This design comes from an exercise in tuning for small area on the open sky130 flow, not from production work. RTL that was checked went through simulation tests only; none was proved equivalent to the original. Some runs may be left out. An edit can pass the tests and still lose a function that they never use. Function not checked in runs 2 to 4, 10 and 11: the RTL went through the layout flow alone.

**design.v**
```verilog
module tv80_reg ( 
  DOBH, DOAL, DOCL, DOBL, DOCH, DOAH, 
  AddrC, AddrA, AddrB, DIH, DIL, clk, CEN, WEH, WEL, DHswap
  );
    input  [2:0] AddrC;
    output [7:0] DOBH;
    input  [2:0] AddrA;
    input  [2:0] AddrB;
    input  [7:0] DIH;
    output [7:0] DOAL;
    output [7:0] DOCL;
    input  [7:0] DIL;
    output [7:0] DOBL;
    output [7:0] DOCH;
    output [7:0] DOAH;
    input  clk, CEN, WEH, WEL;
    input  [1:0] DHswap;
  function [2:0] phys;
    input [2:0] a;
    input [1:0] sw;
    begin
      phys = a;
      if ((a[1:0] == 2'b01 || a[1:0] == 2'b10) && sw[a[2]])
        phys[1:0] = ~a[1:0];
    end
  endfunction
  wire [2:0] pA = phys(AddrA, DHswap);
  wire [2:0] pB = phys(AddrB, DHswap);
  wire [2:0] pC = phys(AddrC, DHswap);
  reg [7:0] RegsH [0:7];
  reg [7:0] RegsL [0:7];
  integer i;
  always @(posedge clk)
    begin
      if (CEN)
        begin
          for (i = 0; i < 8; i = i + 1) begin
            if (WEH && pA == i) RegsH[i] <= DIH;
            if (WEL && pA == i) RegsL[i] <= DIL;
          end
        end
    end
  reg [7:0] sa, sb, sc;
  reg [7:0] ah, al, bh, bl, ch, cl;
  always @* begin
    for (i = 0; i < 8; i = i + 1) begin
      sa[i] = (pA == i);
      sb[i] = (pB == i);
      sc[i] = (pC == i);
    end
    ah = 0; al = 0; bh = 0; bl = 0; ch = 0; cl = 0;
    for (i = 0; i < 8; i = i + 1) begin
      ah = ah | ({8{sa[i]}} & RegsH[i]);
      al = al | ({8{sa[i]}} & RegsL[i]);
      bh = bh | ({8{sb[i]}} & RegsH[i]);
      bl = bl | ({8{sb[i]}} & RegsL[i]);
      ch = ch | ({8{sc[i]}} & RegsH[i]);
      cl = cl | ({8{sc[i]}} & RegsL[i]);
    end
  end
  assign DOAH = ah;
  assign DOAL = al;
  assign DOBH = bh;
  assign DOBL = bl;
  assign DOCH = ch;
  assign DOCL = cl;
endmodule
module tv80_alu ( 
  Q, F_Out, 
  Arith16, Z16, ALU_Op, IR, ISet, BusA, BusB, F_In
  );
  parameter		Mode   = 0;
  parameter		Flag_C = 0;
  parameter		Flag_N = 1;
  parameter		Flag_P = 2;
  parameter		Flag_X = 3;
  parameter		Flag_H = 4;
  parameter		Flag_Y = 5;
  parameter		Flag_Z = 6;
  parameter		Flag_S = 7;
  input 		Arith16;
  input 		Z16;
  input [3:0]           ALU_Op ;
  input [5:0]           IR;
  input [1:0]           ISet;
  input [7:0]           BusA;
  input [7:0]           BusB;
  input [7:0]           F_In;
  output [7:0]          Q;
  output [7:0]          F_Out;
  reg [7:0]             Q;
  reg [7:0]             F_Out;
  wire [3:0] lo    = BusA[3:0];
  wire [3:0] hi    = BusA[7:4];
  wire       lo_gt9 = lo[3] & (lo[2] | lo[1]);
  wire       lo_gt5 = lo[3] | (lo[2] & lo[1]);
  wire       c1    = lo_gt9 | F_In[Flag_H];
  wire       hi_gt9 = hi[3] & (hi[2] | hi[1]);
  wire       c2    = F_In[Flag_C] | hi_gt9 | (hi == 4'd9 & lo_gt9);   
  wire       daa   = (ALU_Op == 4'b1100);
  wire       sub   = daa ? F_In[Flag_N] : ALU_Op[1];
  wire       cin   = sub ^ (~ALU_Op[2] & ALU_Op[0] & F_In[Flag_C]);
  wire [7:0] opb   = daa ? {1'b0, c2, c2, 1'b0, 1'b0, c1, c1, 1'b0} : BusB;
  wire [7:0] bx    = opb ^ {8{sub}};
  wire [8:0] sum   = {1'b0, BusA} + {1'b0, bx} + {8'b0, cin};
  wire       hc    = BusA[4] ^ bx[4] ^ sum[4];    
  wire       c7    = BusA[7] ^ bx[7] ^ sum[7];    
  wire       ovf   = sum[8] ^ c7;
  wire       a_ge60 = BusA[7] | (BusA[6] & BusA[5]);
  wire       a_ge66 = BusA[7] | (BusA[6] & BusA[5] & (BusA[4] | BusA[3] | (BusA[2] & BusA[1])));
  wire       a_lt6  = (BusA[7:3] == 5'b0) & ~(BusA[2] & BusA[1]);
  wire       d8    = F_In[Flag_N] ? (c2 & (c1 ? (a_ge66 | a_lt6) : a_ge60)) : sum[8];
  reg [7:0] BitMask;
  always @* begin
    BitMask = 8'b0;
    BitMask[IR[5:3]] = 1'b1;
  end
  reg       rfill;
  reg [7:0] rot;
  always @* begin
    if (IR[3] == 1'b0) begin
      case (IR[5:4])
        2'b00: rfill = BusA[7];
        2'b01: rfill = F_In[Flag_C];
        2'b10: rfill = 1'b0;
        default: rfill = 1'b1;
      endcase
      rot = {BusA[6:0], rfill};
    end else begin
      case (IR[5:4])
        2'b00: rfill = BusA[0];
        2'b01: rfill = F_In[Flag_C];
        2'b10: rfill = BusA[7];
        default: rfill = 1'b0;
      endcase
      rot = {rfill, BusA[7:1]};
    end
  end
  wire parity = ~(^Q);
  wire zero   = (Q == 8'b0);
  always @* begin
    case (ALU_Op)
      4'b0000, 4'b0001, 4'b0010, 4'b0011, 4'b0111: Q = sum[7:0];
      4'b0100: Q = BusA & BusB;
      4'b0101: Q = BusA ^ BusB;
      4'b0110: Q = BusA | BusB;
      4'b1100: Q = sum[7:0];
      4'b1101: Q = {BusA[7:4], BusB[7:4]};
      4'b1110: Q = {BusA[7:4], BusB[3:0]};
      4'b1001: Q = BusB & BitMask;
      4'b1010: Q = BusB | BitMask;
      4'b1011: Q = BusB & ~BitMask;
      4'b1000: Q = rot;
      default: Q = 8'bx;
    endcase
  end
  always @* begin
    F_Out = F_In;
    case (ALU_Op)
      4'b0000, 4'b0001, 4'b0010, 4'b0011, 4'b0100, 4'b0101, 4'b0110, 4'b0111: begin
        F_Out[Flag_N] = (ALU_Op[2:0] == 3'b010) | (ALU_Op[2:0] == 3'b011) | (ALU_Op[2:0] == 3'b111);
        if (ALU_Op[2:0] == 3'b100 || ALU_Op[2:0] == 3'b101 || ALU_Op[2:0] == 3'b110) begin
          F_Out[Flag_C] = 1'b0;
          F_Out[Flag_H] = (ALU_Op[2:0] == 3'b100);
          F_Out[Flag_P] = parity;
        end else begin
          F_Out[Flag_C] = sum[8] ^ sub;
          F_Out[Flag_H] = hc ^ sub;
          F_Out[Flag_P] = ovf;
        end
        if (ALU_Op[2:0] == 3'b111) begin
          F_Out[Flag_X] = BusB[3];
          F_Out[Flag_Y] = BusB[5];
        end else begin
          F_Out[Flag_X] = Q[3];
          F_Out[Flag_Y] = Q[5];
        end
        F_Out[Flag_Z] = zero & (~Z16 | F_In[Flag_Z]);
        F_Out[Flag_S] = Q[7];
        if (Arith16) begin
          F_Out[Flag_S] = F_In[Flag_S];
          F_Out[Flag_Z] = F_In[Flag_Z];
          F_Out[Flag_P] = F_In[Flag_P];
        end
      end
      4'b1100: begin
        F_Out[Flag_H] = F_In[Flag_N] ? (F_In[Flag_H] & ~lo_gt5) : lo_gt9;
        F_Out[Flag_C] = c2;
        F_Out[Flag_X] = Q[3];
        F_Out[Flag_Y] = Q[5];
        F_Out[Flag_Z] = zero;
        F_Out[Flag_S] = Q[7];
        F_Out[Flag_P] = parity ^ d8;
      end
      4'b1101, 4'b1110: begin
        F_Out[Flag_H] = 1'b0;
        F_Out[Flag_N] = 1'b0;
        F_Out[Flag_X] = Q[3];
        F_Out[Flag_Y] = Q[5];
        F_Out[Flag_Z] = zero;
        F_Out[Flag_S] = Q[7];
        F_Out[Flag_P] = parity;
      end
      4'b1001: begin
        F_Out[Flag_S] = Q[7];
        F_Out[Flag_Z] = zero;
        F_Out[Flag_P] = zero;
        F_Out[Flag_H] = 1'b1;
        F_Out[Flag_N] = 1'b0;
        F_Out[Flag_X] = (IR[2:0] != 3'b110) & BusB[3];
        F_Out[Flag_Y] = (IR[2:0] != 3'b110) & BusB[5];
      end
      4'b1000: begin
        F_Out[Flag_C] = IR[3] ? BusA[0] : BusA[7];
        F_Out[Flag_H] = 1'b0;
        F_Out[Flag_N] = 1'b0;
        F_Out[Flag_X] = Q[3];
        F_Out[Flag_Y] = Q[5];
        if (ISet != 2'b00) begin
          F_Out[Flag_S] = Q[7];
          F_Out[Flag_Z] = zero;
          F_Out[Flag_P] = parity;
        end
      end
      default: ;
    endcase
  end
endmodule
`timescale 1ps / 1ps
module tv80_mcode 
  ( 
  MCycles, TStates, Prefix, Inc_PC, Inc_WZ, IncDec_16, Read_To_Reg, 
  Read_To_Acc, Set_BusA_To, Set_BusB_To, ALU_Op, Save_ALU, PreserveC, 
  Arith16, Set_Addr_To, IORQ, Jump, JumpE, JumpXY, Call, RstP, LDZ, 
  LDW, LDSPHL, Special_LD, ExchangeDH, ExchangeRp, ExchangeAF, 
  ExchangeRS, I_DJNZ, I_CPL, I_CCF, I_SCF, I_RETN, I_BT, I_BC, I_BTR, 
  I_RLD, I_RRD, I_INRC, SetDI, SetEI, IMode, Halt, NoRead, Write, 
  IR, ISet, MCycle, F, NMICycle, IntCycle
  );
  parameter             Mode   = 0;
  parameter             Flag_C = 0;
  parameter             Flag_N = 1;
  parameter             Flag_P = 2;
  parameter             Flag_X = 3;
  parameter             Flag_H = 4;
  parameter             Flag_Y = 5;
  parameter             Flag_Z = 6;
  parameter             Flag_S = 7;
  input [7:0]           IR;
  input [1:0]           ISet                    ;
  input [6:0]           MCycle                  ;
  input [7:0]           F                       ;
  input                 NMICycle                ;
  input                 IntCycle                ;
  output [2:0]          MCycles                 ;
  output [2:0]          TStates                 ;
  output [1:0]          Prefix                  ;  
  output                Inc_PC                  ;
  output                Inc_WZ                  ;
  output [3:0]          IncDec_16               ;  
  output                Read_To_Reg             ;
  output                Read_To_Acc             ;
  output [3:0]          Set_BusA_To     ;  
  output [3:0]          Set_BusB_To     ;  
  output [3:0]          ALU_Op                  ;
  output                Save_ALU                ;
  output                PreserveC               ;
  output                Arith16                 ;
  output [2:0]          Set_Addr_To             ;  
  output                IORQ                    ;
  output                Jump                    ;
  output                JumpE                   ;
  output                JumpXY                  ;
  output                Call                    ;
  output                RstP                    ;
  output                LDZ                     ;
  output                LDW                     ;
  output                LDSPHL                  ;
  output [2:0]          Special_LD              ;  
  output                ExchangeDH              ;
  output                ExchangeRp              ;
  output                ExchangeAF              ;
  output                ExchangeRS              ;
  output                I_DJNZ                  ;
  output                I_CPL                   ;
  output                I_CCF                   ;
  output                I_SCF                   ;
  output                I_RETN                  ;
  output                I_BT                    ;
  output                I_BC                    ;
  output                I_BTR                   ;
  output                I_RLD                   ;
  output                I_RRD                   ;
  output                I_INRC                  ;
  output                SetDI                   ;
  output                SetEI                   ;
  output [1:0]          IMode                   ;
  output                Halt                    ;
  output                NoRead                  ;
  output                Write   ;                
  reg [2:0]             MCycles                 ;
  reg [2:0]             TStates                 ;
  reg [1:0]             Prefix                  ;  
  reg                   Inc_PC                  ;
  reg                   Inc_WZ                  ;
  reg [3:0]             IncDec_16               ;  
  reg                   Read_To_Reg             ;
  reg                   Read_To_Acc             ;
  reg [3:0]             Set_BusA_To     ;  
  reg [3:0]             Set_BusB_To     ;  
  reg [3:0]             ALU_Op                  ;
  reg                   Save_ALU                ;
  reg                   PreserveC               ;
  reg                   Arith16                 ;
  reg [2:0]             Set_Addr_To             ;  
  reg                   IORQ                    ;
  reg                   Jump                    ;
  reg                   JumpE                   ;
  reg                   JumpXY                  ;
  reg                   Call                    ;
  reg                   RstP                    ;
  reg                   LDZ                     ;
  reg                   LDW                     ;
  reg                   LDSPHL                  ;
  reg [2:0]             Special_LD              ;  
  reg                   ExchangeDH              ;
  reg                   ExchangeRp              ;
  reg                   ExchangeAF              ;
  reg                   ExchangeRS              ;
  reg                   I_DJNZ                  ;
  reg                   I_CPL                   ;
  reg                   I_CCF                   ;
  reg                   I_SCF                   ;
  reg                   I_RETN                  ;
  reg                   I_BT                    ;
  reg                   I_BC                    ;
  reg                   I_BTR                   ;
  reg                   I_RLD                   ;
  reg                   I_RRD                   ;
  reg                   I_INRC                  ;
  reg                   SetDI                   ;
  reg                   SetEI                   ;
  reg [1:0]             IMode                   ;
  reg                   Halt                    ;
  reg                   NoRead                  ;
  reg                   Write   ;                
  parameter             aNone   = 3'b111;
  parameter             aBC     = 3'b000;
  parameter             aDE     = 3'b001;
  parameter             aXY     = 3'b010;
  parameter             aIOA    = 3'b100;
  parameter             aSP     = 3'b101;
  parameter             aZI     = 3'b110;
  function is_cc_true;
    input [7:0] FF;
    input [2:0] cc;
    begin
      if (Mode == 3 ) 
        begin
          case (cc)
            3'b000  : is_cc_true = FF[7] == 1'b0;  
            3'b001  : is_cc_true = FF[7] == 1'b1;  
            3'b010  : is_cc_true = FF[4] == 1'b0;  
            3'b011  : is_cc_true = FF[4] == 1'b1;  
            3'b100  : is_cc_true = 0;
            3'b101  : is_cc_true = 0;
            3'b110  : is_cc_true = 0;
            3'b111  : is_cc_true = 0;
          endcase
        end 
      else 
        begin
          case (cc)
            3'b000  : is_cc_true = FF[6] == 1'b0;  
            3'b001  : is_cc_true = FF[6] == 1'b1;  
            3'b010  : is_cc_true = FF[0] == 1'b0;  
            3'b011  : is_cc_true = FF[0] == 1'b1;  
            3'b100  : is_cc_true = FF[2] == 1'b0;  
            3'b101  : is_cc_true = FF[2] == 1'b1;  
            3'b110  : is_cc_true = FF[7] == 1'b0;  
            3'b111  : is_cc_true = FF[7] == 1'b1;  
          endcase
        end
    end
  endfunction  
  reg [2:0] DDD;
  reg [2:0] SSS;
  reg [1:0] DPAIR;
  always @*
    begin
      DDD = IR[5:3];
      SSS = IR[2:0];
      DPAIR = IR[5:4];
      MCycles = 3'b001;
      if (MCycle[0] ) 
        begin
          TStates = 3'b100;
        end 
      else 
        begin
          TStates = 3'b011;
        end
      Prefix = 2'b00;
      Inc_PC = 1'b0;
      Inc_WZ = 1'b0;
      IncDec_16 = 4'b0000;
      Read_To_Acc = 1'b0;
      Read_To_Reg = 1'b0;
      Set_BusB_To = 4'b0000;
      Set_BusA_To = 4'b0000;
      ALU_Op = { 1'b0, IR[5:3] };
      Save_ALU = 1'b0;
      PreserveC = 1'b0;
      Arith16 = 1'b0;
      IORQ = 1'b0;
      Set_Addr_To = aNone;
      Jump = 1'b0;
      JumpE = 1'b0;
      JumpXY = 1'b0;
      Call = 1'b0;
      RstP = 1'b0;
      LDZ = 1'b0;
      LDW = 1'b0;
      LDSPHL = 1'b0;
      Special_LD = 3'b000;
      ExchangeDH = 1'b0;
      ExchangeRp = 1'b0;
      ExchangeAF = 1'b0;
      ExchangeRS = 1'b0;
      I_DJNZ = 1'b0;
      I_CPL = 1'b0;
      I_CCF = 1'b0;
      I_SCF = 1'b0;
      I_RETN = 1'b0;
      I_BT = 1'b0;
      I_BC = 1'b0;
      I_BTR = 1'b0;
      I_RLD = 1'b0;
      I_RRD = 1'b0;
      I_INRC = 1'b0;
      SetDI = 1'b0;
      SetEI = 1'b0;
      IMode = 2'b11;
      Halt = 1'b0;
      NoRead = 1'b0;
      Write = 1'b0;
      case (ISet)
        2'b00  :
          begin
            casez (IR)
              8'b01zzzzzz :
                begin
                  if (IR[5:0] == 6'b110110)
                    Halt = 1'b1;
                  else if (IR[2:0] == 3'b110)
                    begin
                      MCycles = 3'b010;
                      if (MCycle[0])
                        Set_Addr_To = aXY;
                      if (MCycle[1])
                        begin
                          Set_BusA_To[2:0] = DDD;
                          Read_To_Reg = 1'b1;
                        end
                    end  
                  else if (IR[5:3] == 3'b110)
                    begin
                      MCycles = 3'b010;
                      if (MCycle[0])
                        begin
                          Set_Addr_To = aXY;
                          Set_BusB_To[2:0] = SSS;
                          Set_BusB_To[3] = 1'b0;
                        end
                      if (MCycle[1])
                        Write = 1'b1;
                    end  
                  else
                    begin
                      Set_BusB_To[2:0] = SSS;
                      ExchangeRp = 1'b1;
                      Set_BusA_To[2:0] = DDD;
                      Read_To_Reg = 1'b1;
                    end  
                end  
              8'b00zzz110 :
                begin
                  if (IR[5:3] == 3'b110)
                    begin
                      MCycles = 3'b011;
                      if (MCycle[1])
                        begin
                          Inc_PC = 1'b1;
                          Set_Addr_To = aXY;
                          Set_BusB_To[2:0] = SSS;
                          Set_BusB_To[3] = 1'b0;
                        end
                      if (MCycle[2])
                        Write = 1'b1;
                    end  
                  else
                    begin
                      MCycles = 3'b010;
                      if (MCycle[1])
                        begin
                          Inc_PC = 1'b1;
                          Set_BusA_To[2:0] = DDD;
                          Read_To_Reg = 1'b1;
                        end
                    end
                end
              8'b00001010  :
                begin
                  MCycles = 3'b010;
                  if (MCycle[0])
                    Set_Addr_To = aBC;
                  if (MCycle[1])
                    Read_To_Acc = 1'b1;
                end  
              8'b00011010  :
                begin
                  MCycles = 3'b010;
                  if (MCycle[0])
                    Set_Addr_To = aDE;
                  if (MCycle[1])
                    Read_To_Acc = 1'b1;
                end  
              8'b00111010  :
                begin
                  if (Mode == 3 ) 
                    begin
                      MCycles = 3'b010;
                      if (MCycle[0])
                        Set_Addr_To = aXY;
                      if (MCycle[1])
                        begin
                          Read_To_Acc = 1'b1;
                          IncDec_16 = 4'b1110;
                        end
                    end 
                  else 
                    begin
                      MCycles = 3'b100;
                      if (MCycle[1])
                        begin
                          Inc_PC = 1'b1;
                          LDZ = 1'b1;
                        end
                      if (MCycle[2])
                        begin
                          Set_Addr_To = aZI;
                          Inc_PC = 1'b1;
                        end
                      if (MCycle[3])
                        begin
                          Read_To_Acc = 1'b1;
                        end
                    end  
                end  
              8'b00000010  :
                begin
                  MCycles = 3'b010;
                  if (MCycle[0])
                    begin
                      Set_Addr_To = aBC;
                      Set_BusB_To = 4'b0111;
                    end
                  if (MCycle[1])
                    begin
                      Write = 1'b1;
                    end
                end  
              8'b00010010  :
                begin
                  MCycles = 3'b010;
                  case (1'b1)  
                    MCycle[0] :
                      begin
                        Set_Addr_To = aDE;
                        Set_BusB_To = 4'b0111;
                      end
                    MCycle[1] :
                      Write = 1'b1;
                    default :;
                  endcase  
                end  
              8'b00110010  :
                begin
                  if (Mode == 3 ) 
                    begin
                      MCycles = 3'b010;
                      case (1'b1)  
                        MCycle[0] :
                          begin
                            Set_Addr_To = aXY;
                            Set_BusB_To = 4'b0111;
                          end
                        MCycle[1] :
                          begin
                            Write = 1'b1;
                            IncDec_16 = 4'b1110;
                          end
                        default :;
                      endcase  
                    end 
                  else 
                    begin
                      MCycles = 3'b100;
                      case (1'b1)  
                        MCycle[1] :
                          begin
                            Inc_PC = 1'b1;
                            LDZ = 1'b1;
                          end
                        MCycle[2] :
                          begin
                            Set_Addr_To = aZI;
                            Inc_PC = 1'b1;
                            Set_BusB_To = 4'b0111;
                          end
                        MCycle[3] :
                          begin
                            Write = 1'b1;
                          end
                        default :;
                      endcase
                    end  
                end  
              8'b00000001,8'b00010001,8'b00100001,8'b00110001  :
                begin
                  MCycles = 3'b011;
                  case (1'b1)  
                    MCycle[1] :
                      begin
                        Inc_PC = 1'b1;
                        Read_To_Reg = 1'b1;
                        if (DPAIR == 2'b11 ) 
                          begin
                            Set_BusA_To[3:0] = 4'b1000;
                          end 
                        else 
                          begin
                            Set_BusA_To[2:1] = DPAIR;
                            Set_BusA_To[0] = 1'b1;
                          end
                      end  
                    MCycle[2] :
                      begin
                        Inc_PC = 1'b1;
                        Read_To_Reg = 1'b1;
                        if (DPAIR == 2'b11 ) 
                          begin
                            Set_BusA_To[3:0] = 4'b1001;
                          end 
                        else 
                          begin
                            Set_BusA_To[2:1] = DPAIR;
                            Set_BusA_To[0] = 1'b0;
                          end
                      end  
                    default :;
                  endcase  
                end  
              8'b00101010  :
                begin
                  if (Mode == 3 ) 
                    begin
                      MCycles = 3'b010;
                      case (1'b1)  
                        MCycle[0] :
                          Set_Addr_To = aXY;
                        MCycle[1] :
                          begin
                            Read_To_Acc = 1'b1;
                            IncDec_16 = 4'b0110;
                          end
                        default :;
                      endcase
                    end 
                  else 
                    begin
                      MCycles = 3'b101;
                      case (1'b1)  
                        MCycle[1] :
                          begin
                            Inc_PC = 1'b1;
                            LDZ = 1'b1;
                          end
                        MCycle[2] :
                          begin
                            Set_Addr_To = aZI;
                            Inc_PC = 1'b1;
                            LDW = 1'b1;
                          end
                        MCycle[3] :
                          begin
                            Set_BusA_To[2:0] = 3'b101;  
                            Read_To_Reg = 1'b1;
                            Inc_WZ = 1'b1;
                            Set_Addr_To = aZI;
                          end
                        MCycle[4] :
                          begin
                            Set_BusA_To[2:0] = 3'b100;  
                            Read_To_Reg = 1'b1;
                          end
                        default :;
                      endcase
                    end  
                end  
              8'b00100010  :
                begin
                  if (Mode == 3 ) 
                    begin
                      MCycles = 3'b010;
                      case (1'b1)  
                        MCycle[0] :
                          begin
                            Set_Addr_To = aXY;
                            Set_BusB_To = 4'b0111;
                          end
                        MCycle[1] :
                          begin
                            Write = 1'b1;
                            IncDec_16 = 4'b0110;
                          end
                        default :;
                      endcase
                    end 
                  else 
                    begin
                      MCycles = 3'b101;
                      case (1'b1)  
                        MCycle[1] :
                          begin
                            Inc_PC = 1'b1;
                            LDZ = 1'b1;
                          end
                        MCycle[2] :
                          begin
                            Set_Addr_To = aZI;
                            Inc_PC = 1'b1;
                            LDW = 1'b1;
                            Set_BusB_To = 4'b0101;  
                          end
                        MCycle[3] :
                          begin
                            Inc_WZ = 1'b1;
                            Set_Addr_To = aZI;
                            Write = 1'b1;
                            Set_BusB_To = 4'b0100;  
                          end
                        MCycle[4] :                          
                          Write = 1'b1;
                        default :;
                      endcase
                    end  
                end  
              8'b11111001  :
                begin
                  TStates = 3'b110;
                  LDSPHL = 1'b1;
                end
              8'b11zz0101 :
                begin
                  MCycles = 3'b011;
                  case (1'b1)  
                    MCycle[0] :
                      begin
                        TStates = 3'b101;
                        IncDec_16 = 4'b1111;
                        Set_Addr_To = aSP;
                        if (DPAIR == 2'b11 ) 
                          begin
                            Set_BusB_To = 4'b0111;
                          end 
                        else
                          begin
                            Set_BusB_To[2:1] = DPAIR;
                            Set_BusB_To[0] = 1'b0;
                            Set_BusB_To[3] = 1'b0;
                          end
                      end  
                    MCycle[1] :
                      begin
                        IncDec_16 = 4'b1111;
                        Set_Addr_To = aSP;
                        if (DPAIR == 2'b11 ) 
                          begin
                            Set_BusB_To = 4'b1011;
                          end 
                        else 
                          begin
                            Set_BusB_To[2:1] = DPAIR;
                            Set_BusB_To[0] = 1'b1;
                            Set_BusB_To[3] = 1'b0;
                          end
                        Write = 1'b1;
                      end  
                    MCycle[2] :
                      Write = 1'b1;
                    default :;
                  endcase  
                end  
              8'b11zz0001 :
                begin
                  MCycles = 3'b011;
                  case (1'b1)  
                    MCycle[0] :
                      Set_Addr_To = aSP;
                    MCycle[1] :
                      begin
                        IncDec_16 = 4'b0111;
                        Set_Addr_To = aSP;
                        Read_To_Reg = 1'b1;
                        if (DPAIR == 2'b11 ) 
                          begin
                            Set_BusA_To[3:0] = 4'b1011;
                          end 
                        else 
                          begin
                            Set_BusA_To[2:1] = DPAIR;
                            Set_BusA_To[0] = 1'b1;
                          end
                      end  
                    MCycle[2] :
                      begin
                        IncDec_16 = 4'b0111;
                        Read_To_Reg = 1'b1;
                        if (DPAIR == 2'b11 ) 
                          begin
                            Set_BusA_To[3:0] = 4'b0111;
                          end 
                        else 
                          begin
                            Set_BusA_To[2:1] = DPAIR;
                            Set_BusA_To[0] = 1'b0;
                          end
                      end  
                    default :;
                  endcase  
                end  
              8'b11101011  :
                begin
                  if (Mode != 3 ) 
                    begin
                      ExchangeDH = 1'b1;
                    end
                end
              8'b00001000  :
                begin
                  if (Mode == 3 ) 
                    begin
                      MCycles = 3'b101;
                      case (1'b1)  
                        MCycle[1] :
                          begin
                            Inc_PC = 1'b1;
                            LDZ = 1'b1;
                          end
                        MCycle[2] :
                          begin
                            Set_Addr_To = aZI;
                            Inc_PC = 1'b1;
                            LDW = 1'b1;
                            Set_BusB_To = 4'b1000;
                          end
                        MCycle[3] :
                          begin
                            Inc_WZ = 1'b1;
                            Set_Addr_To = aZI;
                            Write = 1'b1;
                            Set_BusB_To = 4'b1001;
                          end
                        MCycle[4] :
                          Write = 1'b1;
                        default :;
                      endcase
                    end 
                  else if (Mode < 2 ) 
                    begin
                      ExchangeAF = 1'b1;
                    end
                end  
              8'b11011001  :
                begin
                  if (Mode == 3 ) 
                    begin
                      MCycles = 3'b011;
                      case (1'b1)  
                        MCycle[0] :
                          Set_Addr_To = aSP;
                        MCycle[1] :
                          begin
                            IncDec_16 = 4'b0111;
                            Set_Addr_To = aSP;
                            LDZ = 1'b1;
                          end
                        MCycle[2] :
                          begin
                            Jump = 1'b1;
                            IncDec_16 = 4'b0111;
                            I_RETN = 1'b1;
                            SetEI = 1'b1;
                          end
                        default :;
                      endcase
                    end 
                  else if (Mode < 2 ) 
                    begin
                      ExchangeRS = 1'b1;
                    end
                end  
              8'b11100011  :
                begin
                  if (Mode != 3 ) 
                    begin
                      MCycles = 3'b101;
                      case (1'b1)  
                        MCycle[0] :
                          Set_Addr_To = aSP;
                        MCycle[1] :
                          begin
                            Read_To_Reg = 1'b1;
                            Set_BusA_To = 4'b0101;
                            Set_BusB_To = 4'b0101;
                            Set_Addr_To = aSP;
                          end
                        MCycle[2] :
                          begin
                            IncDec_16 = 4'b0111;
                            Set_Addr_To = aSP;
                            TStates = 3'b100;
                            Write = 1'b1;
                          end
                        MCycle[3] :
                          begin
                            Read_To_Reg = 1'b1;
                            Set_BusA_To = 4'b0100;
                            Set_BusB_To = 4'b0100;
                            Set_Addr_To = aSP;
                          end
                        MCycle[4] :
                          begin
                            IncDec_16 = 4'b1111;
                            TStates = 3'b101;
                            Write = 1'b1;
                          end
                        default :;
                      endcase
                    end  
                end  
              8'b10zzzzzz :
                begin
                  if (IR[2:0] == 3'b110)
                    begin
                      MCycles = 3'b010;
                      case (1'b1)  
                        MCycle[0] :
                          Set_Addr_To = aXY;
                        MCycle[1] :
                          begin
                            Read_To_Reg = 1'b1;
                            Save_ALU = 1'b1;
                            Set_BusB_To[2:0] = SSS;
                            Set_BusA_To[2:0] = 3'b111;
                          end
                        default :;
                      endcase  
                    end  
                  else
                    begin
                      Set_BusB_To[2:0] = SSS;
                      Set_BusA_To[2:0] = 3'b111;
                      Read_To_Reg = 1'b1;
                      Save_ALU = 1'b1;
                    end  
                end  
              8'b11zzz110 :
                begin
                  MCycles = 3'b010;
                  if (MCycle[1] ) 
                    begin
                      Inc_PC = 1'b1;
                      Read_To_Reg = 1'b1;
                      Save_ALU = 1'b1;
                      Set_BusB_To[2:0] = SSS;
                      Set_BusA_To[2:0] = 3'b111;
                    end
                end
              8'b00zzz100 :
                begin
                  if (IR[5:3] == 3'b110)
                    begin
                      MCycles = 3'b011;
                      case (1'b1)  
                        MCycle[0] :
                          Set_Addr_To = aXY;
                        MCycle[1] :
                          begin
                            TStates = 3'b100;
                            Set_Addr_To = aXY;
                            Read_To_Reg = 1'b1;
                            Save_ALU = 1'b1;
                            PreserveC = 1'b1;
                            ALU_Op = 4'b0000;
                            Set_BusB_To = 4'b1010;
                            Set_BusA_To[2:0] = DDD;
                          end  
                        MCycle[2] :
                          Write = 1'b1;
                        default :;
                      endcase  
                    end  
                  else
                    begin
                      Set_BusB_To = 4'b1010;
                      Set_BusA_To[2:0] = DDD;
                      Read_To_Reg = 1'b1;
                      Save_ALU = 1'b1;
                      PreserveC = 1'b1;
                      ALU_Op = 4'b0000;
                    end
                end
              8'b00zzz101 :
                begin               
                  if (IR[5:3] == 3'b110)
                    begin
                      MCycles = 3'b011;
                      case (1'b1)  
                        MCycle[0] :
                          Set_Addr_To = aXY;
                        MCycle[1] :
                          begin
                            TStates = 3'b100;
                            Set_Addr_To = aXY;
                            ALU_Op = 4'b0010;
                            Read_To_Reg = 1'b1;
                            Save_ALU = 1'b1;
                            PreserveC = 1'b1;
                            Set_BusB_To = 4'b1010;
                            Set_BusA_To[2:0] = DDD;
                          end  
                        MCycle[2] :
                          Write = 1'b1;
                        default :;
                      endcase  
                    end
                  else
                    begin
                      Set_BusB_To = 4'b1010;
                      Set_BusA_To[2:0] = DDD;
                      Read_To_Reg = 1'b1;
                      Save_ALU = 1'b1;
                      PreserveC = 1'b1;
                      ALU_Op = 4'b0010;
                    end
                end
              8'b00100111  :
                begin
                  Set_BusA_To[2:0] = 3'b111;
                  Read_To_Reg = 1'b1;
                  ALU_Op = 4'b1100;
                  Save_ALU = 1'b1;
                end
              8'b00101111  :
                I_CPL = 1'b1;
              8'b00111111  :
                I_CCF = 1'b1;
              8'b00110111  :
                I_SCF = 1'b1;
              8'b00000000  :
                begin
                  if (NMICycle == 1'b1 ) 
                    begin
                      MCycles = 3'b011;
                      case (1'b1)  
                        MCycle[0] :
                          begin
                            TStates = 3'b101;
                            IncDec_16 = 4'b1111;
                            Set_Addr_To = aSP;
                            Set_BusB_To = 4'b1101;
                          end
                        MCycle[1] :
                          begin
                            TStates = 3'b100;
                            Write = 1'b1;
                            IncDec_16 = 4'b1111;
                            Set_Addr_To = aSP;
                            Set_BusB_To = 4'b1100;
                          end
                        MCycle[2] :
                          begin
                            TStates = 3'b100;
                            Write = 1'b1;
                          end
                        default :;
                      endcase  
                    end 
                  else if (IntCycle == 1'b1 ) 
                    begin
                      MCycles = 3'b101;
                      case (1'b1)  
                        MCycle[0] :
                          begin
                            LDZ = 1'b1;
                            TStates = 3'b101;
                            IncDec_16 = 4'b1111;
                            Set_Addr_To = aSP;
                            Set_BusB_To = 4'b1101;
                          end
                        MCycle[1] :
                          begin
                            TStates = 3'b100;
                            Write = 1'b1;
                            IncDec_16 = 4'b1111;
                            Set_Addr_To = aSP;
                            Set_BusB_To = 4'b1100;
                          end
                        MCycle[2] :
                          begin
                            TStates = 3'b100;
                            Write = 1'b1;
                          end
                        MCycle[3] :
                          begin
                            Inc_PC = 1'b1;
                            LDZ = 1'b1;
                          end
                        MCycle[4] :
                          Jump = 1'b1;
                        default :;
                      endcase
                    end
                end  
              8'b11110011  :
                SetDI = 1'b1;
              8'b11111011  :
                SetEI = 1'b1;
              8'b00zz1001  :
                begin
                  MCycles = 3'b011;
                  case (1'b1)  
                    MCycle[1] :
                      begin
                        NoRead = 1'b1;
                        ALU_Op = 4'b0000;
                        Read_To_Reg = 1'b1;
                        Save_ALU = 1'b1;
                        Set_BusA_To[2:0] = 3'b101;
                        case (IR[5:4])
                          0,1,2  :
                            begin
                              Set_BusB_To[2:1] = IR[5:4];
                              Set_BusB_To[0] = 1'b1;
                            end
                          default :
                            Set_BusB_To = 4'b1000;
                        endcase  
                        TStates = 3'b100;
                        Arith16 = 1'b1;
                      end  
                    MCycle[2] :
                      begin
                        NoRead = 1'b1;
                        Read_To_Reg = 1'b1;
                        Save_ALU = 1'b1;
                        ALU_Op = 4'b0001;
                        Set_BusA_To[2:0] = 3'b100;
                        case (IR[5:4])
                          0,1,2  :
                            Set_BusB_To[2:1] = IR[5:4];
                          default :
                            Set_BusB_To = 4'b1001;
                        endcase
                        Arith16 = 1'b1;
                      end  
                    default :;
                  endcase  
                end  
              8'b00zz0011 :
                begin
                  TStates = 3'b110;
                  IncDec_16[3:2] = 2'b01;
                  IncDec_16[1:0] = DPAIR;
                end
              8'b00zz1011 :
                begin
                  TStates = 3'b110;
                  IncDec_16[3:2] = 2'b11;
                  IncDec_16[1:0] = DPAIR;
                end
              8'b00000111,
                  8'b00010111,
                  8'b00001111,
                  8'b00011111 :
                    begin
                      Set_BusA_To[2:0] = 3'b111;
                      ALU_Op = 4'b1000;
                      Read_To_Reg = 1'b1;
                      Save_ALU = 1'b1;
                    end  
              8'b11000011  :
                begin
                  MCycles = 3'b011;
                  if (MCycle[1])
                    begin
                      Inc_PC = 1'b1;
                      LDZ = 1'b1;
                    end
                  if (MCycle[2])
                    begin
                      Inc_PC = 1'b1;
                      Jump = 1'b1;
                    end
                end  
              8'b11zzz010  :
                begin
                  if (IR[5] == 1'b1 && Mode == 3 ) 
                    begin
                      case (IR[4:3])
                        2'b00  :
                          begin
                            MCycles = 3'b010;
                            case (1'b1)  
                              MCycle[0] :
                                begin
                                  Set_Addr_To = aBC;
                                  Set_BusB_To   = 4'b0111;
                                end
                              MCycle[1] :
                                begin
                                  Write = 1'b1;
                                  IORQ = 1'b1;
                                end
                              default :;
                            endcase  
                          end  
                        2'b01  :
                          begin
                            MCycles = 3'b100;
                            case (1'b1)  
                              MCycle[1] :
                                begin
                                  Inc_PC = 1'b1;
                                  LDZ = 1'b1;
                                end
                              MCycle[2] :
                                begin
                                  Set_Addr_To = aZI;
                                  Inc_PC = 1'b1;
                                  Set_BusB_To = 4'b0111;
                                end
                              MCycle[3] :
                                Write = 1'b1;
                              default :;
                            endcase  
                          end  
                        2'b10  :
                          begin
                            MCycles = 3'b010;
                            case (1'b1)  
                              MCycle[0] :
                                Set_Addr_To = aBC;
                              MCycle[1] :
                                begin
                                  Read_To_Acc = 1'b1;
                                  IORQ = 1'b1;
                                end
                              default :;
                            endcase  
                          end  
                        2'b11  :
                          begin
                            MCycles = 3'b100;
                            case (1'b1)  
                              MCycle[1] :
                                begin
                                  Inc_PC = 1'b1;
                                  LDZ = 1'b1;
                                end
                              MCycle[2] :
                                begin
                                  Set_Addr_To = aZI;
                                  Inc_PC = 1'b1;
                                end
                              MCycle[3] :
                                Read_To_Acc = 1'b1;
                              default :;
                            endcase  
                          end
                      endcase
                    end 
                  else 
                    begin
                      MCycles = 3'b011;
                      case (1'b1)  
                        MCycle[1] :
                          begin
                            Inc_PC = 1'b1;
                            LDZ = 1'b1;
                          end
                        MCycle[2] :
                          begin
                            Inc_PC = 1'b1;
                            if (is_cc_true(F, IR[5:3]) ) 
                              begin
                                Jump = 1'b1;
                              end
                          end
                        default :;
                      endcase
                    end  
                end  
              8'b00011000  :
                begin
                  if (Mode != 2 ) 
                    begin
                      MCycles = 3'b011;
                      case (1'b1)  
                        MCycle[1] :
                          Inc_PC = 1'b1;
                        MCycle[2] :
                          begin
                            NoRead = 1'b1;
                            JumpE = 1'b1;
                            TStates = 3'b101;
                          end
                        default :;
                      endcase
                    end  
                end  
              8'b001zz000  :
                begin
                  if (Mode != 2 ) 
                    begin
                      MCycles = 3'd3;
                      case (1'b1)  
                        MCycle[1] :
                          begin
                            Inc_PC = 1'b1;
                            case (IR[4:3])
                              0 : MCycles = (F[Flag_Z]) ? 3'd2 : 3'd3;
                              1 : MCycles = (!F[Flag_Z]) ? 3'd2 : 3'd3;
                              2 : MCycles = (F[Flag_C]) ? 3'd2 : 3'd3;
                              3 : MCycles = (!F[Flag_C]) ? 3'd2 : 3'd3;
                            endcase
                          end
                        MCycle[2] :
                          begin
                            NoRead = 1'b1;
                            JumpE = 1'b1;
                            TStates = 3'd5;
                          end
                        default :;
                      endcase
                    end  
                end  
              8'b11101001  :
                JumpXY = 1'b1;
              8'b00010000  :
                begin
                  if (Mode == 3 ) 
                    begin
                      I_DJNZ = 1'b1;
                    end 
                  else if (Mode < 2 ) 
                    begin
                      MCycles = 3'b011;
                      case (1'b1)  
                        MCycle[0] :
                          begin
                            TStates = 3'b101;
                            I_DJNZ = 1'b1;
                            Set_BusB_To = 4'b1010;
                            Set_BusA_To[2:0] = 3'b000;
                            Read_To_Reg = 1'b1;
                            Save_ALU = 1'b1;
                            ALU_Op = 4'b0010;
                          end
                        MCycle[1] :
                          begin
                            I_DJNZ = 1'b1;
                            Inc_PC = 1'b1;
                          end
                        MCycle[2] :
                          begin
                            NoRead = 1'b1;
                            JumpE = 1'b1;
                            TStates = 3'b101;
                          end
                        default :;
                      endcase
                    end  
                end  
              8'b11001101  :
                begin
                  MCycles = 3'b101;
                  case (1'b1)  
                    MCycle[1] :
                      begin
                        Inc_PC = 1'b1;
                        LDZ = 1'b1;
                      end
                    MCycle[2] :
                      begin
                        IncDec_16 = 4'b1111;
                        Inc_PC = 1'b1;
                        TStates = 3'b100;
                        Set_Addr_To = aSP;
                        LDW = 1'b1;
                        Set_BusB_To = 4'b1101;
                      end
                    MCycle[3] :
                      begin
                        Write = 1'b1;
                        IncDec_16 = 4'b1111;
                        Set_Addr_To = aSP;
                        Set_BusB_To = 4'b1100;
                      end
                    MCycle[4] :
                      begin
                        Write = 1'b1;
                        Call = 1'b1;
                      end
                    default :;
                  endcase  
                end  
              8'b11zzz100  :
                begin
                  if (IR[5] == 1'b0 || Mode != 3 ) 
                    begin
                      MCycles = 3'b101;
                      case (1'b1)  
                        MCycle[1] :
                          begin
                            Inc_PC = 1'b1;
                            LDZ = 1'b1;
                          end
                        MCycle[2] :
                          begin
                            Inc_PC = 1'b1;
                            LDW = 1'b1;
                            if (is_cc_true(F, IR[5:3]) ) 
                              begin
                                IncDec_16 = 4'b1111;
                                Set_Addr_To = aSP;
                                TStates = 3'b100;
                                Set_BusB_To = 4'b1101;
                              end 
                            else 
                              begin
                                MCycles = 3'b011;
                              end  
                          end  
                        MCycle[3] :
                          begin
                            Write = 1'b1;
                            IncDec_16 = 4'b1111;
                            Set_Addr_To = aSP;
                            Set_BusB_To = 4'b1100;
                          end
                        MCycle[4] :
                          begin
                            Write = 1'b1;
                            Call = 1'b1;
                          end
                        default :;
                      endcase
                    end  
                end  
              8'b11001001  :
                begin
                  MCycles = 3'b011;
                  case (1'b1)  
                    MCycle[0] :
                      begin
                        TStates = 3'b101;
                        Set_Addr_To = aSP;
                      end
                    MCycle[1] :
                      begin
                        IncDec_16 = 4'b0111;
                        Set_Addr_To = aSP;
                        LDZ = 1'b1;
                      end
                    MCycle[2] :
                      begin
                        Jump = 1'b1;
                        IncDec_16 = 4'b0111;
                      end
                    default :;
                  endcase  
                end  
              8'b11000000,8'b11001000,8'b11010000,8'b11011000,8'b11100000,8'b11101000,8'b11110000,8'b11111000  :
                begin                  
                  if (IR[5] == 1'b1 && Mode == 3 ) 
                    begin
                      case (IR[4:3])
                        2'b00  :
                          begin
                            MCycles = 3'b011;
                            case (1'b1)  
                              MCycle[1] :
                                begin
                                  Inc_PC = 1'b1;
                                  Set_Addr_To = aIOA;
                                  Set_BusB_To   = 4'b0111;
                                end
                              MCycle[2] :
                                Write = 1'b1;
                              default :;
                            endcase  
                          end  
                        2'b01  :
                          begin
                            MCycles = 3'b011;
                            case (1'b1)  
                              MCycle[1] :
                                begin
                                  ALU_Op = 4'b0000;
                                  Inc_PC = 1'b1;
                                  Read_To_Reg = 1'b1;
                                  Save_ALU = 1'b1;
                                  Set_BusA_To = 4'b1000;
                                  Set_BusB_To = 4'b0110;
                                end
                              MCycle[2] :
                                begin
                                  NoRead = 1'b1;
                                  Read_To_Reg = 1'b1;
                                  Save_ALU = 1'b1;
                                  ALU_Op = 4'b0001;
                                  Set_BusA_To = 4'b1001;
                                  Set_BusB_To = 4'b1110;         
                                end
                              default :;
                            endcase  
                          end  
                        2'b10  :
                          begin
                            MCycles = 3'b011;
                            case (1'b1)  
                              MCycle[1] :
                                begin
                                  Inc_PC = 1'b1;
                                  Set_Addr_To = aIOA;
                                end
                              MCycle[2] :
                                Read_To_Acc = 1'b1;
                              default :;
                            endcase  
                          end  
                        2'b11  :
                          begin
                            MCycles = 3'b101;
                            case (1'b1)  
                              MCycle[1] :
                                begin
                                  Inc_PC = 1'b1;
                                  LDZ = 1'b1;
                                end
                              MCycle[2] :
                                begin
                                  Set_Addr_To = aZI;
                                  Inc_PC = 1'b1;
                                  LDW = 1'b1;
                                end
                              MCycle[3] :
                                begin
                                  Set_BusA_To[2:0] = 3'b101;  
                                  Read_To_Reg = 1'b1;
                                  Inc_WZ = 1'b1;
                                  Set_Addr_To = aZI;
                                end
                              MCycle[4] :
                                begin
                                  Set_BusA_To[2:0] = 3'b100;  
                                  Read_To_Reg = 1'b1;
                                end
                              default :;
                            endcase  
                          end  
                      endcase  
                    end 
                  else 
                    begin
                      MCycles = 3'b011;
                      case (1'b1)  
                        MCycle[0] :
                          begin
                            if (is_cc_true(F, IR[5:3]) )                              
                              begin
                                Set_Addr_To = aSP;
                              end 
                            else 
                              begin
                                MCycles = 3'b001;
                              end
                            TStates = 3'b101;
                          end  
                        MCycle[1] :
                          begin
                            IncDec_16 = 4'b0111;
                            Set_Addr_To = aSP;
                            LDZ = 1'b1;
                          end
                        MCycle[2] :
                          begin
                            Jump = 1'b1;
                            IncDec_16 = 4'b0111;
                          end
                        default :;
                      endcase
                    end  
                end  
              8'b11000111,8'b11001111,8'b11010111,8'b11011111,8'b11100111,8'b11101111,8'b11110111,8'b11111111  :
                begin
                  MCycles = 3'b011;
                  case (1'b1)  
                    MCycle[0] :
                      begin
                        TStates = 3'b101;
                        IncDec_16 = 4'b1111;
                        Set_Addr_To = aSP;
                        Set_BusB_To = 4'b1101;
                      end
                    MCycle[1] :
                      begin
                        Write = 1'b1;
                        IncDec_16 = 4'b1111;
                        Set_Addr_To = aSP;
                        Set_BusB_To = 4'b1100;
                      end
                    MCycle[2] :
                      begin
                        Write = 1'b1;
                        RstP = 1'b1;
                      end
                    default :;
                  endcase  
                end  
              8'b11011011  :
                begin
                  if (Mode != 3 ) 
                    begin
                      MCycles = 3'b011;
                      case (1'b1)  
                        MCycle[1] :
                          begin
                            Inc_PC = 1'b1;
                            Set_Addr_To = aIOA;
                          end
                        MCycle[2] :
                          begin
                            Read_To_Acc = 1'b1;
                            IORQ = 1'b1;
                          end
                        default :;
                      endcase
                    end  
                end  
              8'b11010011  :
                begin
                  if (Mode != 3 ) 
                    begin
                      MCycles = 3'b011;
                      case (1'b1)  
                        MCycle[1] :
                          begin
                            Inc_PC = 1'b1;
                            Set_Addr_To = aIOA;
                            Set_BusB_To = 4'b0111;
                          end
                        MCycle[2] :
                          begin
                            Write = 1'b1;
                            IORQ = 1'b1;
                          end
                        default :;
                      endcase
                    end  
                end  
              8'b11001011  :
                begin
                  if (Mode != 2 ) 
                    begin
                      Prefix = 2'b01;
                    end
                end              
              8'b11101101  :
                begin
                  if (Mode < 2 ) 
                    begin
                      Prefix = 2'b10;
                    end
                end
              8'b11011101,8'b11111101  :
                begin
                  if (Mode < 2 ) 
                    begin
                      Prefix = 2'b11;
                    end
                end
            endcase  
          end  
        2'b01  :
          begin
            Set_BusA_To[2:0] = IR[2:0];
            Set_BusB_To[2:0] = IR[2:0];
            casez (IR)
              8'b00000000,8'b00000001,8'b00000010,8'b00000011,8'b00000100,8'b00000101,8'b00000111,
              8'b00010000,8'b00010001,8'b00010010,8'b00010011,8'b00010100,8'b00010101,8'b00010111,
              8'b00001000,8'b00001001,8'b00001010,8'b00001011,8'b00001100,8'b00001101,8'b00001111,
              8'b00011000,8'b00011001,8'b00011010,8'b00011011,8'b00011100,8'b00011101,8'b00011111,
              8'b00100000,8'b00100001,8'b00100010,8'b00100011,8'b00100100,8'b00100101,8'b00100111,
              8'b00101000,8'b00101001,8'b00101010,8'b00101011,8'b00101100,8'b00101101,8'b00101111,
              8'b00110000,8'b00110001,8'b00110010,8'b00110011,8'b00110100,8'b00110101,8'b00110111,
              8'b00111000,8'b00111001,8'b00111010,8'b00111011,8'b00111100,8'b00111101,8'b00111111 :
                begin
                  if (MCycle[0] ) begin
                    ALU_Op = 4'b1000;
                    Read_To_Reg = 1'b1;
                    Save_ALU = 1'b1;
                  end
                end  
              8'b00zzz110  :
                begin
                  MCycles = 3'b011;
                  case (1'b1)  
                    MCycle[0], MCycle[6] :
                      Set_Addr_To = aXY;
                    MCycle[1] :
                      begin
                        ALU_Op = 4'b1000;
                        Read_To_Reg = 1'b1;
                        Save_ALU = 1'b1;
                        Set_Addr_To = aXY;
                        TStates = 3'b100;
                      end
                    MCycle[2] :
                      Write = 1'b1;
                    default :;
                  endcase  
                end  
              8'b01000000,8'b01000001,8'b01000010,8'b01000011,8'b01000100,8'b01000101,8'b01000111,
                  8'b01001000,8'b01001001,8'b01001010,8'b01001011,8'b01001100,8'b01001101,8'b01001111,
                  8'b01010000,8'b01010001,8'b01010010,8'b01010011,8'b01010100,8'b01010101,8'b01010111,
                  8'b01011000,8'b01011001,8'b01011010,8'b01011011,8'b01011100,8'b01011101,8'b01011111,
                  8'b01100000,8'b01100001,8'b01100010,8'b01100011,8'b01100100,8'b01100101,8'b01100111,
                  8'b01101000,8'b01101001,8'b01101010,8'b01101011,8'b01101100,8'b01101101,8'b01101111,
                  8'b01110000,8'b01110001,8'b01110010,8'b01110011,8'b01110100,8'b01110101,8'b01110111,
                  8'b01111000,8'b01111001,8'b01111010,8'b01111011,8'b01111100,8'b01111101,8'b01111111 :
                    begin
                      if (MCycle[0] )
                        begin
                          Set_BusB_To[2:0] = IR[2:0];
                          ALU_Op = 4'b1001;
                        end
                    end  
              8'b01000110,8'b01001110,8'b01010110,8'b01011110,8'b01100110,8'b01101110,8'b01110110,8'b01111110  :
                begin
                  MCycles = 3'b010;
                  case (1'b1)  
                    MCycle[0], MCycle[6] :
                      Set_Addr_To = aXY;
                    MCycle[1] :
                      begin
                        ALU_Op = 4'b1001;
                        TStates = 3'b100;
                      end
                    default :;
                  endcase  
                end  
              8'b11000000,8'b11000001,8'b11000010,8'b11000011,8'b11000100,8'b11000101,8'b11000111,
                  8'b11001000,8'b11001001,8'b11001010,8'b11001011,8'b11001100,8'b11001101,8'b11001111,
                  8'b11010000,8'b11010001,8'b11010010,8'b11010011,8'b11010100,8'b11010101,8'b11010111,
                  8'b11011000,8'b11011001,8'b11011010,8'b11011011,8'b11011100,8'b11011101,8'b11011111,
                  8'b11100000,8'b11100001,8'b11100010,8'b11100011,8'b11100100,8'b11100101,8'b11100111,
                  8'b11101000,8'b11101001,8'b11101010,8'b11101011,8'b11101100,8'b11101101,8'b11101111,
                  8'b11110000,8'b11110001,8'b11110010,8'b11110011,8'b11110100,8'b11110101,8'b11110111,
                  8'b11111000,8'b11111001,8'b11111010,8'b11111011,8'b11111100,8'b11111101,8'b11111111 :
                    begin
                      if (MCycle[0] ) 
                        begin
                          ALU_Op = 4'b1010;
                          Read_To_Reg = 1'b1;
                          Save_ALU = 1'b1;
                        end
                    end  
              8'b11000110,8'b11001110,8'b11010110,8'b11011110,8'b11100110,8'b11101110,8'b11110110,8'b11111110  :
                begin
                  MCycles = 3'b011;
                  case (1'b1)  
                    MCycle[0], MCycle[6] :
                      Set_Addr_To = aXY;
                    MCycle[1] :
                      begin
                        ALU_Op = 4'b1010;
                        Read_To_Reg = 1'b1;
                        Save_ALU = 1'b1;
                        Set_Addr_To = aXY;
                        TStates = 3'b100;
                      end
                    MCycle[2] :
                      Write = 1'b1;
                    default :;
                  endcase  
                end  
              8'b10000000,8'b10000001,8'b10000010,8'b10000011,8'b10000100,8'b10000101,8'b10000111,
                  8'b10001000,8'b10001001,8'b10001010,8'b10001011,8'b10001100,8'b10001101,8'b10001111,
                  8'b10010000,8'b10010001,8'b10010010,8'b10010011,8'b10010100,8'b10010101,8'b10010111,
                  8'b10011000,8'b10011001,8'b10011010,8'b10011011,8'b10011100,8'b10011101,8'b10011111,
                  8'b10100000,8'b10100001,8'b10100010,8'b10100011,8'b10100100,8'b10100101,8'b10100111,
                  8'b10101000,8'b10101001,8'b10101010,8'b10101011,8'b10101100,8'b10101101,8'b10101111,
                  8'b10110000,8'b10110001,8'b10110010,8'b10110011,8'b10110100,8'b10110101,8'b10110111,
                  8'b10111000,8'b10111001,8'b10111010,8'b10111011,8'b10111100,8'b10111101,8'b10111111 :
                    begin
                      if (MCycle[0] ) 
                        begin
                          ALU_Op = 4'b1011;
                          Read_To_Reg = 1'b1;
                          Save_ALU = 1'b1;
                        end
                    end  
              8'b10000110,8'b10001110,8'b10010110,8'b10011110,8'b10100110,8'b10101110,8'b10110110,8'b10111110  :
                begin
                  MCycles = 3'b011;
                  case (1'b1)  
                    MCycle[0], MCycle[6] :
                      Set_Addr_To = aXY;
                    MCycle[1] :
                      begin
                        ALU_Op = 4'b1011;
                        Read_To_Reg = 1'b1;
                        Save_ALU = 1'b1;
                        Set_Addr_To = aXY;
                        TStates = 3'b100;
                      end
                    MCycle[2] :
                      Write = 1'b1;
                    default :;
                  endcase  
                end  
            endcase  
          end  
        default :
          begin : default_ed_block
            casez (IR)
              8'b01010111  :
                begin
                  Special_LD = 3'b100;
                  TStates = 3'b101;
                end
              8'b01011111  :
                begin
                  Special_LD = 3'b101;
                  TStates = 3'b101;
                end
              8'b01000111  :
                begin
                  Special_LD = 3'b110;
                  TStates = 3'b101;
                end
              8'b01001111  :
                begin
                  Special_LD = 3'b111;
                  TStates = 3'b101;
                end
              8'b01001011,8'b01011011,8'b01101011,8'b01111011  :
                begin
                  MCycles = 3'b101;
                  case (1'b1)  
                    MCycle[1] :
                      begin
                        Inc_PC = 1'b1;
                        LDZ = 1'b1;
                      end
                    MCycle[2] :
                      begin
                        Set_Addr_To = aZI;
                        Inc_PC = 1'b1;
                        LDW = 1'b1;
                      end
                    MCycle[3] :
                      begin
                        Read_To_Reg = 1'b1;
                        if (IR[5:4] == 2'b11 ) 
                          begin
                            Set_BusA_To = 4'b1000;
                          end 
                        else 
                          begin
                            Set_BusA_To[2:1] = IR[5:4];
                            Set_BusA_To[0] = 1'b1;
                          end
                        Inc_WZ = 1'b1;
                        Set_Addr_To = aZI;
                      end  
                    MCycle[4] :
                      begin
                        Read_To_Reg = 1'b1;
                        if (IR[5:4] == 2'b11 ) 
                          begin
                            Set_BusA_To = 4'b1001;
                          end 
                        else 
                          begin
                            Set_BusA_To[2:1] = IR[5:4];
                            Set_BusA_To[0] = 1'b0;
                          end
                      end  
                    default :;
                  endcase  
                end  
              8'b01000011,8'b01010011,8'b01100011,8'b01110011  :
                begin
                  MCycles = 3'b101;
                  case (1'b1)  
                    MCycle[1] :
                      begin
                        Inc_PC = 1'b1;
                        LDZ = 1'b1;
                      end
                    MCycle[2] :
                      begin
                        Set_Addr_To = aZI;
                        Inc_PC = 1'b1;
                        LDW = 1'b1;
                        if (IR[5:4] == 2'b11 ) 
                          begin
                            Set_BusB_To = 4'b1000;
                          end 
                        else 
                          begin
                            Set_BusB_To[2:1] = IR[5:4];
                            Set_BusB_To[0] = 1'b1;
                            Set_BusB_To[3] = 1'b0;
                          end
                      end  
                    MCycle[3] :
                      begin
                        Inc_WZ = 1'b1;
                        Set_Addr_To = aZI;
                        Write = 1'b1;
                        if (IR[5:4] == 2'b11 ) 
                          begin
                            Set_BusB_To = 4'b1001;
                          end 
                        else 
                          begin
                            Set_BusB_To[2:1] = IR[5:4];
                            Set_BusB_To[0] = 1'b0;
                            Set_BusB_To[3] = 1'b0;
                          end
                      end  
                    MCycle[4] :
                      begin
                        Write = 1'b1;
                      end
                    default :;
                  endcase  
                end  
              8'b10100000 , 8'b10101000 , 8'b10110000 , 8'b10111000  :
                begin
                  MCycles = 3'b100;
                  case (1'b1)  
                    MCycle[0] :
                      begin
                        Set_Addr_To = aXY;
                        IncDec_16 = 4'b1100;  
                      end
                    MCycle[1] :
                      begin
                        Set_BusB_To = 4'b0110;
                        Set_BusA_To[2:0] = 3'b111;
                        ALU_Op = 4'b0000;
                        Set_Addr_To = aDE;
                        if (IR[3] == 1'b0 ) 
                          begin
                            IncDec_16 = 4'b0110;  
                          end 
                        else 
                          begin
                            IncDec_16 = 4'b1110;
                          end
                      end  
                    MCycle[2] :
                      begin
                        I_BT = 1'b1;
                        TStates = 3'b101;
                        Write = 1'b1;
                        if (IR[3] == 1'b0 ) 
                          begin
                            IncDec_16 = 4'b0101;  
                          end 
                        else 
                          begin
                            IncDec_16 = 4'b1101;
                          end
                      end  
                    MCycle[3] :
                      begin
                        NoRead = 1'b1;
                        TStates = 3'b101;
                      end
                    default :;
                  endcase  
                end  
              8'b10100001 , 8'b10101001 , 8'b10110001 , 8'b10111001  :
                begin
                  MCycles = 3'b100;
                  case (1'b1)  
                    MCycle[0] :
                      begin
                        Set_Addr_To = aXY;
                        IncDec_16 = 4'b1100;  
                      end
                    MCycle[1] :
                      begin
                        Set_BusB_To = 4'b0110;
                        Set_BusA_To[2:0] = 3'b111;
                        ALU_Op = 4'b0111;
                        Save_ALU = 1'b1;
                        PreserveC = 1'b1;
                        if (IR[3] == 1'b0 ) 
                          begin
                            IncDec_16 = 4'b0110;
                          end 
                        else 
                          begin
                            IncDec_16 = 4'b1110;
                          end
                      end  
                    MCycle[2] :
                      begin
                        NoRead = 1'b1;
                        I_BC = 1'b1;
                        TStates = 3'b101;
                      end
                    MCycle[3] :
                      begin
                        NoRead = 1'b1;
                        TStates = 3'b101;
                      end
                    default :;
                  endcase  
                end  
              8'b01000100,8'b01001100,8'b01010100,8'b01011100,8'b01100100,8'b01101100,8'b01110100,8'b01111100  :
                begin
                  ALU_Op = 4'b0010;
                  Set_BusB_To = 4'b0111;
                  Set_BusA_To = 4'b1010;
                  Read_To_Acc = 1'b1;
                  Save_ALU = 1'b1;
                end
              8'b01000110,8'b01001110,8'b01100110,8'b01101110  :
                begin
                  IMode = 2'b00;
                end
              8'b01010110,8'b01110110  :
                IMode = 2'b01;
              8'b01011110,8'b01110111  :
                IMode = 2'b10;
              8'b01001010,8'b01011010,8'b01101010,8'b01111010  :
                begin
                  MCycles = 3'b011;
                  case (1'b1)  
                    MCycle[1] :
                      begin
                        NoRead = 1'b1;
                        ALU_Op = 4'b0001;
                        Read_To_Reg = 1'b1;
                        Save_ALU = 1'b1;
                        Set_BusA_To[2:0] = 3'b101;
                        case (IR[5:4])
                          0,1,2  :
                            begin
                              Set_BusB_To[2:1] = IR[5:4];
                              Set_BusB_To[0] = 1'b1;
                            end
                          default :
                            Set_BusB_To = 4'b1000;
                        endcase
                        TStates = 3'b100;
                      end  
                    MCycle[2] :
                      begin
                        NoRead = 1'b1;
                        Read_To_Reg = 1'b1;
                        Save_ALU = 1'b1;
                        ALU_Op = 4'b0001;
                        Set_BusA_To[2:0] = 3'b100;
                        case (IR[5:4])
                          0,1,2  :
                            begin
                              Set_BusB_To[2:1] = IR[5:4];
                              Set_BusB_To[0] = 1'b0;
                            end
                          default :
                            Set_BusB_To = 4'b1001;
                        endcase  
                      end  
                    default :;
                  endcase  
                end  
              8'b01000010,8'b01010010,8'b01100010,8'b01110010  :
                begin
                  MCycles = 3'b011;
                  case (1'b1)  
                    MCycle[1] :
                      begin
                        NoRead = 1'b1;
                        ALU_Op = 4'b0011;
                        Read_To_Reg = 1'b1;
                        Save_ALU = 1'b1;
                        Set_BusA_To[2:0] = 3'b101;
                        case (IR[5:4])
                          0,1,2  :
                            begin
                              Set_BusB_To[2:1] = IR[5:4];
                              Set_BusB_To[0] = 1'b1;
                            end
                          default :
                            Set_BusB_To = 4'b1000;
                        endcase
                        TStates = 3'b100;
                      end  
                    MCycle[2] :
                      begin
                        NoRead = 1'b1;
                        ALU_Op = 4'b0011;
                        Read_To_Reg = 1'b1;
                        Save_ALU = 1'b1;
                        Set_BusA_To[2:0] = 3'b100;
                        case (IR[5:4])
                          0,1,2  :
                            Set_BusB_To[2:1] = IR[5:4];
                          default :
                            Set_BusB_To = 4'b1001;
                        endcase
                      end  
                    default :;
                  endcase  
                end  
              8'b01101111  :
                begin
                  MCycles = 3'b100;
                  case (1'b1)  
                    MCycle[1] :
                      begin
                        NoRead = 1'b1;
                        Set_Addr_To = aXY;
                      end
                    MCycle[2] :
                      begin
                        Read_To_Reg = 1'b1;
                        Set_BusB_To[2:0] = 3'b110;
                        Set_BusA_To[2:0] = 3'b111;
                        ALU_Op = 4'b1101;
                        TStates = 3'b100;
                        Set_Addr_To = aXY;
                        Save_ALU = 1'b1;
                      end
                    MCycle[3] :
                      begin
                        I_RLD = 1'b1;
                        Write = 1'b1;
                      end
                    default :;
                  endcase  
                end  
              8'b01100111  :
                begin
                  MCycles = 3'b100;
                  case (1'b1)  
                    MCycle[1] :
                      Set_Addr_To = aXY;
                    MCycle[2] :
                      begin
                        Read_To_Reg = 1'b1;
                        Set_BusB_To[2:0] = 3'b110;
                        Set_BusA_To[2:0] = 3'b111;
                        ALU_Op = 4'b1110;
                        TStates = 3'b100;
                        Set_Addr_To = aXY;
                        Save_ALU = 1'b1;
                      end
                    MCycle[3] :
                      begin
                        I_RRD = 1'b1;
                        Write = 1'b1;
                      end
                    default :;
                  endcase  
                end  
              8'b01000101,8'b01001101,8'b01010101,8'b01011101,8'b01100101,8'b01101101,8'b01110101,8'b01111101  :
                begin
                  MCycles = 3'b011;
                  case (1'b1)  
                    MCycle[0] :
                      Set_Addr_To = aSP;
                    MCycle[1] :
                      begin
                        IncDec_16 = 4'b0111;
                        Set_Addr_To = aSP;
                        LDZ = 1'b1;
                      end
                    MCycle[2] :
                      begin
                        Jump = 1'b1;
                        IncDec_16 = 4'b0111;
                        I_RETN = 1'b1;
                      end
                    default :;
                  endcase  
                end  
              8'b01000000,8'b01001000,8'b01010000,8'b01011000,8'b01100000,8'b01101000,8'b01110000,8'b01111000  :
                begin
                  MCycles = 3'b010;
                  case (1'b1)  
                    MCycle[0] :
                      Set_Addr_To = aBC;
                    MCycle[1] :
                      begin
                        IORQ = 1'b1;
                        if (IR[5:3] != 3'b110 ) 
                          begin
                            Read_To_Reg = 1'b1;
                            Set_BusA_To[2:0] = IR[5:3];
                          end
                        I_INRC = 1'b1;
                      end
                    default :;
                  endcase  
                end  
              8'b01000001,8'b01001001,8'b01010001,8'b01011001,8'b01100001,8'b01101001,8'b01110001,8'b01111001  :
                begin
                  MCycles = 3'b010;
                  case (1'b1)  
                    MCycle[0] :
                      begin
                        Set_Addr_To = aBC;
                        Set_BusB_To[2:0]        = IR[5:3];
                        if (IR[5:3] == 3'b110 ) 
                          begin
                            Set_BusB_To[3] = 1'b1;
                          end
                      end
                    MCycle[1] :
                      begin
                        Write = 1'b1;
                        IORQ = 1'b1;
                      end
                    default :;
                  endcase  
                end  
              8'b10100010 , 8'b10101010 , 8'b10110010 , 8'b10111010  :
                begin
                  MCycles = 3'b100;
                  case (1'b1)  
                    MCycle[0] :
                      begin
                        Set_Addr_To = aBC;
                        Set_BusB_To = 4'b1010;
                        Set_BusA_To = 4'b0000;
                        Read_To_Reg = 1'b1;
                        Save_ALU = 1'b1;
                        ALU_Op = 4'b0010;
                      end
                    MCycle[1] :
                      begin
                        IORQ = 1'b1;
                        Set_BusB_To = 4'b0110;
                        Set_Addr_To = aXY;
                      end
                    MCycle[2] :
                      begin
                        if (IR[3] == 1'b0 ) 
                          begin
			    IncDec_16 = 4'b0110;
                          end 
                        else 
                          begin
			    IncDec_16 = 4'b1110;
                          end
                        TStates = 3'b100;
                        Write = 1'b1;
                        I_BTR = 1'b1;
                      end  
                    MCycle[3] :
                      begin
                        NoRead = 1'b1;
                        TStates = 3'b101;
                      end
                    default :;
                  endcase  
                end  
              8'b10100011 , 8'b10101011 , 8'b10110011 , 8'b10111011  :
                begin
                  MCycles = 3'b100;
                  case (1'b1)  
                    MCycle[0] :
                      begin
                        TStates = 3'b101;
                        Set_Addr_To = aXY;
                        Set_BusB_To = 4'b1010;
                        Set_BusA_To = 4'b0000;
                        Read_To_Reg = 1'b1;
                        Save_ALU = 1'b1;
                        ALU_Op = 4'b0010;
                      end
                    MCycle[1] :
                      begin
                        Set_BusB_To = 4'b0110;
                        Set_Addr_To = aBC;
                        if (IR[3] == 1'b0 ) 
                          begin
                            IncDec_16 = 4'b0110;
                          end 
                        else 
                          begin
                            IncDec_16 = 4'b1110;
                          end
                      end
                    MCycle[2] :
                      begin
                        if (IR[3] == 1'b0 ) 
                          begin
                            IncDec_16 = 4'b0010;
                          end 
                        else 
                          begin
                            IncDec_16 = 4'b1010;
                          end
                        IORQ = 1'b1;
                        Write = 1'b1;
                        I_BTR = 1'b1;
                      end  
                    MCycle[3] :
                      begin
                        NoRead = 1'b1;
                        TStates = 3'b101;
                      end
                    default :;
                  endcase  
                end  
              default : ;
            endcase  
          end  
      endcase  
      if (Mode == 1 ) 
        begin
          if (MCycle[0] ) 
            begin
            end 
          else 
            begin
              TStates = 3'b011;
            end
        end
      if (Mode == 3 ) 
        begin
          if (MCycle[0] ) 
            begin
            end 
          else 
            begin
              TStates = 3'b100;
            end
        end
      if (Mode < 2 ) 
        begin
          if (MCycle[5] ) 
            begin
              Inc_PC = 1'b1;
              if (Mode == 1 ) 
                begin
                  Set_Addr_To = aXY;
                  TStates = 3'b100;
                  Set_BusB_To[2:0] = SSS;
                  Set_BusB_To[3] = 1'b0;
                end
              if (IR == 8'b00110110 || IR == 8'b11001011 ) 
                begin
                  Set_Addr_To = aNone;
                end
            end
          if (MCycle[6] ) 
            begin
              if (Mode == 0 ) 
                begin
                  TStates = 3'b101;
                end
              if (ISet != 2'b01 ) 
                begin
                  Set_Addr_To = aXY;
                end
              Set_BusB_To[2:0] = SSS;
              Set_BusB_To[3] = 1'b0;
              if (IR == 8'b00110110 || ISet == 2'b01 ) 
                begin
                  Inc_PC = 1'b1;
                end 
              else 
                begin
                  NoRead = 1'b1;
                end
            end
        end  
    end  
endmodule  
`timescale 1ps / 1ps
module tv80_core ( 
  m1_n, iorq, no_read, write, rfsh_n, halt_n, busak_n, A, dout, mc,
  ts, intcycle_n, IntE, stop,
  reset_n, clk, cen, wait_n, int_n, nmi_n, busrq_n, dinst, di
  );
  parameter Mode = 1;    
  parameter IOWait = 1;  
  parameter Flag_C = 0;
  parameter Flag_N = 1;
  parameter Flag_P = 2;
  parameter Flag_X = 3;
  parameter Flag_H = 4;
  parameter Flag_Y = 5;
  parameter Flag_Z = 6;
  parameter Flag_S = 7;
  input     reset_n;            
  input     clk;                
  input     cen;                
  input     wait_n;             
  input     int_n;              
  input     nmi_n;              
  input     busrq_n;            
  output    m1_n;               
  output    iorq;               
  output    no_read;            
  output    write;              
  output    rfsh_n;             
  output    halt_n;             
  output    busak_n;            
  output [15:0] A; 
  input [7:0]   dinst;  
  input [7:0]   di;     
  output [7:0]  dout;     
  output [6:0]  mc;     
  output [6:0]  ts;     
  output        intcycle_n;     
  output        IntE;           
  output        stop;           
  reg    m1_n;          
  reg    iorq; 
  reg    halt_n;                
  reg    busak_n;               
  reg [15:0] A; 
  reg [7:0]  dout;        
  reg [6:0]  mc;        
  reg [6:0]  ts;        
  reg   intcycle_n;     
  reg   IntE;           
  reg   stop;           
  parameter     aNone    = 3'b111;
  parameter     aBC      = 3'b000;
  parameter     aDE      = 3'b001;
  parameter     aXY      = 3'b010;
  parameter     aIOA     = 3'b100;
  parameter     aSP      = 3'b101;
  parameter     aZI      = 3'b110;
  reg [7:0]     ACC, F;
  reg [7:0]     Ap, Fp;
  reg [7:0]     I;
  reg [15:0]    SP, PC;
  reg [7:0]     RegDIH;
  reg [7:0]     RegDIL;
  wire [15:0]   RegBusA;
  wire [15:0]   RegBusB;
  wire [15:0]   RegBusC;
  reg [2:0]     RegAddrA_r;
  reg [2:0]     RegAddrA;
  reg [2:0]     RegAddrB_r;
  reg [2:0]     RegAddrB;
  reg [2:0]     RegAddrC;
  reg           RegWEH;
  reg           RegWEL;
  reg           Alternate;
  reg [15:0]    TmpAddr;         
  reg [7:0]     IR;              
  reg [1:0]     ISet;            
  reg [1:0]     DHswap;          
  reg [15:0]    ID16;
  reg [7:0]     Save_Mux;
  reg [2:0]     ts_b;
  reg [2:0]     mc_b;
  wire [6:0]    tstate = 7'b0000001 << ts_b;
  wire [6:0]    mcycle = 7'b0000001 << mc_b;
  reg           last_mcycle, last_tstate;
  reg           IntE_FF1;
  reg           IntE_FF2;
  reg           Halt_FF;
  reg           BusReq_s;
  reg           BusAck;
  reg           ClkEn;
  reg           NMI_s;
  reg           INT_s;
  reg [1:0]     IStatus;
  reg [7:0]     DI_Reg;
  reg           T_Res;
  reg [1:0]     XY_State;
  reg [2:0]     Pre_XY_F_M;
  reg           NextIs_XY_Fetch;
  reg           XY_Ind;
  reg           No_BTR;
  reg           BTR_r;
  reg           Auto_Wait;
  reg           Auto_Wait_t1;
  reg           Auto_Wait_t2;
  reg           IncDecZ;
  reg [7:0]     BusB;
  reg [7:0]     BusA;
  wire [7:0]    ALU_Q;
  wire [7:0]    F_Out;
  reg [4:0]     Read_To_Reg_r;
  reg           Arith16_r;
  reg           Z16_r;
  reg [3:0]     ALU_Op_r;
  reg           Save_ALU_r;
  reg           PreserveC_r;
  reg [2:0]     mcycles;
  wire [2:0]    mcycles_d;
  wire [2:0]    tstates;
  reg           IntCycle;
  reg           NMICycle;
  wire          Inc_PC;
  wire          Inc_WZ;
  wire [3:0]    IncDec_16;
  wire [1:0]    Prefix;
  wire          Read_To_Acc;
  wire          Read_To_Reg;
  wire [3:0]     Set_BusB_To;
  wire [3:0]     Set_BusA_To;
  wire [3:0]     ALU_Op;
  wire           Save_ALU;
  wire           PreserveC;
  wire           Arith16;
  wire [2:0]     Set_Addr_To;
  wire           Jump;
  wire           JumpE;
  wire           JumpXY;
  wire           Call;
  wire           RstP;
  wire           LDZ;
  wire           LDW;
  wire           LDSPHL;
  wire           iorq_i;
  wire [2:0]     Special_LD;
  wire           ExchangeDH;
  wire           ExchangeRp;
  wire           ExchangeAF;
  wire           ExchangeRS;
  wire           I_DJNZ;
  wire           I_CPL;
  wire           I_CCF;
  wire           I_SCF;
  wire           I_RETN;
  wire           I_BT;
  wire           I_BC;
  wire           I_BTR;
  wire           I_RLD;
  wire           I_RRD;
  wire           I_INRC;
  wire           SetDI;
  wire           SetEI;
  wire [1:0]     IMode;
  wire           Halt;
  reg [15:0]     PC16;
  reg [7:0]      PC16_B;
  reg [15:0]     SP16, SP16_A;
  reg [7:0]      SP16_B;
  reg            Oldnmi_n;
  tv80_mcode #(Mode, Flag_C, Flag_N, Flag_P, Flag_X, Flag_H, Flag_Y, Flag_Z, Flag_S) i_mcode
    (
     .IR                   (IR),
     .ISet                 (ISet),
     .MCycle               (mcycle),
     .F                    (F),
     .NMICycle             (NMICycle),
     .IntCycle             (IntCycle),
     .MCycles              (mcycles_d),
     .TStates              (tstates),
     .Prefix               (Prefix),
     .Inc_PC               (Inc_PC),
     .Inc_WZ               (Inc_WZ),
     .IncDec_16            (IncDec_16),
     .Read_To_Acc          (Read_To_Acc),
     .Read_To_Reg          (Read_To_Reg),
     .Set_BusB_To          (Set_BusB_To),
     .Set_BusA_To          (Set_BusA_To),
     .ALU_Op               (ALU_Op),
     .Save_ALU             (Save_ALU),
     .PreserveC            (PreserveC),
     .Arith16              (Arith16),
     .Set_Addr_To          (Set_Addr_To),
     .IORQ                 (iorq_i),
     .Jump                 (Jump),
     .JumpE                (JumpE),
     .JumpXY               (JumpXY),
     .Call                 (Call),
     .RstP                 (RstP),
     .LDZ                  (LDZ),
     .LDW                  (LDW),
     .LDSPHL               (LDSPHL),
     .Special_LD           (Special_LD),
     .ExchangeDH           (ExchangeDH),
     .ExchangeRp           (ExchangeRp),
     .ExchangeAF           (ExchangeAF),
     .ExchangeRS           (ExchangeRS),
     .I_DJNZ               (I_DJNZ),
     .I_CPL                (I_CPL),
     .I_CCF                (I_CCF),
     .I_SCF                (I_SCF),
     .I_RETN               (I_RETN),
     .I_BT                 (I_BT),
     .I_BC                 (I_BC),
     .I_BTR                (I_BTR),
     .I_RLD                (I_RLD),
     .I_RRD                (I_RRD),
     .I_INRC               (I_INRC),
     .SetDI                (SetDI),
     .SetEI                (SetEI),
     .IMode                (IMode),
     .Halt                 (Halt),
     .NoRead               (no_read),
     .Write                (write)
     );
  tv80_alu #(Mode, Flag_C, Flag_N, Flag_P, Flag_X, Flag_H, Flag_Y, Flag_Z, Flag_S) i_alu
    (
     .Arith16              (Arith16_r),
     .Z16                  (Z16_r),
     .ALU_Op               (ALU_Op_r),
     .IR                   (IR[5:0]),
     .ISet                 (ISet),
     .BusA                 (BusA),
     .BusB                 (BusB),
     .F_In                 (F),
     .Q                    (ALU_Q),
     .F_Out                (F_Out)
     );
  function [15:0] incdec16;
    input [15:0] a;
    input        dec;
    reg   [15:0] x, c;
    integer      k;
    begin
      x = a ^ {16{dec}};
      c[0] = 1'b1;
      for (k = 1; k < 16; k = k + 1)
        c[k] = c[k-1] & x[k-1];
      incdec16 = a ^ c;
    end
  endfunction
  function [15:0] add16s8;
    input [15:0] a;
    input [7:0]  b;
    reg   [8:0]  lo;
    reg   [7:0]  x, c;
    reg          inc, dec;
    integer      k;
    begin
      lo  = {1'b0, a[7:0]} + {1'b0, b};
      inc = lo[8] & ~b[7];
      dec = ~lo[8] & b[7];
      x = a[15:8] ^ {8{dec}};
      c[0] = inc | dec;
      for (k = 1; k < 8; k = k + 1)
        c[k] = c[k-1] & x[k-1];
      add16s8 = {a[15:8] ^ c, lo[7:0]};
    end
  endfunction
  function [6:0] number_to_bitvec;
    input [2:0] num;
    begin
      case (num)
        1 : number_to_bitvec = 7'b0000001;
        2 : number_to_bitvec = 7'b0000010;
        3 : number_to_bitvec = 7'b0000100;
        4 : number_to_bitvec = 7'b0001000;
        5 : number_to_bitvec = 7'b0010000;
        6 : number_to_bitvec = 7'b0100000;
        7 : number_to_bitvec = 7'b1000000;
        default : number_to_bitvec = 7'bx;
      endcase  
    end
  endfunction  
  function [2:0] mcyc_to_number;
    input [6:0] mcyc;
    begin
      casez (mcyc)
        7'b1zzzzzz : mcyc_to_number = 3'h7;
        7'b01zzzzz : mcyc_to_number = 3'h6;
        7'b001zzzz : mcyc_to_number = 3'h5;
        7'b0001zzz : mcyc_to_number = 3'h4;
        7'b00001zz : mcyc_to_number = 3'h3;
        7'b000001z : mcyc_to_number = 3'h2;
        7'b0000001 : mcyc_to_number = 3'h1;
        default : mcyc_to_number = 3'h1;
      endcase
    end
  endfunction
  always @*
    begin
      case (mcycles)
        1 : last_mcycle = mcycle[0];
        2 : last_mcycle = mcycle[1];
        3 : last_mcycle = mcycle[2];
        4 : last_mcycle = mcycle[3];
        5 : last_mcycle = mcycle[4];
        6 : last_mcycle = mcycle[5];
        7 : last_mcycle = mcycle[6];
        default : last_mcycle = 1'bx;
      endcase  
      case (tstates)
        0 : last_tstate = tstate[0];
        1 : last_tstate = tstate[1];
        2 : last_tstate = tstate[2];
        3 : last_tstate = tstate[3];
        4 : last_tstate = tstate[4];
        5 : last_tstate = tstate[5];
        6 : last_tstate = tstate[6];
        default : last_tstate = 1'bx;
      endcase
    end  
  always @*
    begin
      ClkEn = cen && ~ BusAck;
      if (last_tstate)
        T_Res = 1'b1;
      else T_Res = 1'b0;
      if (XY_State != 2'b00 && XY_Ind == 1'b0 &&
          ((Set_Addr_To == aXY) ||
           (mcycle[0] && IR == 8'b11001011) ||
           (mcycle[0] && IR == 8'b00110110)))
        NextIs_XY_Fetch = 1'b1;
      else 
        NextIs_XY_Fetch = 1'b0;
      if (ExchangeRp)
        Save_Mux = BusB;
      else if (!Save_ALU_r)
        Save_Mux = DI_Reg;
      else
        Save_Mux = ALU_Q;
    end  
  reg        s_jp, s_jxy, s_call, s_nmi, s_im2, s_def, s_jmp;
  reg        a_dt, a_c, a_t, a_pc, a_io, a_sp, a_inc;
  reg [15:0] A_next;
  reg [15:0] TmpAddr_inc;
  always @*
    begin
      s_jp   = Jump;
      s_jxy  = ~Jump & JumpXY;
      s_call = ~Jump & ~JumpXY & (Call | RstP);
      s_nmi  = ~Jump & ~JumpXY & ~(Call | RstP) & last_mcycle & NMICycle;
      s_im2  = ~Jump & ~JumpXY & ~(Call | RstP) & ~(last_mcycle & NMICycle) &
               mcycle[2] & IntCycle & (IStatus == 2'b10);
      s_def  = ~Jump & ~JumpXY & ~(Call | RstP) & ~(last_mcycle & NMICycle) &
               ~(mcycle[2] & IntCycle & (IStatus == 2'b10));
      s_jmp  = ~s_def;
      a_dt  = s_jp | (s_def & (Set_Addr_To == aZI) & ~Inc_WZ);
      a_c   = s_jxy | (s_def & (((Set_Addr_To == aXY) & (XY_State == 2'b00)) |
                                 (Set_Addr_To == aBC) | (Set_Addr_To == aDE)));
      a_t   = s_call | (s_def & (Set_Addr_To == aXY) & (XY_State != 2'b00) & ~NextIs_XY_Fetch);
      a_pc  = s_def & (((Set_Addr_To == aXY) & (XY_State != 2'b00) & NextIs_XY_Fetch) |
                       (Set_Addr_To == 3'b011) | (Set_Addr_To == aNone));
      a_io  = s_def & (Set_Addr_To == aIOA);
      a_sp  = s_def & (Set_Addr_To == aSP);
      a_inc = s_def & (Set_Addr_To == aZI) & Inc_WZ;
      TmpAddr_inc = incdec16(TmpAddr, 1'b0);
      A_next[15:8] = ({8{a_dt}}  & DI_Reg)         |
                     ({8{a_c}}   & RegBusC[15:8])  |
                     ({8{a_t}}   & TmpAddr[15:8])  |
                     ({8{s_im2}} & I)              |
                     ({8{a_pc}}  & PC[15:8])       |
                     ({8{a_io}}  & ACC)            |
                     ({8{a_sp}}  & SP[15:8])       |
                     ({8{a_inc}} & TmpAddr_inc[15:8]);
      A_next[7:0]  = ({8{a_dt | a_t | s_im2}} & TmpAddr[7:0]) |
                     ({8{a_c}}   & RegBusC[7:0])   |
                     ({8{s_nmi}} & 8'h66)          |
                     ({8{a_pc}}  & PC[7:0])        |
                     ({8{a_io}}  & DI_Reg)         |
                     ({8{a_sp}}  & SP[7:0])        |
                     ({8{a_inc}} & TmpAddr_inc[7:0]);
    end
  always @ (posedge clk or negedge reset_n)
    begin
      if (reset_n == 1'b0 ) 
        begin
          PC <= 0;   
          A <= 0;
          TmpAddr <= 0;
          IR <= 8'b00000000;
          ISet <= 2'b00;
          XY_State <= 2'b00;
          IStatus <= 2'b00;
          mcycles <= 3'b000;
          dout <= 8'b00000000;
          ACC <= 8'hFF;
          F <= 8'hFF;
          Ap <= 8'hFF;
          Fp <= 8'hFF;
          I <= 0;
          SP <= 16'hFFFF;
          Alternate <= 1'b0;
          Read_To_Reg_r <= 5'b00000;
          Arith16_r <= 1'b0;
          BTR_r <= 1'b0;
          Z16_r <= 1'b0;
          ALU_Op_r <= 4'b0000;
          Save_ALU_r <= 1'b0;
          PreserveC_r <= 1'b0;
          XY_Ind <= 1'b0;
        end 
      else 
        begin
          if (ClkEn == 1'b1 ) 
            begin
              ALU_Op_r <= 4'b0000;
              Save_ALU_r <= 1'b0;
              Read_To_Reg_r <= 5'b00000;
              mcycles <= mcycles_d;
              if (IMode != 2'b11 ) 
                begin
                  IStatus <= IMode;
                end
              Arith16_r <= Arith16;
              PreserveC_r <= PreserveC;
              if (ISet == 2'b10 && ALU_Op[2] == 1'b0 && ALU_Op[0] == 1'b1 && mcycle[2] ) 
                begin
                  Z16_r <= 1'b1;
                end 
              else 
                begin
                  Z16_r <= 1'b0;
                end
              if (mcycle[0] && (tstate[1] | tstate[2] | tstate[3] )) 
                begin
                  if (tstate[2] && wait_n == 1'b1 ) 
                    begin
                      if (Jump == 1'b0 && Call == 1'b0 && NMICycle == 1'b0 && IntCycle == 1'b0 && ~ (Halt_FF == 1'b1 || Halt == 1'b1) ) 
                        begin
                          PC <= PC16;
                        end
                      if (IntCycle == 1'b1 && IStatus == 2'b01 ) 
                        begin
                          IR <= 8'b11111111;
                        end 
                      else if (Halt_FF == 1'b1 || (IntCycle == 1'b1 && IStatus == 2'b10) || NMICycle == 1'b1 ) 
                        begin
                          IR <= 8'b00000000;
			  TmpAddr[7:0] <= dinst;  
                        end 
                      else 
                        begin
                          IR <= dinst;
                        end
                      ISet <= 2'b00;
                      if (Prefix != 2'b00 ) 
                        begin
                          if (Prefix == 2'b11 ) 
                            begin
                              if (IR[5] == 1'b1 ) 
                                begin
                                  XY_State <= 2'b10;
                                end 
                              else 
                                begin
                                  XY_State <= 2'b01;
                                end
                            end 
                          else 
                            begin
                              if (Prefix == 2'b10 ) 
                                begin
                                  XY_State <= 2'b00;
                                  XY_Ind <= 1'b0;
                                end
                              ISet <= Prefix;
                            end
                        end 
                      else 
                        begin
                          XY_State <= 2'b00;
                          XY_Ind <= 1'b0;
                        end
                    end  
                end 
              else 
                begin
                  if (mcycle[5] ) 
                    begin
                      XY_Ind <= 1'b1;
                      if (Prefix == 2'b01 ) 
                        begin
                          ISet <= 2'b01;
                        end
                    end
                  if (T_Res == 1'b1 ) 
                    begin
                      BTR_r <= (I_BT || I_BC || I_BTR) && ~ No_BTR;
                      A <= A_next;
                      if (s_jmp)
                        PC <= A_next;
                      Save_ALU_r <= Save_ALU;
                      ALU_Op_r <= ALU_Op;
                      if (I_CPL == 1'b1 ) 
                        begin
                          ACC <= ~ ACC;
                          F[Flag_Y] <= ~ ACC[5];
                          F[Flag_H] <= 1'b1;
                          F[Flag_X] <= ~ ACC[3];
                          F[Flag_N] <= 1'b1;
                        end
                      if (I_CCF == 1'b1 ) 
                        begin
                          F[Flag_C] <= ~ F[Flag_C];
                          F[Flag_Y] <= ACC[5];
                          F[Flag_H] <= F[Flag_C];
                          F[Flag_X] <= ACC[3];
                          F[Flag_N] <= 1'b0;
                        end
                      if (I_SCF == 1'b1 ) 
                        begin
                          F[Flag_C] <= 1'b1;
                          F[Flag_Y] <= ACC[5];
                          F[Flag_H] <= 1'b0;
                          F[Flag_X] <= ACC[3];
                          F[Flag_N] <= 1'b0;
                        end
                    end  
                  if (tstate[2] && wait_n == 1'b1 ) 
                    begin
                      if (ISet == 2'b01 && mcycle[6] ) 
                        begin
                          IR <= dinst;
                        end
                      if (JumpE == 1'b1 ) 
                        begin
                          PC <= PC16;
                        end 
                      else if (Inc_PC == 1'b1 ) 
                        begin
                          PC <= PC16;
                        end
                      if (BTR_r == 1'b1 ) 
                        begin
                          PC <= PC16;
                        end
                      if (RstP == 1'b1 ) 
                        begin
                          TmpAddr <= { 10'h0, IR[5:3], 3'h0 };
                        end
                    end
                  if (tstate[3] && mcycle[5] ) 
                    begin
                      TmpAddr <= SP16;
                    end
                  if ((tstate[2] && wait_n == 1'b1) || (tstate[4] && mcycle[0]) ) 
                    begin
                      if (IncDec_16[2:0] == 3'b111 ) 
                        begin
                          SP <= SP16;
                        end
                    end
                  if (LDSPHL == 1'b1 ) 
                    begin
                      SP <= RegBusC;
                    end
                  if (ExchangeAF == 1'b1 ) 
                    begin
                      Ap <= ACC;
                      ACC <= Ap;
                      Fp <= F;
                      F <= Fp;
                    end
                  if (ExchangeRS == 1'b1 ) 
                    begin
                      Alternate <= ~ Alternate;
                    end
                end  
              if (tstate[3] ) 
                begin
                  if (LDZ == 1'b1 ) 
                    begin
                      TmpAddr[7:0] <= DI_Reg;
                    end
                  if (LDW == 1'b1 ) 
                    begin
                      TmpAddr[15:8] <= DI_Reg;
                    end
                  if (Special_LD[2] == 1'b1 ) 
                    begin
                      case (Special_LD[1:0])
                        2'b00 :
                          begin
                            ACC <= I;
                            F[Flag_P] <= IntE_FF2;
			    F[Flag_Z] <= (I == 0);
			    F[Flag_S] <= I[7];
			    F[Flag_H] <= 0;
			    F[Flag_N] <= 0; 
                          end
                        2'b01 :
                          begin
                            ACC <= 0;
                            F[Flag_P] <= IntE_FF2;
			    F[Flag_Z] <= (I == 0);
			    F[Flag_S] <= I[7];
			    F[Flag_H] <= 0;
			    F[Flag_N] <= 0; 
                          end
                        2'b10 :
                          I <= ACC;
                        default : ;
                      endcase
                    end
                end  
              if ((I_DJNZ == 1'b0 && Save_ALU_r == 1'b1) || ALU_Op_r == 4'b1001 ) 
                begin
                  if (Mode == 3 ) 
                    begin
                      F[6] <= F_Out[6];
                      F[5] <= F_Out[5];
                      F[7] <= F_Out[7];
                      if (PreserveC_r == 1'b0 ) 
                        begin
                          F[4] <= F_Out[4];
                        end
                    end 
                  else 
                    begin
                      F[7:1] <= F_Out[7:1];
                      if (PreserveC_r == 1'b0 ) 
                        begin
                          F[Flag_C] <= F_Out[0];
                        end
                    end
                end  
              if (T_Res == 1'b1 && I_INRC == 1'b1 ) 
                begin
                  F[Flag_H] <= 1'b0;
                  F[Flag_N] <= 1'b0;
                  if (DI_Reg[7:0] == 8'b00000000 ) 
                    begin
                      F[Flag_Z] <= 1'b1;
                    end 
                  else 
                    begin
                      F[Flag_Z] <= 1'b0;
                    end
                  F[Flag_S] <= DI_Reg[7];
                  F[Flag_P] <= ~ (^DI_Reg[7:0]);
                end  
              if (tstate[1] && Auto_Wait_t1 == 1'b0 ) 
                begin
                  dout <= BusB;
                  if (I_RLD == 1'b1 ) 
                    begin
                      dout[3:0] <= BusA[3:0];
                      dout[7:4] <= BusB[3:0];
                    end
                  if (I_RRD == 1'b1 ) 
                    begin
                      dout[3:0] <= BusB[7:4];
                      dout[7:4] <= BusA[3:0];
                    end
                end
              if (T_Res == 1'b1 ) 
                begin
                  Read_To_Reg_r[3:0] <= Set_BusA_To;
                  Read_To_Reg_r[4] <= Read_To_Reg;
                  if (Read_To_Acc == 1'b1 ) 
                    begin
                      Read_To_Reg_r[3:0] <= 4'b0111;
                      Read_To_Reg_r[4] <= 1'b1;
                    end
                end
              if (tstate[1] && I_BT == 1'b1 ) 
                begin
                  F[Flag_X] <= ALU_Q[3];
                  F[Flag_Y] <= ALU_Q[1];
                  F[Flag_H] <= 1'b0;
                  F[Flag_N] <= 1'b0;
                end
              if (I_BC == 1'b1 || I_BT == 1'b1 ) 
                begin
                  F[Flag_P] <= IncDecZ;
                end
              if ((tstate[1] && Save_ALU_r == 1'b0 && Auto_Wait_t1 == 1'b0) ||
                  (Save_ALU_r == 1'b1 && ALU_Op_r != 4'b0111) ) 
                begin
                  case (Read_To_Reg_r)
                    5'b10111 :
                      ACC <= Save_Mux;
                    5'b10110 :
                      dout <= Save_Mux;
                    5'b11000 :
                      SP[7:0] <= Save_Mux;
                    5'b11001 :
                      SP[15:8] <= Save_Mux;
                    5'b11011 :
                      F <= Save_Mux;
                    default : ;
                  endcase
                end  
            end  
        end  
    end
  always @ (posedge clk)
    begin
      if (ClkEn == 1'b1 ) 
        begin
          RegAddrA_r <=  { Alternate, Set_BusA_To[2:1] };
          if (XY_Ind == 1'b0 && XY_State != 2'b00 && Set_BusA_To[2:1] == 2'b10 ) 
            begin
              RegAddrA_r <= { XY_State[1],  2'b11 };
            end
          RegAddrB_r <= { Alternate, Set_BusB_To[2:1] };
          if (XY_Ind == 1'b0 && XY_State != 2'b00 && Set_BusB_To[2:1] == 2'b10 ) 
            begin
              RegAddrB_r <= { XY_State[1],  2'b11 };
            end
          RegAddrC <= { Alternate,  Set_Addr_To[1:0] };
          if ((JumpXY == 1'b1 || LDSPHL == 1'b1) ) 
            begin
              RegAddrC <= { Alternate, 2'b10 };
            end
          if (((JumpXY == 1'b1 || LDSPHL == 1'b1) && XY_State != 2'b00) || (mcycle[5]) ) 
            begin
              RegAddrC <= { XY_State[1],  2'b11 };
            end
          if (I_DJNZ == 1'b1 && Save_ALU_r == 1'b1 && Mode < 2 ) 
            begin
              IncDecZ <= F_Out[Flag_Z];
            end
          if ((tstate[2] || (tstate[3] && mcycle[0])) && IncDec_16[2:0] == 3'b100 ) 
            begin
              if (RegBusA == (IncDec_16[3] ? 16'h0001 : 16'hFFFF) ) 
                begin
                  IncDecZ <= 1'b0;
                end 
              else 
                begin
                  IncDecZ <= 1'b1;
                end
            end
          if (ExchangeDH == 1'b1 && tstate[4])
            begin
              if (Alternate)
                DHswap[1] <= ~DHswap[1];
              else
                DHswap[0] <= ~DHswap[0];
            end
        end
    end  
  always @*
    begin
      if ((tstate[2] || (tstate[3] && mcycle[0] && IncDec_16[2] == 1'b1)) && XY_State == 2'b00)
        RegAddrA = { Alternate, IncDec_16[1:0] };
      else if ((tstate[2] || (tstate[3] && mcycle[0] && IncDec_16[2] == 1'b1)) && IncDec_16[1:0] == 2'b10)
        RegAddrA = { XY_State[1], 2'b11 };
      else if (ExchangeDH == 1'b1 && tstate[3])
        RegAddrA = { Alternate, 2'b10 };
      else if (ExchangeDH == 1'b1 && tstate[4])
        RegAddrA = { Alternate, 2'b01 };
      else
        RegAddrA = RegAddrA_r;
      if (ExchangeDH == 1'b1 && tstate[3])
        RegAddrB = { Alternate, 2'b01 };
      else
        RegAddrB = RegAddrB_r;
    end  
  always @*
    begin
      RegWEH = 1'b0;
      RegWEL = 1'b0;
      if ((tstate[1] && ~Save_ALU_r && ~Auto_Wait_t1) ||
          (Save_ALU_r && (ALU_Op_r != 4'b0111)) ) 
        begin
          case (Read_To_Reg_r)
            5'b10000 , 5'b10001 , 5'b10010 , 5'b10011 , 5'b10100 , 5'b10101 :
              begin
                RegWEH = ~ Read_To_Reg_r[0];
                RegWEL = Read_To_Reg_r[0];
              end  
            default : ;
          endcase  
        end  
      if (IncDec_16[2] && ((tstate[2] && wait_n && ~mcycle[0]) || (tstate[3] && mcycle[0])) ) 
        begin
          case (IncDec_16[1:0])
            2'b00 , 2'b01 , 2'b10 :
              begin
                RegWEH = 1'b1;
                RegWEL = 1'b1;
              end  
            default : ;
          endcase
        end
    end  
  always @*
    begin
      RegDIH = Save_Mux;
      RegDIL = Save_Mux;
      if (IncDec_16[2] == 1'b1 && ((tstate[2] && ~mcycle[0]) || (tstate[3] && mcycle[0])) ) 
        begin
          RegDIH = ID16[15:8];
          RegDIL = ID16[7:0];
        end
    end
  tv80_reg i_reg
    (
     .clk                  (clk),
     .CEN                  (ClkEn),
     .DHswap               (DHswap),
     .WEH                  (RegWEH),
     .WEL                  (RegWEL),
     .AddrA                (RegAddrA),
     .AddrB                (RegAddrB),
     .AddrC                (RegAddrC),
     .DIH                  (RegDIH),
     .DIL                  (RegDIL),
     .DOAH                 (RegBusA[15:8]),
     .DOAL                 (RegBusA[7:0]),
     .DOBH                 (RegBusB[15:8]),
     .DOBL                 (RegBusB[7:0]),
     .DOCH                 (RegBusC[15:8]),
     .DOCL                 (RegBusC[7:0])
     );
  always @ (posedge clk)
    begin
      if (ClkEn == 1'b1 ) 
        begin
          case (Set_BusB_To)
            4'b0111 :
              BusB <= ACC;
            4'b0000 , 4'b0001 , 4'b0010 , 4'b0011 , 4'b0100 , 4'b0101 :
              begin
                if (Set_BusB_To[0] == 1'b1 ) 
                  begin
                    BusB <= RegBusB[7:0];
                  end 
                else 
                  begin
                    BusB <= RegBusB[15:8];
                  end
              end
            4'b0110 :
              BusB <= DI_Reg;
            4'b1000 :
              BusB <= SP[7:0];
            4'b1001 :
              BusB <= SP[15:8];
            4'b1010 :
              BusB <= 8'b00000001;
            4'b1011 :
              BusB <= F;
            4'b1100 :
              BusB <= PC[7:0];
            4'b1101 :
              BusB <= PC[15:8];
            4'b1110 :
              BusB <= 8'b00000000;
            default :
              BusB <= 8'h0;
          endcase
          case (Set_BusA_To)
            4'b0111 :
              BusA <= ACC;
            4'b0000 , 4'b0001 , 4'b0010 , 4'b0011 , 4'b0100 , 4'b0101 :
              begin
                if (Set_BusA_To[0] == 1'b1 )
                  begin
                    BusA <= RegBusA[7:0];
                  end 
                else 
                  begin
                    BusA <= RegBusA[15:8];
                  end
              end
            4'b0110 :
              BusA <= DI_Reg;
            4'b1000 :
              BusA <= SP[7:0];
            4'b1001 :
              BusA <= SP[15:8];
            4'b1010 :
              BusA <= 8'b00000000;
            default :
              BusA <=  8'h0;
          endcase
        end
    end
  assign rfsh_n = 1'b1;
  always @*
    begin
      mc = mcycle;
      ts = tstate;
      DI_Reg = di;
      halt_n = ~ Halt_FF;
      busak_n = ~ BusAck;
      intcycle_n = ~ IntCycle;
      IntE = IntE_FF1;
      iorq = iorq_i;
      stop = I_DJNZ;
    end
  always @ (posedge clk or negedge reset_n)
    begin : sync_inputs
      if (~reset_n) 
        begin
          BusReq_s <= 1'b0;
          INT_s <= 1'b0;
          NMI_s <= 1'b0;
          Oldnmi_n <= 1'b0;
        end 
      else
        begin
          if (cen == 1'b1 ) 
            begin
              BusReq_s <= ~ busrq_n;
              INT_s <= ~ int_n;
              if (NMICycle == 1'b1 ) 
                begin
                  NMI_s <= 1'b0;
                end 
              else if (nmi_n == 1'b0 && Oldnmi_n == 1'b1 ) 
                begin
                  NMI_s <= 1'b1;
                end
              Oldnmi_n <= nmi_n;
            end
        end
    end
  always @ (posedge clk or negedge reset_n)
    begin
      if (reset_n == 1'b0 ) 
        begin
          mc_b <= 3'd0;
          ts_b <= 3'd0;
          Pre_XY_F_M <= 3'b000;
          Halt_FF <= 1'b0;
          BusAck <= 1'b0;
          NMICycle <= 1'b0;
          IntCycle <= 1'b0;
          IntE_FF1 <= 1'b0;
          IntE_FF2 <= 1'b0;
          No_BTR <= 1'b0;
          Auto_Wait_t1 <= 1'b0;
          Auto_Wait_t2 <= 1'b0;
          m1_n <= 1'b1;
        end 
      else
        begin
          if (cen == 1'b1 ) 
            begin
              if (T_Res == 1'b1 ) 
                begin
                  Auto_Wait_t1 <= 1'b0;
                end 
              else 
                begin
		  Auto_Wait_t1 <= Auto_Wait || (iorq_i & ~Auto_Wait_t2);
                end
              Auto_Wait_t2 <= Auto_Wait_t1 & !T_Res;
              No_BTR <= (I_BT && (~ IR[4] || ~ F[Flag_P])) ||
                        (I_BC && (~ IR[4] || F[Flag_Z] || ~ F[Flag_P])) ||
                        (I_BTR && (~ IR[4] || F[Flag_Z]));
              if (tstate[2] ) 
                begin
                  if (SetEI == 1'b1 ) 
                    begin
                      if (!NMICycle)
                        IntE_FF1 <= 1'b1;
                      IntE_FF2 <= 1'b1;
                    end
                  if (I_RETN == 1'b1 ) 
                    begin
                      IntE_FF1 <= IntE_FF2;
                    end
                end
              if (tstate[3] ) 
                begin
                  if (SetDI == 1'b1 ) 
                    begin
                      IntE_FF1 <= 1'b0;
                      IntE_FF2 <= 1'b0;
                    end
                end
              if (IntCycle == 1'b1 || NMICycle == 1'b1 ) 
                begin
                  Halt_FF <= 1'b0;
                end
              if (mcycle[0] && tstate[2] && wait_n == 1'b1 ) 
                begin
                  m1_n <= 1'b1;
                end
              if (BusReq_s == 1'b1 && BusAck == 1'b1 ) 
                begin
                end 
              else 
                begin
                  BusAck <= 1'b0;
                  if (tstate[2] && wait_n == 1'b0 ) 
                    begin
                    end 
                  else if (T_Res == 1'b1 ) 
                    begin
                      if (Halt == 1'b1 ) 
                        begin
                          Halt_FF <= 1'b1;
                        end
                      if (BusReq_s == 1'b1 ) 
                        begin
                          BusAck <= 1'b1;
                        end 
                      else 
                        begin
                          ts_b <= 3'd1;
                          if (NextIs_XY_Fetch == 1'b1 ) 
                            begin
                              mc_b <= 3'd5;
                              Pre_XY_F_M <= mc_b + 3'd1;
                              if (IR == 8'b00110110 && Mode == 0 ) 
                                begin
                                  Pre_XY_F_M <= 3'b010;
                                end
                            end 
                          else if ((mcycle[6]) || (mcycle[5] && Mode == 1 && ISet != 2'b01) ) 
                            begin
                              mc_b <= Pre_XY_F_M;
                            end 
                          else if ((last_mcycle) ||
                                   No_BTR == 1'b1 ||
                                   (mcycle[1] && I_DJNZ == 1'b1 && IncDecZ == 1'b1) ) 
                            begin
                              m1_n <= 1'b0;
                              mc_b <= 3'd0;
                              IntCycle <= 1'b0;
                              NMICycle <= 1'b0;
                              if (NMI_s == 1'b1 && Prefix == 2'b00 ) 
                                begin
                                  NMICycle <= 1'b1;
                                  IntE_FF1 <= 1'b0;
                                end 
                              else if ((IntE_FF1 == 1'b1 && INT_s == 1'b1) && Prefix == 2'b00 && SetEI == 1'b0 ) 
                                begin
                                  IntCycle <= 1'b1;
                                  IntE_FF1 <= 1'b0;
                                  IntE_FF2 <= 1'b0;
                                end
                            end 
                          else 
                            begin
                              mc_b <= (mc_b == 3'd6) ? 3'd0 : mc_b + 3'd1;
                            end
                        end
                    end 
                  else 
                    begin    
                      if ( ~(Auto_Wait == 1'b1 && Auto_Wait_t2 == 1'b0) &&
                           ~(IOWait == 1 && iorq_i == 1'b1 && Auto_Wait_t1 == 1'b0) ) 
                        begin
                          ts_b <= (ts_b == 3'd6) ? 3'd0 : ts_b + 3'd1;
                        end
                    end
                end
              if (tstate[0]) 
                begin
                  m1_n <= 1'b0;
                end
            end
        end
    end
  always @*
    begin
      if (JumpE == 1'b1)
        PC16_B = DI_Reg;
      else if (BTR_r == 1'b1)
        PC16_B = 8'hFE;            
      else
        PC16_B = 8'h01;
      if (tstate[3])
        begin
          SP16_A = RegBusC;
          SP16_B = DI_Reg;
        end
      else
        begin
          SP16_A = SP;
          SP16_B = IncDec_16[3] ? 8'hFF : 8'h01;
        end
      ID16 = incdec16(RegBusA, IncDec_16[3]);
      PC16 = add16s8(PC, PC16_B);
      SP16 = add16s8(SP16_A, SP16_B);
    end  
  always @*
    begin
      Auto_Wait = 1'b0;
      if (IntCycle == 1'b1 || NMICycle == 1'b1 ) 
        begin
          if (mcycle[0] ) 
            begin
              Auto_Wait = 1'b1;
            end
        end
    end  
endmodule  
`timescale 1ps / 1ps
module tv80s
#(
    parameter Mode    = 0,   
    parameter T2Write = 1,   
    parameter IOWait  = 1    
)
(
    input         reset_n, 
    input         clk, 
    input         cen,       
    input         wait_n, 
    input         int_n, 
    input         nmi_n, 
    input         busrq_n, 
    output        busak_n, 
    output        m1_n, 
    output        mreq_n, 
    output        iorq_n, 
    output        rd_n, 
    output        wr_n, 
    output        rfsh_n, 
    output        halt_n, 
    output [15:0] A, 
    input  [7:0]  di,
    output [7:0]  dout
);
  reg           mreq_n_reg; 
  reg           iorq_n_reg; 
  reg           rd_n_reg; 
  reg           wr_n_reg;
  reg  [7:0]    di_reg;
  wire          intcycle_n;
  wire          no_read;
  wire          write;
  wire          iorq;
  wire [6:0]    mcycle;
  wire [6:0]    tstate;
  assign mreq_n = mreq_n_reg;
  assign iorq_n = iorq_n_reg;
  assign rd_n   = rd_n_reg;
  assign wr_n   = wr_n_reg;
  tv80_core #(Mode, IOWait) i_tv80_core
  (
    .cen         (cen),
    .m1_n        (m1_n),
    .iorq        (iorq),
    .no_read     (no_read),
    .write       (write),
    .rfsh_n      (rfsh_n),
    .halt_n      (halt_n),
    .wait_n      (wait_n),
    .int_n       (int_n),
    .nmi_n       (nmi_n),
    .reset_n     (reset_n),
    .busrq_n     (busrq_n),
    .busak_n     (busak_n),
    .clk         (clk),
    .IntE        (),
    .stop        (),
    .A           (A),
    .dinst       (di),      
    .di          (di_reg),  
    .dout        (dout),
    .mc          (mcycle),
    .ts          (tstate),
    .intcycle_n  (intcycle_n)
  );
  always @(posedge clk or negedge reset_n) begin
    if (!reset_n) begin
      rd_n_reg   <= 1'b1;
      wr_n_reg   <= 1'b1;
      iorq_n_reg <= 1'b1;
      mreq_n_reg <= 1'b1;
      di_reg     <= 8'b0;
    end
    else if (cen) begin
      rd_n_reg   <= 1'b1;
      wr_n_reg   <= 1'b1;
      iorq_n_reg <= 1'b1;
      mreq_n_reg <= 1'b1;
      if (mcycle[0]) begin
        if (tstate[1] || (tstate[2] && (wait_n == 1'b0))) begin
          rd_n_reg   <= ~intcycle_n;
          mreq_n_reg <= ~intcycle_n;
          iorq_n_reg <= intcycle_n;
        end
      end else begin
        if ((tstate[1] || (tstate[2] && (wait_n == 1'b0))) && (no_read == 1'b0) && (write == 1'b0)) begin
          rd_n_reg   <= 1'b0;
          iorq_n_reg <= ~iorq;
          mreq_n_reg <= iorq;
        end
        if (T2Write == 0) begin
          if (tstate[2] && write) begin
            wr_n_reg   <= 1'b0;
            iorq_n_reg <= ~iorq;
            mreq_n_reg <= iorq;
          end
        end else begin
          if ((tstate[1] || (tstate[2] && (wait_n == 1'b0))) && write) begin
            wr_n_reg   <= 1'b0;
            iorq_n_reg <= ~iorq;
            mreq_n_reg <= iorq;
          end
        end
      end
      if (tstate[2] && wait_n)
        di_reg <= di;
    end
  end
endmodule
```
**flow/run.sh**
```bash
#!/bin/bash
# ORFS flow (standard.sh) with:
#  - an area-oriented ABC script (deepsyn + area-recovering mapping) in place
#    of ORFS's speed script; OpenROAD repairs timing as usual afterwards,
#  - the buffers that timing-driven global placement inserts removed again
#    right after it (repair_design / repair_timing add back what is needed),
#    with a 0.15 ns setup margin for repair_timing,
#  - CTS without dummy loads and with larger sink clusters,
#  - port buffers from the smallest buffer cell,
#  - a higher placement density.
set -euo pipefail
rm -rf scripts_local
cp -r "$FLOW_HOME/scripts" scripts_local
cp flow/abc_map.script scripts_local/abc_speed.script
bash standard.sh SCRIPTS_DIR="$PWD/scripts_local" \
  "CTS_ARGS=-sink_clustering_enable -repair_clock_nets -dont_use_dummy_load -sink_clustering_size 24 -sink_clustering_max_diameter 80" \
  "BUFFER_PORTS_ARGS=-buffer_cell sky130_fd_sc_hd__buf_1" \
  PLACE_DENSITY=0.75 \
  POST_GLOBAL_PLACE_TCL="$PWD/flow/post_gpl.tcl" \
  SETUP_SLACK_MARGIN=0.15 \
  finish > standard.log 2>&1
```
**flow/abc_map.script**
```
&get -n
&st
&deepsyn -J 20
&dch
&nf -R 1000
&put
topo
stime -c
```
**flow/post_gpl.tcl**
```tcl
# Drop the buffers that timing-driven global placement added (instances named
# place*): each buffer's loads are moved back to its input net. repair_design
# and repair_timing later add back only the buffers that are needed.
set block [ord::get_db_block]
set n 0
foreach inst [$block getInsts] {
  if {![string match "place*" [$inst getName]]} { continue }
  set master [$inst getMaster]
  if {![string match "sky130_fd_sc_hd__buf_*" [$master getName]]} { continue }
  set in_net [[$inst findITerm A] getNet]
  set out_net [[$inst findITerm X] getNet]
  if {$in_net == "NULL" || $out_net == "NULL"} { continue }
  if {[llength [$out_net getBTerms]] > 0} { continue }
  foreach it [$out_net getITerms] {
    if {[$it getInst] == $inst} { continue }
    $it disconnect
    $it connect $in_net
  }
  odb::dbInst_destroy $inst
  odb::dbNet_destroy $out_net
  incr n
}
puts "post-gpl: removed $n placement buffers"
```
**standard.sh**
```bash
#!/bin/bash
# synth_recipe.tcl (not shown) runs the flow's synth.tcl, then flattens the netlist and writes it again
# the make line also repeats each setting of config.mk as NAME=value (left out here)
make -C /OpenROAD-flow-scripts/flow DESIGN_CONFIG=/design/flow/config.mk WORK_HOME=/design/flow/orfs CLKGATE_MAP_FILE= SYNTH_SCRIPT=/design/flow/synth_recipe.tcl "${@:-finish}"
```
**config.mk**
```make
export PLATFORM = sky130hd
export DESIGN_NAME = tv80s
export DESIGN_NICKNAME = tv80s
export VERILOG_FILES = /design/flow/design.v
export SDC_FILE = /design/flow/constraint.sdc
export NUM_CORES = 8
export LEC_CHECK = 0
export CAP_MARGIN = 20
export CORE_MARGIN = 2
export CORE_UTILIZATION = 40
export SLEW_MARGIN = 20
```
**constraint.sdc**
```tcl
create_clock -name core_clock -period 10.0 [get_ports {clk}]
set_input_delay 2.0000 -clock core_clock [delete_from_list [all_inputs] [get_ports {clk}]]
set_output_delay 2.0000 -clock core_clock [all_outputs]
set_load 0.01 [all_outputs]
```
Fig. 1: run 1, metal 2
Scale: 2 px per um.
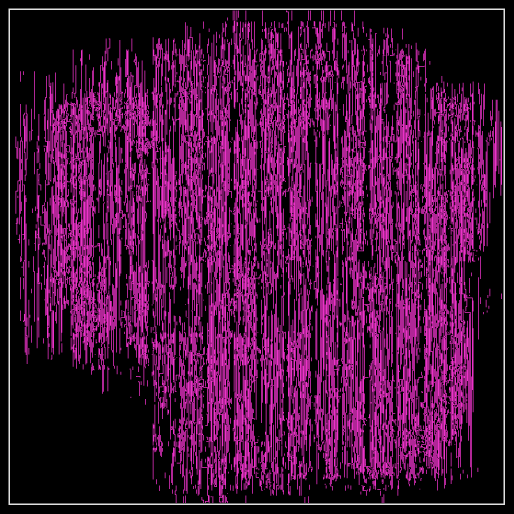
- longest straight run: 86.8 um
- main direction: vertical
met2 GRT Util: 57.7%
detailed-route wire length: 121,000 um
Via Count: 26,630

Fig. 2: run 1, the whole layout, all layers
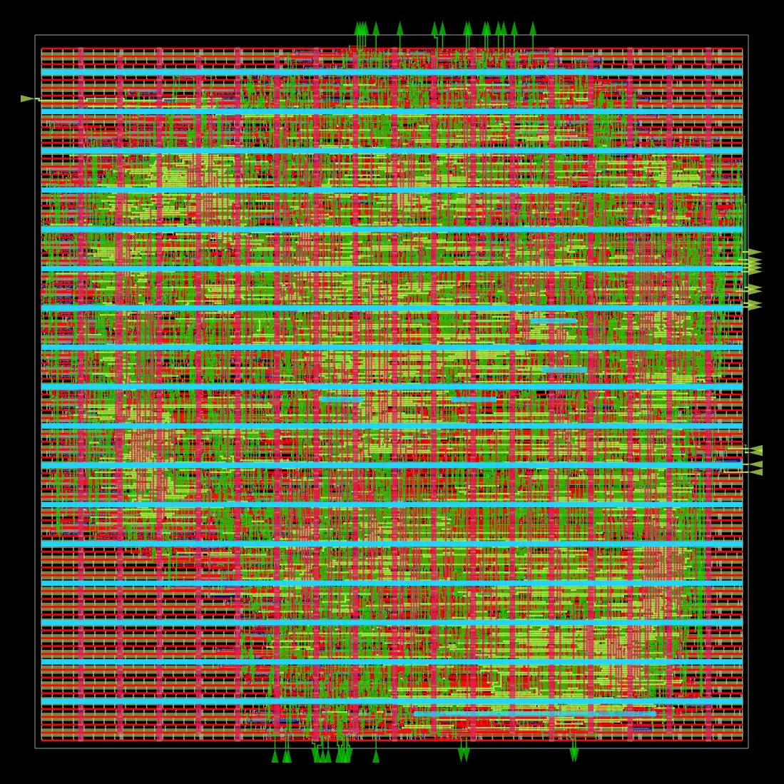
share of the core filled with cells: 45.1%
IO Pins: 47

Fig. 3: run 1, clock wires, drivers and flops
Scale: 2 px per um.
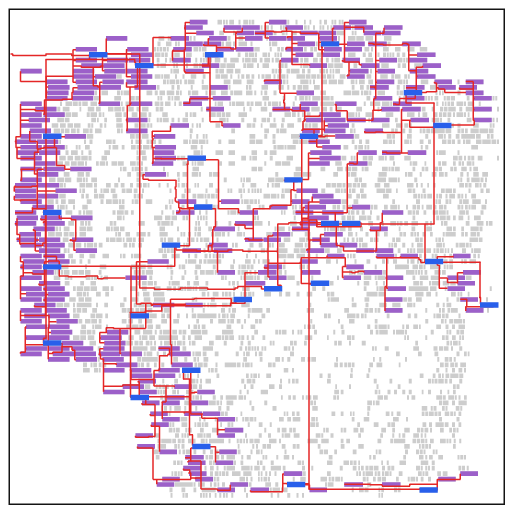
- purple: flip-flops (count 336)
- blue: clock-net drivers (count 28)
- red: clock wires (length 4,590 um)
- flops lie: spread over the die
- routed clock nets: 29
worst-skew pair later-pin latency: 630 ps
Final Skew: 84.2 ps

==> metrics.md, run 1 <==
| Metric | Value |
|---|---|
| Outcome | `timing/DRC/antenna clean` |
| Largest net degree at the start of global routing | `143` |
| CTS Buffer Depth | `3` |
| Pre-antenna DRT Iters | `14` |
| XOR/XNOR Fraction of Synth Area | `2.49%` |
| Die H | `247 um` |
| Actual slew at the worst max-slew pin | `1210 ps` |
| Area of the die | `60,900 sq um` |
| Compound-Gate Fraction of Synth Area | `28.7%` |
| WL met1 | `46,500 um` |
| Post-synth top flop | `edfxtp_1` |
| DRT antenna net count | `0` |
| First DRT Iteration DRCs | `4,813` |
| First-pass GRT wire length | `174,000 um` |
| GR Util All Layers | `38.9%` |
| Root buffer cell | `clkbuf_16` |
| Largest regs | `i_tv80_core.i_reg.RegsH: 64 flops, i_tv80_core.i_reg.RegsL: 64 flops` |
| Max-Cap Viols | `0` |
| Post-CTS Hold Buffers | `0` |
| Vias in the first global route | `24,802` |
| Worst hold path type | `reg -> reg` |
| Final setup vio count | `0` |
| Clock transition at the registers of the reported paths | `90 ps` |
| RSZ-0062 raised after global routing | `no` |
| WHS Path Cells | `2` |
| Ant diodes | `0` |
| Vias per cell | `7.34` |
| CTS tree | `done` |
| Cells after Synth | `2,761` |
| Remaining DRCs | `0` |
| Routed wl met2 | `50,600 um` |
| Worst Path Required | `10,360 ps` |
| Grt total ovfl | `0` |
| Synth unique cells | `69` |
| Placeable Area | `58,000 sq um` |
| Synth warn | `7` |
| # rows | `88` |
| Syn_area_per_cell | `8.54 sq um` |
| CP most frequent cell | `nand2_1` |
| Worst reg2reg endpoint | `i_tv80_core.i_reg.RegsH[6][7]$_DFFE_PP_` |
| Nets | `2,945` |
| Most common cell after layout, fill and taps aside | `nand2_1` |
| IO Port Bufs | `45` |
| CTS Buf Count | `28` |
| Seq/Total Area, Yosys | `39.3%` |
| Hold Path End | `i_tv80_core.Read_To_Reg_r[4]$_DFFE_PN0P_` |
| Met3 Wirelength | `15,100 um` |
| Setup CP Type | `reg -> reg` |
| Minimum clock period | `9380 ps` |
| Final Max Slew Viols | `0` |
| Adder-Cell Fraction of Synth Area | `3.68%` |
| Mux contribution to synthesized area | `1.32%` |
| # clock sinks | `336` |
| Headroom to the max-slew limit | `19.4%` |
| Placed wire-length estimate | `90,700 um` |
| Worst setup path startpoint | `i_tv80_core.mc_b[0]$_DFFE_PN0P_` |
| Yosys reg bits | `336` |
| Starting Density | `40.6%` |
| Initial antenna violation count | `3` |
| Share of cells above drive strength 1 | `6.99%` |
| Slowest-stage cell, CP | `nand2_1` |
| Die X | `247 um` |
| Layout area overhead | `11.0%` |
| Critical Path Fanout Max | `22` |
| Critical Path End | `i_tv80_core.i_reg.RegsH[6][7]$_DFFE_PP_` |
| Placed cell areas | `25,300 sq um` |
| Final Cell Area | `26,200 sq um` |
| Highest routed layer | `met5` |
| Fraction of registers with async set/reset | `53.6%` |
| Multi-input logic area | `14,400 sq um` |
| Simple-Gate Fraction of Synth Area | `23.2%` |
| CP Capture Type | `register` |
| Most frequent cells in the layout | `398 x nand2_1, 316 x nor2_1, 234 x a21oi_1, 170 x o21ai_0, 156 x edfxtp_1` |
| Final period util | `93.8%` |
| Hold Fails Final Rpt | `0` |
| Worst Min Path Start | `i_tv80_core.Read_To_Reg_r[4]$_DFFE_PN0P_` |
| Critical Path Source Type | `register` |
| Crit-path max cell delay | `950 ps` |
| Synthesized area | `23,600 sq um` |
[run 1: Yosys cell counts, types with 53 or more instances]
library cell / count / area [sq um]
nor3_1: 115 / 576
edfxtp_1: 156 / 4680
a21oi_1: 243 / 1220
nand3_1: 122 / 611
o21ai_0: 179 / 896
dfrtp_1: 127 / 3180
a221oi_1: 57 / 499
dfstp_2: 53 / 1390
a222oi_1: 100 / 1000
ha_1: 63 / 788
a22oi_1: 73 / 548
clkinv_1: 81 / 304
nand2_1: 400 / 1500
nor2_1: 333 / 1250
[run 1: per-layer routing]
metal / vias to the layer above / GRT usage, %
li1: 11052 / -
met1: 12817 / 51.7
met2: 2192 / 57.7
met3: 559 / 9.64
met4: 10 / 22.0
met5: - / 1.06
[run 1: final cells by class]
class | instances | area share (%)
timing repair buffer | 73 | 1.92
multi-input combinational | 2343 | 55.2
inverter | 81 | 1.20
clock buffer | 28 | 2.68
sequential | 336 | 35.4
tap | 765 | 3.66
[run 1: cells by family (layout without fill, tap and decap cells)]
kind of cell	Yosys count	in the layout
buffers and inverters	82	182
other	1	1
XOR/XNOR	67	67
multiplexers	28	28
flip-flops	336	336
AO/OA/AOI/OAI	973	973
AND/OR/NAND/NOR	1207	1207
adder cells (fa/ha/maj)	67	67
[run 1: worst max-delay path, delay by kind of cell (launching register included)]
family / cells / cell delay, ps
buffers and inverters: 1 / 100
adder cells (fa/ha/maj): 1 / 800
AO/OA/AOI/OAI: 12 / 2650
AND/OR/NAND/NOR: 16 / 5020
flip-flops: 1 / 450
XOR/XNOR: 1 / 80
[run 1: stage by stage]
step / hold WS [ps] / setup WS [ps] / setup TNS [ps] / std cells / util (%)
2_1_floorplan: 432 / 1550 / 0 / 2761 / -
3_3_place_gp: 456 / 1750 / 0 / 3694 / 44.4
3_5_place_dp: 463 / -940 / -41750 / 3591 / 43.6
4_1_cts: 480 / 316 / 0 / 3619 / 44.9
5_1_grt: 504 / 260 / 0 / 3626 / 45.1
6_report: 478 / 624 / 0 / 3626 / 45.1
## Run 2: what changed since run 1
--- a/design.v
+++ b/design.v
@@ -1,4 +1,4 @@
 module tv80_reg ( 
-  DOBH, DOAL, DOCL, DOBL, DOCH, DOAH, 
-  AddrC, AddrA, AddrB, DIH, DIL, clk, CEN, WEH, WEL, DHswap
+  DOBH, DOAL, DOBL, DOAH, 
+  AddrC, AddrA, AddrA_r, AddrB, SelC, IncDecT, DIH, DIL, clk, CEN, WEH, WEL, DHswap
   );
@@ -10,6 +10,4 @@
     output [7:0] DOAL;
-    output [7:0] DOCL;
     input  [7:0] DIL;
     output [7:0] DOBL;
-    output [7:0] DOCH;
     output [7:0] DOAH;
@@ -17,2 +15,5 @@
     input  [1:0] DHswap;
+    input  [2:0] AddrA_r;   
+    input        SelC;      
+    input        IncDecT;   
   function [2:0] phys;
@@ -29,2 +30,4 @@
   wire [2:0] pC = phys(AddrC, DHswap);
+  wire [2:0] pAr = phys(AddrA_r, DHswap);
+  wire [2:0] pR = IncDecT ? pA : (SelC ? pC : pAr);
   reg [7:0] RegsH [0:7];
@@ -42,11 +45,10 @@
     end
-  reg [7:0] sa, sb, sc;
-  reg [7:0] ah, al, bh, bl, ch, cl;
+  reg [7:0] sa, sb;
+  reg [7:0] ah, al, bh, bl;
   always @* begin
     for (i = 0; i < 8; i = i + 1) begin
-      sa[i] = (pA == i);
+      sa[i] = (pR == i);
       sb[i] = (pB == i);
-      sc[i] = (pC == i);
     end
-    ah = 0; al = 0; bh = 0; bl = 0; ch = 0; cl = 0;
+    ah = 0; al = 0; bh = 0; bl = 0;
     for (i = 0; i < 8; i = i + 1) begin
@@ -56,4 +58,2 @@
       bl = bl | ({8{sb[i]}} & RegsL[i]);
-      ch = ch | ({8{sc[i]}} & RegsH[i]);
-      cl = cl | ({8{sc[i]}} & RegsL[i]);
     end
@@ -64,4 +64,2 @@
   assign DOBL = bl;
-  assign DOCH = ch;
-  assign DOCL = cl;
 endmodule
@@ -2479,2 +2477,7 @@
   wire [15:0]   RegBusC;
+  wire          RegSelC;
+  assign RegBusC = RegBusA;
+  wire          BusA_steal = RegSelC &
+                             ~Set_BusA_To[3] & ~(Set_BusA_To[2] & Set_BusA_To[1]) &
+                             (Set_BusB_To[3] | (Set_BusB_To[2] & Set_BusB_To[1]));
   reg [2:0]     RegAddrA_r;
@@ -2491,2 +2494,20 @@
   reg [1:0]     DHswap;          
+  reg [2:0]     id_addr_r;       
+  reg           id_w_r;          
+  reg           id_dir_r;        
+  reg           id_z_r;          
+  reg           id_sp_r;         
+  reg [2:0]     RegAddrA_r_d;
+  wire [7:0]    IR_nx = (IntCycle & (IStatus == 2'b01)) ? 8'hFF :
+                        (Halt_FF | (IntCycle & (IStatus == 2'b10)) | NMICycle) ? 8'h00 : dinst;
+  wire [1:0]    ISet_nx = ((Prefix == 2'b01) | (Prefix == 2'b10)) ? Prefix : 2'b00;
+  wire [1:0]    XY_nx = (Prefix == 2'b11) ? (IR[5] ? 2'b10 : 2'b01) :
+                        (Prefix == 2'b01) ? XY_State : 2'b00;
+  wire          f_rr = (ISet_nx == 2'b00) & (IR_nx[7:6] == 2'b00) & (IR_nx[2:0] == 3'b011) & (IR_nx[5:4] != 2'b11);  
+  wire          f_bc = (ISet_nx == 2'b10) & (IR_nx[7:5] == 3'b101) & (IR_nx[2:1] == 2'b00);   
+  wire          f_w  = f_rr | f_bc;                       
+  wire [1:0]    f_pair = f_rr ? IR_nx[5:4] : 2'b00;
+  wire          f_dir = f_rr ? IR_nx[3] : 1'b1;
+  wire          f_z  = f_w & (f_pair == 2'b00);            
+  wire          m1t3 = tstate[3] & mcycle[0];
   reg [15:0]    ID16;
@@ -2777,3 +2798,3 @@
       a_inc = s_def & (Set_Addr_To == aZI) & Inc_WZ;
-      TmpAddr_inc = incdec16(TmpAddr, 1'b0);
+      TmpAddr_inc = PC16;    
       A_next[15:8] = ({8{a_dt}}  & DI_Reg)         |
@@ -2794,2 +2815,5 @@
     end
+  assign RegSelC = (T_Res & a_c) |
+                   (LDSPHL & ~(mcycle[0] & (tstate[1] | tstate[2] | tstate[3]))) |
+                   (tstate[3] & mcycle[5]);
   always @ (posedge clk or negedge reset_n)
@@ -3122,6 +3146,28 @@
         begin
-          RegAddrA_r <=  { Alternate, Set_BusA_To[2:1] };
-          if (XY_Ind == 1'b0 && XY_State != 2'b00 && Set_BusA_To[2:1] == 2'b10 ) 
+          RegAddrA_r <= RegAddrA_r_d;
+          if (mcycle[0] & tstate[2] & wait_n)
             begin
-              RegAddrA_r <= { XY_State[1],  2'b11 };
+              if (XY_nx == 2'b00)
+                id_addr_r <= { Alternate, f_pair };
+              else if (f_pair == 2'b10)
+                id_addr_r <= { XY_nx[1], 2'b11 };
+              else
+                id_addr_r <= RegAddrA_r_d;
+              id_w_r   <= f_w;
+              id_dir_r <= f_dir;
+              id_z_r   <= f_z;
+              id_sp_r  <= 1'b0;
+            end
+          else
+            begin
+              if (XY_State == 2'b00)
+                id_addr_r <= { Alternate, IncDec_16[1:0] };
+              else if (IncDec_16[1:0] == 2'b10)
+                id_addr_r <= { XY_State[1], 2'b11 };
+              else
+                id_addr_r <= RegAddrA_r_d;
+              id_w_r   <= IncDec_16[2] & (IncDec_16[1:0] != 2'b11);
+              id_dir_r <= IncDec_16[3];
+              id_z_r   <= (IncDec_16[2:0] == 3'b100);
+              id_sp_r  <= (IncDec_16[1:0] == 2'b11);
             end
@@ -3145,5 +3191,5 @@
             end
-          if ((tstate[2] || (tstate[3] && mcycle[0])) && IncDec_16[2:0] == 3'b100 ) 
+          if ((tstate[2] | m1t3) & id_z_r)
             begin
-              if (RegBusA == (IncDec_16[3] ? 16'h0001 : 16'hFFFF) ) 
+              if (RegBusA == (id_dir_r ? 16'h0001 : 16'hFFFF) ) 
                 begin
@@ -3167,16 +3213,10 @@
     begin
-      if ((tstate[2] || (tstate[3] && mcycle[0] && IncDec_16[2] == 1'b1)) && XY_State == 2'b00)
-        RegAddrA = { Alternate, IncDec_16[1:0] };
-      else if ((tstate[2] || (tstate[3] && mcycle[0] && IncDec_16[2] == 1'b1)) && IncDec_16[1:0] == 2'b10)
-        RegAddrA = { XY_State[1], 2'b11 };
-      else if (ExchangeDH == 1'b1 && tstate[3])
-        RegAddrA = { Alternate, 2'b10 };
-      else if (ExchangeDH == 1'b1 && tstate[4])
-        RegAddrA = { Alternate, 2'b01 };
+      RegAddrA_r_d = { Alternate, Set_BusA_To[2:1] };
+      if (XY_Ind == 1'b0 && XY_State != 2'b00 && Set_BusA_To[2:1] == 2'b10 )
+        RegAddrA_r_d = { XY_State[1],  2'b11 };
+      if (tstate[2] | m1t3)
+        RegAddrA = id_addr_r;
       else
         RegAddrA = RegAddrA_r;
-      if (ExchangeDH == 1'b1 && tstate[3])
-        RegAddrB = { Alternate, 2'b01 };
-      else
-        RegAddrB = RegAddrB_r;
+      RegAddrB = BusA_steal ? RegAddrA_r : RegAddrB_r;
     end  
@@ -3198,12 +3238,6 @@
         end  
-      if (IncDec_16[2] && ((tstate[2] && wait_n && ~mcycle[0]) || (tstate[3] && mcycle[0])) ) 
+      if (((tstate[2] & wait_n & ~mcycle[0]) | m1t3) & id_w_r)
         begin
-          case (IncDec_16[1:0])
-            2'b00 , 2'b01 , 2'b10 :
-              begin
-                RegWEH = 1'b1;
-                RegWEL = 1'b1;
-              end  
-            default : ;
-          endcase
+          RegWEH = 1'b1;
+          RegWEL = 1'b1;
         end
@@ -3214,3 +3248,3 @@
       RegDIL = Save_Mux;
-      if (IncDec_16[2] == 1'b1 && ((tstate[2] && ~mcycle[0]) || (tstate[3] && mcycle[0])) ) 
+      if (((tstate[2] & ~mcycle[0]) | m1t3) & id_w_r)
         begin
@@ -3228,2 +3262,4 @@
      .AddrA                (RegAddrA),
+     .AddrA_r              (RegAddrA_r),
+     .IncDecT              (tstate[2] | (tstate[3] & mcycle[0])),
      .AddrB                (RegAddrB),
@@ -3236,4 +3272,3 @@
      .DOBL                 (RegBusB[7:0]),
-     .DOCH                 (RegBusC[15:8]),
-     .DOCL                 (RegBusC[7:0])
+     .SelC                 (RegSelC)
      );
@@ -3283,3 +3318,3 @@
                   begin
-                    BusA <= RegBusA[7:0];
+                    BusA <= BusA_steal ? RegBusB[7:0] : RegBusA[7:0];
                   end 
@@ -3287,3 +3322,3 @@
                   begin
-                    BusA <= RegBusA[15:8];
+                    BusA <= BusA_steal ? RegBusB[15:8] : RegBusA[15:8];
                   end
@@ -3485,3 +3520,5 @@
     begin
-      if (JumpE == 1'b1)
+      if (~tstate[2])
+        PC16_B = 8'h01;
+      else if (JumpE == 1'b1)
         PC16_B = DI_Reg;
@@ -3491,5 +3528,6 @@
         PC16_B = 8'h01;
-      if (tstate[3])
+      PC16 = add16s8(tstate[2] ? PC : TmpAddr, PC16_B);
+      if (tstate[3] & mcycle[5])
         begin
-          SP16_A = RegBusC;
+          SP16_A = RegBusA;
           SP16_B = DI_Reg;
@@ -3498,8 +3536,7 @@
         begin
-          SP16_A = SP;
-          SP16_B = IncDec_16[3] ? 8'hFF : 8'h01;
+          SP16_A = id_sp_r ? SP : RegBusA;
+          SP16_B = id_dir_r ? 8'hFF : 8'h01;
         end
-      ID16 = incdec16(RegBusA, IncDec_16[3]);
-      PC16 = add16s8(PC, PC16_B);
       SP16 = add16s8(SP16_A, SP16_B);
+      ID16 = SP16;
     end  
Fig. 4: run 2, placed standard cells
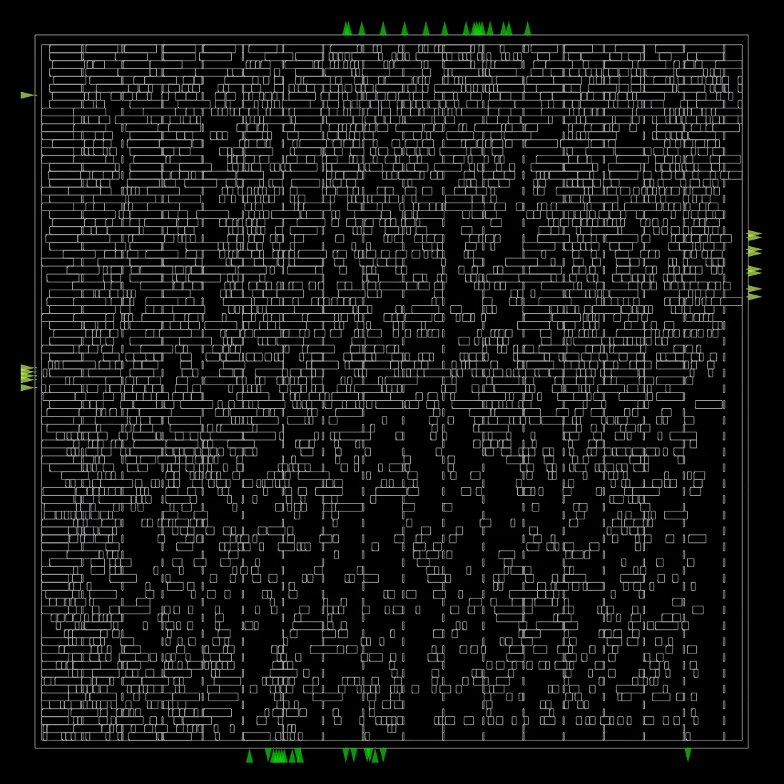
Placeable Area: 57,700 sq um
Seq area share: 35.5%

Fig. 5: run 2, the metal 3 layer
Scale: 2 px per um.
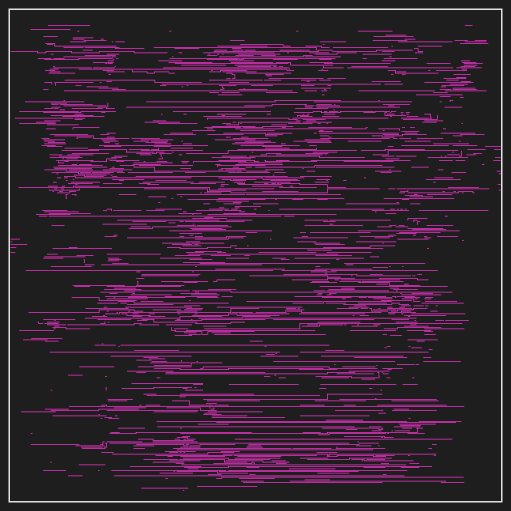
- nets with wire on the layer: 655
- main direction: horizontal
Via Count: 26,738
met3 Track Usage GR: 15.8%
detailed-route wire length: 139,000 um

Fig. 6: run 2, the whole layout, all layers
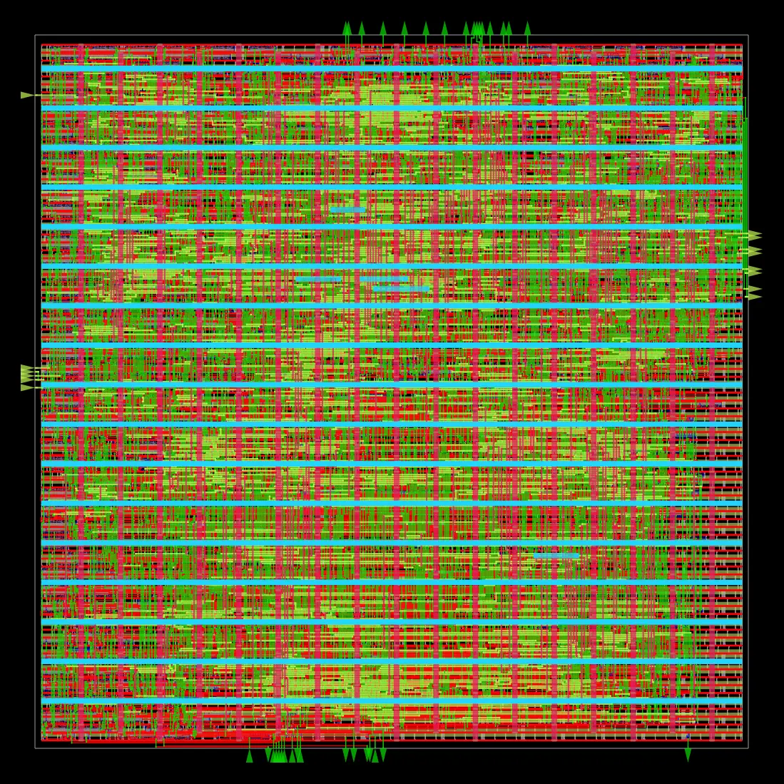
share of the core filled with cells: 46.3%
# rows: 88
Post-Layout Cell Count: 3,618
Final Cell Area: 26,700 sq um
area of the die: 60,300 sq um

==> run 2 against run 1 <==
Compared with the run above: still clean; clock skew grew 24 ps; synthesized area shrank 1.1%; register-to-register slack lost 190 ps; die area shrank 1.1%; highest routed layer unchanged.
==> metrics.md, run 2 <==
| Metric | Value |
|---|---|
| Outcome | `timing/DRC/antenna clean (unchanged)` |
| Grt total ovfl | `0 (unchanged)` |
| Count leader, synth | `nor2_1 (was nand2_1)` |
| Hold Path End | `i_tv80_core.Fp[5]$_DFFE_PN1P_ (was i_tv80_core.Read_To_Reg_r[4]$_DFFE_PN0P_)` |
| CP Capture Type | `register (unchanged)` |
| Placed wire-length estimate | `105,000 um (was 90,700 um)` |
| Critical Path Source Type | `register (unchanged)` |
| Largest regs | `i_tv80_core.i_reg.RegsH: 64 flops, i_tv80_core.i_reg.RegsL: 64 flops (unchanged)` |
| Worst Min Path Start | `i_tv80_core.F[5]$_DFFE_PN1P_ (was i_tv80_core.Read_To_Reg_r[4]$_DFFE_PN0P_)` |
| IO Port Bufs | `45 (unchanged)` |
| Syn_area_per_cell | `8.60 sq um (was 8.54 sq um)` |
| Synth unique cells | `67 (was 69)` |
| Synthesized area | `23,300 sq um (was 23,600 sq um)` |
| CP most frequent cell | `nand2_1 (unchanged)` |
| Final setup vio count | `0 (unchanged)` |
| Simple-Gate Fraction of Synth Area | `22.2% (was 23.2%)` |
| Synth area leaders | `edfxtp_1 21%, dfrtp_1 14%, nor2_1 6.2%, nand2_1 6.1%, dfstp_2 6.0% (was edfxtp_1 20%, dfrtp_1 13%, nand2_1 6.4%, dfstp_2 5.9%, nor2_1 5.3%)` |
| Clock transition at the registers of the reported paths | `90 ps (about the same)` |
| Cells after Synth | `2,711 (was 2,761)` |
| Adder-Cell Fraction of Synth Area | `3.45% (was 3.68%)` |
| Cell accounting for the most synthesized area | `edfxtp_1 (unchanged)` |
| Critical path buffers and inverters | `2 (was 1)` |
| Setup ws final | `437 ps (was 624 ps)` |
| Placed insts | `3,542 (was 3,591)` |
| Yosys reg bits | `343 (was 336)` |
| WHS Path Cells | `2 (unchanged)` |
| Worst hold path type | `reg -> reg (unchanged)` |
| Worst Path Required | `10,350 ps (was 10,360 ps)` |
| Headroom to the max-slew limit | `11.7% (was 19.4%)` |
| Initial antenna violation count | `10 (was 3)` |
| CTS tree | `done (unchanged)` |
| Die H | `245 um (was 247 um)` |
| Vias in the first global route | `24,833 (was 24,802)` |
| Worst-skew pair later-pin latency | `660 ps (was 630 ps)` |
| Setup CP Type | `reg -> reg (unchanged)` |
| Largest net degree at the start of global routing | `140 (was 143)` |
| Final period util | `95.6% (was 93.8%)` |
| Critical Path Fanout Max | `16 (was 22)` |
| Final Max Slew Viols | `0 (unchanged)` |
| # clock sinks | `343 (was 336)` |
| First DRT Iteration DRCs | `5,260 (was 4,813)` |
| TNS Setup | `0 ps (unchanged)` |
-- run 2: worst max path at each step --
stage	start	to	slack (ps)	depth (start not counted)
CTS	i_tv80_core.IR[6]$_DFFE_PN0P_	i_tv80_core.i_reg.RegsH[4][7]$_DFFE_PP_	160	46
global route	i_tv80_core.mc_b[0]$_DFFE_PN0P_	i_tv80_core.i_reg.RegsH[5][7]$_DFFE_PP_	140	42
global placement	i_tv80_core.IR[4]$_DFFE_PN0P_	i_tv80_core.i_reg.RegsH[0][7]$_DFFE_PP_	770	50
finish	i_tv80_core.IR[6]$_DFFE_PN0P_	i_tv80_core.BusA[2]$_DFFE_PP_	440	26
floorplan	i_tv80_core.IR[5]$_DFFE_PN0P_	i_tv80_core.i_reg.RegsH[0][7]$_DFFE_PP_	200	47
detailed placement	i_tv80_core.IR[3]$_DFFE_PN0P_	i_tv80_core.i_reg.RegsH[2][7]$_DFFE_PP_	-4650	41
-- run 2: cells by family (layout without fill, tap and decap cells) --
family	Yosys count	count (layout)
xor+xnor	52	52
mux	44	44
compound gates	953	953
other cells	1	4
simple gates	1160	1160
buf+inv	96	235
flops	343	343
fa+ha+maj	62	62
-- run 2: final cells by class --
class                   instances  share of cell area [%]
flip-flops and latches        343                    35.5
clock buffers                  28                    2.62
diodes                          3                  0.0281
inverters                      95                    1.42
well taps                     765                    3.58
multi-input cells            2272                    53.6
repair buffers                112                    3.26
-- run 2: metrics by stage --
stage | hold slack (ps)
finish | 458
global route | 469
CTS | 448
detailed placement | 472
global placement | 458
floorplan | 446
-- run 2: repair_timing --
| action | in CTS | in global routing |
|---|---|---|
| buffers inserted | 24 | 19 |
| gates resized for setup | 126 | 47 |
| setup endpoints to repair | 209 | 97 |
| pin swaps | 9 | 14 |
| hold buffers | 0 | 0 |
-- run 2: worst register-to-register path, delay by kind of cell (launching register included) --
family / cells / cell delay [ps]
AOI/OAI and AO/OA: 10 / 4260
and+or+nand+nor: 12 / 3370
DFF: 1 / 460
buffers and inverters: 2 / 420
muxes: 1 / 530
adders and majority gates: 1 / 350
-- run 2: layer usage --
layer | vias up | wire length [um] | track usage (%)
met2 | 2266 | 56700 | 65.2
li1 | 10898 | - | -
met3 | 474 | 19800 | 15.8
met5 | - | 69 | 0
met1 | 13090 | 54700 | 60.8
met4 | 10 | 7570 | 19.7
## Run 3: what changed since run 2
--- a/design.v
+++ b/design.v
@@ -2815,4 +2815,11 @@
     end
-  assign RegSelC = (T_Res & a_c) |
-                   (LDSPHL & ~(mcycle[0] & (tstate[1] | tstate[2] | tstate[3]))) |
+  reg a_c_r, ldsphl_r;
+  always @ (posedge clk)
+    if (ClkEn)
+      begin
+        a_c_r    <= a_c;
+        ldsphl_r <= LDSPHL;
+      end
+  assign RegSelC = (a_c_r & ~(tstate[2] | (tstate[3] & mcycle[0]))) |
+                   (ldsphl_r & ~(mcycle[0] & (tstate[1] | tstate[2] | tstate[3]))) |
                    (tstate[3] & mcycle[5]);
--- a/flow/run.sh
+++ b/flow/run.sh
@@ -6,3 +6,4 @@
 #    right after it (repair_design / repair_timing add back what is needed),
-#    with a 0.15 ns setup margin for repair_timing,
+#    with a 0.15 ns setup margin for repair_timing, and a slightly
+#    pessimistic wire RC for the repair after global routing,
 #  - CTS without dummy loads and with larger sink clusters,
@@ -20,2 +21,3 @@
   SETUP_SLACK_MARGIN=0.15 \
+  PRE_GLOBAL_ROUTE_TCL="$PWD/flow/pre_grt.tcl" \
   finish > standard.log 2>&1
==> flow/abc_map.script (replaced) <==
&get -n
&st
&deepsyn -J 20
&dch
&nf -R 1000 -C 32 -F 10 -A 10
&put
topo
stime -c
==> flow/pre_grt.tcl (new file) <==
# Make the global-route parasitic estimate more pessimistic than the
# platform's (wires 10% more resistive and capacitive), so that the timing
# repair after global routing leaves margin for detailed routing.
set rc_scale 1.1
foreach {layer c r} {
  li1  1.499e-04   7.176e-02
  met1 1.72375E-04 8.929e-04
  met2 1.36233E-04 8.929e-04
  met3 2.14962E-04 1.567e-04
  met4 1.48128E-04 1.567e-04
  met5 1.54087E-04 1.781e-05
} {
  set_layer_rc -layer $layer -capacitance [expr {$c * $rc_scale}] -resistance [expr {$r * $rc_scale}]
}
set_wire_rc -signal -layer met1
set_wire_rc -clock -layer met3
puts "pre-grt: layer RC scaled by $rc_scale"
Fig. 7: run 3, clock wires, drivers and flops
Scale: 2 px per um.
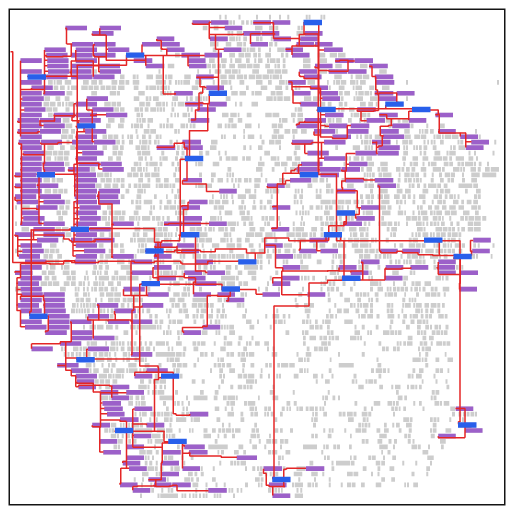
- red: clock wires (length 4,380 um)
- blue: clock-net drivers (count 29)
- purple: flip-flops (count 345)
- flops lie: spread over the die
- routed clock nets: 30

Fig. 8: run 3, logic cells by family
Scale: 2 px per um.
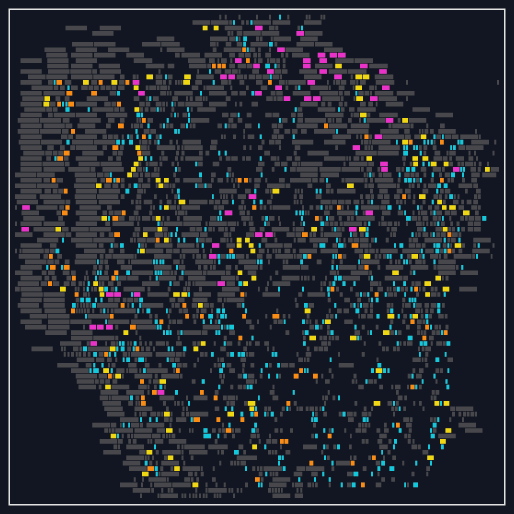
- yellow: non-inverting ao/oa cells (cells 112; where spread over the die)
- magenta: mux cells (cells 53)
- orange: and/or cells (cells 108; where spread over the die)
- cyan: nand cells (cells 487)
most common cell after layout, fill and taps aside: nand2_1
Post-Layout Cell Count: 3,550
multi-input combinational area share: 53.7%

Fig. 9: run 3, placed standard cells
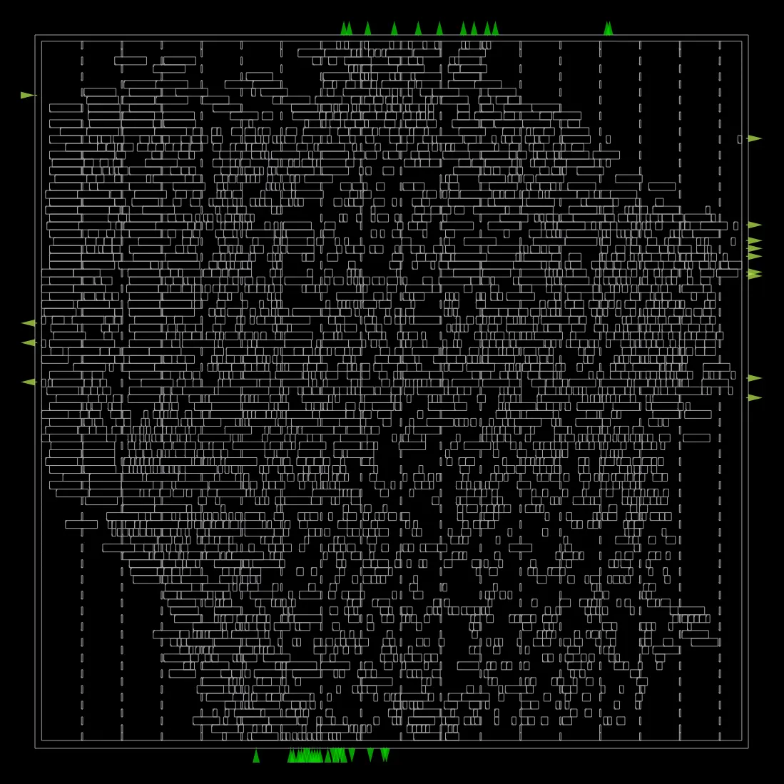
share of the core filled with cells: 44.4%
# rows: 89
tapcells inserted: 773

==> run 3 against run 2 <==
Compared with the run above: clock skew up 4.6 ps; highest routed layer is now met4; die area up 1.2%; design area down 2.4%.
==> metrics.md, run 3 <==
| Metric | Value |
|---|---|
| Final Cell Area | `26,100 sq um (was 26,700 sq um)` |
| Nets | `2,853 (was 2,929)` |
| RSZ-0062 raised after global routing | `no (unchanged)` |
| Worst hold path type | `reg -> reg (unchanged)` |
| Detailed-route wire length | `119,000 um (was 139,000 um)` |
| Worst reg2reg endpoint | `i_tv80_core.PC[1]$_DFFE_PN0P_ (was i_tv80_core.BusA[2]$_DFFE_PP_)` |
| Cells after Synth | `2,683 (was 2,711)` |
| Setup CP Type | `reg -> reg (unchanged)` |
| Count leader, synth | `nor2_1 (unchanged)` |
| Seq/Total Area, Yosys | `40.3% (was 40.6%)` |
| IO Pins | `47 (unchanged)` |
| Synth unique cells | `70 (was 67)` |
| CTS tree | `done (unchanged)` |
| Initial antenna violation count | `1 (was 10)` |
| Largest regs | `i_tv80_core.i_reg.RegsH: 64 flops, i_tv80_core.i_reg.RegsL: 64 flops (unchanged)` |
| Most frequent cells in the layout | `337 x nand2_1, 321 x nor2_1, 199 x a21oi_1, 177 x o21ai_0, 165 x edfxtp_1 (was 359 x nand2_1, 345 x nor2_1, 188 x a21oi_1, 168 x o21ai_0, 163 x edfxtp_1)` |
| CP Capture Type | `register (unchanged)` |
| Largest net degree at the start of global routing | `137 (was 140)` |
| Compound-Gate Fraction of Synth Area | `29.1% (was 28.2%)` |
| Placeable Area | `58,700 sq um (was 57,700 sq um)` |
| Grt total ovfl | `0 (unchanged)` |
| IO Port Bufs | `45 (unchanged)` |
| Synth warn | `7 (unchanged)` |
| Final Max Slew Viols | `0 (unchanged)` |
| Actual slew at the worst max-slew pin | `1230 ps (was 1320 ps)` |
| Clock transition at the registers of the reported paths | `70 ps (was 90 ps)` |
| Placed cell areas | `25,200 sq um (was 25,000 sq um)` |
| WHS Path Cells | `2 (unchanged)` |
| Cell accounting for the most synthesized area | `edfxtp_1 (unchanged)` |
| Yosys top cell area share | `21.0% (about the same)` |
| Post-synth top cells | `345 x nor2_1, 340 x nand2_1, 207 x a21oi_1 (was 386 x nor2_1, 376 x nand2_1, 202 x a21oi_1)` |
| Root buffer cell | `clkbuf_16 (unchanged)` |
| Starting Density | `40.2% (was 40.4%)` |
| Pre-CTS setup slack | `31.9 ps (was -4650 ps)` |
| Outcome | `timing/DRC/antenna clean (unchanged)` |
| Layout area overhead | `10.4% (was 14.6%)` |
| Multi-input logic area | `14,000 sq um (was 14,300 sq um)` |
| Post-CTS Hold Buffers | `0 (unchanged)` |
| Remaining DRCs | `0 (unchanged)` |
| Simple-Gate Fraction of Synth Area | `21.0% (was 22.2%)` |
| Minimum clock period | `9340 ps (was 9560 ps)` |
| Met3 Track Usage GR | `12.3% (was 15.8%)` |
| # clock sinks | `345 (was 343)` |
| GR Util All Layers | `37.8% (was 45.1%)` |
| Worst Path Required | `10,410 ps (was 10,350 ps)` |
| CTS Buffer Depth | `3 (unchanged)` |
| Headroom to the max-slew limit | `17.2% (was 11.7%)` |
| Setup ws final | `659 ps (was 437 ps)` |
| Hold Fails Final Rpt | `0 (unchanged)` |
| Final period util | `93.4% (was 95.6%)` |
| Critical Path Source Type | `register (unchanged)` |
| Yosys reg bits | `345 (was 343)` |
| GR Layer Usage met1 | `50.2% (was 60.8%)` |
| Pre-antenna DRT Iters | `10 (unchanged)` |
| Synth area leaders | `edfxtp_1 21%, dfrtp_1 13%, dfstp_2 5.9%, nor2_1 5.5%, nand2_1 5.4% (was edfxtp_1 21%, dfrtp_1 14%, nor2_1 6.2%, nand2_1 6.1%, dfstp_2 6.0%)` |
| Met2 GRT Util | `55.3% (was 65.2%)` |
| Critical Path End | `i_tv80_core.PC[1]$_DFFE_PN0P_ (was i_tv80_core.BusA[2]$_DFFE_PP_)` |
| First-pass GRT wire length | `170,000 um (was 193,000 um)` |
| Final setup vio count | `0 (unchanged)` |
| Area of the die | `61,000 sq um (was 60,300 sq um)` |
| Vias in the first global route | `24,146 (was 24,833)` |
| Die H | `247 um (was 245 um)` |
| Ant diodes | `0 (was 3)` |
| Share of cells above drive strength 1 | `6.12% (was 10.9%)` |
| Hold_ws | `472 ps (was 458 ps)` |
| Fraction of registers with async set/reset | `52.2% (was 52.5%)` |
| Final Skew | `112 ps (was 108 ps)` |
| Critical Path Fanout Max | `24 (was 16)` |
-- run 3: worst min path at each step --
stage / start / end / slack, ps
after floorplan: i_tv80_core.Read_To_Reg_r[4]$_DFFE_PN0P_ / i_tv80_core.Read_To_Reg_r[4]$_DFFE_PN0P_ / 440
after global placement: i_tv80_core.Read_To_Reg_r[4]$_DFFE_PN0P_ / i_tv80_core.Read_To_Reg_r[4]$_DFFE_PN0P_ / 460
after detailed placement: i_tv80_core.Read_To_Reg_r[4]$_DFFE_PN0P_ / i_tv80_core.Read_To_Reg_r[4]$_DFFE_PN0P_ / 470
after CTS: i_tv80_core.Read_To_Reg_r[4]$_DFFE_PN0P_ / i_tv80_core.Read_To_Reg_r[4]$_DFFE_PN0P_ / 480
after global routing: i_tv80_core.A[8]$_DFFE_PN0P_ / i_tv80_core.A[8]$_DFFE_PN0P_ / 500
final: i_tv80_core.A[1]$_DFFE_PN0P_ / i_tv80_core.A[1]$_DFFE_PN0P_ / 470
-- run 3: worst max-delay path: stages, from the launching register on --
cell and delay (ps):
dfrtp_2 880, clkinvlp_4 640, ha_1 450, nor3_1 210
a21oi_1 70, o21ai_0 90, a21oi_1 60, a21oi_1 680
and2_0 370, nor2_1 220, o21ai_0 250, nand2_1 70
nor2_1 140, a21oi_1 130, a211oi_1 660, o21ai_0 210
a221oi_1 420, o21ai_1 280, buf_4 250, nor2_1 450
nand2_2 360, buf_12 290, nor2_2 780, clkinv_1 520
nand2_1 430, o221ai_1 190
-- run 3: cell type report --
type,instances,area share (%)
clock buffers,29,2.78
well taps,773,3.71
repair buffers,66,1.83
inverters,94,1.40
flip-flops and latches,345,36.6
multi-input cells,2243,53.7
-- run 3: timing repair --
item	CTS	global route
gates resized for setup	1	10
hold endpoints to repair	0	0
setup endpoints to repair	11	67
setup buffers	0	0
-- run 3: metal layers --
layer	share of wire [%]	vias to the layer above
li1	-	10779
met2	41	2327
met1	38	12563
met4	6.5	0
met3	15	555
met5	0	-
## Run 4: what changed since run 3
--- a/flow/run.sh
+++ b/flow/run.sh
@@ -8,3 +8,3 @@
 #    pessimistic wire RC for the repair after global routing,
-#  - CTS without dummy loads and with larger sink clusters,
+#  - CTS without dummy loads, with clkbuf_8 leaf buffers,
 #  - port buffers from the smallest buffer cell,
@@ -16,3 +16,3 @@
 bash standard.sh SCRIPTS_DIR="$PWD/scripts_local" \
-  "CTS_ARGS=-sink_clustering_enable -repair_clock_nets -dont_use_dummy_load -sink_clustering_size 24 -sink_clustering_max_diameter 80" \
+  "CTS_ARGS=-sink_clustering_enable -repair_clock_nets -dont_use_dummy_load -sink_clustering_size 16 -sink_clustering_max_diameter 60 -buf_list sky130_fd_sc_hd__clkbuf_8 -root_buf sky130_fd_sc_hd__clkbuf_16" \
   "BUFFER_PORTS_ARGS=-buffer_cell sky130_fd_sc_hd__buf_1" \
Fig. 10: run 4, metal 2
Scale: 2 px per um.
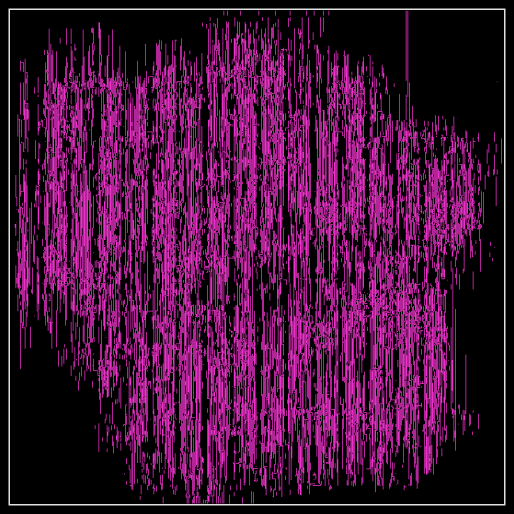
- main direction: vertical
- longest straight run: 92.5 um
- wire length on this layer: 48.5 mm
- nets with wire on the layer: 2,424
- share of all routed wire: 41%
Via Count: 26,207
detailed-route wire length: 119,000 um

Fig. 11: run 4, placed standard cells
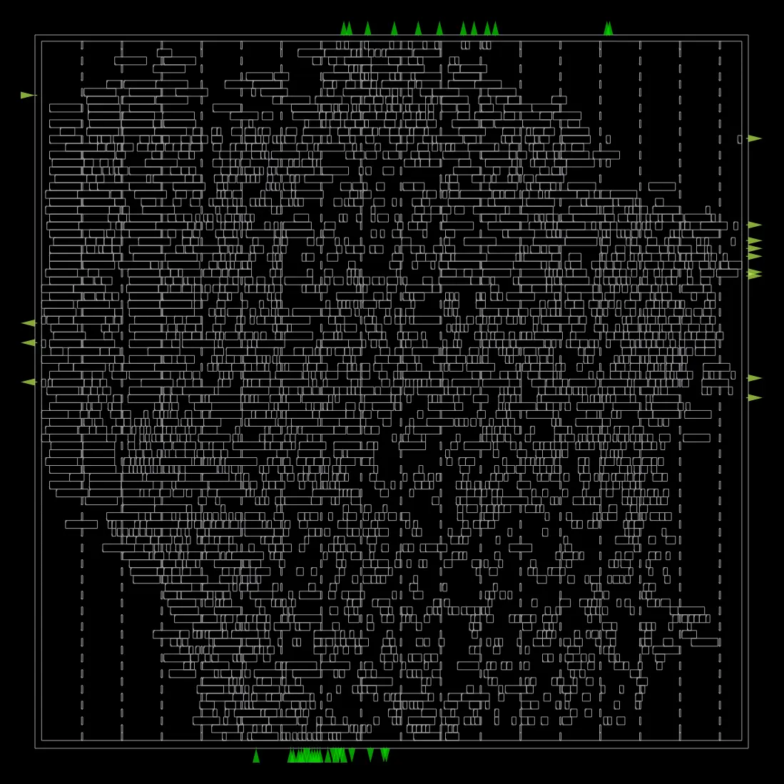
Seq area share: 36.8%
total number of sequential cells: 345
filler cell count: 5,812

Fig. 12: run 4, the whole layout, all layers
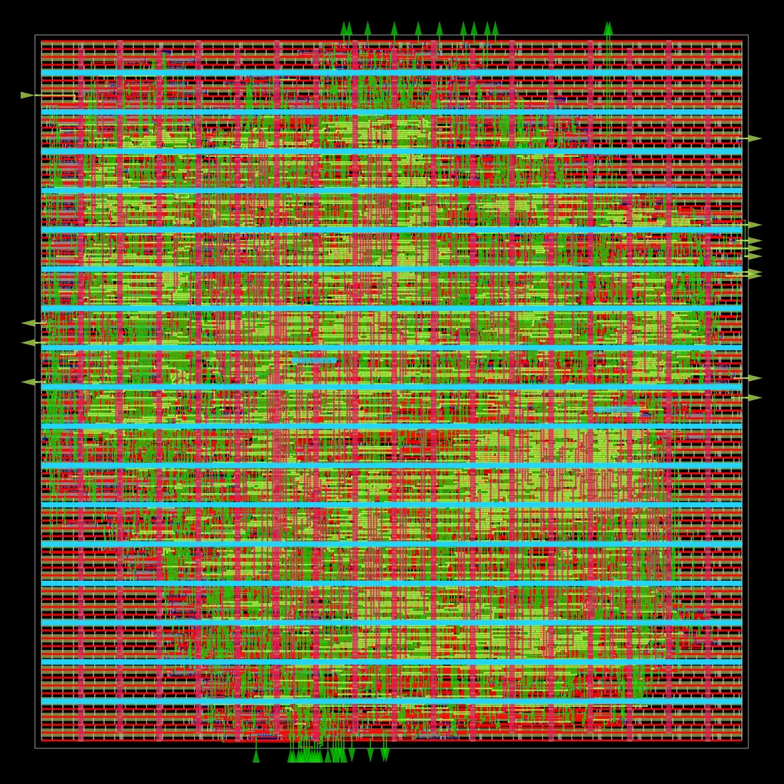
Die X: 247 um
Final Cell Area: 25,900 sq um
Die H: 247 um
share of the core filled with cells: 44.2%

==> run 4 against run 3 <==
Compared with the run above: critical path type unchanged; synthesized area unchanged; via count about the same; synthesized cell count unchanged; clock skew down 26 ps; critical endpoint is now i_tv80_core.BusA[4]$_DFFE_PP_; still clean on timing, DRC and antenna; design area down 0.49%.
==> metrics.md, run 4 <==
| Metric | Value |
|---|---|
| Area of the die | `61,000 sq um (unchanged)` |
| Setup CP Type | `reg -> reg (unchanged)` |
| DRT antenna net count | `0 (unchanged)` |
| # rows | `89 (unchanged)` |
| Placed wire-length estimate | `87,400 um (unchanged)` |
| Synth area leaders | `edfxtp_1 21%, dfrtp_1 13%, dfstp_2 5.9%, nor2_1 5.5%, nand2_1 5.4% (unchanged)` |
| Nets | `2,863 (was 2,853)` |
| Setup bufs post-CTS | `0 (unchanged)` |
| Layout area overhead | `9.84% (was 10.4%)` |
| Critical Path Fanout Max | `24 (unchanged)` |
| Worst Min Path Start | `i_tv80_core.A[1]$_DFFE_PN0P_ (unchanged)` |
| Outcome | `timing/DRC/antenna clean (unchanged)` |
| RSZ-0062 raised after global routing | `no (unchanged)` |
| CTS Buf Count | `37 (was 29)` |
| Count leader, synth | `nor2_1 (unchanged)` |
| Post-Layout Cell Count | `3,560 (was 3,550)` |
| Post-CTS Hold Buffers | `0 (unchanged)` |
| Pre-CTS setup slack | `31.9 ps (unchanged)` |
| First-pass GRT wire length | `170,000 um (about the same)` |
| Final setup vio count | `0 (unchanged)` |
| Most frequent cells in the layout | `336 x nand2_1, 319 x nor2_1, 200 x a21oi_1, 177 x o21ai_0, 165 x edfxtp_1 (was 337 x nand2_1, 321 x nor2_1, 199 x a21oi_1, 177 x o21ai_0, 165 x edfxtp_1)` |
| Share of cells above drive strength 1 | `6.49% (was 6.12%)` |
| Largest regs | `i_tv80_core.i_reg.RegsH: 64 flops, i_tv80_core.i_reg.RegsL: 64 flops (unchanged)` |
| Placeable Area | `58,700 sq um (unchanged)` |
| IO Pins | `47 (unchanged)` |
| CTS tree | `done (unchanged)` |
| Final period util | `93.5% (was 93.4%)` |
| Adder-Cell Fraction of Synth Area | `3.25% (unchanged)` |
| Synth warn | `7 (unchanged)` |
| Syn_area_per_cell | `8.80 sq um (unchanged)` |
| Clock transition at the registers of the reported paths | `80 ps (was 70 ps)` |
| XOR/XNOR Fraction of Synth Area | `2.37% (unchanged)` |
| Root buffer cell | `clkbuf_16 (unchanged)` |
| Simple-Gate Fraction of Synth Area | `21.0% (unchanged)` |
| Critical Path Source Type | `register (unchanged)` |
| Worst-skew pair later-pin latency | `580 ps (was 650 ps)` |
| WHS Path Cells | `2 (unchanged)` |
| Placed insts | `3,518 (unchanged)` |
| Grt total ovfl | `0 (unchanged)` |
| Vias per cell | `7.36 (was 7.39)` |
| First DRT Iteration DRCs | `4,963 (was 4,899)` |
| CP Capture Type | `register (unchanged)` |
| Worst Path Required | `10,300 ps (was 10,410 ps)` |
| Fraction of registers with async set/reset | `52.2% (unchanged)` |
| Post-synth top flop | `edfxtp_1 (unchanged)` |
| Final Skew | `86.0 ps (was 112 ps)` |
| Largest net degree at the start of global routing | `137 (unchanged)` |
| Hold Path End | `i_tv80_core.A[1]$_DFFE_PN0P_ (unchanged)` |
| IO Port Bufs | `45 (unchanged)` |
| Yosys top cell area share | `21.0% (unchanged)` |
| Most common cell after layout, fill and taps aside | `nand2_1 (unchanged)` |
| Worst hold path type | `reg -> reg (unchanged)` |
| Setup ws final | `655 ps (was 659 ps)` |
| Max-Cap Viols | `0 (unchanged)` |
| Final Max Slew Viols | `0 (unchanged)` |
| Starting Density | `40.2% (unchanged)` |
| Headroom to the max-slew limit | `25.1% (was 17.2%)` |
| Synth unique cells | `70 (unchanged)` |
| Actual slew at the worst max-slew pin | `1110 ps (was 1230 ps)` |
| GR Util All Layers | `38.0% (was 37.8%)` |
| Ant diodes | `0 (unchanged)` |
| Hold Fails Final Rpt | `0 (unchanged)` |
| Synthesized area | `23,600 sq um (unchanged)` |
| # clock sinks | `345 (unchanged)` |
| Hold_ws | `471 ps (was 472 ps)` |
| CTS Buffer Depth | `3 (unchanged)` |
-- run 4: cell counts after synthesis --
No cell type changed its count.
-- run 4: worst max path at each step --
stage / from / to / slack, ps
after floorplan: i_tv80_core.mc_b[1]$_DFFE_PN0P_ / i_tv80_core.SP[15]$_DFFE_PN1P_ / 2460
after global placement: i_tv80_core.IR[6]$_DFFE_PN0P_ / i_tv80_core.A[14]$_DFFE_PN0P_ / 1720
after detailed placement: i_tv80_core.IR[3]$_DFFE_PN0P_ / i_tv80_core.BusA[4]$_DFFE_PP_ / 30
after CTS: i_tv80_core.IR[3]$_DFFE_PN0P_ / i_tv80_core.BusA[4]$_DFFE_PP_ / 410
after global routing: i_tv80_core.IR[6]$_DFFE_PN0P_ / i_tv80_core.PC[14]$_DFFE_PN0P_ / 150
final: i_tv80_core.IR[4]$_DFFE_PN0P_ / i_tv80_core.BusA[4]$_DFFE_PP_ / 650
-- run 4: critical path, cell delays in order (launching register included) --
cell        delay (ps)
dfrtp_2            890
clkinvlp_4         650
ha_1               450
a221oi_1           360
o21ai_0            140
a21oi_1            140
a21oi_1            190
and2_0             340
nor2_1             540
a21oi_1            170
a31oi_1            530
a311oi_1           340
a31oi_1            470
a21boi_1           590
a21oi_1            280
buf_4              260
a31oi_1            330
o221ai_1           440
nor3_4             900
a22oi_1            220
nand4_1            320
clkinv_1           190
o21ai_0            340
-- run 4: stage by stage --
stage / cell area (sq um)
floorplan: 23600
global placement: 25600
detailed placement: 25200
CTS: 25800
global route: 25900
finish: 25900
-- run 4: layout make-up --
type	instances	area, sq um
clock buffer	37	566
fill	5812	32700
multi-input combinational	2243	14000
tap	773	967
inverter	94	364
sequential	345	9540
timing repair buffer	68	509
-- run 4: cell families (layout without fill, tap and decap cells) --
logic type,after synthesis,count (layout)
xor+xnor,64,64
other cells,1,1
simple gates,1082,1082
fa+ha+maj,59,59
flops,345,345
compound gates,984,984
buf+inv,95,199
mux,53,53
-- run 4: layer usage --
metal,up-vias,part of all wire (%),global-route usage [%]
li1,10808,-,-
met1,12572,38,50.0
met2,2290,41,55.1
met3,533,15,12.9
met4,4,6.5,19.5
met5,-,0.023,0
## Run 5: what changed since run 4
--- a/design.v
+++ b/design.v
@@ -2550,3 +2550,2 @@
   reg           PreserveC_r;
-  reg [2:0]     mcycles;
   wire [2:0]    mcycles_d;
@@ -2733,3 +2732,3 @@
     begin
-      case (mcycles)
+      case (mcycles_d)
         1 : last_mcycle = mcycle[0];
@@ -2836,3 +2835,2 @@
           IStatus <= 2'b00;
-          mcycles <= 3'b000;
           dout <= 8'b00000000;
@@ -2861,3 +2859,2 @@
               Read_To_Reg_r <= 5'b00000;
-              mcycles <= mcycles_d;
               if (IMode != 2'b11 ) 
Fig. 13: run 5, the metal 3 layer
Scale: 2 px per um.
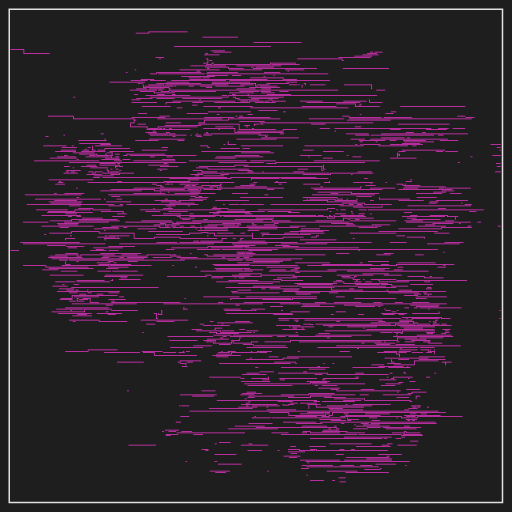
- wire length on this layer: 15,900 um
- share of all routed wire: 14%
met3 Track Usage GR: 10.1%
Via Count: 25,897

Fig. 14: run 5, metal 2
Scale: 2 px per um.
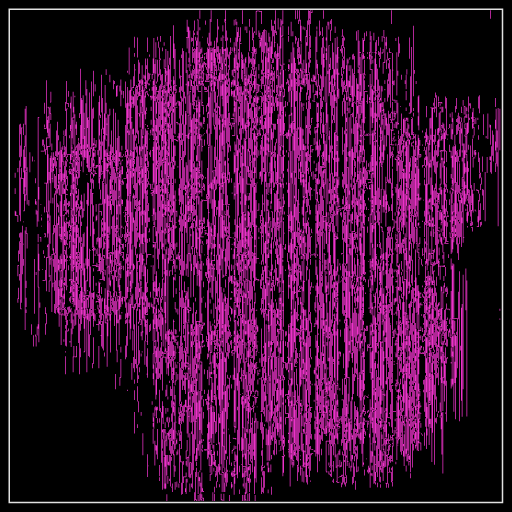
- main direction: vertical
- longest straight run: 83.8 um
- wire length on this layer: 47.3 mm
- nets with wire on the layer: 2,372
- share of all routed wire: 41%
detailed-route wire length: 115,000 um
met2 GRT Util: 54.2%

Fig. 15: run 5, the whole layout, all layers
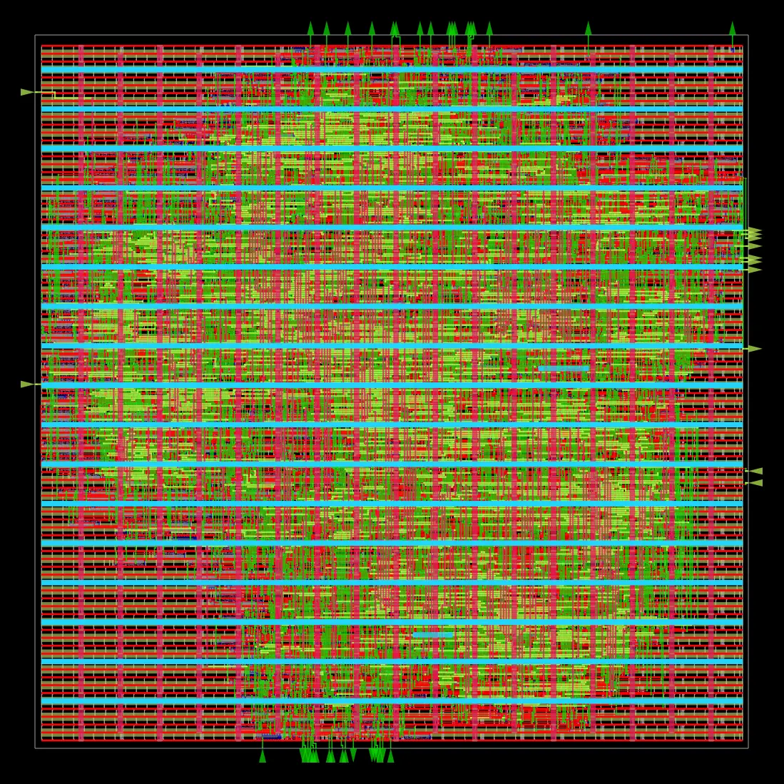
# rows: 88
area of the die: 60,400 sq um
Die X: 246 um

==> run 5 against run 4 <==
Compared with the run above: still clean; hold slack gained 17 ps; die area shrank 0.94%; count of clock-buffer cells in the layout grew 1; first-iteration DRC count grew 8.7%; final cell count shrank 0.45%; sequential cell count shrank 3; largest cell class unchanged.
==> metrics.md, run 5 <==
| Metric | Value |
|---|---|
| Worst hold path type | `reg -> reg (unchanged)` |
| Nets | `2,853 (was 2,863)` |
| WHS Path Cells | `2 (unchanged)` |
| Placeable Area | `57,800 sq um (was 58,700 sq um)` |
| CTS Buf Count | `38 (was 37)` |
| Placed wire-length estimate | `84,300 um (was 87,400 um)` |
| TNS Setup | `0 ps (unchanged)` |
| R2R Path Start | `i_tv80_core.IR[5]$_DFFE_PN0P_ (was i_tv80_core.IR[4]$_DFFE_PN0P_)` |
| Post-CTS Hold Buffers | `0 (unchanged)` |
| Clock transition at the registers of the reported paths | `100 ps (was 80 ps)` |
| Setup CP Type | `reg -> reg (unchanged)` |
| Critical Path Source Type | `register (unchanged)` |
| Critical path buffers and inverters | `2 (was 3)` |
| Critical Path Fanout Max | `33 (was 24)` |
| CTS HTree Levels | `2 (unchanged)` |
| Fraction of registers with async set/reset | `51.8% (was 52.2%)` |
| Final Skew | `78.1 ps (was 86.0 ps)` |
| Worst Path Required | `10,460 ps (was 10,300 ps)` |
| Cell accounting for the most synthesized area | `edfxtp_1 (unchanged)` |
| Post-synth top flop | `edfxtp_1 (unchanged)` |
| Cell chain of the critical path | `clkinv_1 -> nand2_1 -> nor2_1 -> a2111oi_0 -> a22o_1 -> a21oi_1 -> nor2_1 -> nor3_1 -> a21oi_1 -> a2111oi_1 -> nor3_1 -> a21oi_1 -> a21oi_1 -> a31o_1 -> nor2_1 -> nand2_4 -> a21oi_1 -> nand2_1 -> clkinv_1 -> nor2_1 -> a22oi_1 -> o21ai_0 (was clkinvlp_4 -> ha_1 -> a221oi_1 -> o21ai_0 -> a21oi_1 -> a21oi_1 -> and2_0 -> nor2_1 -> a21oi_1 -> a31oi_1 -> a311oi_1 -> a31oi_1 -> a21boi_1 -> a21oi_1 -> buf_4 -> a31oi_1 -> o221ai_1 -> nor3_4 -> a22oi_1 -> nand4_1 -> clkinv_1 -> o21ai_0)` |
| Post-Layout Cell Count | `3,544 (was 3,560)` |
| Placed insts | `3,502 (was 3,518)` |
| Family with the most delay on the worst path | `simple AND/OR/NAND/NOR gates (was compound AO/OA/AOI/OAI gates)` |
| Cells after Synth | `2,680 (was 2,683)` |
| CTS tree | `done (unchanged)` |
| RSZ-0062 raised after global routing | `no (unchanged)` |
| First DRT Iteration DRCs | `5,397 (was 4,963)` |
| Worst r2r path cells | `22 (unchanged)` |
| DRT antenna net count | `0 (unchanged)` |
| Final Cell Area | `25,600 sq um (was 25,900 sq um)` |
| Hold Fails Final Rpt | `0 (unchanged)` |
| Vias per cell | `7.31 (was 7.36)` |
| Post-Syn Nets | `2,755 (was 2,757)` |
| Final period util | `91.9% (was 93.5%)` |
| Slowest-stage cell, CP | `dfrtp_2 (was nor3_4)` |
| Synth warn | `7 (unchanged)` |
| Share of the core filled with cells | `44.2% (about the same)` |
| Fmax | `109 MHz (was 107 MHz)` |
| Outcome | `timing/DRC/antenna clean (unchanged)` |
| Yosys reg bits | `342 (was 345)` |
| CP arrival | `9650 ps (was 9640 ps)` |
| Initial antenna violation count | `4 (was 2)` |
| Worst Min Path Start | `i_tv80_core.Fp[0]$_DFFE_PN1P_ (was i_tv80_core.A[1]$_DFFE_PN0P_)` |
| Pre-antenna DRT Iters | `13 (was 12)` |
| CP Capture Type | `register (unchanged)` |
| Crit-path max cell delay | `960 ps (was 900 ps)` |
| Seq/Total Area, Yosys | `40.4% (was 40.3%)` |
| Remaining DRCs | `0 (unchanged)` |
| Pre-CTS setup slack | `612 ps (was 31.9 ps)` |
| CTS Buffer Depth | `3 (unchanged)` |
| IO Port Bufs | `45 (unchanged)` |
| Max-Cap Viols | `0 (unchanged)` |
| Syn_area_per_cell | `8.73 sq um (was 8.80 sq um)` |
| Actual slew at the worst max-slew pin | `1210 ps (was 1110 ps)` |
| Most frequent cells in the layout | `351 x nor2_1, 347 x nand2_1, 187 x o21ai_0, 185 x a21oi_1, 165 x edfxtp_1 (was 336 x nand2_1, 319 x nor2_1, 200 x a21oi_1, 177 x o21ai_0, 165 x edfxtp_1)` |
| Count leader, synth | `nor2_1 (unchanged)` |
| Minimum clock period | `9190 ps (was 9350 ps)` |
| Final setup vio count | `0 (unchanged)` |
| GR Util All Layers | `37.1% (was 38.0%)` |
| Largest regs | `i_tv80_core.i_reg.RegsH: 64 flops, i_tv80_core.i_reg.RegsL: 64 flops (unchanged)` |
| Worst reg2reg endpoint | `i_tv80_core.PC[4]$_DFFE_PN0P_ (was i_tv80_core.BusA[4]$_DFFE_PP_)` |
| Starting Density | `40.5% (was 40.2%)` |
| Root buffer cell | `clkbuf_16 (unchanged)` |
| First-pass GRT wire length | `166,000 um (was 170,000 um)` |
| Hold_ws | `488 ps (was 471 ps)` |
| Placed cell areas | `24,900 sq um (was 25,200 sq um)` |
| Layout area overhead | `9.25% (was 9.84%)` |
| Synthesized area | `23,400 sq um (was 23,600 sq um)` |
| # clock sinks | `342 (was 345)` |
| Post-synth top cells | `367 x nor2_1, 350 x nand2_1, 191 x a21oi_1 (was 345 x nor2_1, 340 x nand2_1, 207 x a21oi_1)` |
| IO Pins | `47 (unchanged)` |
| Synth unique cells | `68 (was 70)` |
| Largest net degree at the start of global routing | `139 (was 137)` |
| Worst-skew pair later-pin latency | `570 ps (was 580 ps)` |
| Hold Path End | `i_tv80_core.Fp[0]$_DFFE_PN1P_ (was i_tv80_core.A[1]$_DFFE_PN0P_)` |
| Share of cells above drive strength 1 | `6.12% (was 6.49%)` |
| Yosys top cell area share | `21.2% (was 21.0%)` |
| Synth area leaders | `edfxtp_1 21%, dfrtp_1 13%, dfstp_2 6.0%, nor2_1 5.9%, nand2_1 5.6% (was edfxtp_1 21%, dfrtp_1 13%, dfstp_2 5.9%, nor2_1 5.5%, nand2_1 5.4%)` |
| Setup ws final | `809 ps (was 655 ps)` |
| Headroom to the max-slew limit | `19.1% (was 25.1%)` |
| Vias in the first global route | `24,131 (was 24,119)` |
| CP most frequent cell | `a21oi_1 (unchanged)` |
| Final Max Slew Viols | `0 (unchanged)` |
| Most common cell after layout, fill and taps aside | `nor2_1 (was nand2_1)` |
| Grt total ovfl | `0 (unchanged)` |
## run 5: cell count changes in the layout (fill, tap and decap cells not counted), moves of 10 or more
| cell | change |
|---|---|
| nor2_1 | +32 |
| a221o_1 | +32 |
| a21oi_1 | -15 |
| o211ai_1 | -11 |
| a22oi_1 | -16 |
| nand4_1 | +10 |
| o21ai_0 | +10 |
| nor4_1 | -14 |
| nand3_1 | +13 |
| nand2_1 | +11 |
## run 5: routing by layer
metal  global-route usage (%)  up-vias  part of all wire [%]
met5                        0        -                 0.024
met4                     22.7        4                   7.6
met3                     10.1      614                    14
met2                     54.2     2349                    41
met1                     48.7    12200                    37
li1                         -    10730                     -
## run 5: worst max-delay path by stage
stage / start / endpoint / slack (ps) / cells after the start
after floorplan: i_tv80_core.mc_b[0]$_DFFE_PN0P_ / i_tv80_core.i_reg.RegsH[0][7]$_DFFE_PP_ / 2660 / 33
after global placement: i_tv80_core.ts_b[1]$_DFFE_PN0P_ / i_tv80_core.i_reg.RegsH[1][7]$_DFFE_PP_ / 1540 / 34
after detailed placement: i_tv80_core.IR[1]$_DFFE_PN0P_ / i_tv80_core.PC[0]$_DFFE_PN0P_ / 610 / 22
after CTS: i_tv80_core.IR[1]$_DFFE_PN0P_ / i_tv80_core.PC[0]$_DFFE_PN0P_ / 620 / 22
after global routing: i_tv80_core.IR[1]$_DFFE_PN0P_ / i_tv80_core.A[14]$_DFFE_PN0P_ / 230 / 32
final: i_tv80_core.IR[5]$_DFFE_PN0P_ / i_tv80_core.PC[4]$_DFFE_PN0P_ / 810 / 22
## run 5: final cells by class
type	instances	area [sq um]
timing repair buffer	59	373
fill	5693	32300
tap	765	957
clock buffer	38	579
sequential	342	9460
multi-input combinational	2237	13800
inverter	100	378
antenna	3	7.51
## run 5: logic make-up after synthesis
logic type | after synthesis | share of synthesized area, %
AOI/OAI and AO/OA | 960 | 28.9
xor gates and xnor gates | 51 | 1.91
adders and majority gates | 60 | 3.34
buffers and inverters | 101 | 1.64
DFF | 342 | 40.4
muxes | 50 | 2.29
other | 1 | 0.0160
and+or+nand+nor | 1115 | 21.5
## run 5: repair_timing
action,in CTS,in global routing
setup endpoints to repair,0,83
gates resized for setup,0,7
buffers inserted,0,0
## Run 6: what changed since run 5
--- a/flow/run.sh
+++ b/flow/run.sh
@@ -4,2 +4,4 @@
 #    of ORFS's speed script; OpenROAD repairs timing as usual afterwards,
+#  - no extraction of adders into half/full-adder cells before ABC, so that
+#    ABC optimizes the arithmetic together with the rest of the logic,
 #  - the buffers that timing-driven global placement inserts removed again
@@ -15,3 +17,3 @@
 cp flow/abc_map.script scripts_local/abc_speed.script
-bash standard.sh SCRIPTS_DIR="$PWD/scripts_local" \
+bash standard.sh SCRIPTS_DIR="$PWD/scripts_local" ADDER_MAP_FILE= \
   "CTS_ARGS=-sink_clustering_enable -repair_clock_nets -dont_use_dummy_load -sink_clustering_size 16 -sink_clustering_max_diameter 60 -buf_list sky130_fd_sc_hd__clkbuf_8 -root_buf sky130_fd_sc_hd__clkbuf_16" \
Fig. 16: run 6, the metal 3 layer
Scale: 2 px per um.
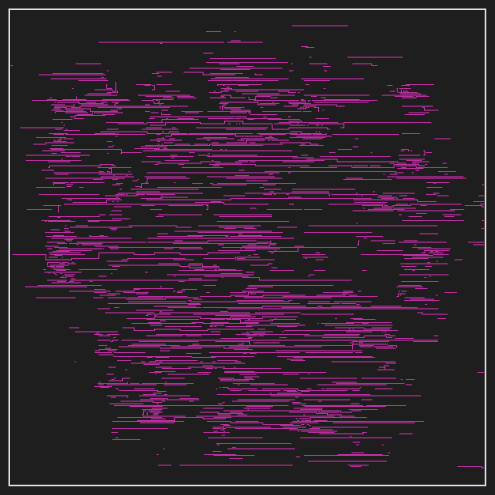
- share of all routed wire: 13%
- main direction: horizontal
detailed-route wire length: 110,000 um
met3 Track Usage GR: 10.7%

Fig. 17: run 6, clock wires, drivers and flops
Scale: 2 px per um.
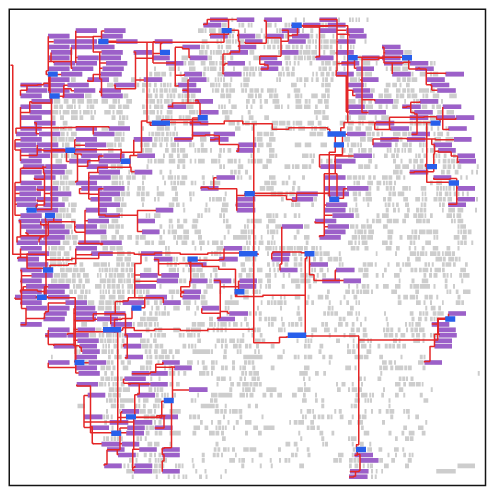
- red: clock wires (length 4,440 um)
- blue: clock-net drivers (count 36)
- purple: flip-flops (count 342)
- routed clock nets: 37
worst-skew pair later-pin latency: 560 ps
Final Skew: 54.5 ps

Fig. 18: run 6, logic cells by family
Scale: 2 px per um.
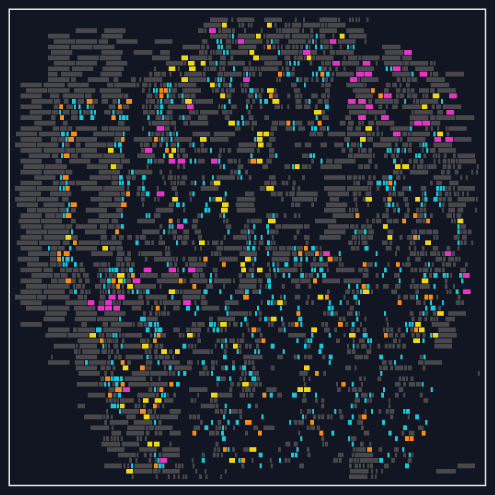
- magenta: mux cells (cells 52)
- cyan: nand cells (cells 475; where spread over the die)
- yellow: non-inverting ao/oa cells (cells 96; where spread over the die)
- orange: and/or cells (cells 101; where spread over the die)
multi-input combinational area share: 51.4%
Post-Layout Cell Count: 3,251

==> run 6 against run 5 <==
Compared with the run above: still clean on timing, DRC and antenna; core utilization is 0.39 points higher; count of clock-buffer cells in the layout is 2 lower; clock skew shrank 24 ps; non-clock buffer count increased by 12; via count fell by 7.5%; first-iteration DRC count decreased by 11%; worst setup slack got worse by 110 ps; synthesized area shrank 6.8%; highest routed layer is now met4.
==> metrics.md, run 6 <==
| Metric | Value |
|---|---|
| Initial antenna violation count | `3 (was 4)` |
| Worst Path Required | `10,410 ps (was 10,460 ps)` |
| Final period util | `93.0% (was 91.9%)` |
| Critical Path Fanout Max | `14 (was 33)` |
| First DRT Iteration DRCs | `4,798 (was 5,397)` |
| Final Max Slew Viols | `0 (unchanged)` |
| Synth unique cells | `72 (was 68)` |
| DRT antenna net count | `0 (unchanged)` |
| Area of the die | `56,400 sq um (was 60,400 sq um)` |
| Hold Fails Final Rpt | `0 (unchanged)` |
| Vias per cell | `7.37 (was 7.31)` |
| Post-Syn Nets | `2,463 (was 2,755)` |
| Post-synth top flop | `edfxtp_1 (unchanged)` |
| CP Capture Type | `register (unchanged)` |
| Minimum clock period | `9300 ps (was 9190 ps)` |
| Nets | `2,571 (was 2,853)` |
| Post-synth top cells | `337 x nand2_1, 311 x nor2_1, 187 x o21ai_0 (was 367 x nor2_1, 350 x nand2_1, 191 x a21oi_1)` |
| Yosys top cell area share | `22.7% (was 21.2%)` |
| Placed cell areas | `23,400 sq um (was 24,900 sq um)` |
| Largest regs | `i_tv80_core.i_reg.RegsH: 64 flops, i_tv80_core.i_reg.RegsL: 64 flops (unchanged)` |
| Vias in the first global route | `22,558 (was 24,131)` |
| WHS Path Cells | `2 (unchanged)` |
| CP most frequent cell | `nand2_1 (was a21oi_1)` |
| Root buffer cell | `clkbuf_16 (unchanged)` |
| CTS HTree Levels | `2 (unchanged)` |
| Seq/Total Area, Yosys | `43.4% (was 40.4%)` |
| Layout area overhead | `10.1% (was 9.25%)` |
| First-pass GRT wire length | `159,000 um (was 166,000 um)` |
| Headroom to the max-slew limit | `15.5% (was 19.1%)` |
| Actual slew at the worst max-slew pin | `1260 ps (was 1210 ps)` |
| Setup CP Type | `reg -> reg (unchanged)` |
| Share of cells above drive strength 1 | `7.24% (was 6.12%)` |
| Cell accounting for the most synthesized area | `edfxtp_1 (unchanged)` |
| Hold_ws | `490 ps (was 488 ps)` |
| Max-Cap Viols | `0 (unchanged)` |
| Synth warn | `7 (unchanged)` |
| Worst setup path startpoint | `i_tv80_core.IR[7]$_DFFE_PN0P_ (was i_tv80_core.IR[5]$_DFFE_PN0P_)` |
| Remaining DRCs | `0 (unchanged)` |
| Worst hold path type | `reg -> reg (unchanged)` |
| Worst reg2reg endpoint | `i_tv80_core.PC[13]$_DFFE_PN0P_ (was i_tv80_core.PC[4]$_DFFE_PN0P_)` |
| Yosys reg bits | `342 (unchanged)` |
| Synth area leaders | `edfxtp_1 23%, dfrtp_1 14%, dfstp_2 6.4%, nand2_1 5.8%, nor2_1 5.4% (was edfxtp_1 21%, dfrtp_1 13%, dfstp_2 6.0%, nor2_1 5.9%, nand2_1 5.6%)` |
| Critical Path Source Type | `register (unchanged)` |
| Final setup vio count | `0 (unchanged)` |
| Die X | `237 um (was 246 um)` |
| Count leader, synth | `nand2_1 (was nor2_1)` |
| IO Pins | `47 (unchanged)` |
| Hold Path End | `i_tv80_core.A[8]$_DFFE_PN0P_ (was i_tv80_core.Fp[0]$_DFFE_PN1P_)` |
| Grt total ovfl | `0 (unchanged)` |
| TNS Setup | `0 ps (unchanged)` |
| # clock sinks | `342 (unchanged)` |
| Outcome | `timing/DRC/antenna clean (unchanged)` |
| Worst Min Path Start | `i_tv80_core.A[8]$_DFFE_PN0P_ (was i_tv80_core.Fp[0]$_DFFE_PN1P_)` |
| Post-CTS Hold Buffers | `0 (unchanged)` |
| R2R Path Start | `i_tv80_core.IR[7]$_DFFE_PN0P_ (was i_tv80_core.IR[5]$_DFFE_PN0P_)` |
| Setup bufs post-CTS | `0 (unchanged)` |
| Most common cell after layout, fill and taps aside | `nand2_1 (was nor2_1)` |
| Fraction of registers with async set/reset | `51.8% (unchanged)` |
| CTS Buffer Depth | `3 (unchanged)` |
[run 6: changes by cell type after synthesis, moves of 22 or more]
cell | previous run | this run
a221o_1 | 50 | 23
ha_1 | 56 | 0
clkinv_1 | 100 | 76
a21o_1 | 33 | 11
a21oi_1 | 191 | 163
nor2_1 | 367 | 311
xnor2_1 | 30 | 52
[run 6: logic make-up after synthesis]
| group | share of synthesized area [%] |
|---|---|
| muxes | 2.57 |
| buffers and inverters | 1.34 |
| AOI/OAI and AO/OA | 27.2 |
| and+or+nand+nor | 22.0 |
| adders and majority gates | 0.276 |
| other | 0.0172 |
| DFF | 43.4 |
| xor gates and xnor gates | 3.21 |
[run 6: cell type report]
type / count / area [sq um] / area share, %
multi-input combinational: 2029 / 12300 / 51.4
sequential: 342 / 9460 / 39.4
tap: 696 / 871 / 3.63
clock buffer: 36 / 552 / 2.30
timing repair buffer: 71 / 499 / 2.08
inverter: 76 / 292 / 1.21
antenna: 1 / 2.50 / 0.0104
[run 6: worst max-delay path by stage]
| stage | end | depth (start not counted) |
|---|---|---|
| after floorplan | i_tv80_core.i_reg.RegsH[0][7]$_DFFE_PP_ | 30 |
| after global placement | i_tv80_core.i_reg.RegsH[5][6]$_DFFE_PP_ | 30 |
| after detailed placement | i_tv80_core.i_reg.RegsH[1][6]$_DFFE_PP_ | 29 |
| after CTS | i_tv80_core.i_reg.RegsH[1][6]$_DFFE_PP_ | 29 |
| after global routing | i_tv80_core.PC[13]$_DFFE_PN0P_ | 25 |
| final | i_tv80_core.PC[13]$_DFFE_PN0P_ | 25 |
[run 6: metal layers]
metal	track usage, %	up-vias	part of all wire [%]
met4	19.6	0	6.4
met2	57.5	2032	43
met5	0	-	0
met1	50.7	11568	38
li1	-	9872	-
met3	10.7	482	13
[run 6: metrics by stage]
step                      setup slack [ps]  cells  util, %
after floorplan                       2230   2448        -
after global placement                2130   3305     44.1
after detailed placement               514   3213     43.4
after CTS                              474   3249     44.4
after global routing                   230   3250     44.6
final                                  703   3251     44.6
[run 6: tightest hold or removal path: cells and delay by family, from the launching register on]
kind | cells | cell delay (ps)
simple gates | 2 | 100
flops | 1 | 360
## Run 7: what changed since run 6
--- a/flow/run.sh
+++ b/flow/run.sh
@@ -12,3 +12,2 @@
 #  - port buffers from the smallest buffer cell,
-#  - a higher placement density.
 set -euo pipefail
--- a/config.mk
+++ b/config.mk
@@ -7,5 +7,5 @@
 export LEC_CHECK = 0
-export CAP_MARGIN = 20
+export CAP_MARGIN = 5
 export CORE_MARGIN = 2
 export CORE_UTILIZATION = 40
-export SLEW_MARGIN = 20
+export SLEW_MARGIN = 5
Fig. 19: run 7, the metal 3 layer
Scale: 2 px per um.
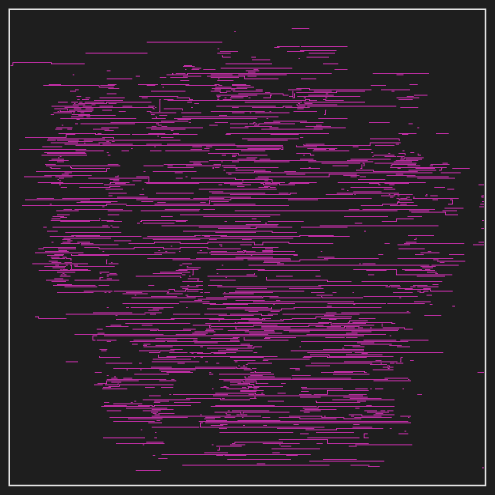
- wire length on this layer: 14,900 um
- share of all routed wire: 13%
detailed-route wire length: 111,000 um
Via Count: 24,217

Fig. 20: run 7, the whole layout, all layers
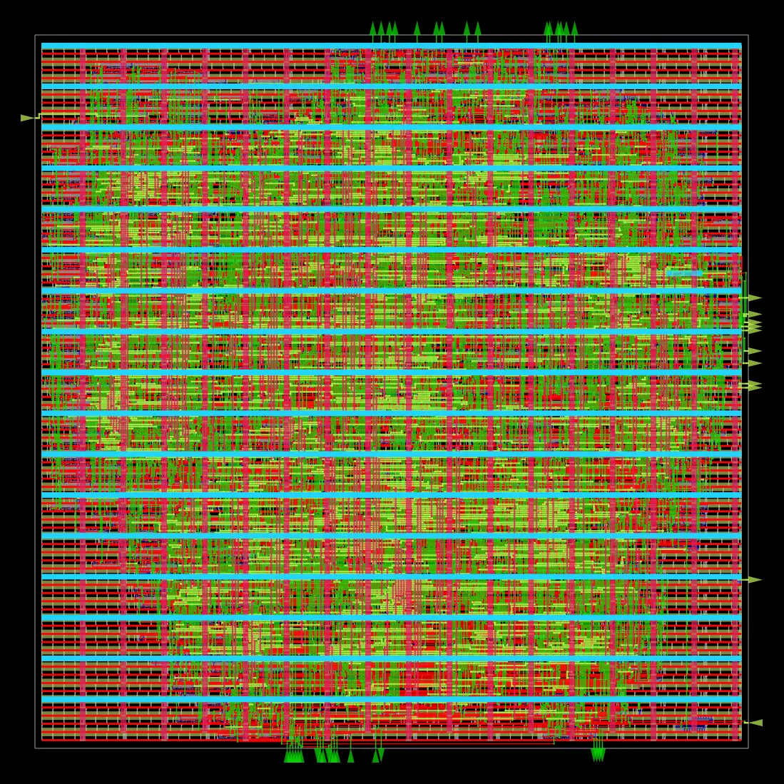
Die X: 237 um
# rows: 85
share of the core filled with cells: 44.4%
Final Cell Area: 23,900 sq um
Die H: 237 um

Fig. 21: run 7, clock wires, drivers and flops
Scale: 2 px per um.
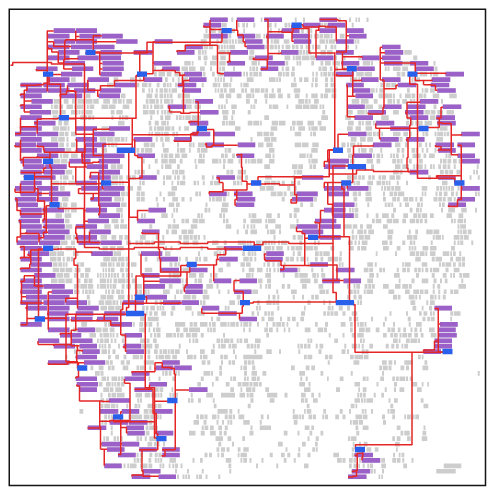
- red: clock wires (length 4,590 um)
- purple: flip-flops (count 342)
- blue: clock-net drivers (count 35)
- flops lie: spread over the die
- routed clock nets: 36

==> run 7 against run 6 <==
Compared with the run above: still clean; sequential cell count did not move; die area did not move; global-route usage is 0.16 points lower; critical path depth unchanged; non-clock buffer count down 3; count of clock-buffer cells in the layout is 1 lower; hold slack worse by 2.8 ps; synthesized cell count is the same.
==> metrics.md, run 7 <==
| Metric | Value |
|---|---|
| Minimum clock period | `9350 ps (was 9300 ps)` |
| Headroom to the max-slew limit | `7.22% (was 15.5%)` |
| Reg area | `9460 sq um (unchanged)` |
| Final Max Slew Viols | `0 (unchanged)` |
| R2R Path Start | `i_tv80_core.IR[7]$_DFFE_PN0P_ (unchanged)` |
| Critical Path Fanout Max | `14 (unchanged)` |
| GR Util All Layers | `38.2% (was 38.4%)` |
| XOR/XNOR Fraction of Synth Area | `3.21% (unchanged)` |
| Worst Min Path Start | `i_tv80_core.A[8]$_DFFE_PN0P_ (unchanged)` |
| CP arrival | `9740 ps (was 9700 ps)` |
| First-pass GRT wire length | `158,000 um (was 159,000 um)` |
| Pre-antenna DRT Iters | `14 (was 11)` |
| TNS Setup | `0 ps (unchanged)` |
| Most frequent cells in the layout | `335 x nand2_1, 295 x nor2_1, 181 x o21ai_0, 165 x edfxtp_1, 163 x a21oi_1 (was 335 x nand2_1, 287 x nor2_1, 176 x o21ai_0, 165 x edfxtp_1, 163 x a21oi_1)` |
| Outcome | `timing/DRC/antenna clean (unchanged)` |
| Hold Path End | `i_tv80_core.A[8]$_DFFE_PN0P_ (unchanged)` |
| Synth unique cells | `72 (unchanged)` |
| Filler cell count | `5,297 (was 5,276)` |
| Worst r2r path cells | `25 (unchanged)` |
| Initial antenna violation count | `1 (was 3)` |
| IO Pins | `47 (unchanged)` |
| Mux contribution to synthesized area | `2.57% (unchanged)` |
| Largest net degree at the start of global routing | `139 (unchanged)` |
| Simple-Gate Fraction of Synth Area | `22.0% (unchanged)` |
| Largest regs | `i_tv80_core.i_reg.RegsH: 64 flops, i_tv80_core.i_reg.RegsL: 64 flops (unchanged)` |
| Count leader, synth | `nand2_1 (unchanged)` |
| Actual slew at the worst max-slew pin | `1390 ps (was 1260 ps)` |
| Synth warn | `7 (unchanged)` |
| Pre-CTS setup slack | `191 ps (was 514 ps)` |
| RSZ-0062 raised after global routing | `no (unchanged)` |
| Ant diodes | `0 (was 1)` |
| Final Skew | `75.9 ps (was 54.5 ps)` |
| Worst reg2reg endpoint | `i_tv80_core.PC[13]$_DFFE_PN0P_ (unchanged)` |
| Vias in the first global route | `22,385 (was 22,558)` |
| Post-synth top flop | `edfxtp_1 (unchanged)` |
| Compound-Gate Fraction of Synth Area | `27.2% (unchanged)` |
| Nets | `2,567 (was 2,571)` |
| Crit-path max cell delay | `1020 ps (was 960 ps)` |
| Worst hold path type | `reg -> reg (unchanged)` |
| Placeable Area | `53,800 sq um (unchanged)` |
| Root buffer cell | `clkbuf_16 (unchanged)` |
| Placed insts | `3,209 (was 3,213)` |
| Multi-input logic area | `12,300 sq um (about the same)` |
| Yosys top cell area share | `22.7% (unchanged)` |
| CP Capture Type | `register (unchanged)` |
| Synth area leaders | `edfxtp_1 23%, dfrtp_1 14%, dfstp_2 6.4%, nand2_1 5.8%, nor2_1 5.4% (unchanged)` |
| Remaining DRCs | `0 (unchanged)` |
| Post-CTS Hold Buffers | `0 (unchanged)` |
| CTS tree | `done (unchanged)` |
| Placed wire-length estimate | `82,100 um (was 82,300 um)` |
| Worst Path Required | `10,390 ps (was 10,410 ps)` |
| Post-Layout Cell Count | `3,246 (was 3,251)` |
| Hold Fails Final Rpt | `0 (unchanged)` |
| Area of the die | `56,400 sq um (unchanged)` |
| Critical Path Source Type | `register (unchanged)` |
| Clock transition at the registers of the reported paths | `90 ps (about the same)` |
| # clock sinks | `342 (unchanged)` |
| Synthesized area | `21,800 sq um (unchanged)` |
| First DRT Iteration DRCs | `5,074 (was 4,798)` |
-- run 7: cells by family after synthesis --
| group | Yosys count |
|---|---|
| AND/OR/NAND/NOR | 1044 |
| AO/OA/AOI/OAI | 846 |
| flip-flops | 342 |
| XOR/XNOR | 80 |
| buffers and inverters | 77 |
| multiplexers | 52 |
| adder cells (fa/ha/maj) | 6 |
| other | 1 |
-- run 7: repair_timing --
item,4_1_cts,5_1_grt
endpoints found under the setup margin,0,45
hold endpoints to repair,0,0
resized for setup,0,5
-- run 7: worst max-delay path by stage --
stage	startpoint	end	slack (ps)	cells after the start
after global routing	i_tv80_core.IR[1]$_DFFE_PN0P_	i_tv80_core.PC[13]$_DFFE_PN0P_	240	25
after detailed placement	i_tv80_core.mc_b[0]$_DFFE_PN0P_	i_tv80_core.i_reg.RegsH[5][6]$_DFFE_PP_	190	29
after floorplan	i_tv80_core.mc_b[0]$_DFFE_PN0P_	i_tv80_core.i_reg.RegsH[0][7]$_DFFE_PP_	2230	30
after CTS	i_tv80_core.mc_b[0]$_DFFE_PN0P_	i_tv80_core.i_reg.RegsH[0][6]$_DFFE_PP_	210	29
after global placement	i_tv80_core.mc_b[0]$_DFFE_PN0P_	i_tv80_core.i_reg.RegsH[5][6]$_DFFE_PP_	2130	30
final	i_tv80_core.IR[7]$_DFFE_PN0P_	i_tv80_core.PC[13]$_DFFE_PN0P_	650	25
-- run 7: per-layer routing --
metal  track usage (%)  up-vias  routed length [um]
met4              19.5        2                7060
met2              57.2     2123               46900
met1              51.1    11760               42000
li1                  -     9842                   -
met5                 0        -                  10
met3              9.84      490               14900
-- run 7: final cells by class --
cell class | count | share of cell area, %
well taps | 696 | 3.65
repair buffers | 68 | 2.01
inverters | 76 | 1.22
multi-input cells | 2029 | 51.3
clock buffers | 35 | 2.25
flip-flops and latches | 342 | 39.6
-- run 7: critical path: cells and delay by family, from the launching register on --
| family | cells | cell delay, ps |
|---|---|---|
| AND/OR/NAND/NOR | 15 | 5650 |
| buffers and inverters | 2 | 620 |
| flip-flops | 1 | 820 |
| AO/OA/AOI/OAI | 8 | 2060 |
## Run 8: what changed since run 7
==> flow/abc_map.script (replaced) <==
&get -n
&st
&deepsyn -J 30
&dch -f
&nf -R 1000 -C 32 -F 10 -A 10 -p
&put
topo
stime -c
Fig. 22: run 8, clock wires, drivers and flops
Scale: 2 px per um.
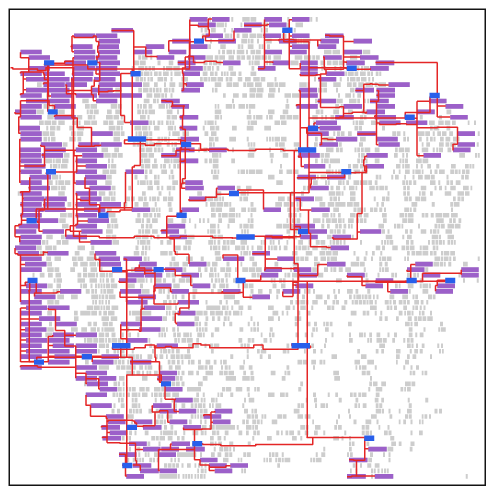
- red: clock wires (length 4,630 um)
- purple: flip-flops (count 342)
- blue: clock-net drivers (count 36)
- routed clock nets: 37

Fig. 23: run 8, the metal 3 layer
Scale: 2 px per um.
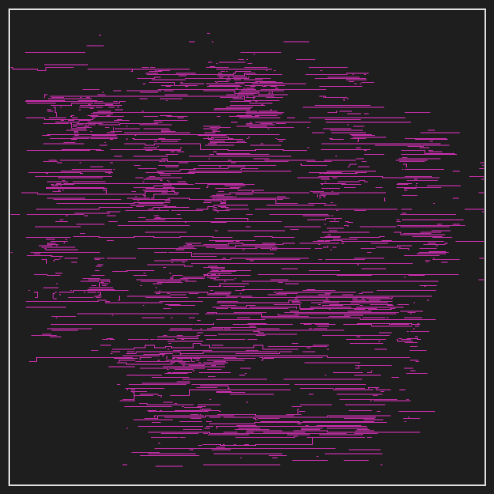
- longest straight run: 116 um
- main direction: horizontal
Via Count: 23,843
met3 Track Usage GR: 10.2%
detailed-route wire length: 108,000 um

Fig. 24: run 8, the whole layout, all layers
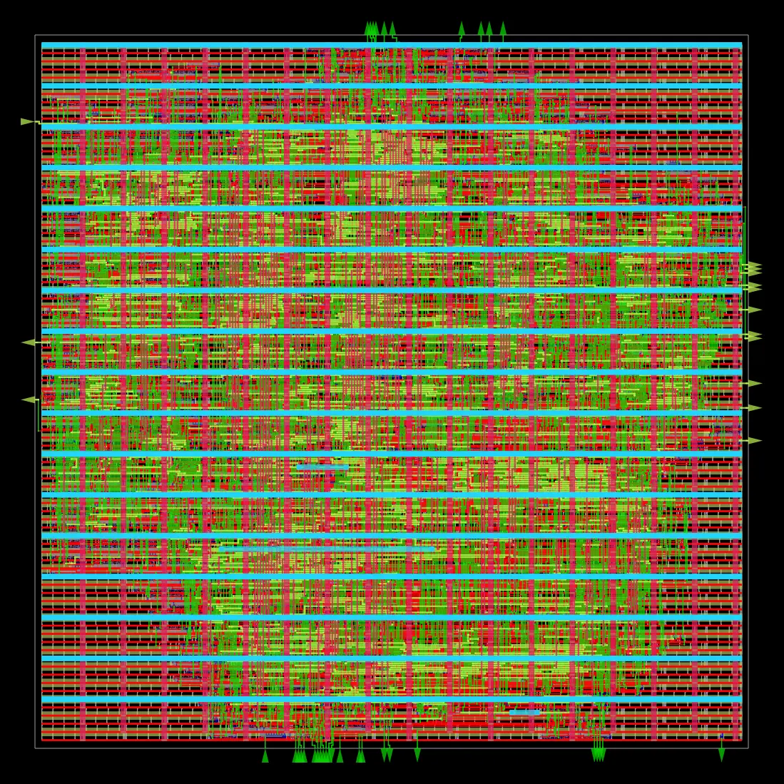
Die H: 237 um
Die X: 237 um
area of the die: 56,300 sq um
Post-Layout Cell Count: 3,222

==> run 8 against run 7 <==
Compared with the run above: critical path depth increased by 5; first-iteration DRC count decreased by 12%; count of clock-buffer cells in the layout increased by 1; final cell count decreased by 0.74%; sequential share of layout area about the same; critical path type unchanged; still clean.
==> metrics.md, run 8 <==
| Metric | Value |
|---|---|
| Most frequent cells in the layout | `300 x nor2_1, 290 x nand2_1, 199 x a21oi_1, 165 x edfxtp_1, 155 x o21ai_0 (was 335 x nand2_1, 295 x nor2_1, 181 x o21ai_0, 165 x edfxtp_1, 163 x a21oi_1)` |
| TNS Setup | `0 ps (unchanged)` |
| # rows | `85 (unchanged)` |
| Actual slew at the worst max-slew pin | `1360 ps (was 1390 ps)` |
| Largest net degree at the start of global routing | `162 (was 139)` |
| Clock transition at the registers of the reported paths | `90 ps (about the same)` |
| WL per Instance | `33.4 um (was 34.2 um)` |
| Final setup vio count | `0 (unchanged)` |
| Final Max Slew Viols | `0 (unchanged)` |
| CP Capture Type | `register (unchanged)` |
| RSZ-0062 raised after global routing | `no (unchanged)` |
| Starting Density | `40.4% (was 40.5%)` |
| Largest regs | `i_tv80_core.i_reg.RegsH: 64 flops, i_tv80_core.i_reg.RegsL: 64 flops (unchanged)` |
| Critical Path Fanout Max | `16 (was 14)` |
| Synth warn | `7 (unchanged)` |
| DRT antenna net count | `0 (unchanged)` |
| Syn_area_per_cell | `8.99 sq um (was 8.90 sq um)` |
| Synth unique cells | `69 (was 72)` |
| IO Port Bufs | `45 (unchanged)` |
| Headroom to the max-slew limit | `9.10% (was 7.22%)` |
| Placeable Area | `53,800 sq um (unchanged)` |
| Pre-antenna DRT Iters | `11 (was 14)` |
| Outcome | `timing/DRC/antenna clean (unchanged)` |
| CTS HTree Levels | `2 (unchanged)` |
| Fmax | `107 MHz (about the same)` |
| Cell accounting for the most synthesized area | `edfxtp_1 (unchanged)` |
| Slowest-stage cell, CP | `nor2_1 (was and2_0)` |
| Remaining DRCs | `0 (unchanged)` |
| Setup bufs post-CTS | `0 (unchanged)` |
| Hold_ws | `485 ps (was 487 ps)` |
| Hold Fails Final Rpt | `0 (unchanged)` |
| Final period util | `93.5% (about the same)` |
| Vias per cell | `7.40 (was 7.46)` |
| Crit-path max cell delay | `990 ps (was 1020 ps)` |
| Root buffer cell | `clkbuf_16 (unchanged)` |
| Post-Syn Nets | `2,436 (was 2,463)` |
| Synth area leaders | `edfxtp_1 23%, dfrtp_1 14%, dfstp_2 6.4%, nor2_1 5.5%, nand2_1 5.0% (was edfxtp_1 23%, dfrtp_1 14%, dfstp_2 6.4%, nand2_1 5.8%, nor2_1 5.4%)` |
| Synthesized area | `21,800 sq um (about the same)` |
| Nets | `2,540 (was 2,567)` |
| CTS Buffer Depth | `3 (unchanged)` |
| Initial antenna violation count | `4 (was 1)` |
| Placed wire-length estimate | `78,700 um (was 82,100 um)` |
| Worst-skew pair later-pin latency | `580 ps (was 560 ps)` |
| First-pass GRT wire length | `154,000 um (was 158,000 um)` |
| IO Pins | `47 (unchanged)` |
| Setup ws final | `647 ps (was 650 ps)` |
| Vias in the first global route | `22,216 (was 22,385)` |
| Critical Path Source Type | `register (unchanged)` |
| Max-Cap Viols | `0 (unchanged)` |
| Minimum clock period | `9350 ps (about the same)` |
| Post-synth top flop | `edfxtp_1 (unchanged)` |
| Yosys top cell area share | `22.8% (was 22.7%)` |
| Count leader, synth | `nor2_1 (was nand2_1)` |
| Worst hold path type | `reg -> reg (unchanged)` |
| CP most frequent cell | `nor2_1 (was nand2_1)` |
| Final Skew | `93.1 ps (was 75.9 ps)` |
| CP arrival | `9660 ps (was 9740 ps)` |
| Worst Path Required | `10,310 ps (was 10,390 ps)` |
| CTS Buf Count | `36 (was 35)` |
| Share of cells above drive strength 1 | `6.46% (was 6.63%)` |
| Placed insts | `3,181 (was 3,209)` |
| Filler cell count | `5,225 (was 5,297)` |
| Cells after Synth | `2,421 (was 2,448)` |
| Fraction of registers with async set/reset | `51.8% (unchanged)` |
| Layout area overhead | `9.63% (was 9.60%)` |
| First DRT Iteration DRCs | `4,463 (was 5,074)` |
| Setup CP Type | `reg -> reg (unchanged)` |
| CTS tree | `done (unchanged)` |
| GR Util All Layers | `37.0% (was 38.2%)` |
| Seq/Total Area, Yosys | `43.4% (about the same)` |
| # clock sinks | `342 (unchanged)` |
| Most common cell after layout, fill and taps aside | `nor2_1 (was nand2_1)` |
| Yosys reg bits | `342 (unchanged)` |
| Grt total ovfl | `0 (unchanged)` |
| Number of flops mapped to enable cells by yosys | `165 (unchanged)` |
| Post-synth top cells | `317 x nor2_1, 292 x nand2_1, 199 x a21oi_1 (was 337 x nand2_1, 311 x nor2_1, 187 x o21ai_0)` |
| Pre-CTS setup slack | `-490 ps (was 191 ps)` |
run 8: worst paths after layout:
| path | start | end | slack, ps | cells after the start |
|---|---|---|---|---|
| max | i_tv80_core.ts_b[2]$_DFFE_PN0P_ | i_tv80_core.i_reg.RegsH[0][7]$_DFFE_PP_ | 650 | 30 |
| min | iorq_n_reg$_DFFE_PN1P_ | iorq_n_reg$_DFFE_PN1P_ | 490 | 2 |
| max reg2reg | i_tv80_core.ts_b[2]$_DFFE_PN0P_ | i_tv80_core.i_reg.RegsH[0][7]$_DFFE_PP_ | 650 | 30 |
| min reg2reg | iorq_n_reg$_DFFE_PN1P_ | iorq_n_reg$_DFFE_PN1P_ | 490 | 2 |
| max in group asynchronous | reset_n | i_tv80_core.dout[3]$_DFFE_PN0P_ | 7520 | 2 |
| min in group asynchronous | reset_n | i_tv80_core.Oldnmi_n$_DFFE_PN0P_ | 1270 | 1 |
run 8: timing repair:
item / in CTS / in global routing
endpoints found under the setup margin: 52 / 128
hold buffers: 0 / 0
gates resized for setup: 9 / 15
run 8: metrics by stage:
step / area [sq um] / util [%]
floorplan: 21800 / -
global placement: 23700 / 44.1
detailed placement: 23200 / 43.0
CTS: 23700 / 44.1
global route: 23900 / 44.3
finish: 23900 / 44.3
run 8: layout make-up:
class	count	area [sq um]	share of cell area [%]
flip-flops and latches	342	9460	39.6
diodes	3	7.51	0.0315
well taps	696	871	3.65
clock buffers	36	552	2.31
inverters	57	219	0.918
repair buffers	67	473	1.98
multi-input cells	2021	12300	51.5
run 8: critical path: cells and delay by family, from the launching register on:
family	cells	cell delay, ps
AOI/OAI and AO/OA	10	2580
buffers and inverters	2	240
and+or+nand+nor	13	4180
adders and majority gates	3	1290
muxes	1	220
DFF	1	510
xor gates and xnor gates	1	120
run 8: kinds of logic after synthesis:
kind of cell | count (synthesis) | share of synthesized area [%]
other | 1 | 0.0172
DFF | 342 | 43.4
xor gates and xnor gates | 83 | 3.34
adders and majority gates | 6 | 0.276
muxes | 53 | 2.62
and+or+nand+nor | 1019 | 21.8
AOI/OAI and AO/OA | 859 | 27.5
buffers and inverters | 58 | 1.02
run 8: layer usage:
layer,vias to the layer above,share of wire (%),global-route usage (%)
met5,-,0.086,0
met4,6,7.1,21.0
met3,528,13,10.2
met2,2037,43,55.9
met1,11524,37,47.9
li1,9748,-,-
## Run 9: what changed since run 8
==> flow/abc_map.script (replaced) <==
&get -n
&st
&deepsyn -J 20
&dch -f
&nf -R 1000 -C 32 -F 10 -A 10 -p
&put
topo
stime -c
Fig. 25: run 9, metal 2
Scale: 2 px per um.
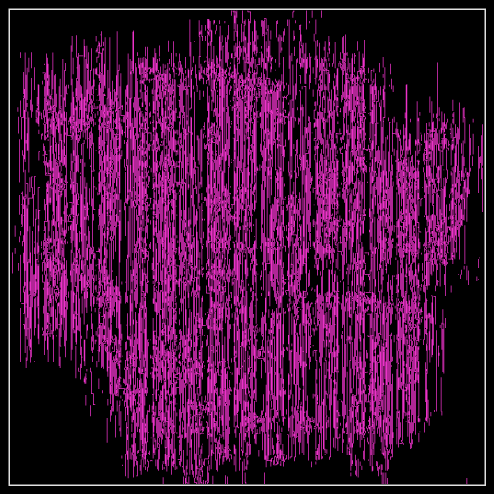
- share of all routed wire: 43%
- longest straight run: 91.1 um
met2 GRT Util: 55.9%

Fig. 26: run 9, placed standard cells
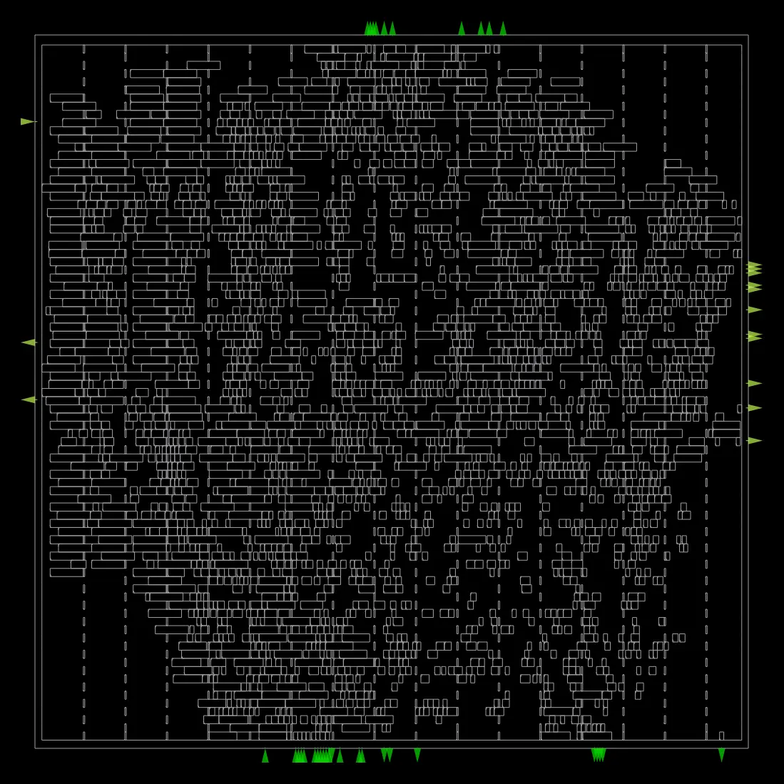
total number of sequential cells: 342
Seq area share: 39.6%
Placeable Area: 53,800 sq um
tapcells inserted: 696
filler cell count: 5,225

Fig. 27: run 9, logic cells by family
Scale: 2 px per um.
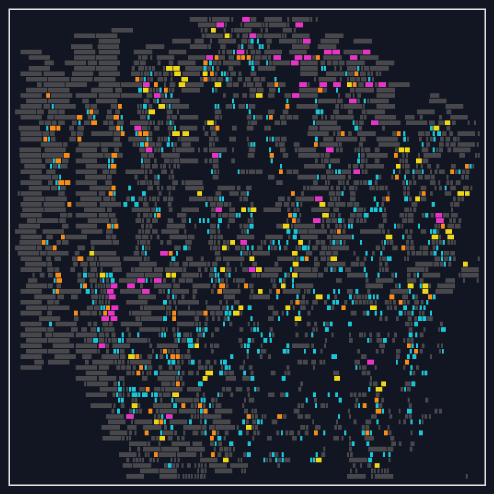
- orange: and/or cells (cells 116; where spread over the die)
- cyan: nand cells (cells 436; where spread over the die)
- magenta: mux cells (cells 53)
- yellow: non-inverting ao/oa cells (cells 77)

==> run 9 against run 8 <==
Compared with the run above: critical path depth stayed put; worst setup slack stayed put; core utilization stayed put; fmax stayed put; hold slack stayed put; sequential share of layout area stayed put; clock skew stayed put; via count stayed put; design area stayed put.
==> metrics.md, run 9 <==
| Metric | Value |
|---|---|
| Outcome | `timing/DRC/antenna clean (unchanged)` |
| Final Skew | `93.1 ps (unchanged)` |
| CTS tree | `done (unchanged)` |
| Worst hold path type | `reg -> reg (unchanged)` |
| Vias in the first global route | `22,216 (unchanged)` |
| Setup bufs post-CTS | `0 (unchanged)` |
| # rows | `85 (unchanged)` |
| Final Max Slew Viols | `0 (unchanged)` |
| CTS Buf Count | `36 (unchanged)` |
| First DRT Iteration DRCs | `4,463 (unchanged)` |
| Met3 Track Usage GR | `10.2% (unchanged)` |
| Syn_area_per_cell | `8.99 sq um (unchanged)` |
| Crit-path max cell delay | `990 ps (about the same)` |
| Yosys reg bits | `342 (unchanged)` |
| Synth unique cells | `69 (unchanged)` |
| CTS Buffer Depth | `3 (unchanged)` |
| Fmax | `107 MHz (unchanged)` |
| Final period util | `93.5% (unchanged)` |
| Highest routed layer | `met5 (unchanged)` |
| Via Count | `23,843 (unchanged)` |
| Die X | `237 um (unchanged)` |
| Met3 Wirelength | `14,000 um (unchanged)` |
| Minimum clock period | `9350 ps (unchanged)` |
| TNS Setup | `0 ps (unchanged)` |
| DRT antenna net count | `0 (unchanged)` |
| RSZ-0062 raised after global routing | `no (unchanged)` |
| Setup CP Type | `reg -> reg (unchanged)` |
| Share of cells above drive strength 1 | `6.46% (unchanged)` |
| Critical Path Fanout Max | `16 (unchanged)` |
| Synthesized area | `21,800 sq um (unchanged)` |
| IO Pins | `47 (unchanged)` |
| Synth warn | `7 (unchanged)` |
| Initial antenna violation count | `4 (unchanged)` |
| WL met1 | `40,200 um (unchanged)` |
| Actual slew at the worst max-slew pin | `1360 ps (unchanged)` |
| Starting Density | `40.4% (unchanged)` |
| Placed wire-length estimate | `78,700 um (unchanged)` |
| Nets | `2,540 (unchanged)` |
| Seq/Total Area, Yosys | `43.4% (unchanged)` |
| CP most frequent cell | `nor2_1 (unchanged)` |
| Slowest-stage cell, CP | `nor2_1 (unchanged)` |
| IO Port Bufs | `45 (unchanged)` |
| Setup ws final | `647 ps (unchanged)` |
| Area of the die | `56,300 sq um (unchanged)` |
| Die H | `237 um (unchanged)` |
| Most common cell after layout, fill and taps aside | `nor2_1 (unchanged)` |
| Pre-antenna DRT Iters | `11 (unchanged)` |
| Post-synth top flop | `edfxtp_1 (unchanged)` |
| Hold Fails Final Rpt | `0 (unchanged)` |
| Routed wl met2 | `45,800 um (unchanged)` |
| Hold_ws | `485 ps (unchanged)` |
| Placed insts | `3,181 (unchanged)` |
| Post-synth top cells | `317 x nor2_1, 292 x nand2_1, 199 x a21oi_1 (unchanged)` |
| Yosys top cell area share | `22.8% (unchanged)` |
| Count leader, synth | `nor2_1 (unchanged)` |
| Synth area leaders | `edfxtp_1 23%, dfrtp_1 14%, dfstp_2 6.4%, nor2_1 5.5%, nand2_1 5.0% (unchanged)` |
| GR Layer Usage met1 | `47.9% (unchanged)` |
| Grt total ovfl | `0 (unchanged)` |
| Placed cell areas | `23,200 sq um (unchanged)` |
| Headroom to the max-slew limit | `9.10% (unchanged)` |
| Post-Syn Nets | `2,436 (unchanged)` |
| Critical Path Source Type | `register (unchanged)` |
| Post-Layout Cell Count | `3,222 (unchanged)` |
| Cell accounting for the most synthesized area | `edfxtp_1 (unchanged)` |
| Vias per cell | `7.40 (unchanged)` |
| GR peak layer | `met2 (unchanged)` |
| Max-Cap Viols | `0 (unchanged)` |
| CTS HTree Levels | `2 (unchanged)` |
| Worst-skew pair later-pin latency | `580 ps (about the same)` |
| Pre-CTS setup slack | `-490 ps (unchanged)` |
| Remaining DRCs | `0 (unchanged)` |
| Root buffer cell | `clkbuf_16 (unchanged)` |
| Largest net degree at the start of global routing | `162 (unchanged)` |
| GR Util All Layers | `37.0% (unchanged)` |
| Share of the core filled with cells | `44.3% (unchanged)` |
| Cells after Synth | `2,421 (unchanged)` |
| First-pass GRT wire length | `154,000 um (unchanged)` |
| Number of flops mapped to enable cells by yosys | `165 (unchanged)` |
| Worst Path Required | `10,310 ps (about the same)` |
| WL per Instance | `33.4 um (unchanged)` |
| Final Cell Area | `23,900 sq um (unchanged)` |
| # clock sinks | `342 (unchanged)` |
| CP arrival | `9660 ps (about the same)` |
| Final setup vio count | `0 (unchanged)` |
| Clock transition at the registers of the reported paths | `90 ps (about the same)` |
| Fraction of registers with async set/reset | `51.8% (unchanged)` |
| Largest regs | `i_tv80_core.i_reg.RegsH: 64 flops, i_tv80_core.i_reg.RegsL: 64 flops (unchanged)` |
| Layout area overhead | `9.63% (unchanged)` |
| Detailed-route wire length | `108,000 um (unchanged)` |
| Most frequent cells in the layout | `300 x nor2_1, 290 x nand2_1, 199 x a21oi_1, 165 x edfxtp_1, 155 x o21ai_0 (unchanged)` |
| CP Capture Type | `register (unchanged)` |
run 9: worst paths after layout:
kind / startpoint / depth (start not counted) / slack, ps / endpoint
setup / recovery: i_tv80_core.ts_b[2]$_DFFE_PN0P_ / 30 / 650 / i_tv80_core.i_reg.RegsH[0][7]$_DFFE_PP_
max in group asynchronous: reset_n / 2 / 7520 / i_tv80_core.dout[3]$_DFFE_PN0P_
min in group asynchronous: reset_n / 1 / 1270 / i_tv80_core.Oldnmi_n$_DFFE_PN0P_
hold / removal: iorq_n_reg$_DFFE_PN1P_ / 2 / 490 / iorq_n_reg$_DFFE_PN1P_
setup reg to reg: i_tv80_core.ts_b[2]$_DFFE_PN0P_ / 30 / 650 / i_tv80_core.i_reg.RegsH[0][7]$_DFFE_PP_
hold reg to reg: iorq_n_reg$_DFFE_PN1P_ / 2 / 490 / iorq_n_reg$_DFFE_PN1P_
run 9: kinds of logic after synthesis:
| logic type | synth area share [%] |
|---|---|
| simple gates | 21.8 |
| other cells | 0.0172 |
| fa+ha+maj | 0.276 |
| flops | 43.4 |
| xor+xnor | 3.34 |
| buf+inv | 1.02 |
| mux | 2.62 |
| compound gates | 27.5 |
run 9: timing repair:
action / 4_1_cts / 5_1_grt
hold buffers: 0 / 0
hold endpoints to repair: 0 / 0
endpoints found under the setup margin: 52 / 128
resized for setup: 9 / 15
run 9: layout make-up:
cell class / count / area (sq um) / share of cell area (%)
Multi-Input combinational cell: 2021 / 12300 / 51.5
Inverter: 57 / 219 / 0.918
Antenna cell: 3 / 7.51 / 0.0315
Tap cell: 696 / 871 / 3.65
Sequential cell: 342 / 9460 / 39.6
Clock buffer: 36 / 552 / 2.31
Timing Repair Buffer: 67 / 473 / 1.98
run 9: worst max-delay path, delay by kind of cell, from the launching register on:
family | cells | cell delay, ps
buffers and inverters | 2 | 240
XOR/XNOR | 1 | 120
adder cells (fa/ha/maj) | 3 | 1290
flip-flops | 1 | 510
multiplexers | 1 | 220
AO/OA/AOI/OAI | 10 | 2580
AND/OR/NAND/NOR | 13 | 4180
## Run 10: what changed since run 9
--- a/design.v
+++ b/design.v
@@ -2814,11 +2814,4 @@
     end
-  reg a_c_r, ldsphl_r;
-  always @ (posedge clk)
-    if (ClkEn)
-      begin
-        a_c_r    <= a_c;
-        ldsphl_r <= LDSPHL;
-      end
-  assign RegSelC = (a_c_r & ~(tstate[2] | (tstate[3] & mcycle[0]))) |
-                   (ldsphl_r & ~(mcycle[0] & (tstate[1] | tstate[2] | tstate[3]))) |
+  assign RegSelC = (T_Res & a_c) |
+                   (LDSPHL & ~(mcycle[0] & (tstate[1] | tstate[2] | tstate[3]))) |
                    (tstate[3] & mcycle[5]);
==> flow/abc_map.script (replaced) <==
&get -n
&st
&deepsyn -J 20
&dch
&nf -R 1000 -C 32 -F 10 -A 10
&put
topo
stime -c
Fig. 28: run 10, the whole layout, all layers
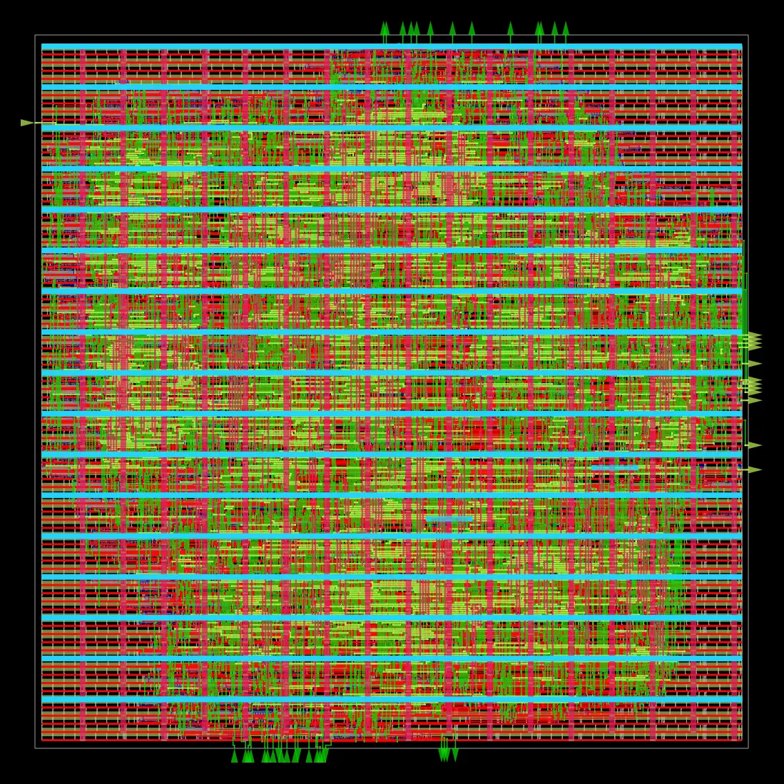
detailed-route wire length: 110,000 um
Final Cell Area: 24,800 sq um
Post-Layout Cell Count: 3,283
Die X: 238 um

Fig. 29: run 10, the metal 3 layer
Scale: 2 px per um.
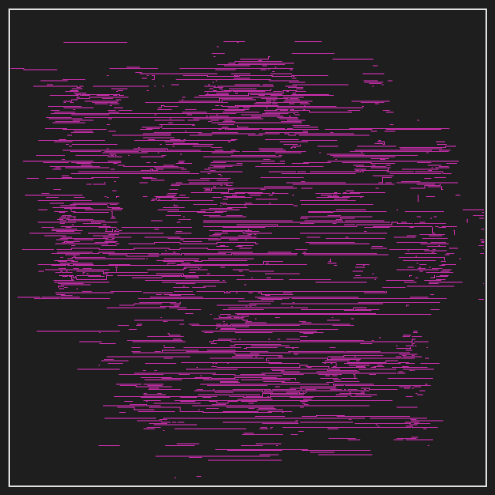
- wire length on this layer: 15,100 um
- main direction: horizontal
- nets with wire on the layer: 601
- longest straight run: 109 um
- share of all routed wire: 14%

Fig. 30: run 10, metal 2
Scale: 2 px per um.
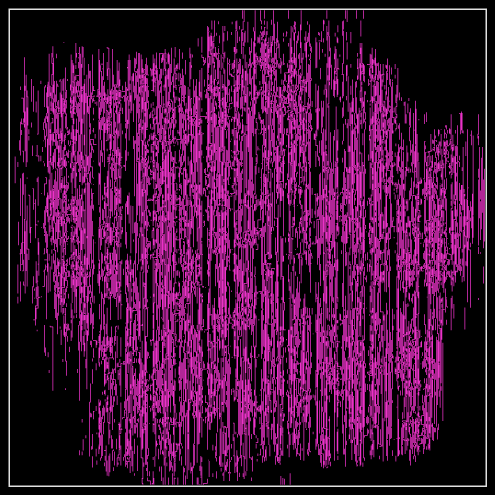
- nets with wire on the layer: 2,264
- share of all routed wire: 41%

==> run 10 against run 9 <==
Compared with the run above: wire length is 2.4% higher; non-clock buffer count is 48 higher; global-route usage is 0.76 points higher; sequential cell count is 2 lower; critical path type unchanged; clock skew is 23 ps lower; fmax is 0.25% higher; register-to-register slack better by 20 ps; via count is 2.7% higher.
==> metrics.md, run 10 <==
| Metric | Value |
|---|---|
| Layout area overhead | `13.4% (was 9.63%)` |
| Setup CP Type | `reg -> reg (unchanged)` |
| Vias in the first global route | `22,645 (was 22,216)` |
| Crit-path max cell delay | `530 ps (was 990 ps)` |
| Critical Path Fanout Max | `13 (was 16)` |
| Headroom to the max-slew limit | `1.60% (was 9.10%)` |
| First DRT Iteration DRCs | `4,643 (was 4,463)` |
| IO Port Bufs | `45 (unchanged)` |
| Final Max Slew Viols | `0 (unchanged)` |
| Post-CTS Hold Buffers | `0 (unchanged)` |
| Actual slew at the worst max-slew pin | `1480 ps (was 1360 ps)` |
| Family with the most delay on the worst path | `simple AND/OR/NAND/NOR gates (unchanged)` |
| TNS Setup | `0 ps (unchanged)` |
| DRT antenna net count | `0 (unchanged)` |
| Simple-Gate Fraction of Synth Area | `20.7% (was 21.8%)` |
| Count leader, synth | `nand2_1 (was nor2_1)` |
| Post-synth top cells | `304 x nand2_1, 299 x nor2_1, 185 x o21ai_0 (was 317 x nor2_1, 292 x nand2_1, 199 x a21oi_1)` |
| Number of flops mapped to enable cells by yosys | `163 (was 165)` |
| Placed wire-length estimate | `80,000 um (was 78,700 um)` |
| Share of the core filled with cells | `45.9% (was 44.3%)` |
| Most frequent cells in the layout | `296 x nand2_1, 269 x nor2_1, 177 x o21ai_0, 173 x a21oi_1, 163 x edfxtp_1 (was 300 x nor2_1, 290 x nand2_1, 199 x a21oi_1, 165 x edfxtp_1, 155 x o21ai_0)` |
| Vias per cell | `7.46 (was 7.40)` |
| Post-Syn Nets | `2,449 (was 2,436)` |
| CP Capture Type | `register (unchanged)` |
| GR Layer Usage met1 | `50.3% (was 47.9%)` |
| Hold_ws | `482 ps (was 485 ps)` |
| Synth warn | `7 (unchanged)` |
| GR Util All Layers | `37.8% (was 37.0%)` |
| Via Count | `24,482 (was 23,843)` |
| Grt total ovfl | `0 (unchanged)` |
| Met3 Wirelength | `15,100 um (was 14,000 um)` |
| Final Skew | `70.3 ps (was 93.1 ps)` |
| Seq/Total Area, Yosys | `43.0% (was 43.4%)` |
| First-pass GRT wire length | `158,000 um (was 154,000 um)` |
| Initial antenna violation count | `3 (was 4)` |
| Compound-Gate Fraction of Synth Area | `28.6% (was 27.5%)` |
| Yosys top cell area share | `22.4% (was 22.8%)` |
| Fraction of registers with async set/reset | `52.1% (was 51.8%)` |
| Largest regs | `i_tv80_core.i_reg.RegsH: 64 flops, i_tv80_core.i_reg.RegsL: 64 flops (unchanged)` |
| Slowest-stage cell, CP | `dfrtp_2 (was nor2_1)` |
| Critical Path Source Type | `register (unchanged)` |
| CTS Buffer Depth | `3 (unchanged)` |
| Critical path buffers and inverters | `3 (was 2)` |
| WL met1 | `41,800 um (was 40,200 um)` |
| CTS Buf Count | `37 (was 36)` |
| CTS HTree Levels | `2 (unchanged)` |
| Highest routed layer | `met5 (unchanged)` |
| # clock sinks | `340 (was 342)` |
| WL per Instance | `33.6 um (was 33.4 um)` |
| Worst-skew pair later-pin latency | `560 ps (was 580 ps)` |
| Mux contribution to synthesized area | `2.83% (was 2.62%)` |
| Setup ws final | `670 ps (was 647 ps)` |
| Worst hold path type | `reg -> reg (unchanged)` |
| Fmax | `107 MHz (about the same)` |
| Max-Cap Viols | `0 (unchanged)` |
| RSZ-0062 raised after global routing | `no (unchanged)` |
| # rows | `85 (unchanged)` |
| Yosys reg bits | `340 (was 342)` |
| Share of cells above drive strength 1 | `11.0% (was 6.46%)` |
| Worst Path Required | `10,400 ps (was 10,310 ps)` |
| Cell accounting for the most synthesized area | `edfxtp_1 (unchanged)` |
| IO Pins | `47 (unchanged)` |
| Placeable Area | `53,900 sq um (was 53,800 sq um)` |
| Area of the die | `56,500 sq um (was 56,300 sq um)` |
| XOR/XNOR Fraction of Synth Area | `3.45% (was 3.34%)` |
| Largest family of logic cells by synthesized area | `compound AO/OA/AOI/OAI gates (unchanged)` |
| Pre-CTS setup slack | `-4330 ps (was -490 ps)` |
| Routed wl met2 | `45,700 um (was 45,800 um)` |
| Outcome | `timing/DRC/antenna clean (unchanged)` |
| Met3 Track Usage GR | `10.6% (was 10.2%)` |
| Root buffer cell | `clkbuf_16 (unchanged)` |
| Synth unique cells | `65 (was 69)` |
| Starting Density | `40.5% (was 40.4%)` |
| Nets | `2,602 (was 2,540)` |
| Minimum clock period | `9330 ps (was 9350 ps)` |
| Post-synth top flop | `edfxtp_1 (unchanged)` |
| Cells after Synth | `2,434 (was 2,421)` |
| Synth area leaders | `edfxtp_1 22%, dfrtp_1 14%, dfstp_2 6.4%, nand2_1 5.2%, nor2_1 5.1% (was edfxtp_1 23%, dfrtp_1 14%, dfstp_2 6.4%, nor2_1 5.5%, nand2_1 5.0%)` |
| Largest net degree at the start of global routing | `158 (was 162)` |
| Pre-antenna DRT Iters | `13 (was 11)` |
| Hold Fails Final Rpt | `0 (unchanged)` |
| Adder-Cell Fraction of Synth Area | `0.275% (was 0.276%)` |
| Final setup vio count | `0 (unchanged)` |
| Remaining DRCs | `0 (unchanged)` |
## run 10: cell count changes in the layout (fill, tap and decap cells not counted), moves of 19 or more
cell      change
a21oi_1      -26
a221oi_1     +19
buf_4        +50
nand3_1      +33
nor2_1       -31
nor3_1       -23
o21ai_0      +22
o221ai_1     -23
## run 10: worst paths after layout
kind,startpoint,endpoint,slack (ps),depth (start not counted)
min in group asynchronous,reset_n,i_tv80_core.BusAck$_DFFE_PN0P_,1270,1
worst max register to register,i_tv80_core.IR[3]$_DFFE_PN0P_,i_tv80_core.i_reg.RegsH[4][4]$_DFFE_PP_,670,43
worst max-delay path,i_tv80_core.IR[3]$_DFFE_PN0P_,i_tv80_core.i_reg.RegsH[4][4]$_DFFE_PP_,670,43
worst min-delay path,i_tv80_core.IntE_FF1$_DFFE_PN0P_,i_tv80_core.IntE_FF2$_DFFE_PN0P_,480,1
worst min register to register,i_tv80_core.IntE_FF1$_DFFE_PN0P_,i_tv80_core.IntE_FF2$_DFFE_PN0P_,480,1
max in group asynchronous,reset_n,i_tv80_core.PreserveC_r$_DFFE_PN0P_,7540,2
## run 10: cell families after synthesis
family	after synthesis
AND/OR/NAND/NOR	988
XOR/XNOR	86
buffers and inverters	62
flip-flops	340
AO/OA/AOI/OAI	894
adder cells (fa/ha/maj)	6
multiplexers	57
other	1
## run 10: layout make-up
cell class / count / area [sq um]
Inverter: 61 / 246
Multi-Input combinational cell: 2032 / 12800
Tap cell: 696 / 871
Timing Repair Buffer: 115 / 882
Clock buffer: 37 / 566
Antenna cell: 2 / 5.00
Sequential cell: 340 / 9430
Fill cell: 5165 / 29100
## run 10: what timing repair did
action                                  CTS  global route
setup buffers                            21            37
cloned                                    0             0
pin swaps                                13            13
endpoints found under the setup margin  209            90
gates resized for setup                  90            65
endpoints found under the hold margin     0             0
## run 10: metrics by stage
| step | area [sq um] | instances |
|---|---|---|
| 2_1_floorplan | 21800 | 2434 |
| 3_3_place_gp | 24000 | 3321 |
| 3_5_place_dp | 23100 | 3184 |
| 4_1_cts | 24200 | 3242 |
| 5_1_grt | 24800 | 3281 |
| 6_report | 24800 | 3283 |
## Run 11: what changed since run 10
--- a/design.v
+++ b/design.v
@@ -2468,6 +2468,11 @@
   parameter     aZI      = 3'b110;
-  reg [7:0]     ACC, F;
-  reg [7:0]     Ap, Fp;
+  reg [7:0]     ACC_n, F_n;
+  wire [7:0]    ACC = ~ACC_n;
+  wire [7:0]    F = ~F_n;
+  reg [7:0]     Ap_n, Fp_n;
+  wire [7:0]    Ap = ~Ap_n;
+  wire [7:0]    Fp = ~Fp_n;
   reg [7:0]     I;
-  reg [15:0]    SP, PC;
+  reg [15:0]    SP_n, PC;
+  wire [15:0]   SP = ~SP_n;
   reg [7:0]     RegDIH;
@@ -2814,4 +2819,11 @@
     end
-  assign RegSelC = (T_Res & a_c) |
-                   (LDSPHL & ~(mcycle[0] & (tstate[1] | tstate[2] | tstate[3]))) |
+  reg a_c_r, ldsphl_r;
+  always @ (posedge clk)
+    if (ClkEn)
+      begin
+        a_c_r    <= a_c;
+        ldsphl_r <= LDSPHL;
+      end
+  assign RegSelC = (a_c_r & ~(tstate[2] | (tstate[3] & mcycle[0]))) |
+                   (ldsphl_r & ~(mcycle[0] & (tstate[1] | tstate[2] | tstate[3]))) |
                    (tstate[3] & mcycle[5]);
@@ -2829,8 +2841,8 @@
           dout <= 8'b00000000;
-          ACC <= 8'hFF;
-          F <= 8'hFF;
-          Ap <= 8'hFF;
-          Fp <= 8'hFF;
+          ACC_n <= ~(8'hFF);
+          F_n <= ~(8'hFF);
+          Ap_n <= ~(8'hFF);
+          Fp_n <= ~(8'hFF);
           I <= 0;
-          SP <= 16'hFFFF;
+          SP_n <= ~(16'hFFFF);
           Alternate <= 1'b0;
@@ -2938,7 +2950,7 @@
                         begin
-                          ACC <= ~ ACC;
-                          F[Flag_Y] <= ~ ACC[5];
-                          F[Flag_H] <= 1'b1;
-                          F[Flag_X] <= ~ ACC[3];
-                          F[Flag_N] <= 1'b1;
+                          ACC_n <= ~(~ ACC);
+                          F_n[Flag_Y] <= ~(~ ACC[5]);
+                          F_n[Flag_H] <= ~(1'b1);
+                          F_n[Flag_X] <= ~(~ ACC[3]);
+                          F_n[Flag_N] <= ~(1'b1);
                         end
@@ -2946,7 +2958,7 @@
                         begin
-                          F[Flag_C] <= ~ F[Flag_C];
-                          F[Flag_Y] <= ACC[5];
-                          F[Flag_H] <= F[Flag_C];
-                          F[Flag_X] <= ACC[3];
-                          F[Flag_N] <= 1'b0;
+                          F_n[Flag_C] <= ~(~ F[Flag_C]);
+                          F_n[Flag_Y] <= ~(ACC[5]);
+                          F_n[Flag_H] <= ~(F[Flag_C]);
+                          F_n[Flag_X] <= ~(ACC[3]);
+                          F_n[Flag_N] <= ~(1'b0);
                         end
@@ -2954,7 +2966,7 @@
                         begin
-                          F[Flag_C] <= 1'b1;
-                          F[Flag_Y] <= ACC[5];
-                          F[Flag_H] <= 1'b0;
-                          F[Flag_X] <= ACC[3];
-                          F[Flag_N] <= 1'b0;
+                          F_n[Flag_C] <= ~(1'b1);
+                          F_n[Flag_Y] <= ~(ACC[5]);
+                          F_n[Flag_H] <= ~(1'b0);
+                          F_n[Flag_X] <= ~(ACC[3]);
+                          F_n[Flag_N] <= ~(1'b0);
                         end
@@ -2992,3 +3004,3 @@
                         begin
-                          SP <= SP16;
+                          SP_n <= ~(SP16);
                         end
@@ -2997,3 +3009,3 @@
                     begin
-                      SP <= RegBusC;
+                      SP_n <= ~(RegBusC);
                     end
@@ -3001,6 +3013,6 @@
                     begin
-                      Ap <= ACC;
-                      ACC <= Ap;
-                      Fp <= F;
-                      F <= Fp;
+                      Ap_n <= ~(ACC);
+                      ACC_n <= ~(Ap);
+                      Fp_n <= ~(F);
+                      F_n <= ~(Fp);
                     end
@@ -3026,8 +3038,8 @@
                           begin
-                            ACC <= I;
-                            F[Flag_P] <= IntE_FF2;
-			    F[Flag_Z] <= (I == 0);
-			    F[Flag_S] <= I[7];
-			    F[Flag_H] <= 0;
-			    F[Flag_N] <= 0; 
+                            ACC_n <= ~(I);
+                            F_n[Flag_P] <= ~(IntE_FF2);
+			    F_n[Flag_Z] <= ~((I == 0));
+			    F_n[Flag_S] <= ~(I[7]);
+			    F_n[Flag_H] <= ~(0);
+			    F_n[Flag_N] <= ~(0);
                           end
@@ -3035,8 +3047,8 @@
                           begin
-                            ACC <= 0;
-                            F[Flag_P] <= IntE_FF2;
-			    F[Flag_Z] <= (I == 0);
-			    F[Flag_S] <= I[7];
-			    F[Flag_H] <= 0;
-			    F[Flag_N] <= 0; 
+                            ACC_n <= ~(0);
+                            F_n[Flag_P] <= ~(IntE_FF2);
+			    F_n[Flag_Z] <= ~((I == 0));
+			    F_n[Flag_S] <= ~(I[7]);
+			    F_n[Flag_H] <= ~(0);
+			    F_n[Flag_N] <= ~(0);
                           end
@@ -3052,8 +3064,8 @@
                     begin
-                      F[6] <= F_Out[6];
-                      F[5] <= F_Out[5];
-                      F[7] <= F_Out[7];
+                      F_n[6] <= ~(F_Out[6]);
+                      F_n[5] <= ~(F_Out[5]);
+                      F_n[7] <= ~(F_Out[7]);
                       if (PreserveC_r == 1'b0 ) 
                         begin
-                          F[4] <= F_Out[4];
+                          F_n[4] <= ~(F_Out[4]);
                         end
@@ -3062,6 +3074,6 @@
                     begin
-                      F[7:1] <= F_Out[7:1];
+                      F_n[7:1] <= ~(F_Out[7:1]);
                       if (PreserveC_r == 1'b0 ) 
                         begin
-                          F[Flag_C] <= F_Out[0];
+                          F_n[Flag_C] <= ~(F_Out[0]);
                         end
@@ -3071,7 +3083,7 @@
                 begin
-                  F[Flag_H] <= 1'b0;
-                  F[Flag_N] <= 1'b0;
+                  F_n[Flag_H] <= ~(1'b0);
+                  F_n[Flag_N] <= ~(1'b0);
                   if (DI_Reg[7:0] == 8'b00000000 ) 
                     begin
-                      F[Flag_Z] <= 1'b1;
+                      F_n[Flag_Z] <= ~(1'b1);
                     end 
@@ -3079,6 +3091,6 @@
                     begin
-                      F[Flag_Z] <= 1'b0;
+                      F_n[Flag_Z] <= ~(1'b0);
                     end
-                  F[Flag_S] <= DI_Reg[7];
-                  F[Flag_P] <= ~ (^DI_Reg[7:0]);
+                  F_n[Flag_S] <= ~(DI_Reg[7]);
+                  F_n[Flag_P] <= ~(~ (^DI_Reg[7:0]));
                 end  
@@ -3110,6 +3122,6 @@
                 begin
-                  F[Flag_X] <= ALU_Q[3];
-                  F[Flag_Y] <= ALU_Q[1];
-                  F[Flag_H] <= 1'b0;
-                  F[Flag_N] <= 1'b0;
+                  F_n[Flag_X] <= ~(ALU_Q[3]);
+                  F_n[Flag_Y] <= ~(ALU_Q[1]);
+                  F_n[Flag_H] <= ~(1'b0);
+                  F_n[Flag_N] <= ~(1'b0);
                 end
@@ -3117,3 +3129,3 @@
                 begin
-                  F[Flag_P] <= IncDecZ;
+                  F_n[Flag_P] <= ~(IncDecZ);
                 end
@@ -3124,3 +3136,3 @@
                     5'b10111 :
-                      ACC <= Save_Mux;
+                      ACC_n <= ~(Save_Mux);
                     5'b10110 :
@@ -3128,7 +3140,7 @@
                     5'b11000 :
-                      SP[7:0] <= Save_Mux;
+                      SP_n[7:0] <= ~(Save_Mux);
                     5'b11001 :
-                      SP[15:8] <= Save_Mux;
+                      SP_n[15:8] <= ~(Save_Mux);
                     5'b11011 :
-                      F <= Save_Mux;
+                      F_n <= ~(Save_Mux);
                     default : ;
--- a/flow/run.sh
+++ b/flow/run.sh
@@ -4,4 +4,2 @@
 #    of ORFS's speed script; OpenROAD repairs timing as usual afterwards,
-#  - no extraction of adders into half/full-adder cells before ABC, so that
-#    ABC optimizes the arithmetic together with the rest of the logic,
 #  - the buffers that timing-driven global placement inserts removed again
@@ -12,2 +10,3 @@
 #  - port buffers from the smallest buffer cell,
+#  - a higher placement density.
 set -euo pipefail
@@ -16,3 +15,3 @@
 cp flow/abc_map.script scripts_local/abc_speed.script
-bash standard.sh SCRIPTS_DIR="$PWD/scripts_local" ADDER_MAP_FILE= \
+bash standard.sh SCRIPTS_DIR="$PWD/scripts_local" \
   "CTS_ARGS=-sink_clustering_enable -repair_clock_nets -dont_use_dummy_load -sink_clustering_size 16 -sink_clustering_max_diameter 60 -buf_list sky130_fd_sc_hd__clkbuf_8 -root_buf sky130_fd_sc_hd__clkbuf_16" \
--- a/config.mk
+++ b/config.mk
@@ -7,5 +7,5 @@
 export LEC_CHECK = 0
-export CAP_MARGIN = 5
+export CAP_MARGIN = 20
 export CORE_MARGIN = 2
 export CORE_UTILIZATION = 40
-export SLEW_MARGIN = 5
+export SLEW_MARGIN = 20
Fig. 31: run 11, the metal 3 layer
Scale: 2 px per um.
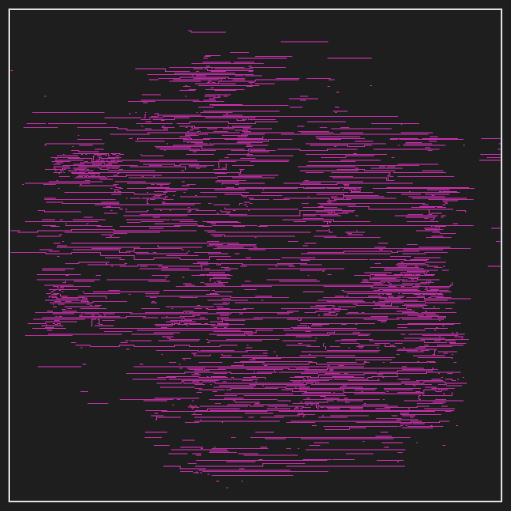
- longest straight run: 128 um
- main direction: horizontal
- share of all routed wire: 15%
detailed-route wire length: 114,000 um
Via Count: 26,015
met3 Track Usage GR: 11.6%

Fig. 32: run 11, clock wires, drivers and flops
Scale: 2 px per um.
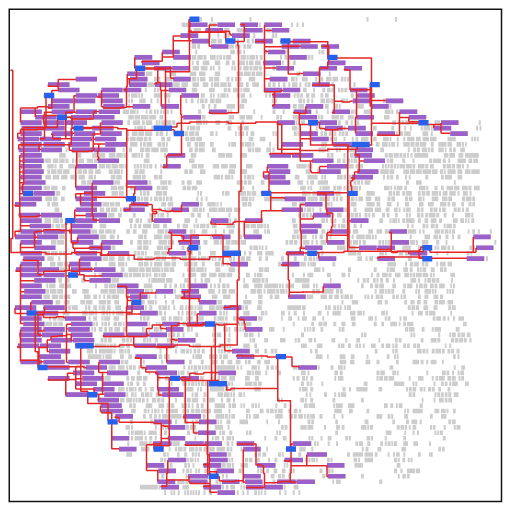
- red: clock wires (length 4,680 um)
- blue: clock-net drivers (count 38)
- purple: flip-flops (count 342)
- routed clock nets: 39
- flops lie: spread over the die

Fig. 33: run 11, logic cells by family
Scale: 2 px per um.
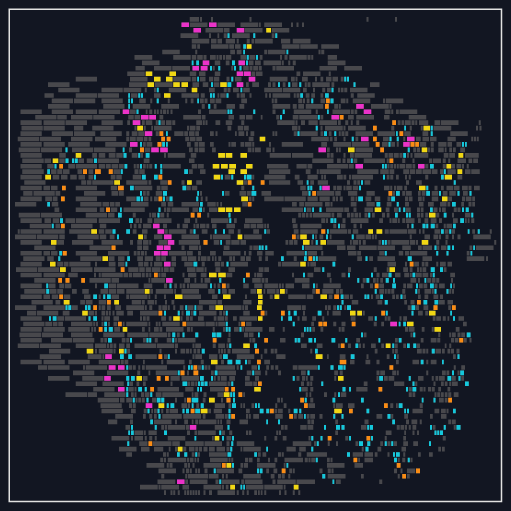
- magenta: mux cells (cells 49)
- orange: and/or cells (cells 110)
- yellow: non-inverting ao/oa cells (cells 103; where spread over the die)
- cyan: nand cells (cells 497; where spread over the die)
Post-Layout Cell Count: 3,539
multi-input combinational area share: 54.2%

==> run 11 against run 10 <==
Compared with the run above: final cell count increased by 7.8%; critical path depth decreased by 20; die area increased by 6.6%; sequential share of layout area decreased by 1.4 points; critical path type unchanged.
==> metrics.md, run 11 <==
| Metric | Value |
|---|---|
| Placed wire-length estimate | `83,900 um (was 80,000 um)` |
| CTS Buf Count | `38 (was 37)` |
| Final period util | `93.9% (was 93.3%)` |
| CTS tree | `done (unchanged)` |
| Die H | `245 um (was 238 um)` |
| First-pass GRT wire length | `164,000 um (was 158,000 um)` |
| Met2 GRT Util | `53.8% (was 55.4%)` |
| GR Util All Layers | `36.9% (was 37.8%)` |
| Placed insts | `3,494 (was 3,184)` |
| Largest net degree at the start of global routing | `138 (was 158)` |
| Post-Syn Nets | `2,747 (was 2,449)` |
| Crit-path max cell delay | `840 ps (was 530 ps)` |
| CP arrival | `9700 ps (was 9730 ps)` |
| IO Pins | `47 (unchanged)` |
| Worst-skew pair later-pin latency | `580 ps (was 560 ps)` |
| Setup ws final | `608 ps (was 670 ps)` |
| Most common cell after layout, fill and taps aside | `nand2_1 (unchanged)` |
| Root buffer cell | `clkbuf_16 (unchanged)` |
| Reg area | `9400 sq um (was 9430 sq um)` |
| Critical Path Fanout Max | `33 (was 13)` |
| Family with the most delay on the worst path | `simple AND/OR/NAND/NOR gates (unchanged)` |
| Actual slew at the worst max-slew pin | `1250 ps (was 1480 ps)` |
| Cell accounting for the most synthesized area | `edfxtp_1 (unchanged)` |
| Largest regs | `i_tv80_core.i_reg.RegsH: 64 flops, i_tv80_core.i_reg.RegsL: 64 flops (unchanged)` |
| TNS Setup | `0 ps (unchanged)` |
| Final setup vio count | `0 (unchanged)` |
| Final Max Slew Viols | `0 (unchanged)` |
| Worst Min Path Start | `i_tv80_core.A[4]$_DFFE_PN0P_ (was i_tv80_core.IntE_FF1$_DFFE_PN0P_)` |
| Nets | `2,847 (was 2,602)` |
| Post-synth top cells | `329 x nand2_1, 324 x nor2_1, 197 x a21oi_1 (was 304 x nand2_1, 299 x nor2_1, 185 x o21ai_0)` |
| DRT antenna net count | `0 (unchanged)` |
| # clock sinks | `342 (was 340)` |
| Pre-CTS setup slack | `-69.5 ps (was -4330 ps)` |
| Post-synth top flop | `dfrtp_1 (was edfxtp_1)` |
| Synth area leaders | `edfxtp_1 21%, dfrtp_1 18%, nand2_1 5.3%, nor2_1 5.2%, a21oi_1 4.2% (was edfxtp_1 22%, dfrtp_1 14%, dfstp_2 6.4%, nand2_1 5.2%, nor2_1 5.1%)` |
| Setup bufs post-CTS | `0 (was 21)` |
| Syn_area_per_cell | `8.72 sq um (was 8.97 sq um)` |
| Final Cell Area | `25,600 sq um (was 24,800 sq um)` |
| Worst Path Required | `10,310 ps (was 10,400 ps)` |
| Yosys top cell area share | `21.3% (was 22.4%)` |
| Clock transition at the registers of the reported paths | `80 ps (was 100 ps)` |
| Share of the core filled with cells | `44.5% (was 45.9%)` |
| Fmax | `106 MHz (was 107 MHz)` |
| Max-Cap Viols | `0 (unchanged)` |
| CP most frequent cell | `nand2_1 (unchanged)` |
| Slowest-stage cell, CP | `mux2i_1 (was dfrtp_2)` |
| Setup CP Type | `reg -> reg (unchanged)` |
| CTS Buffer Depth | `3 (unchanged)` |
| Outcome | `timing/DRC/antenna clean (unchanged)` |
| IO Port Bufs | `45 (unchanged)` |
| Hold_ws | `470 ps (was 482 ps)` |
| Filler cell count | `5,653 (was 5,165)` |
| First DRT Iteration DRCs | `5,604 (was 4,643)` |
| Count leader, synth | `nand2_1 (unchanged)` |
| Starting Density | `40.4% (was 40.5%)` |
| Post-CTS Hold Buffers | `0 (unchanged)` |
| Die X | `245 um (was 238 um)` |
| Cells after Synth | `2,672 (was 2,434)` |
| # rows | `88 (was 85)` |
| RSZ-0062 raised after global routing | `no (unchanged)` |
| Worst hold path type | `reg -> reg (unchanged)` |
| Pre-antenna DRT Iters | `10 (was 13)` |
| Minimum clock period | `9390 ps (was 9330 ps)` |
| Initial antenna violation count | `3 (unchanged)` |
| Layout area overhead | `10.0% (was 13.4%)` |
| WL per Instance | `32.1 um (was 33.6 um)` |
| GR peak layer | `met2 (unchanged)` |
## run 11: cell types whose count changed after synthesis, moves of 15 or more
cell      change
xor2_1       -21
a211oi_1     +31
o221ai_1     +31
dfrtp_1      +48
nor3_1       +54
nor2_1       +25
nand2_1      +25
a21oi_1      +15
ha_1         +56
clkinv_1     +41
a22oi_1      -18
dfstp_2      -48
mux2_1       -18
## run 11: path summary, 6_finish.rpt
kind | endpoint | slack (ps) | depth (start not counted)
max | i_tv80_core.BusA[5]$_DFFE_PP_ | 610 | 23
min | i_tv80_core.A[4]$_DFFE_PN0P_ | 470 | 2
max reg2reg | i_tv80_core.BusA[5]$_DFFE_PP_ | 610 | 23
min reg2reg | i_tv80_core.A[4]$_DFFE_PN0P_ | 470 | 2
max in group asynchronous | i_tv80_core.A[4]$_DFFE_PN0P_ | 7540 | 2
min in group asynchronous | i_tv80_core.Oldnmi_n$_DFFE_PN0P_ | 1290 | 1
## run 11: what timing repair did
item,CTS,global route
endpoints found under the hold margin,0,0
pin swaps,0,0
resized for setup,9,31
setup endpoints to repair,35,102
cloned,0,0
## run 11: routing by layer
layer,vias up,share of wire [%],wire (um)
met4,2,7.7,8710
li1,10728,-,-
met1,12230,36,41400
met5,-,0.011,12
met2,2392,41,46700
met3,663,15,16900
## run 11: logic make-up after synthesis
family                   count (synthesis)  synth area share [%]
AO/OA/AOI/OAI                          954                  28.5
AND/OR/NAND/NOR                       1106                  21.8
multiplexers                            49                  2.21
buffers and inverters                  103                  1.68
flip-flops                             342                  40.3
other                                    1                0.0161
adder cells (fa/ha/maj)                 60                  3.35
XOR/XNOR                                57                  2.14
## run 11: area by class of cell
class | instances | area share, %
clock buffer | 38 | 2.26
tap | 765 | 3.73
sequential | 342 | 36.7
antenna | 4 | 0.0390
inverter | 102 | 1.53
timing repair buffer | 61 | 1.56
multi-input combinational | 2227 | 54.2

==> notes/layouts.md <==
Pictures saved along the way, in no particular order.

Logic cells by family.
Scale: 2 px per um.
(a)
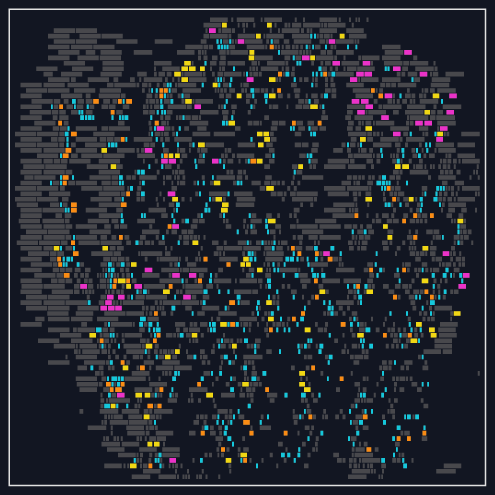
(b)
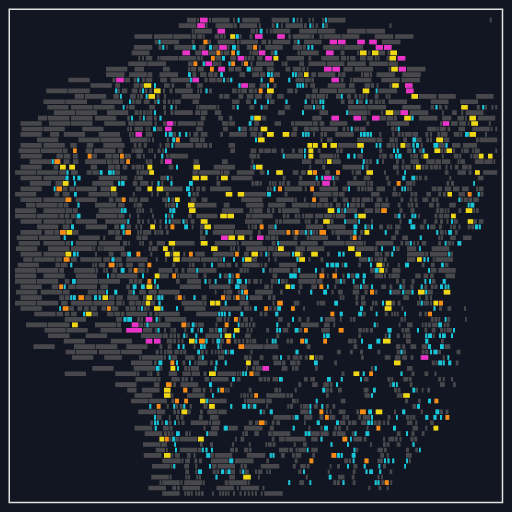
(c)
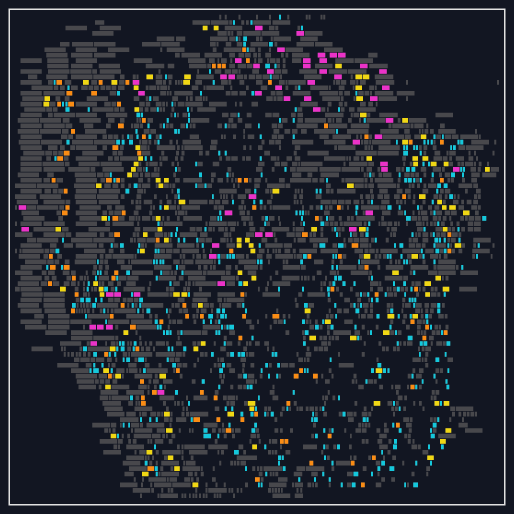
(d)
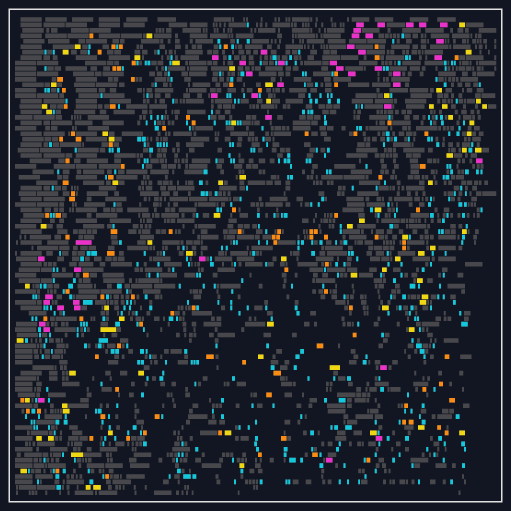
(a) -> run 7
(c) -> run 4
(b) -> run 5
(d) -> run 2

Key to (b):
- cyan: nand cells (cells 507)
- magenta: mux cells (cells 50)
- yellow: non-inverting ao/oa cells (cells 137)
- orange: and/or cells (cells 97)


==> layout pictures side by side <==
Metal 2.
Scale: 2 px per um.
panel A
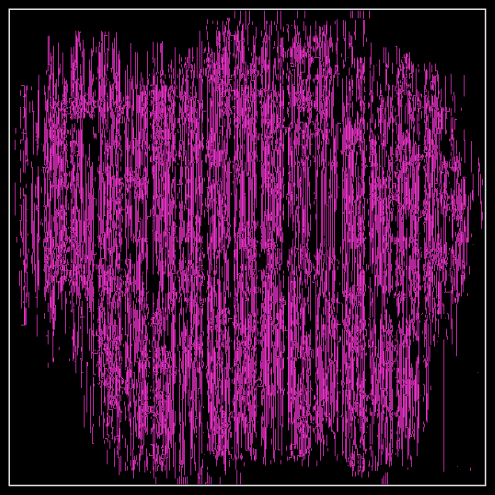
panel B
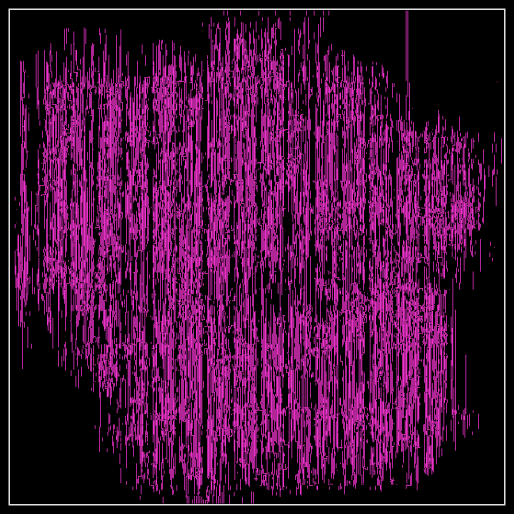
panel C
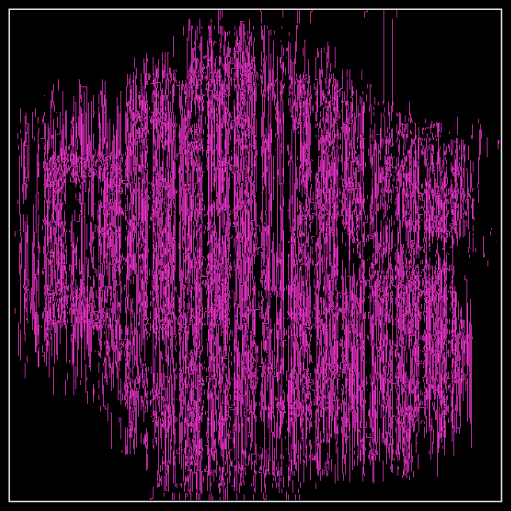
panel D
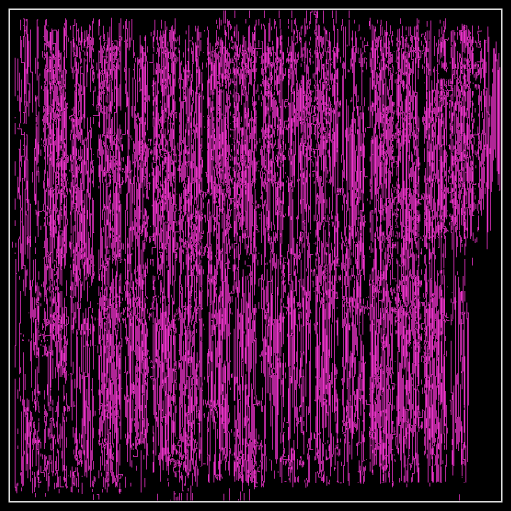
Panel A is run 6.
Panel B is run 3.
Panel C is run 11.
Panel D is run 2.

Key to panel A:
- longest straight run: 91.8 um
- nets with wire on the layer: 2,201
- main direction: vertical

re-timing with driven ports:
In the flow no input, the clock included, has a driving cell. The finished layouts below were timed again as built, in two steps. Step 1, drivers: a clkbuf_16 drives clk and a buf_2 each remaining input, both assumed. Step 2 times the ports against the registers' clock, not the clock port: input delays grow and output delays shrink by t, the midpoint of the rising clock arrivals with the driver on. a / b / c = ideal / step 1 / step 2; a / b = the first two.
run | t, ns | setup WS [ns] | hold WS [ns] | slew at the worst register clock pin (ns) | worst data-port slew with drivers (ns)
run 1 | 0.654 | 0.624 / 0.624 / 0.624 | 0.478 / 0.478 / 0.478 | 0.09 / 0.09 | 0.05
run 2 | 0.668 | 0.437 / 0.437 / 0.437 | 0.458 / 0.458 / 0.458 | 0.10 / 0.10 | 0.10
run 3 | 0.646 | 0.659 / 0.659 / 0.659 | 0.472 / 0.472 / 0.472 | 0.09 / 0.09 | 0.05
run 4 | 0.600 | 0.655 / 0.655 / 0.655 | 0.471 / 0.471 / 0.471 | 0.11 / 0.11 | 0.05
run 5 | 0.599 | 0.809 / 0.809 / 0.809 | 0.488 / 0.488 / 0.488 | 0.11 / 0.11 | 0.12
run 6 | 0.582 | 0.703 / 0.703 / 0.703 | 0.490 / 0.490 / 0.490 | 0.10 / 0.10 | 0.06
run 7 | 0.586 | 0.650 / 0.649 / 0.649 | 0.487 / 0.487 / 0.487 | 0.10 / 0.10 | 0.06
run 8 | 0.596 | 0.647 / 0.647 / 0.647 | 0.485 / 0.485 / 0.485 | 0.11 / 0.11 | 0.05
run 9 | 0.596 | 0.647 / 0.647 / 0.647 | 0.485 / 0.485 / 0.485 | 0.11 / 0.11 | 0.05
run 10 | 0.586 | 0.670 / 0.670 / 0.670 | 0.482 / 0.482 / 0.482 | 0.10 / 0.10 | 0.05
run 11 | 0.591 | 0.608 / 0.608 / 0.608 | 0.470 / 0.470 / 0.470 | 0.10 / 0.10 | 0.06
After both steps setup and hold are still met in every run listed. For run 7, which loses most, drivers alone change the setup slack by -0.001 ns; drivers and shift together by -0.001 ns.
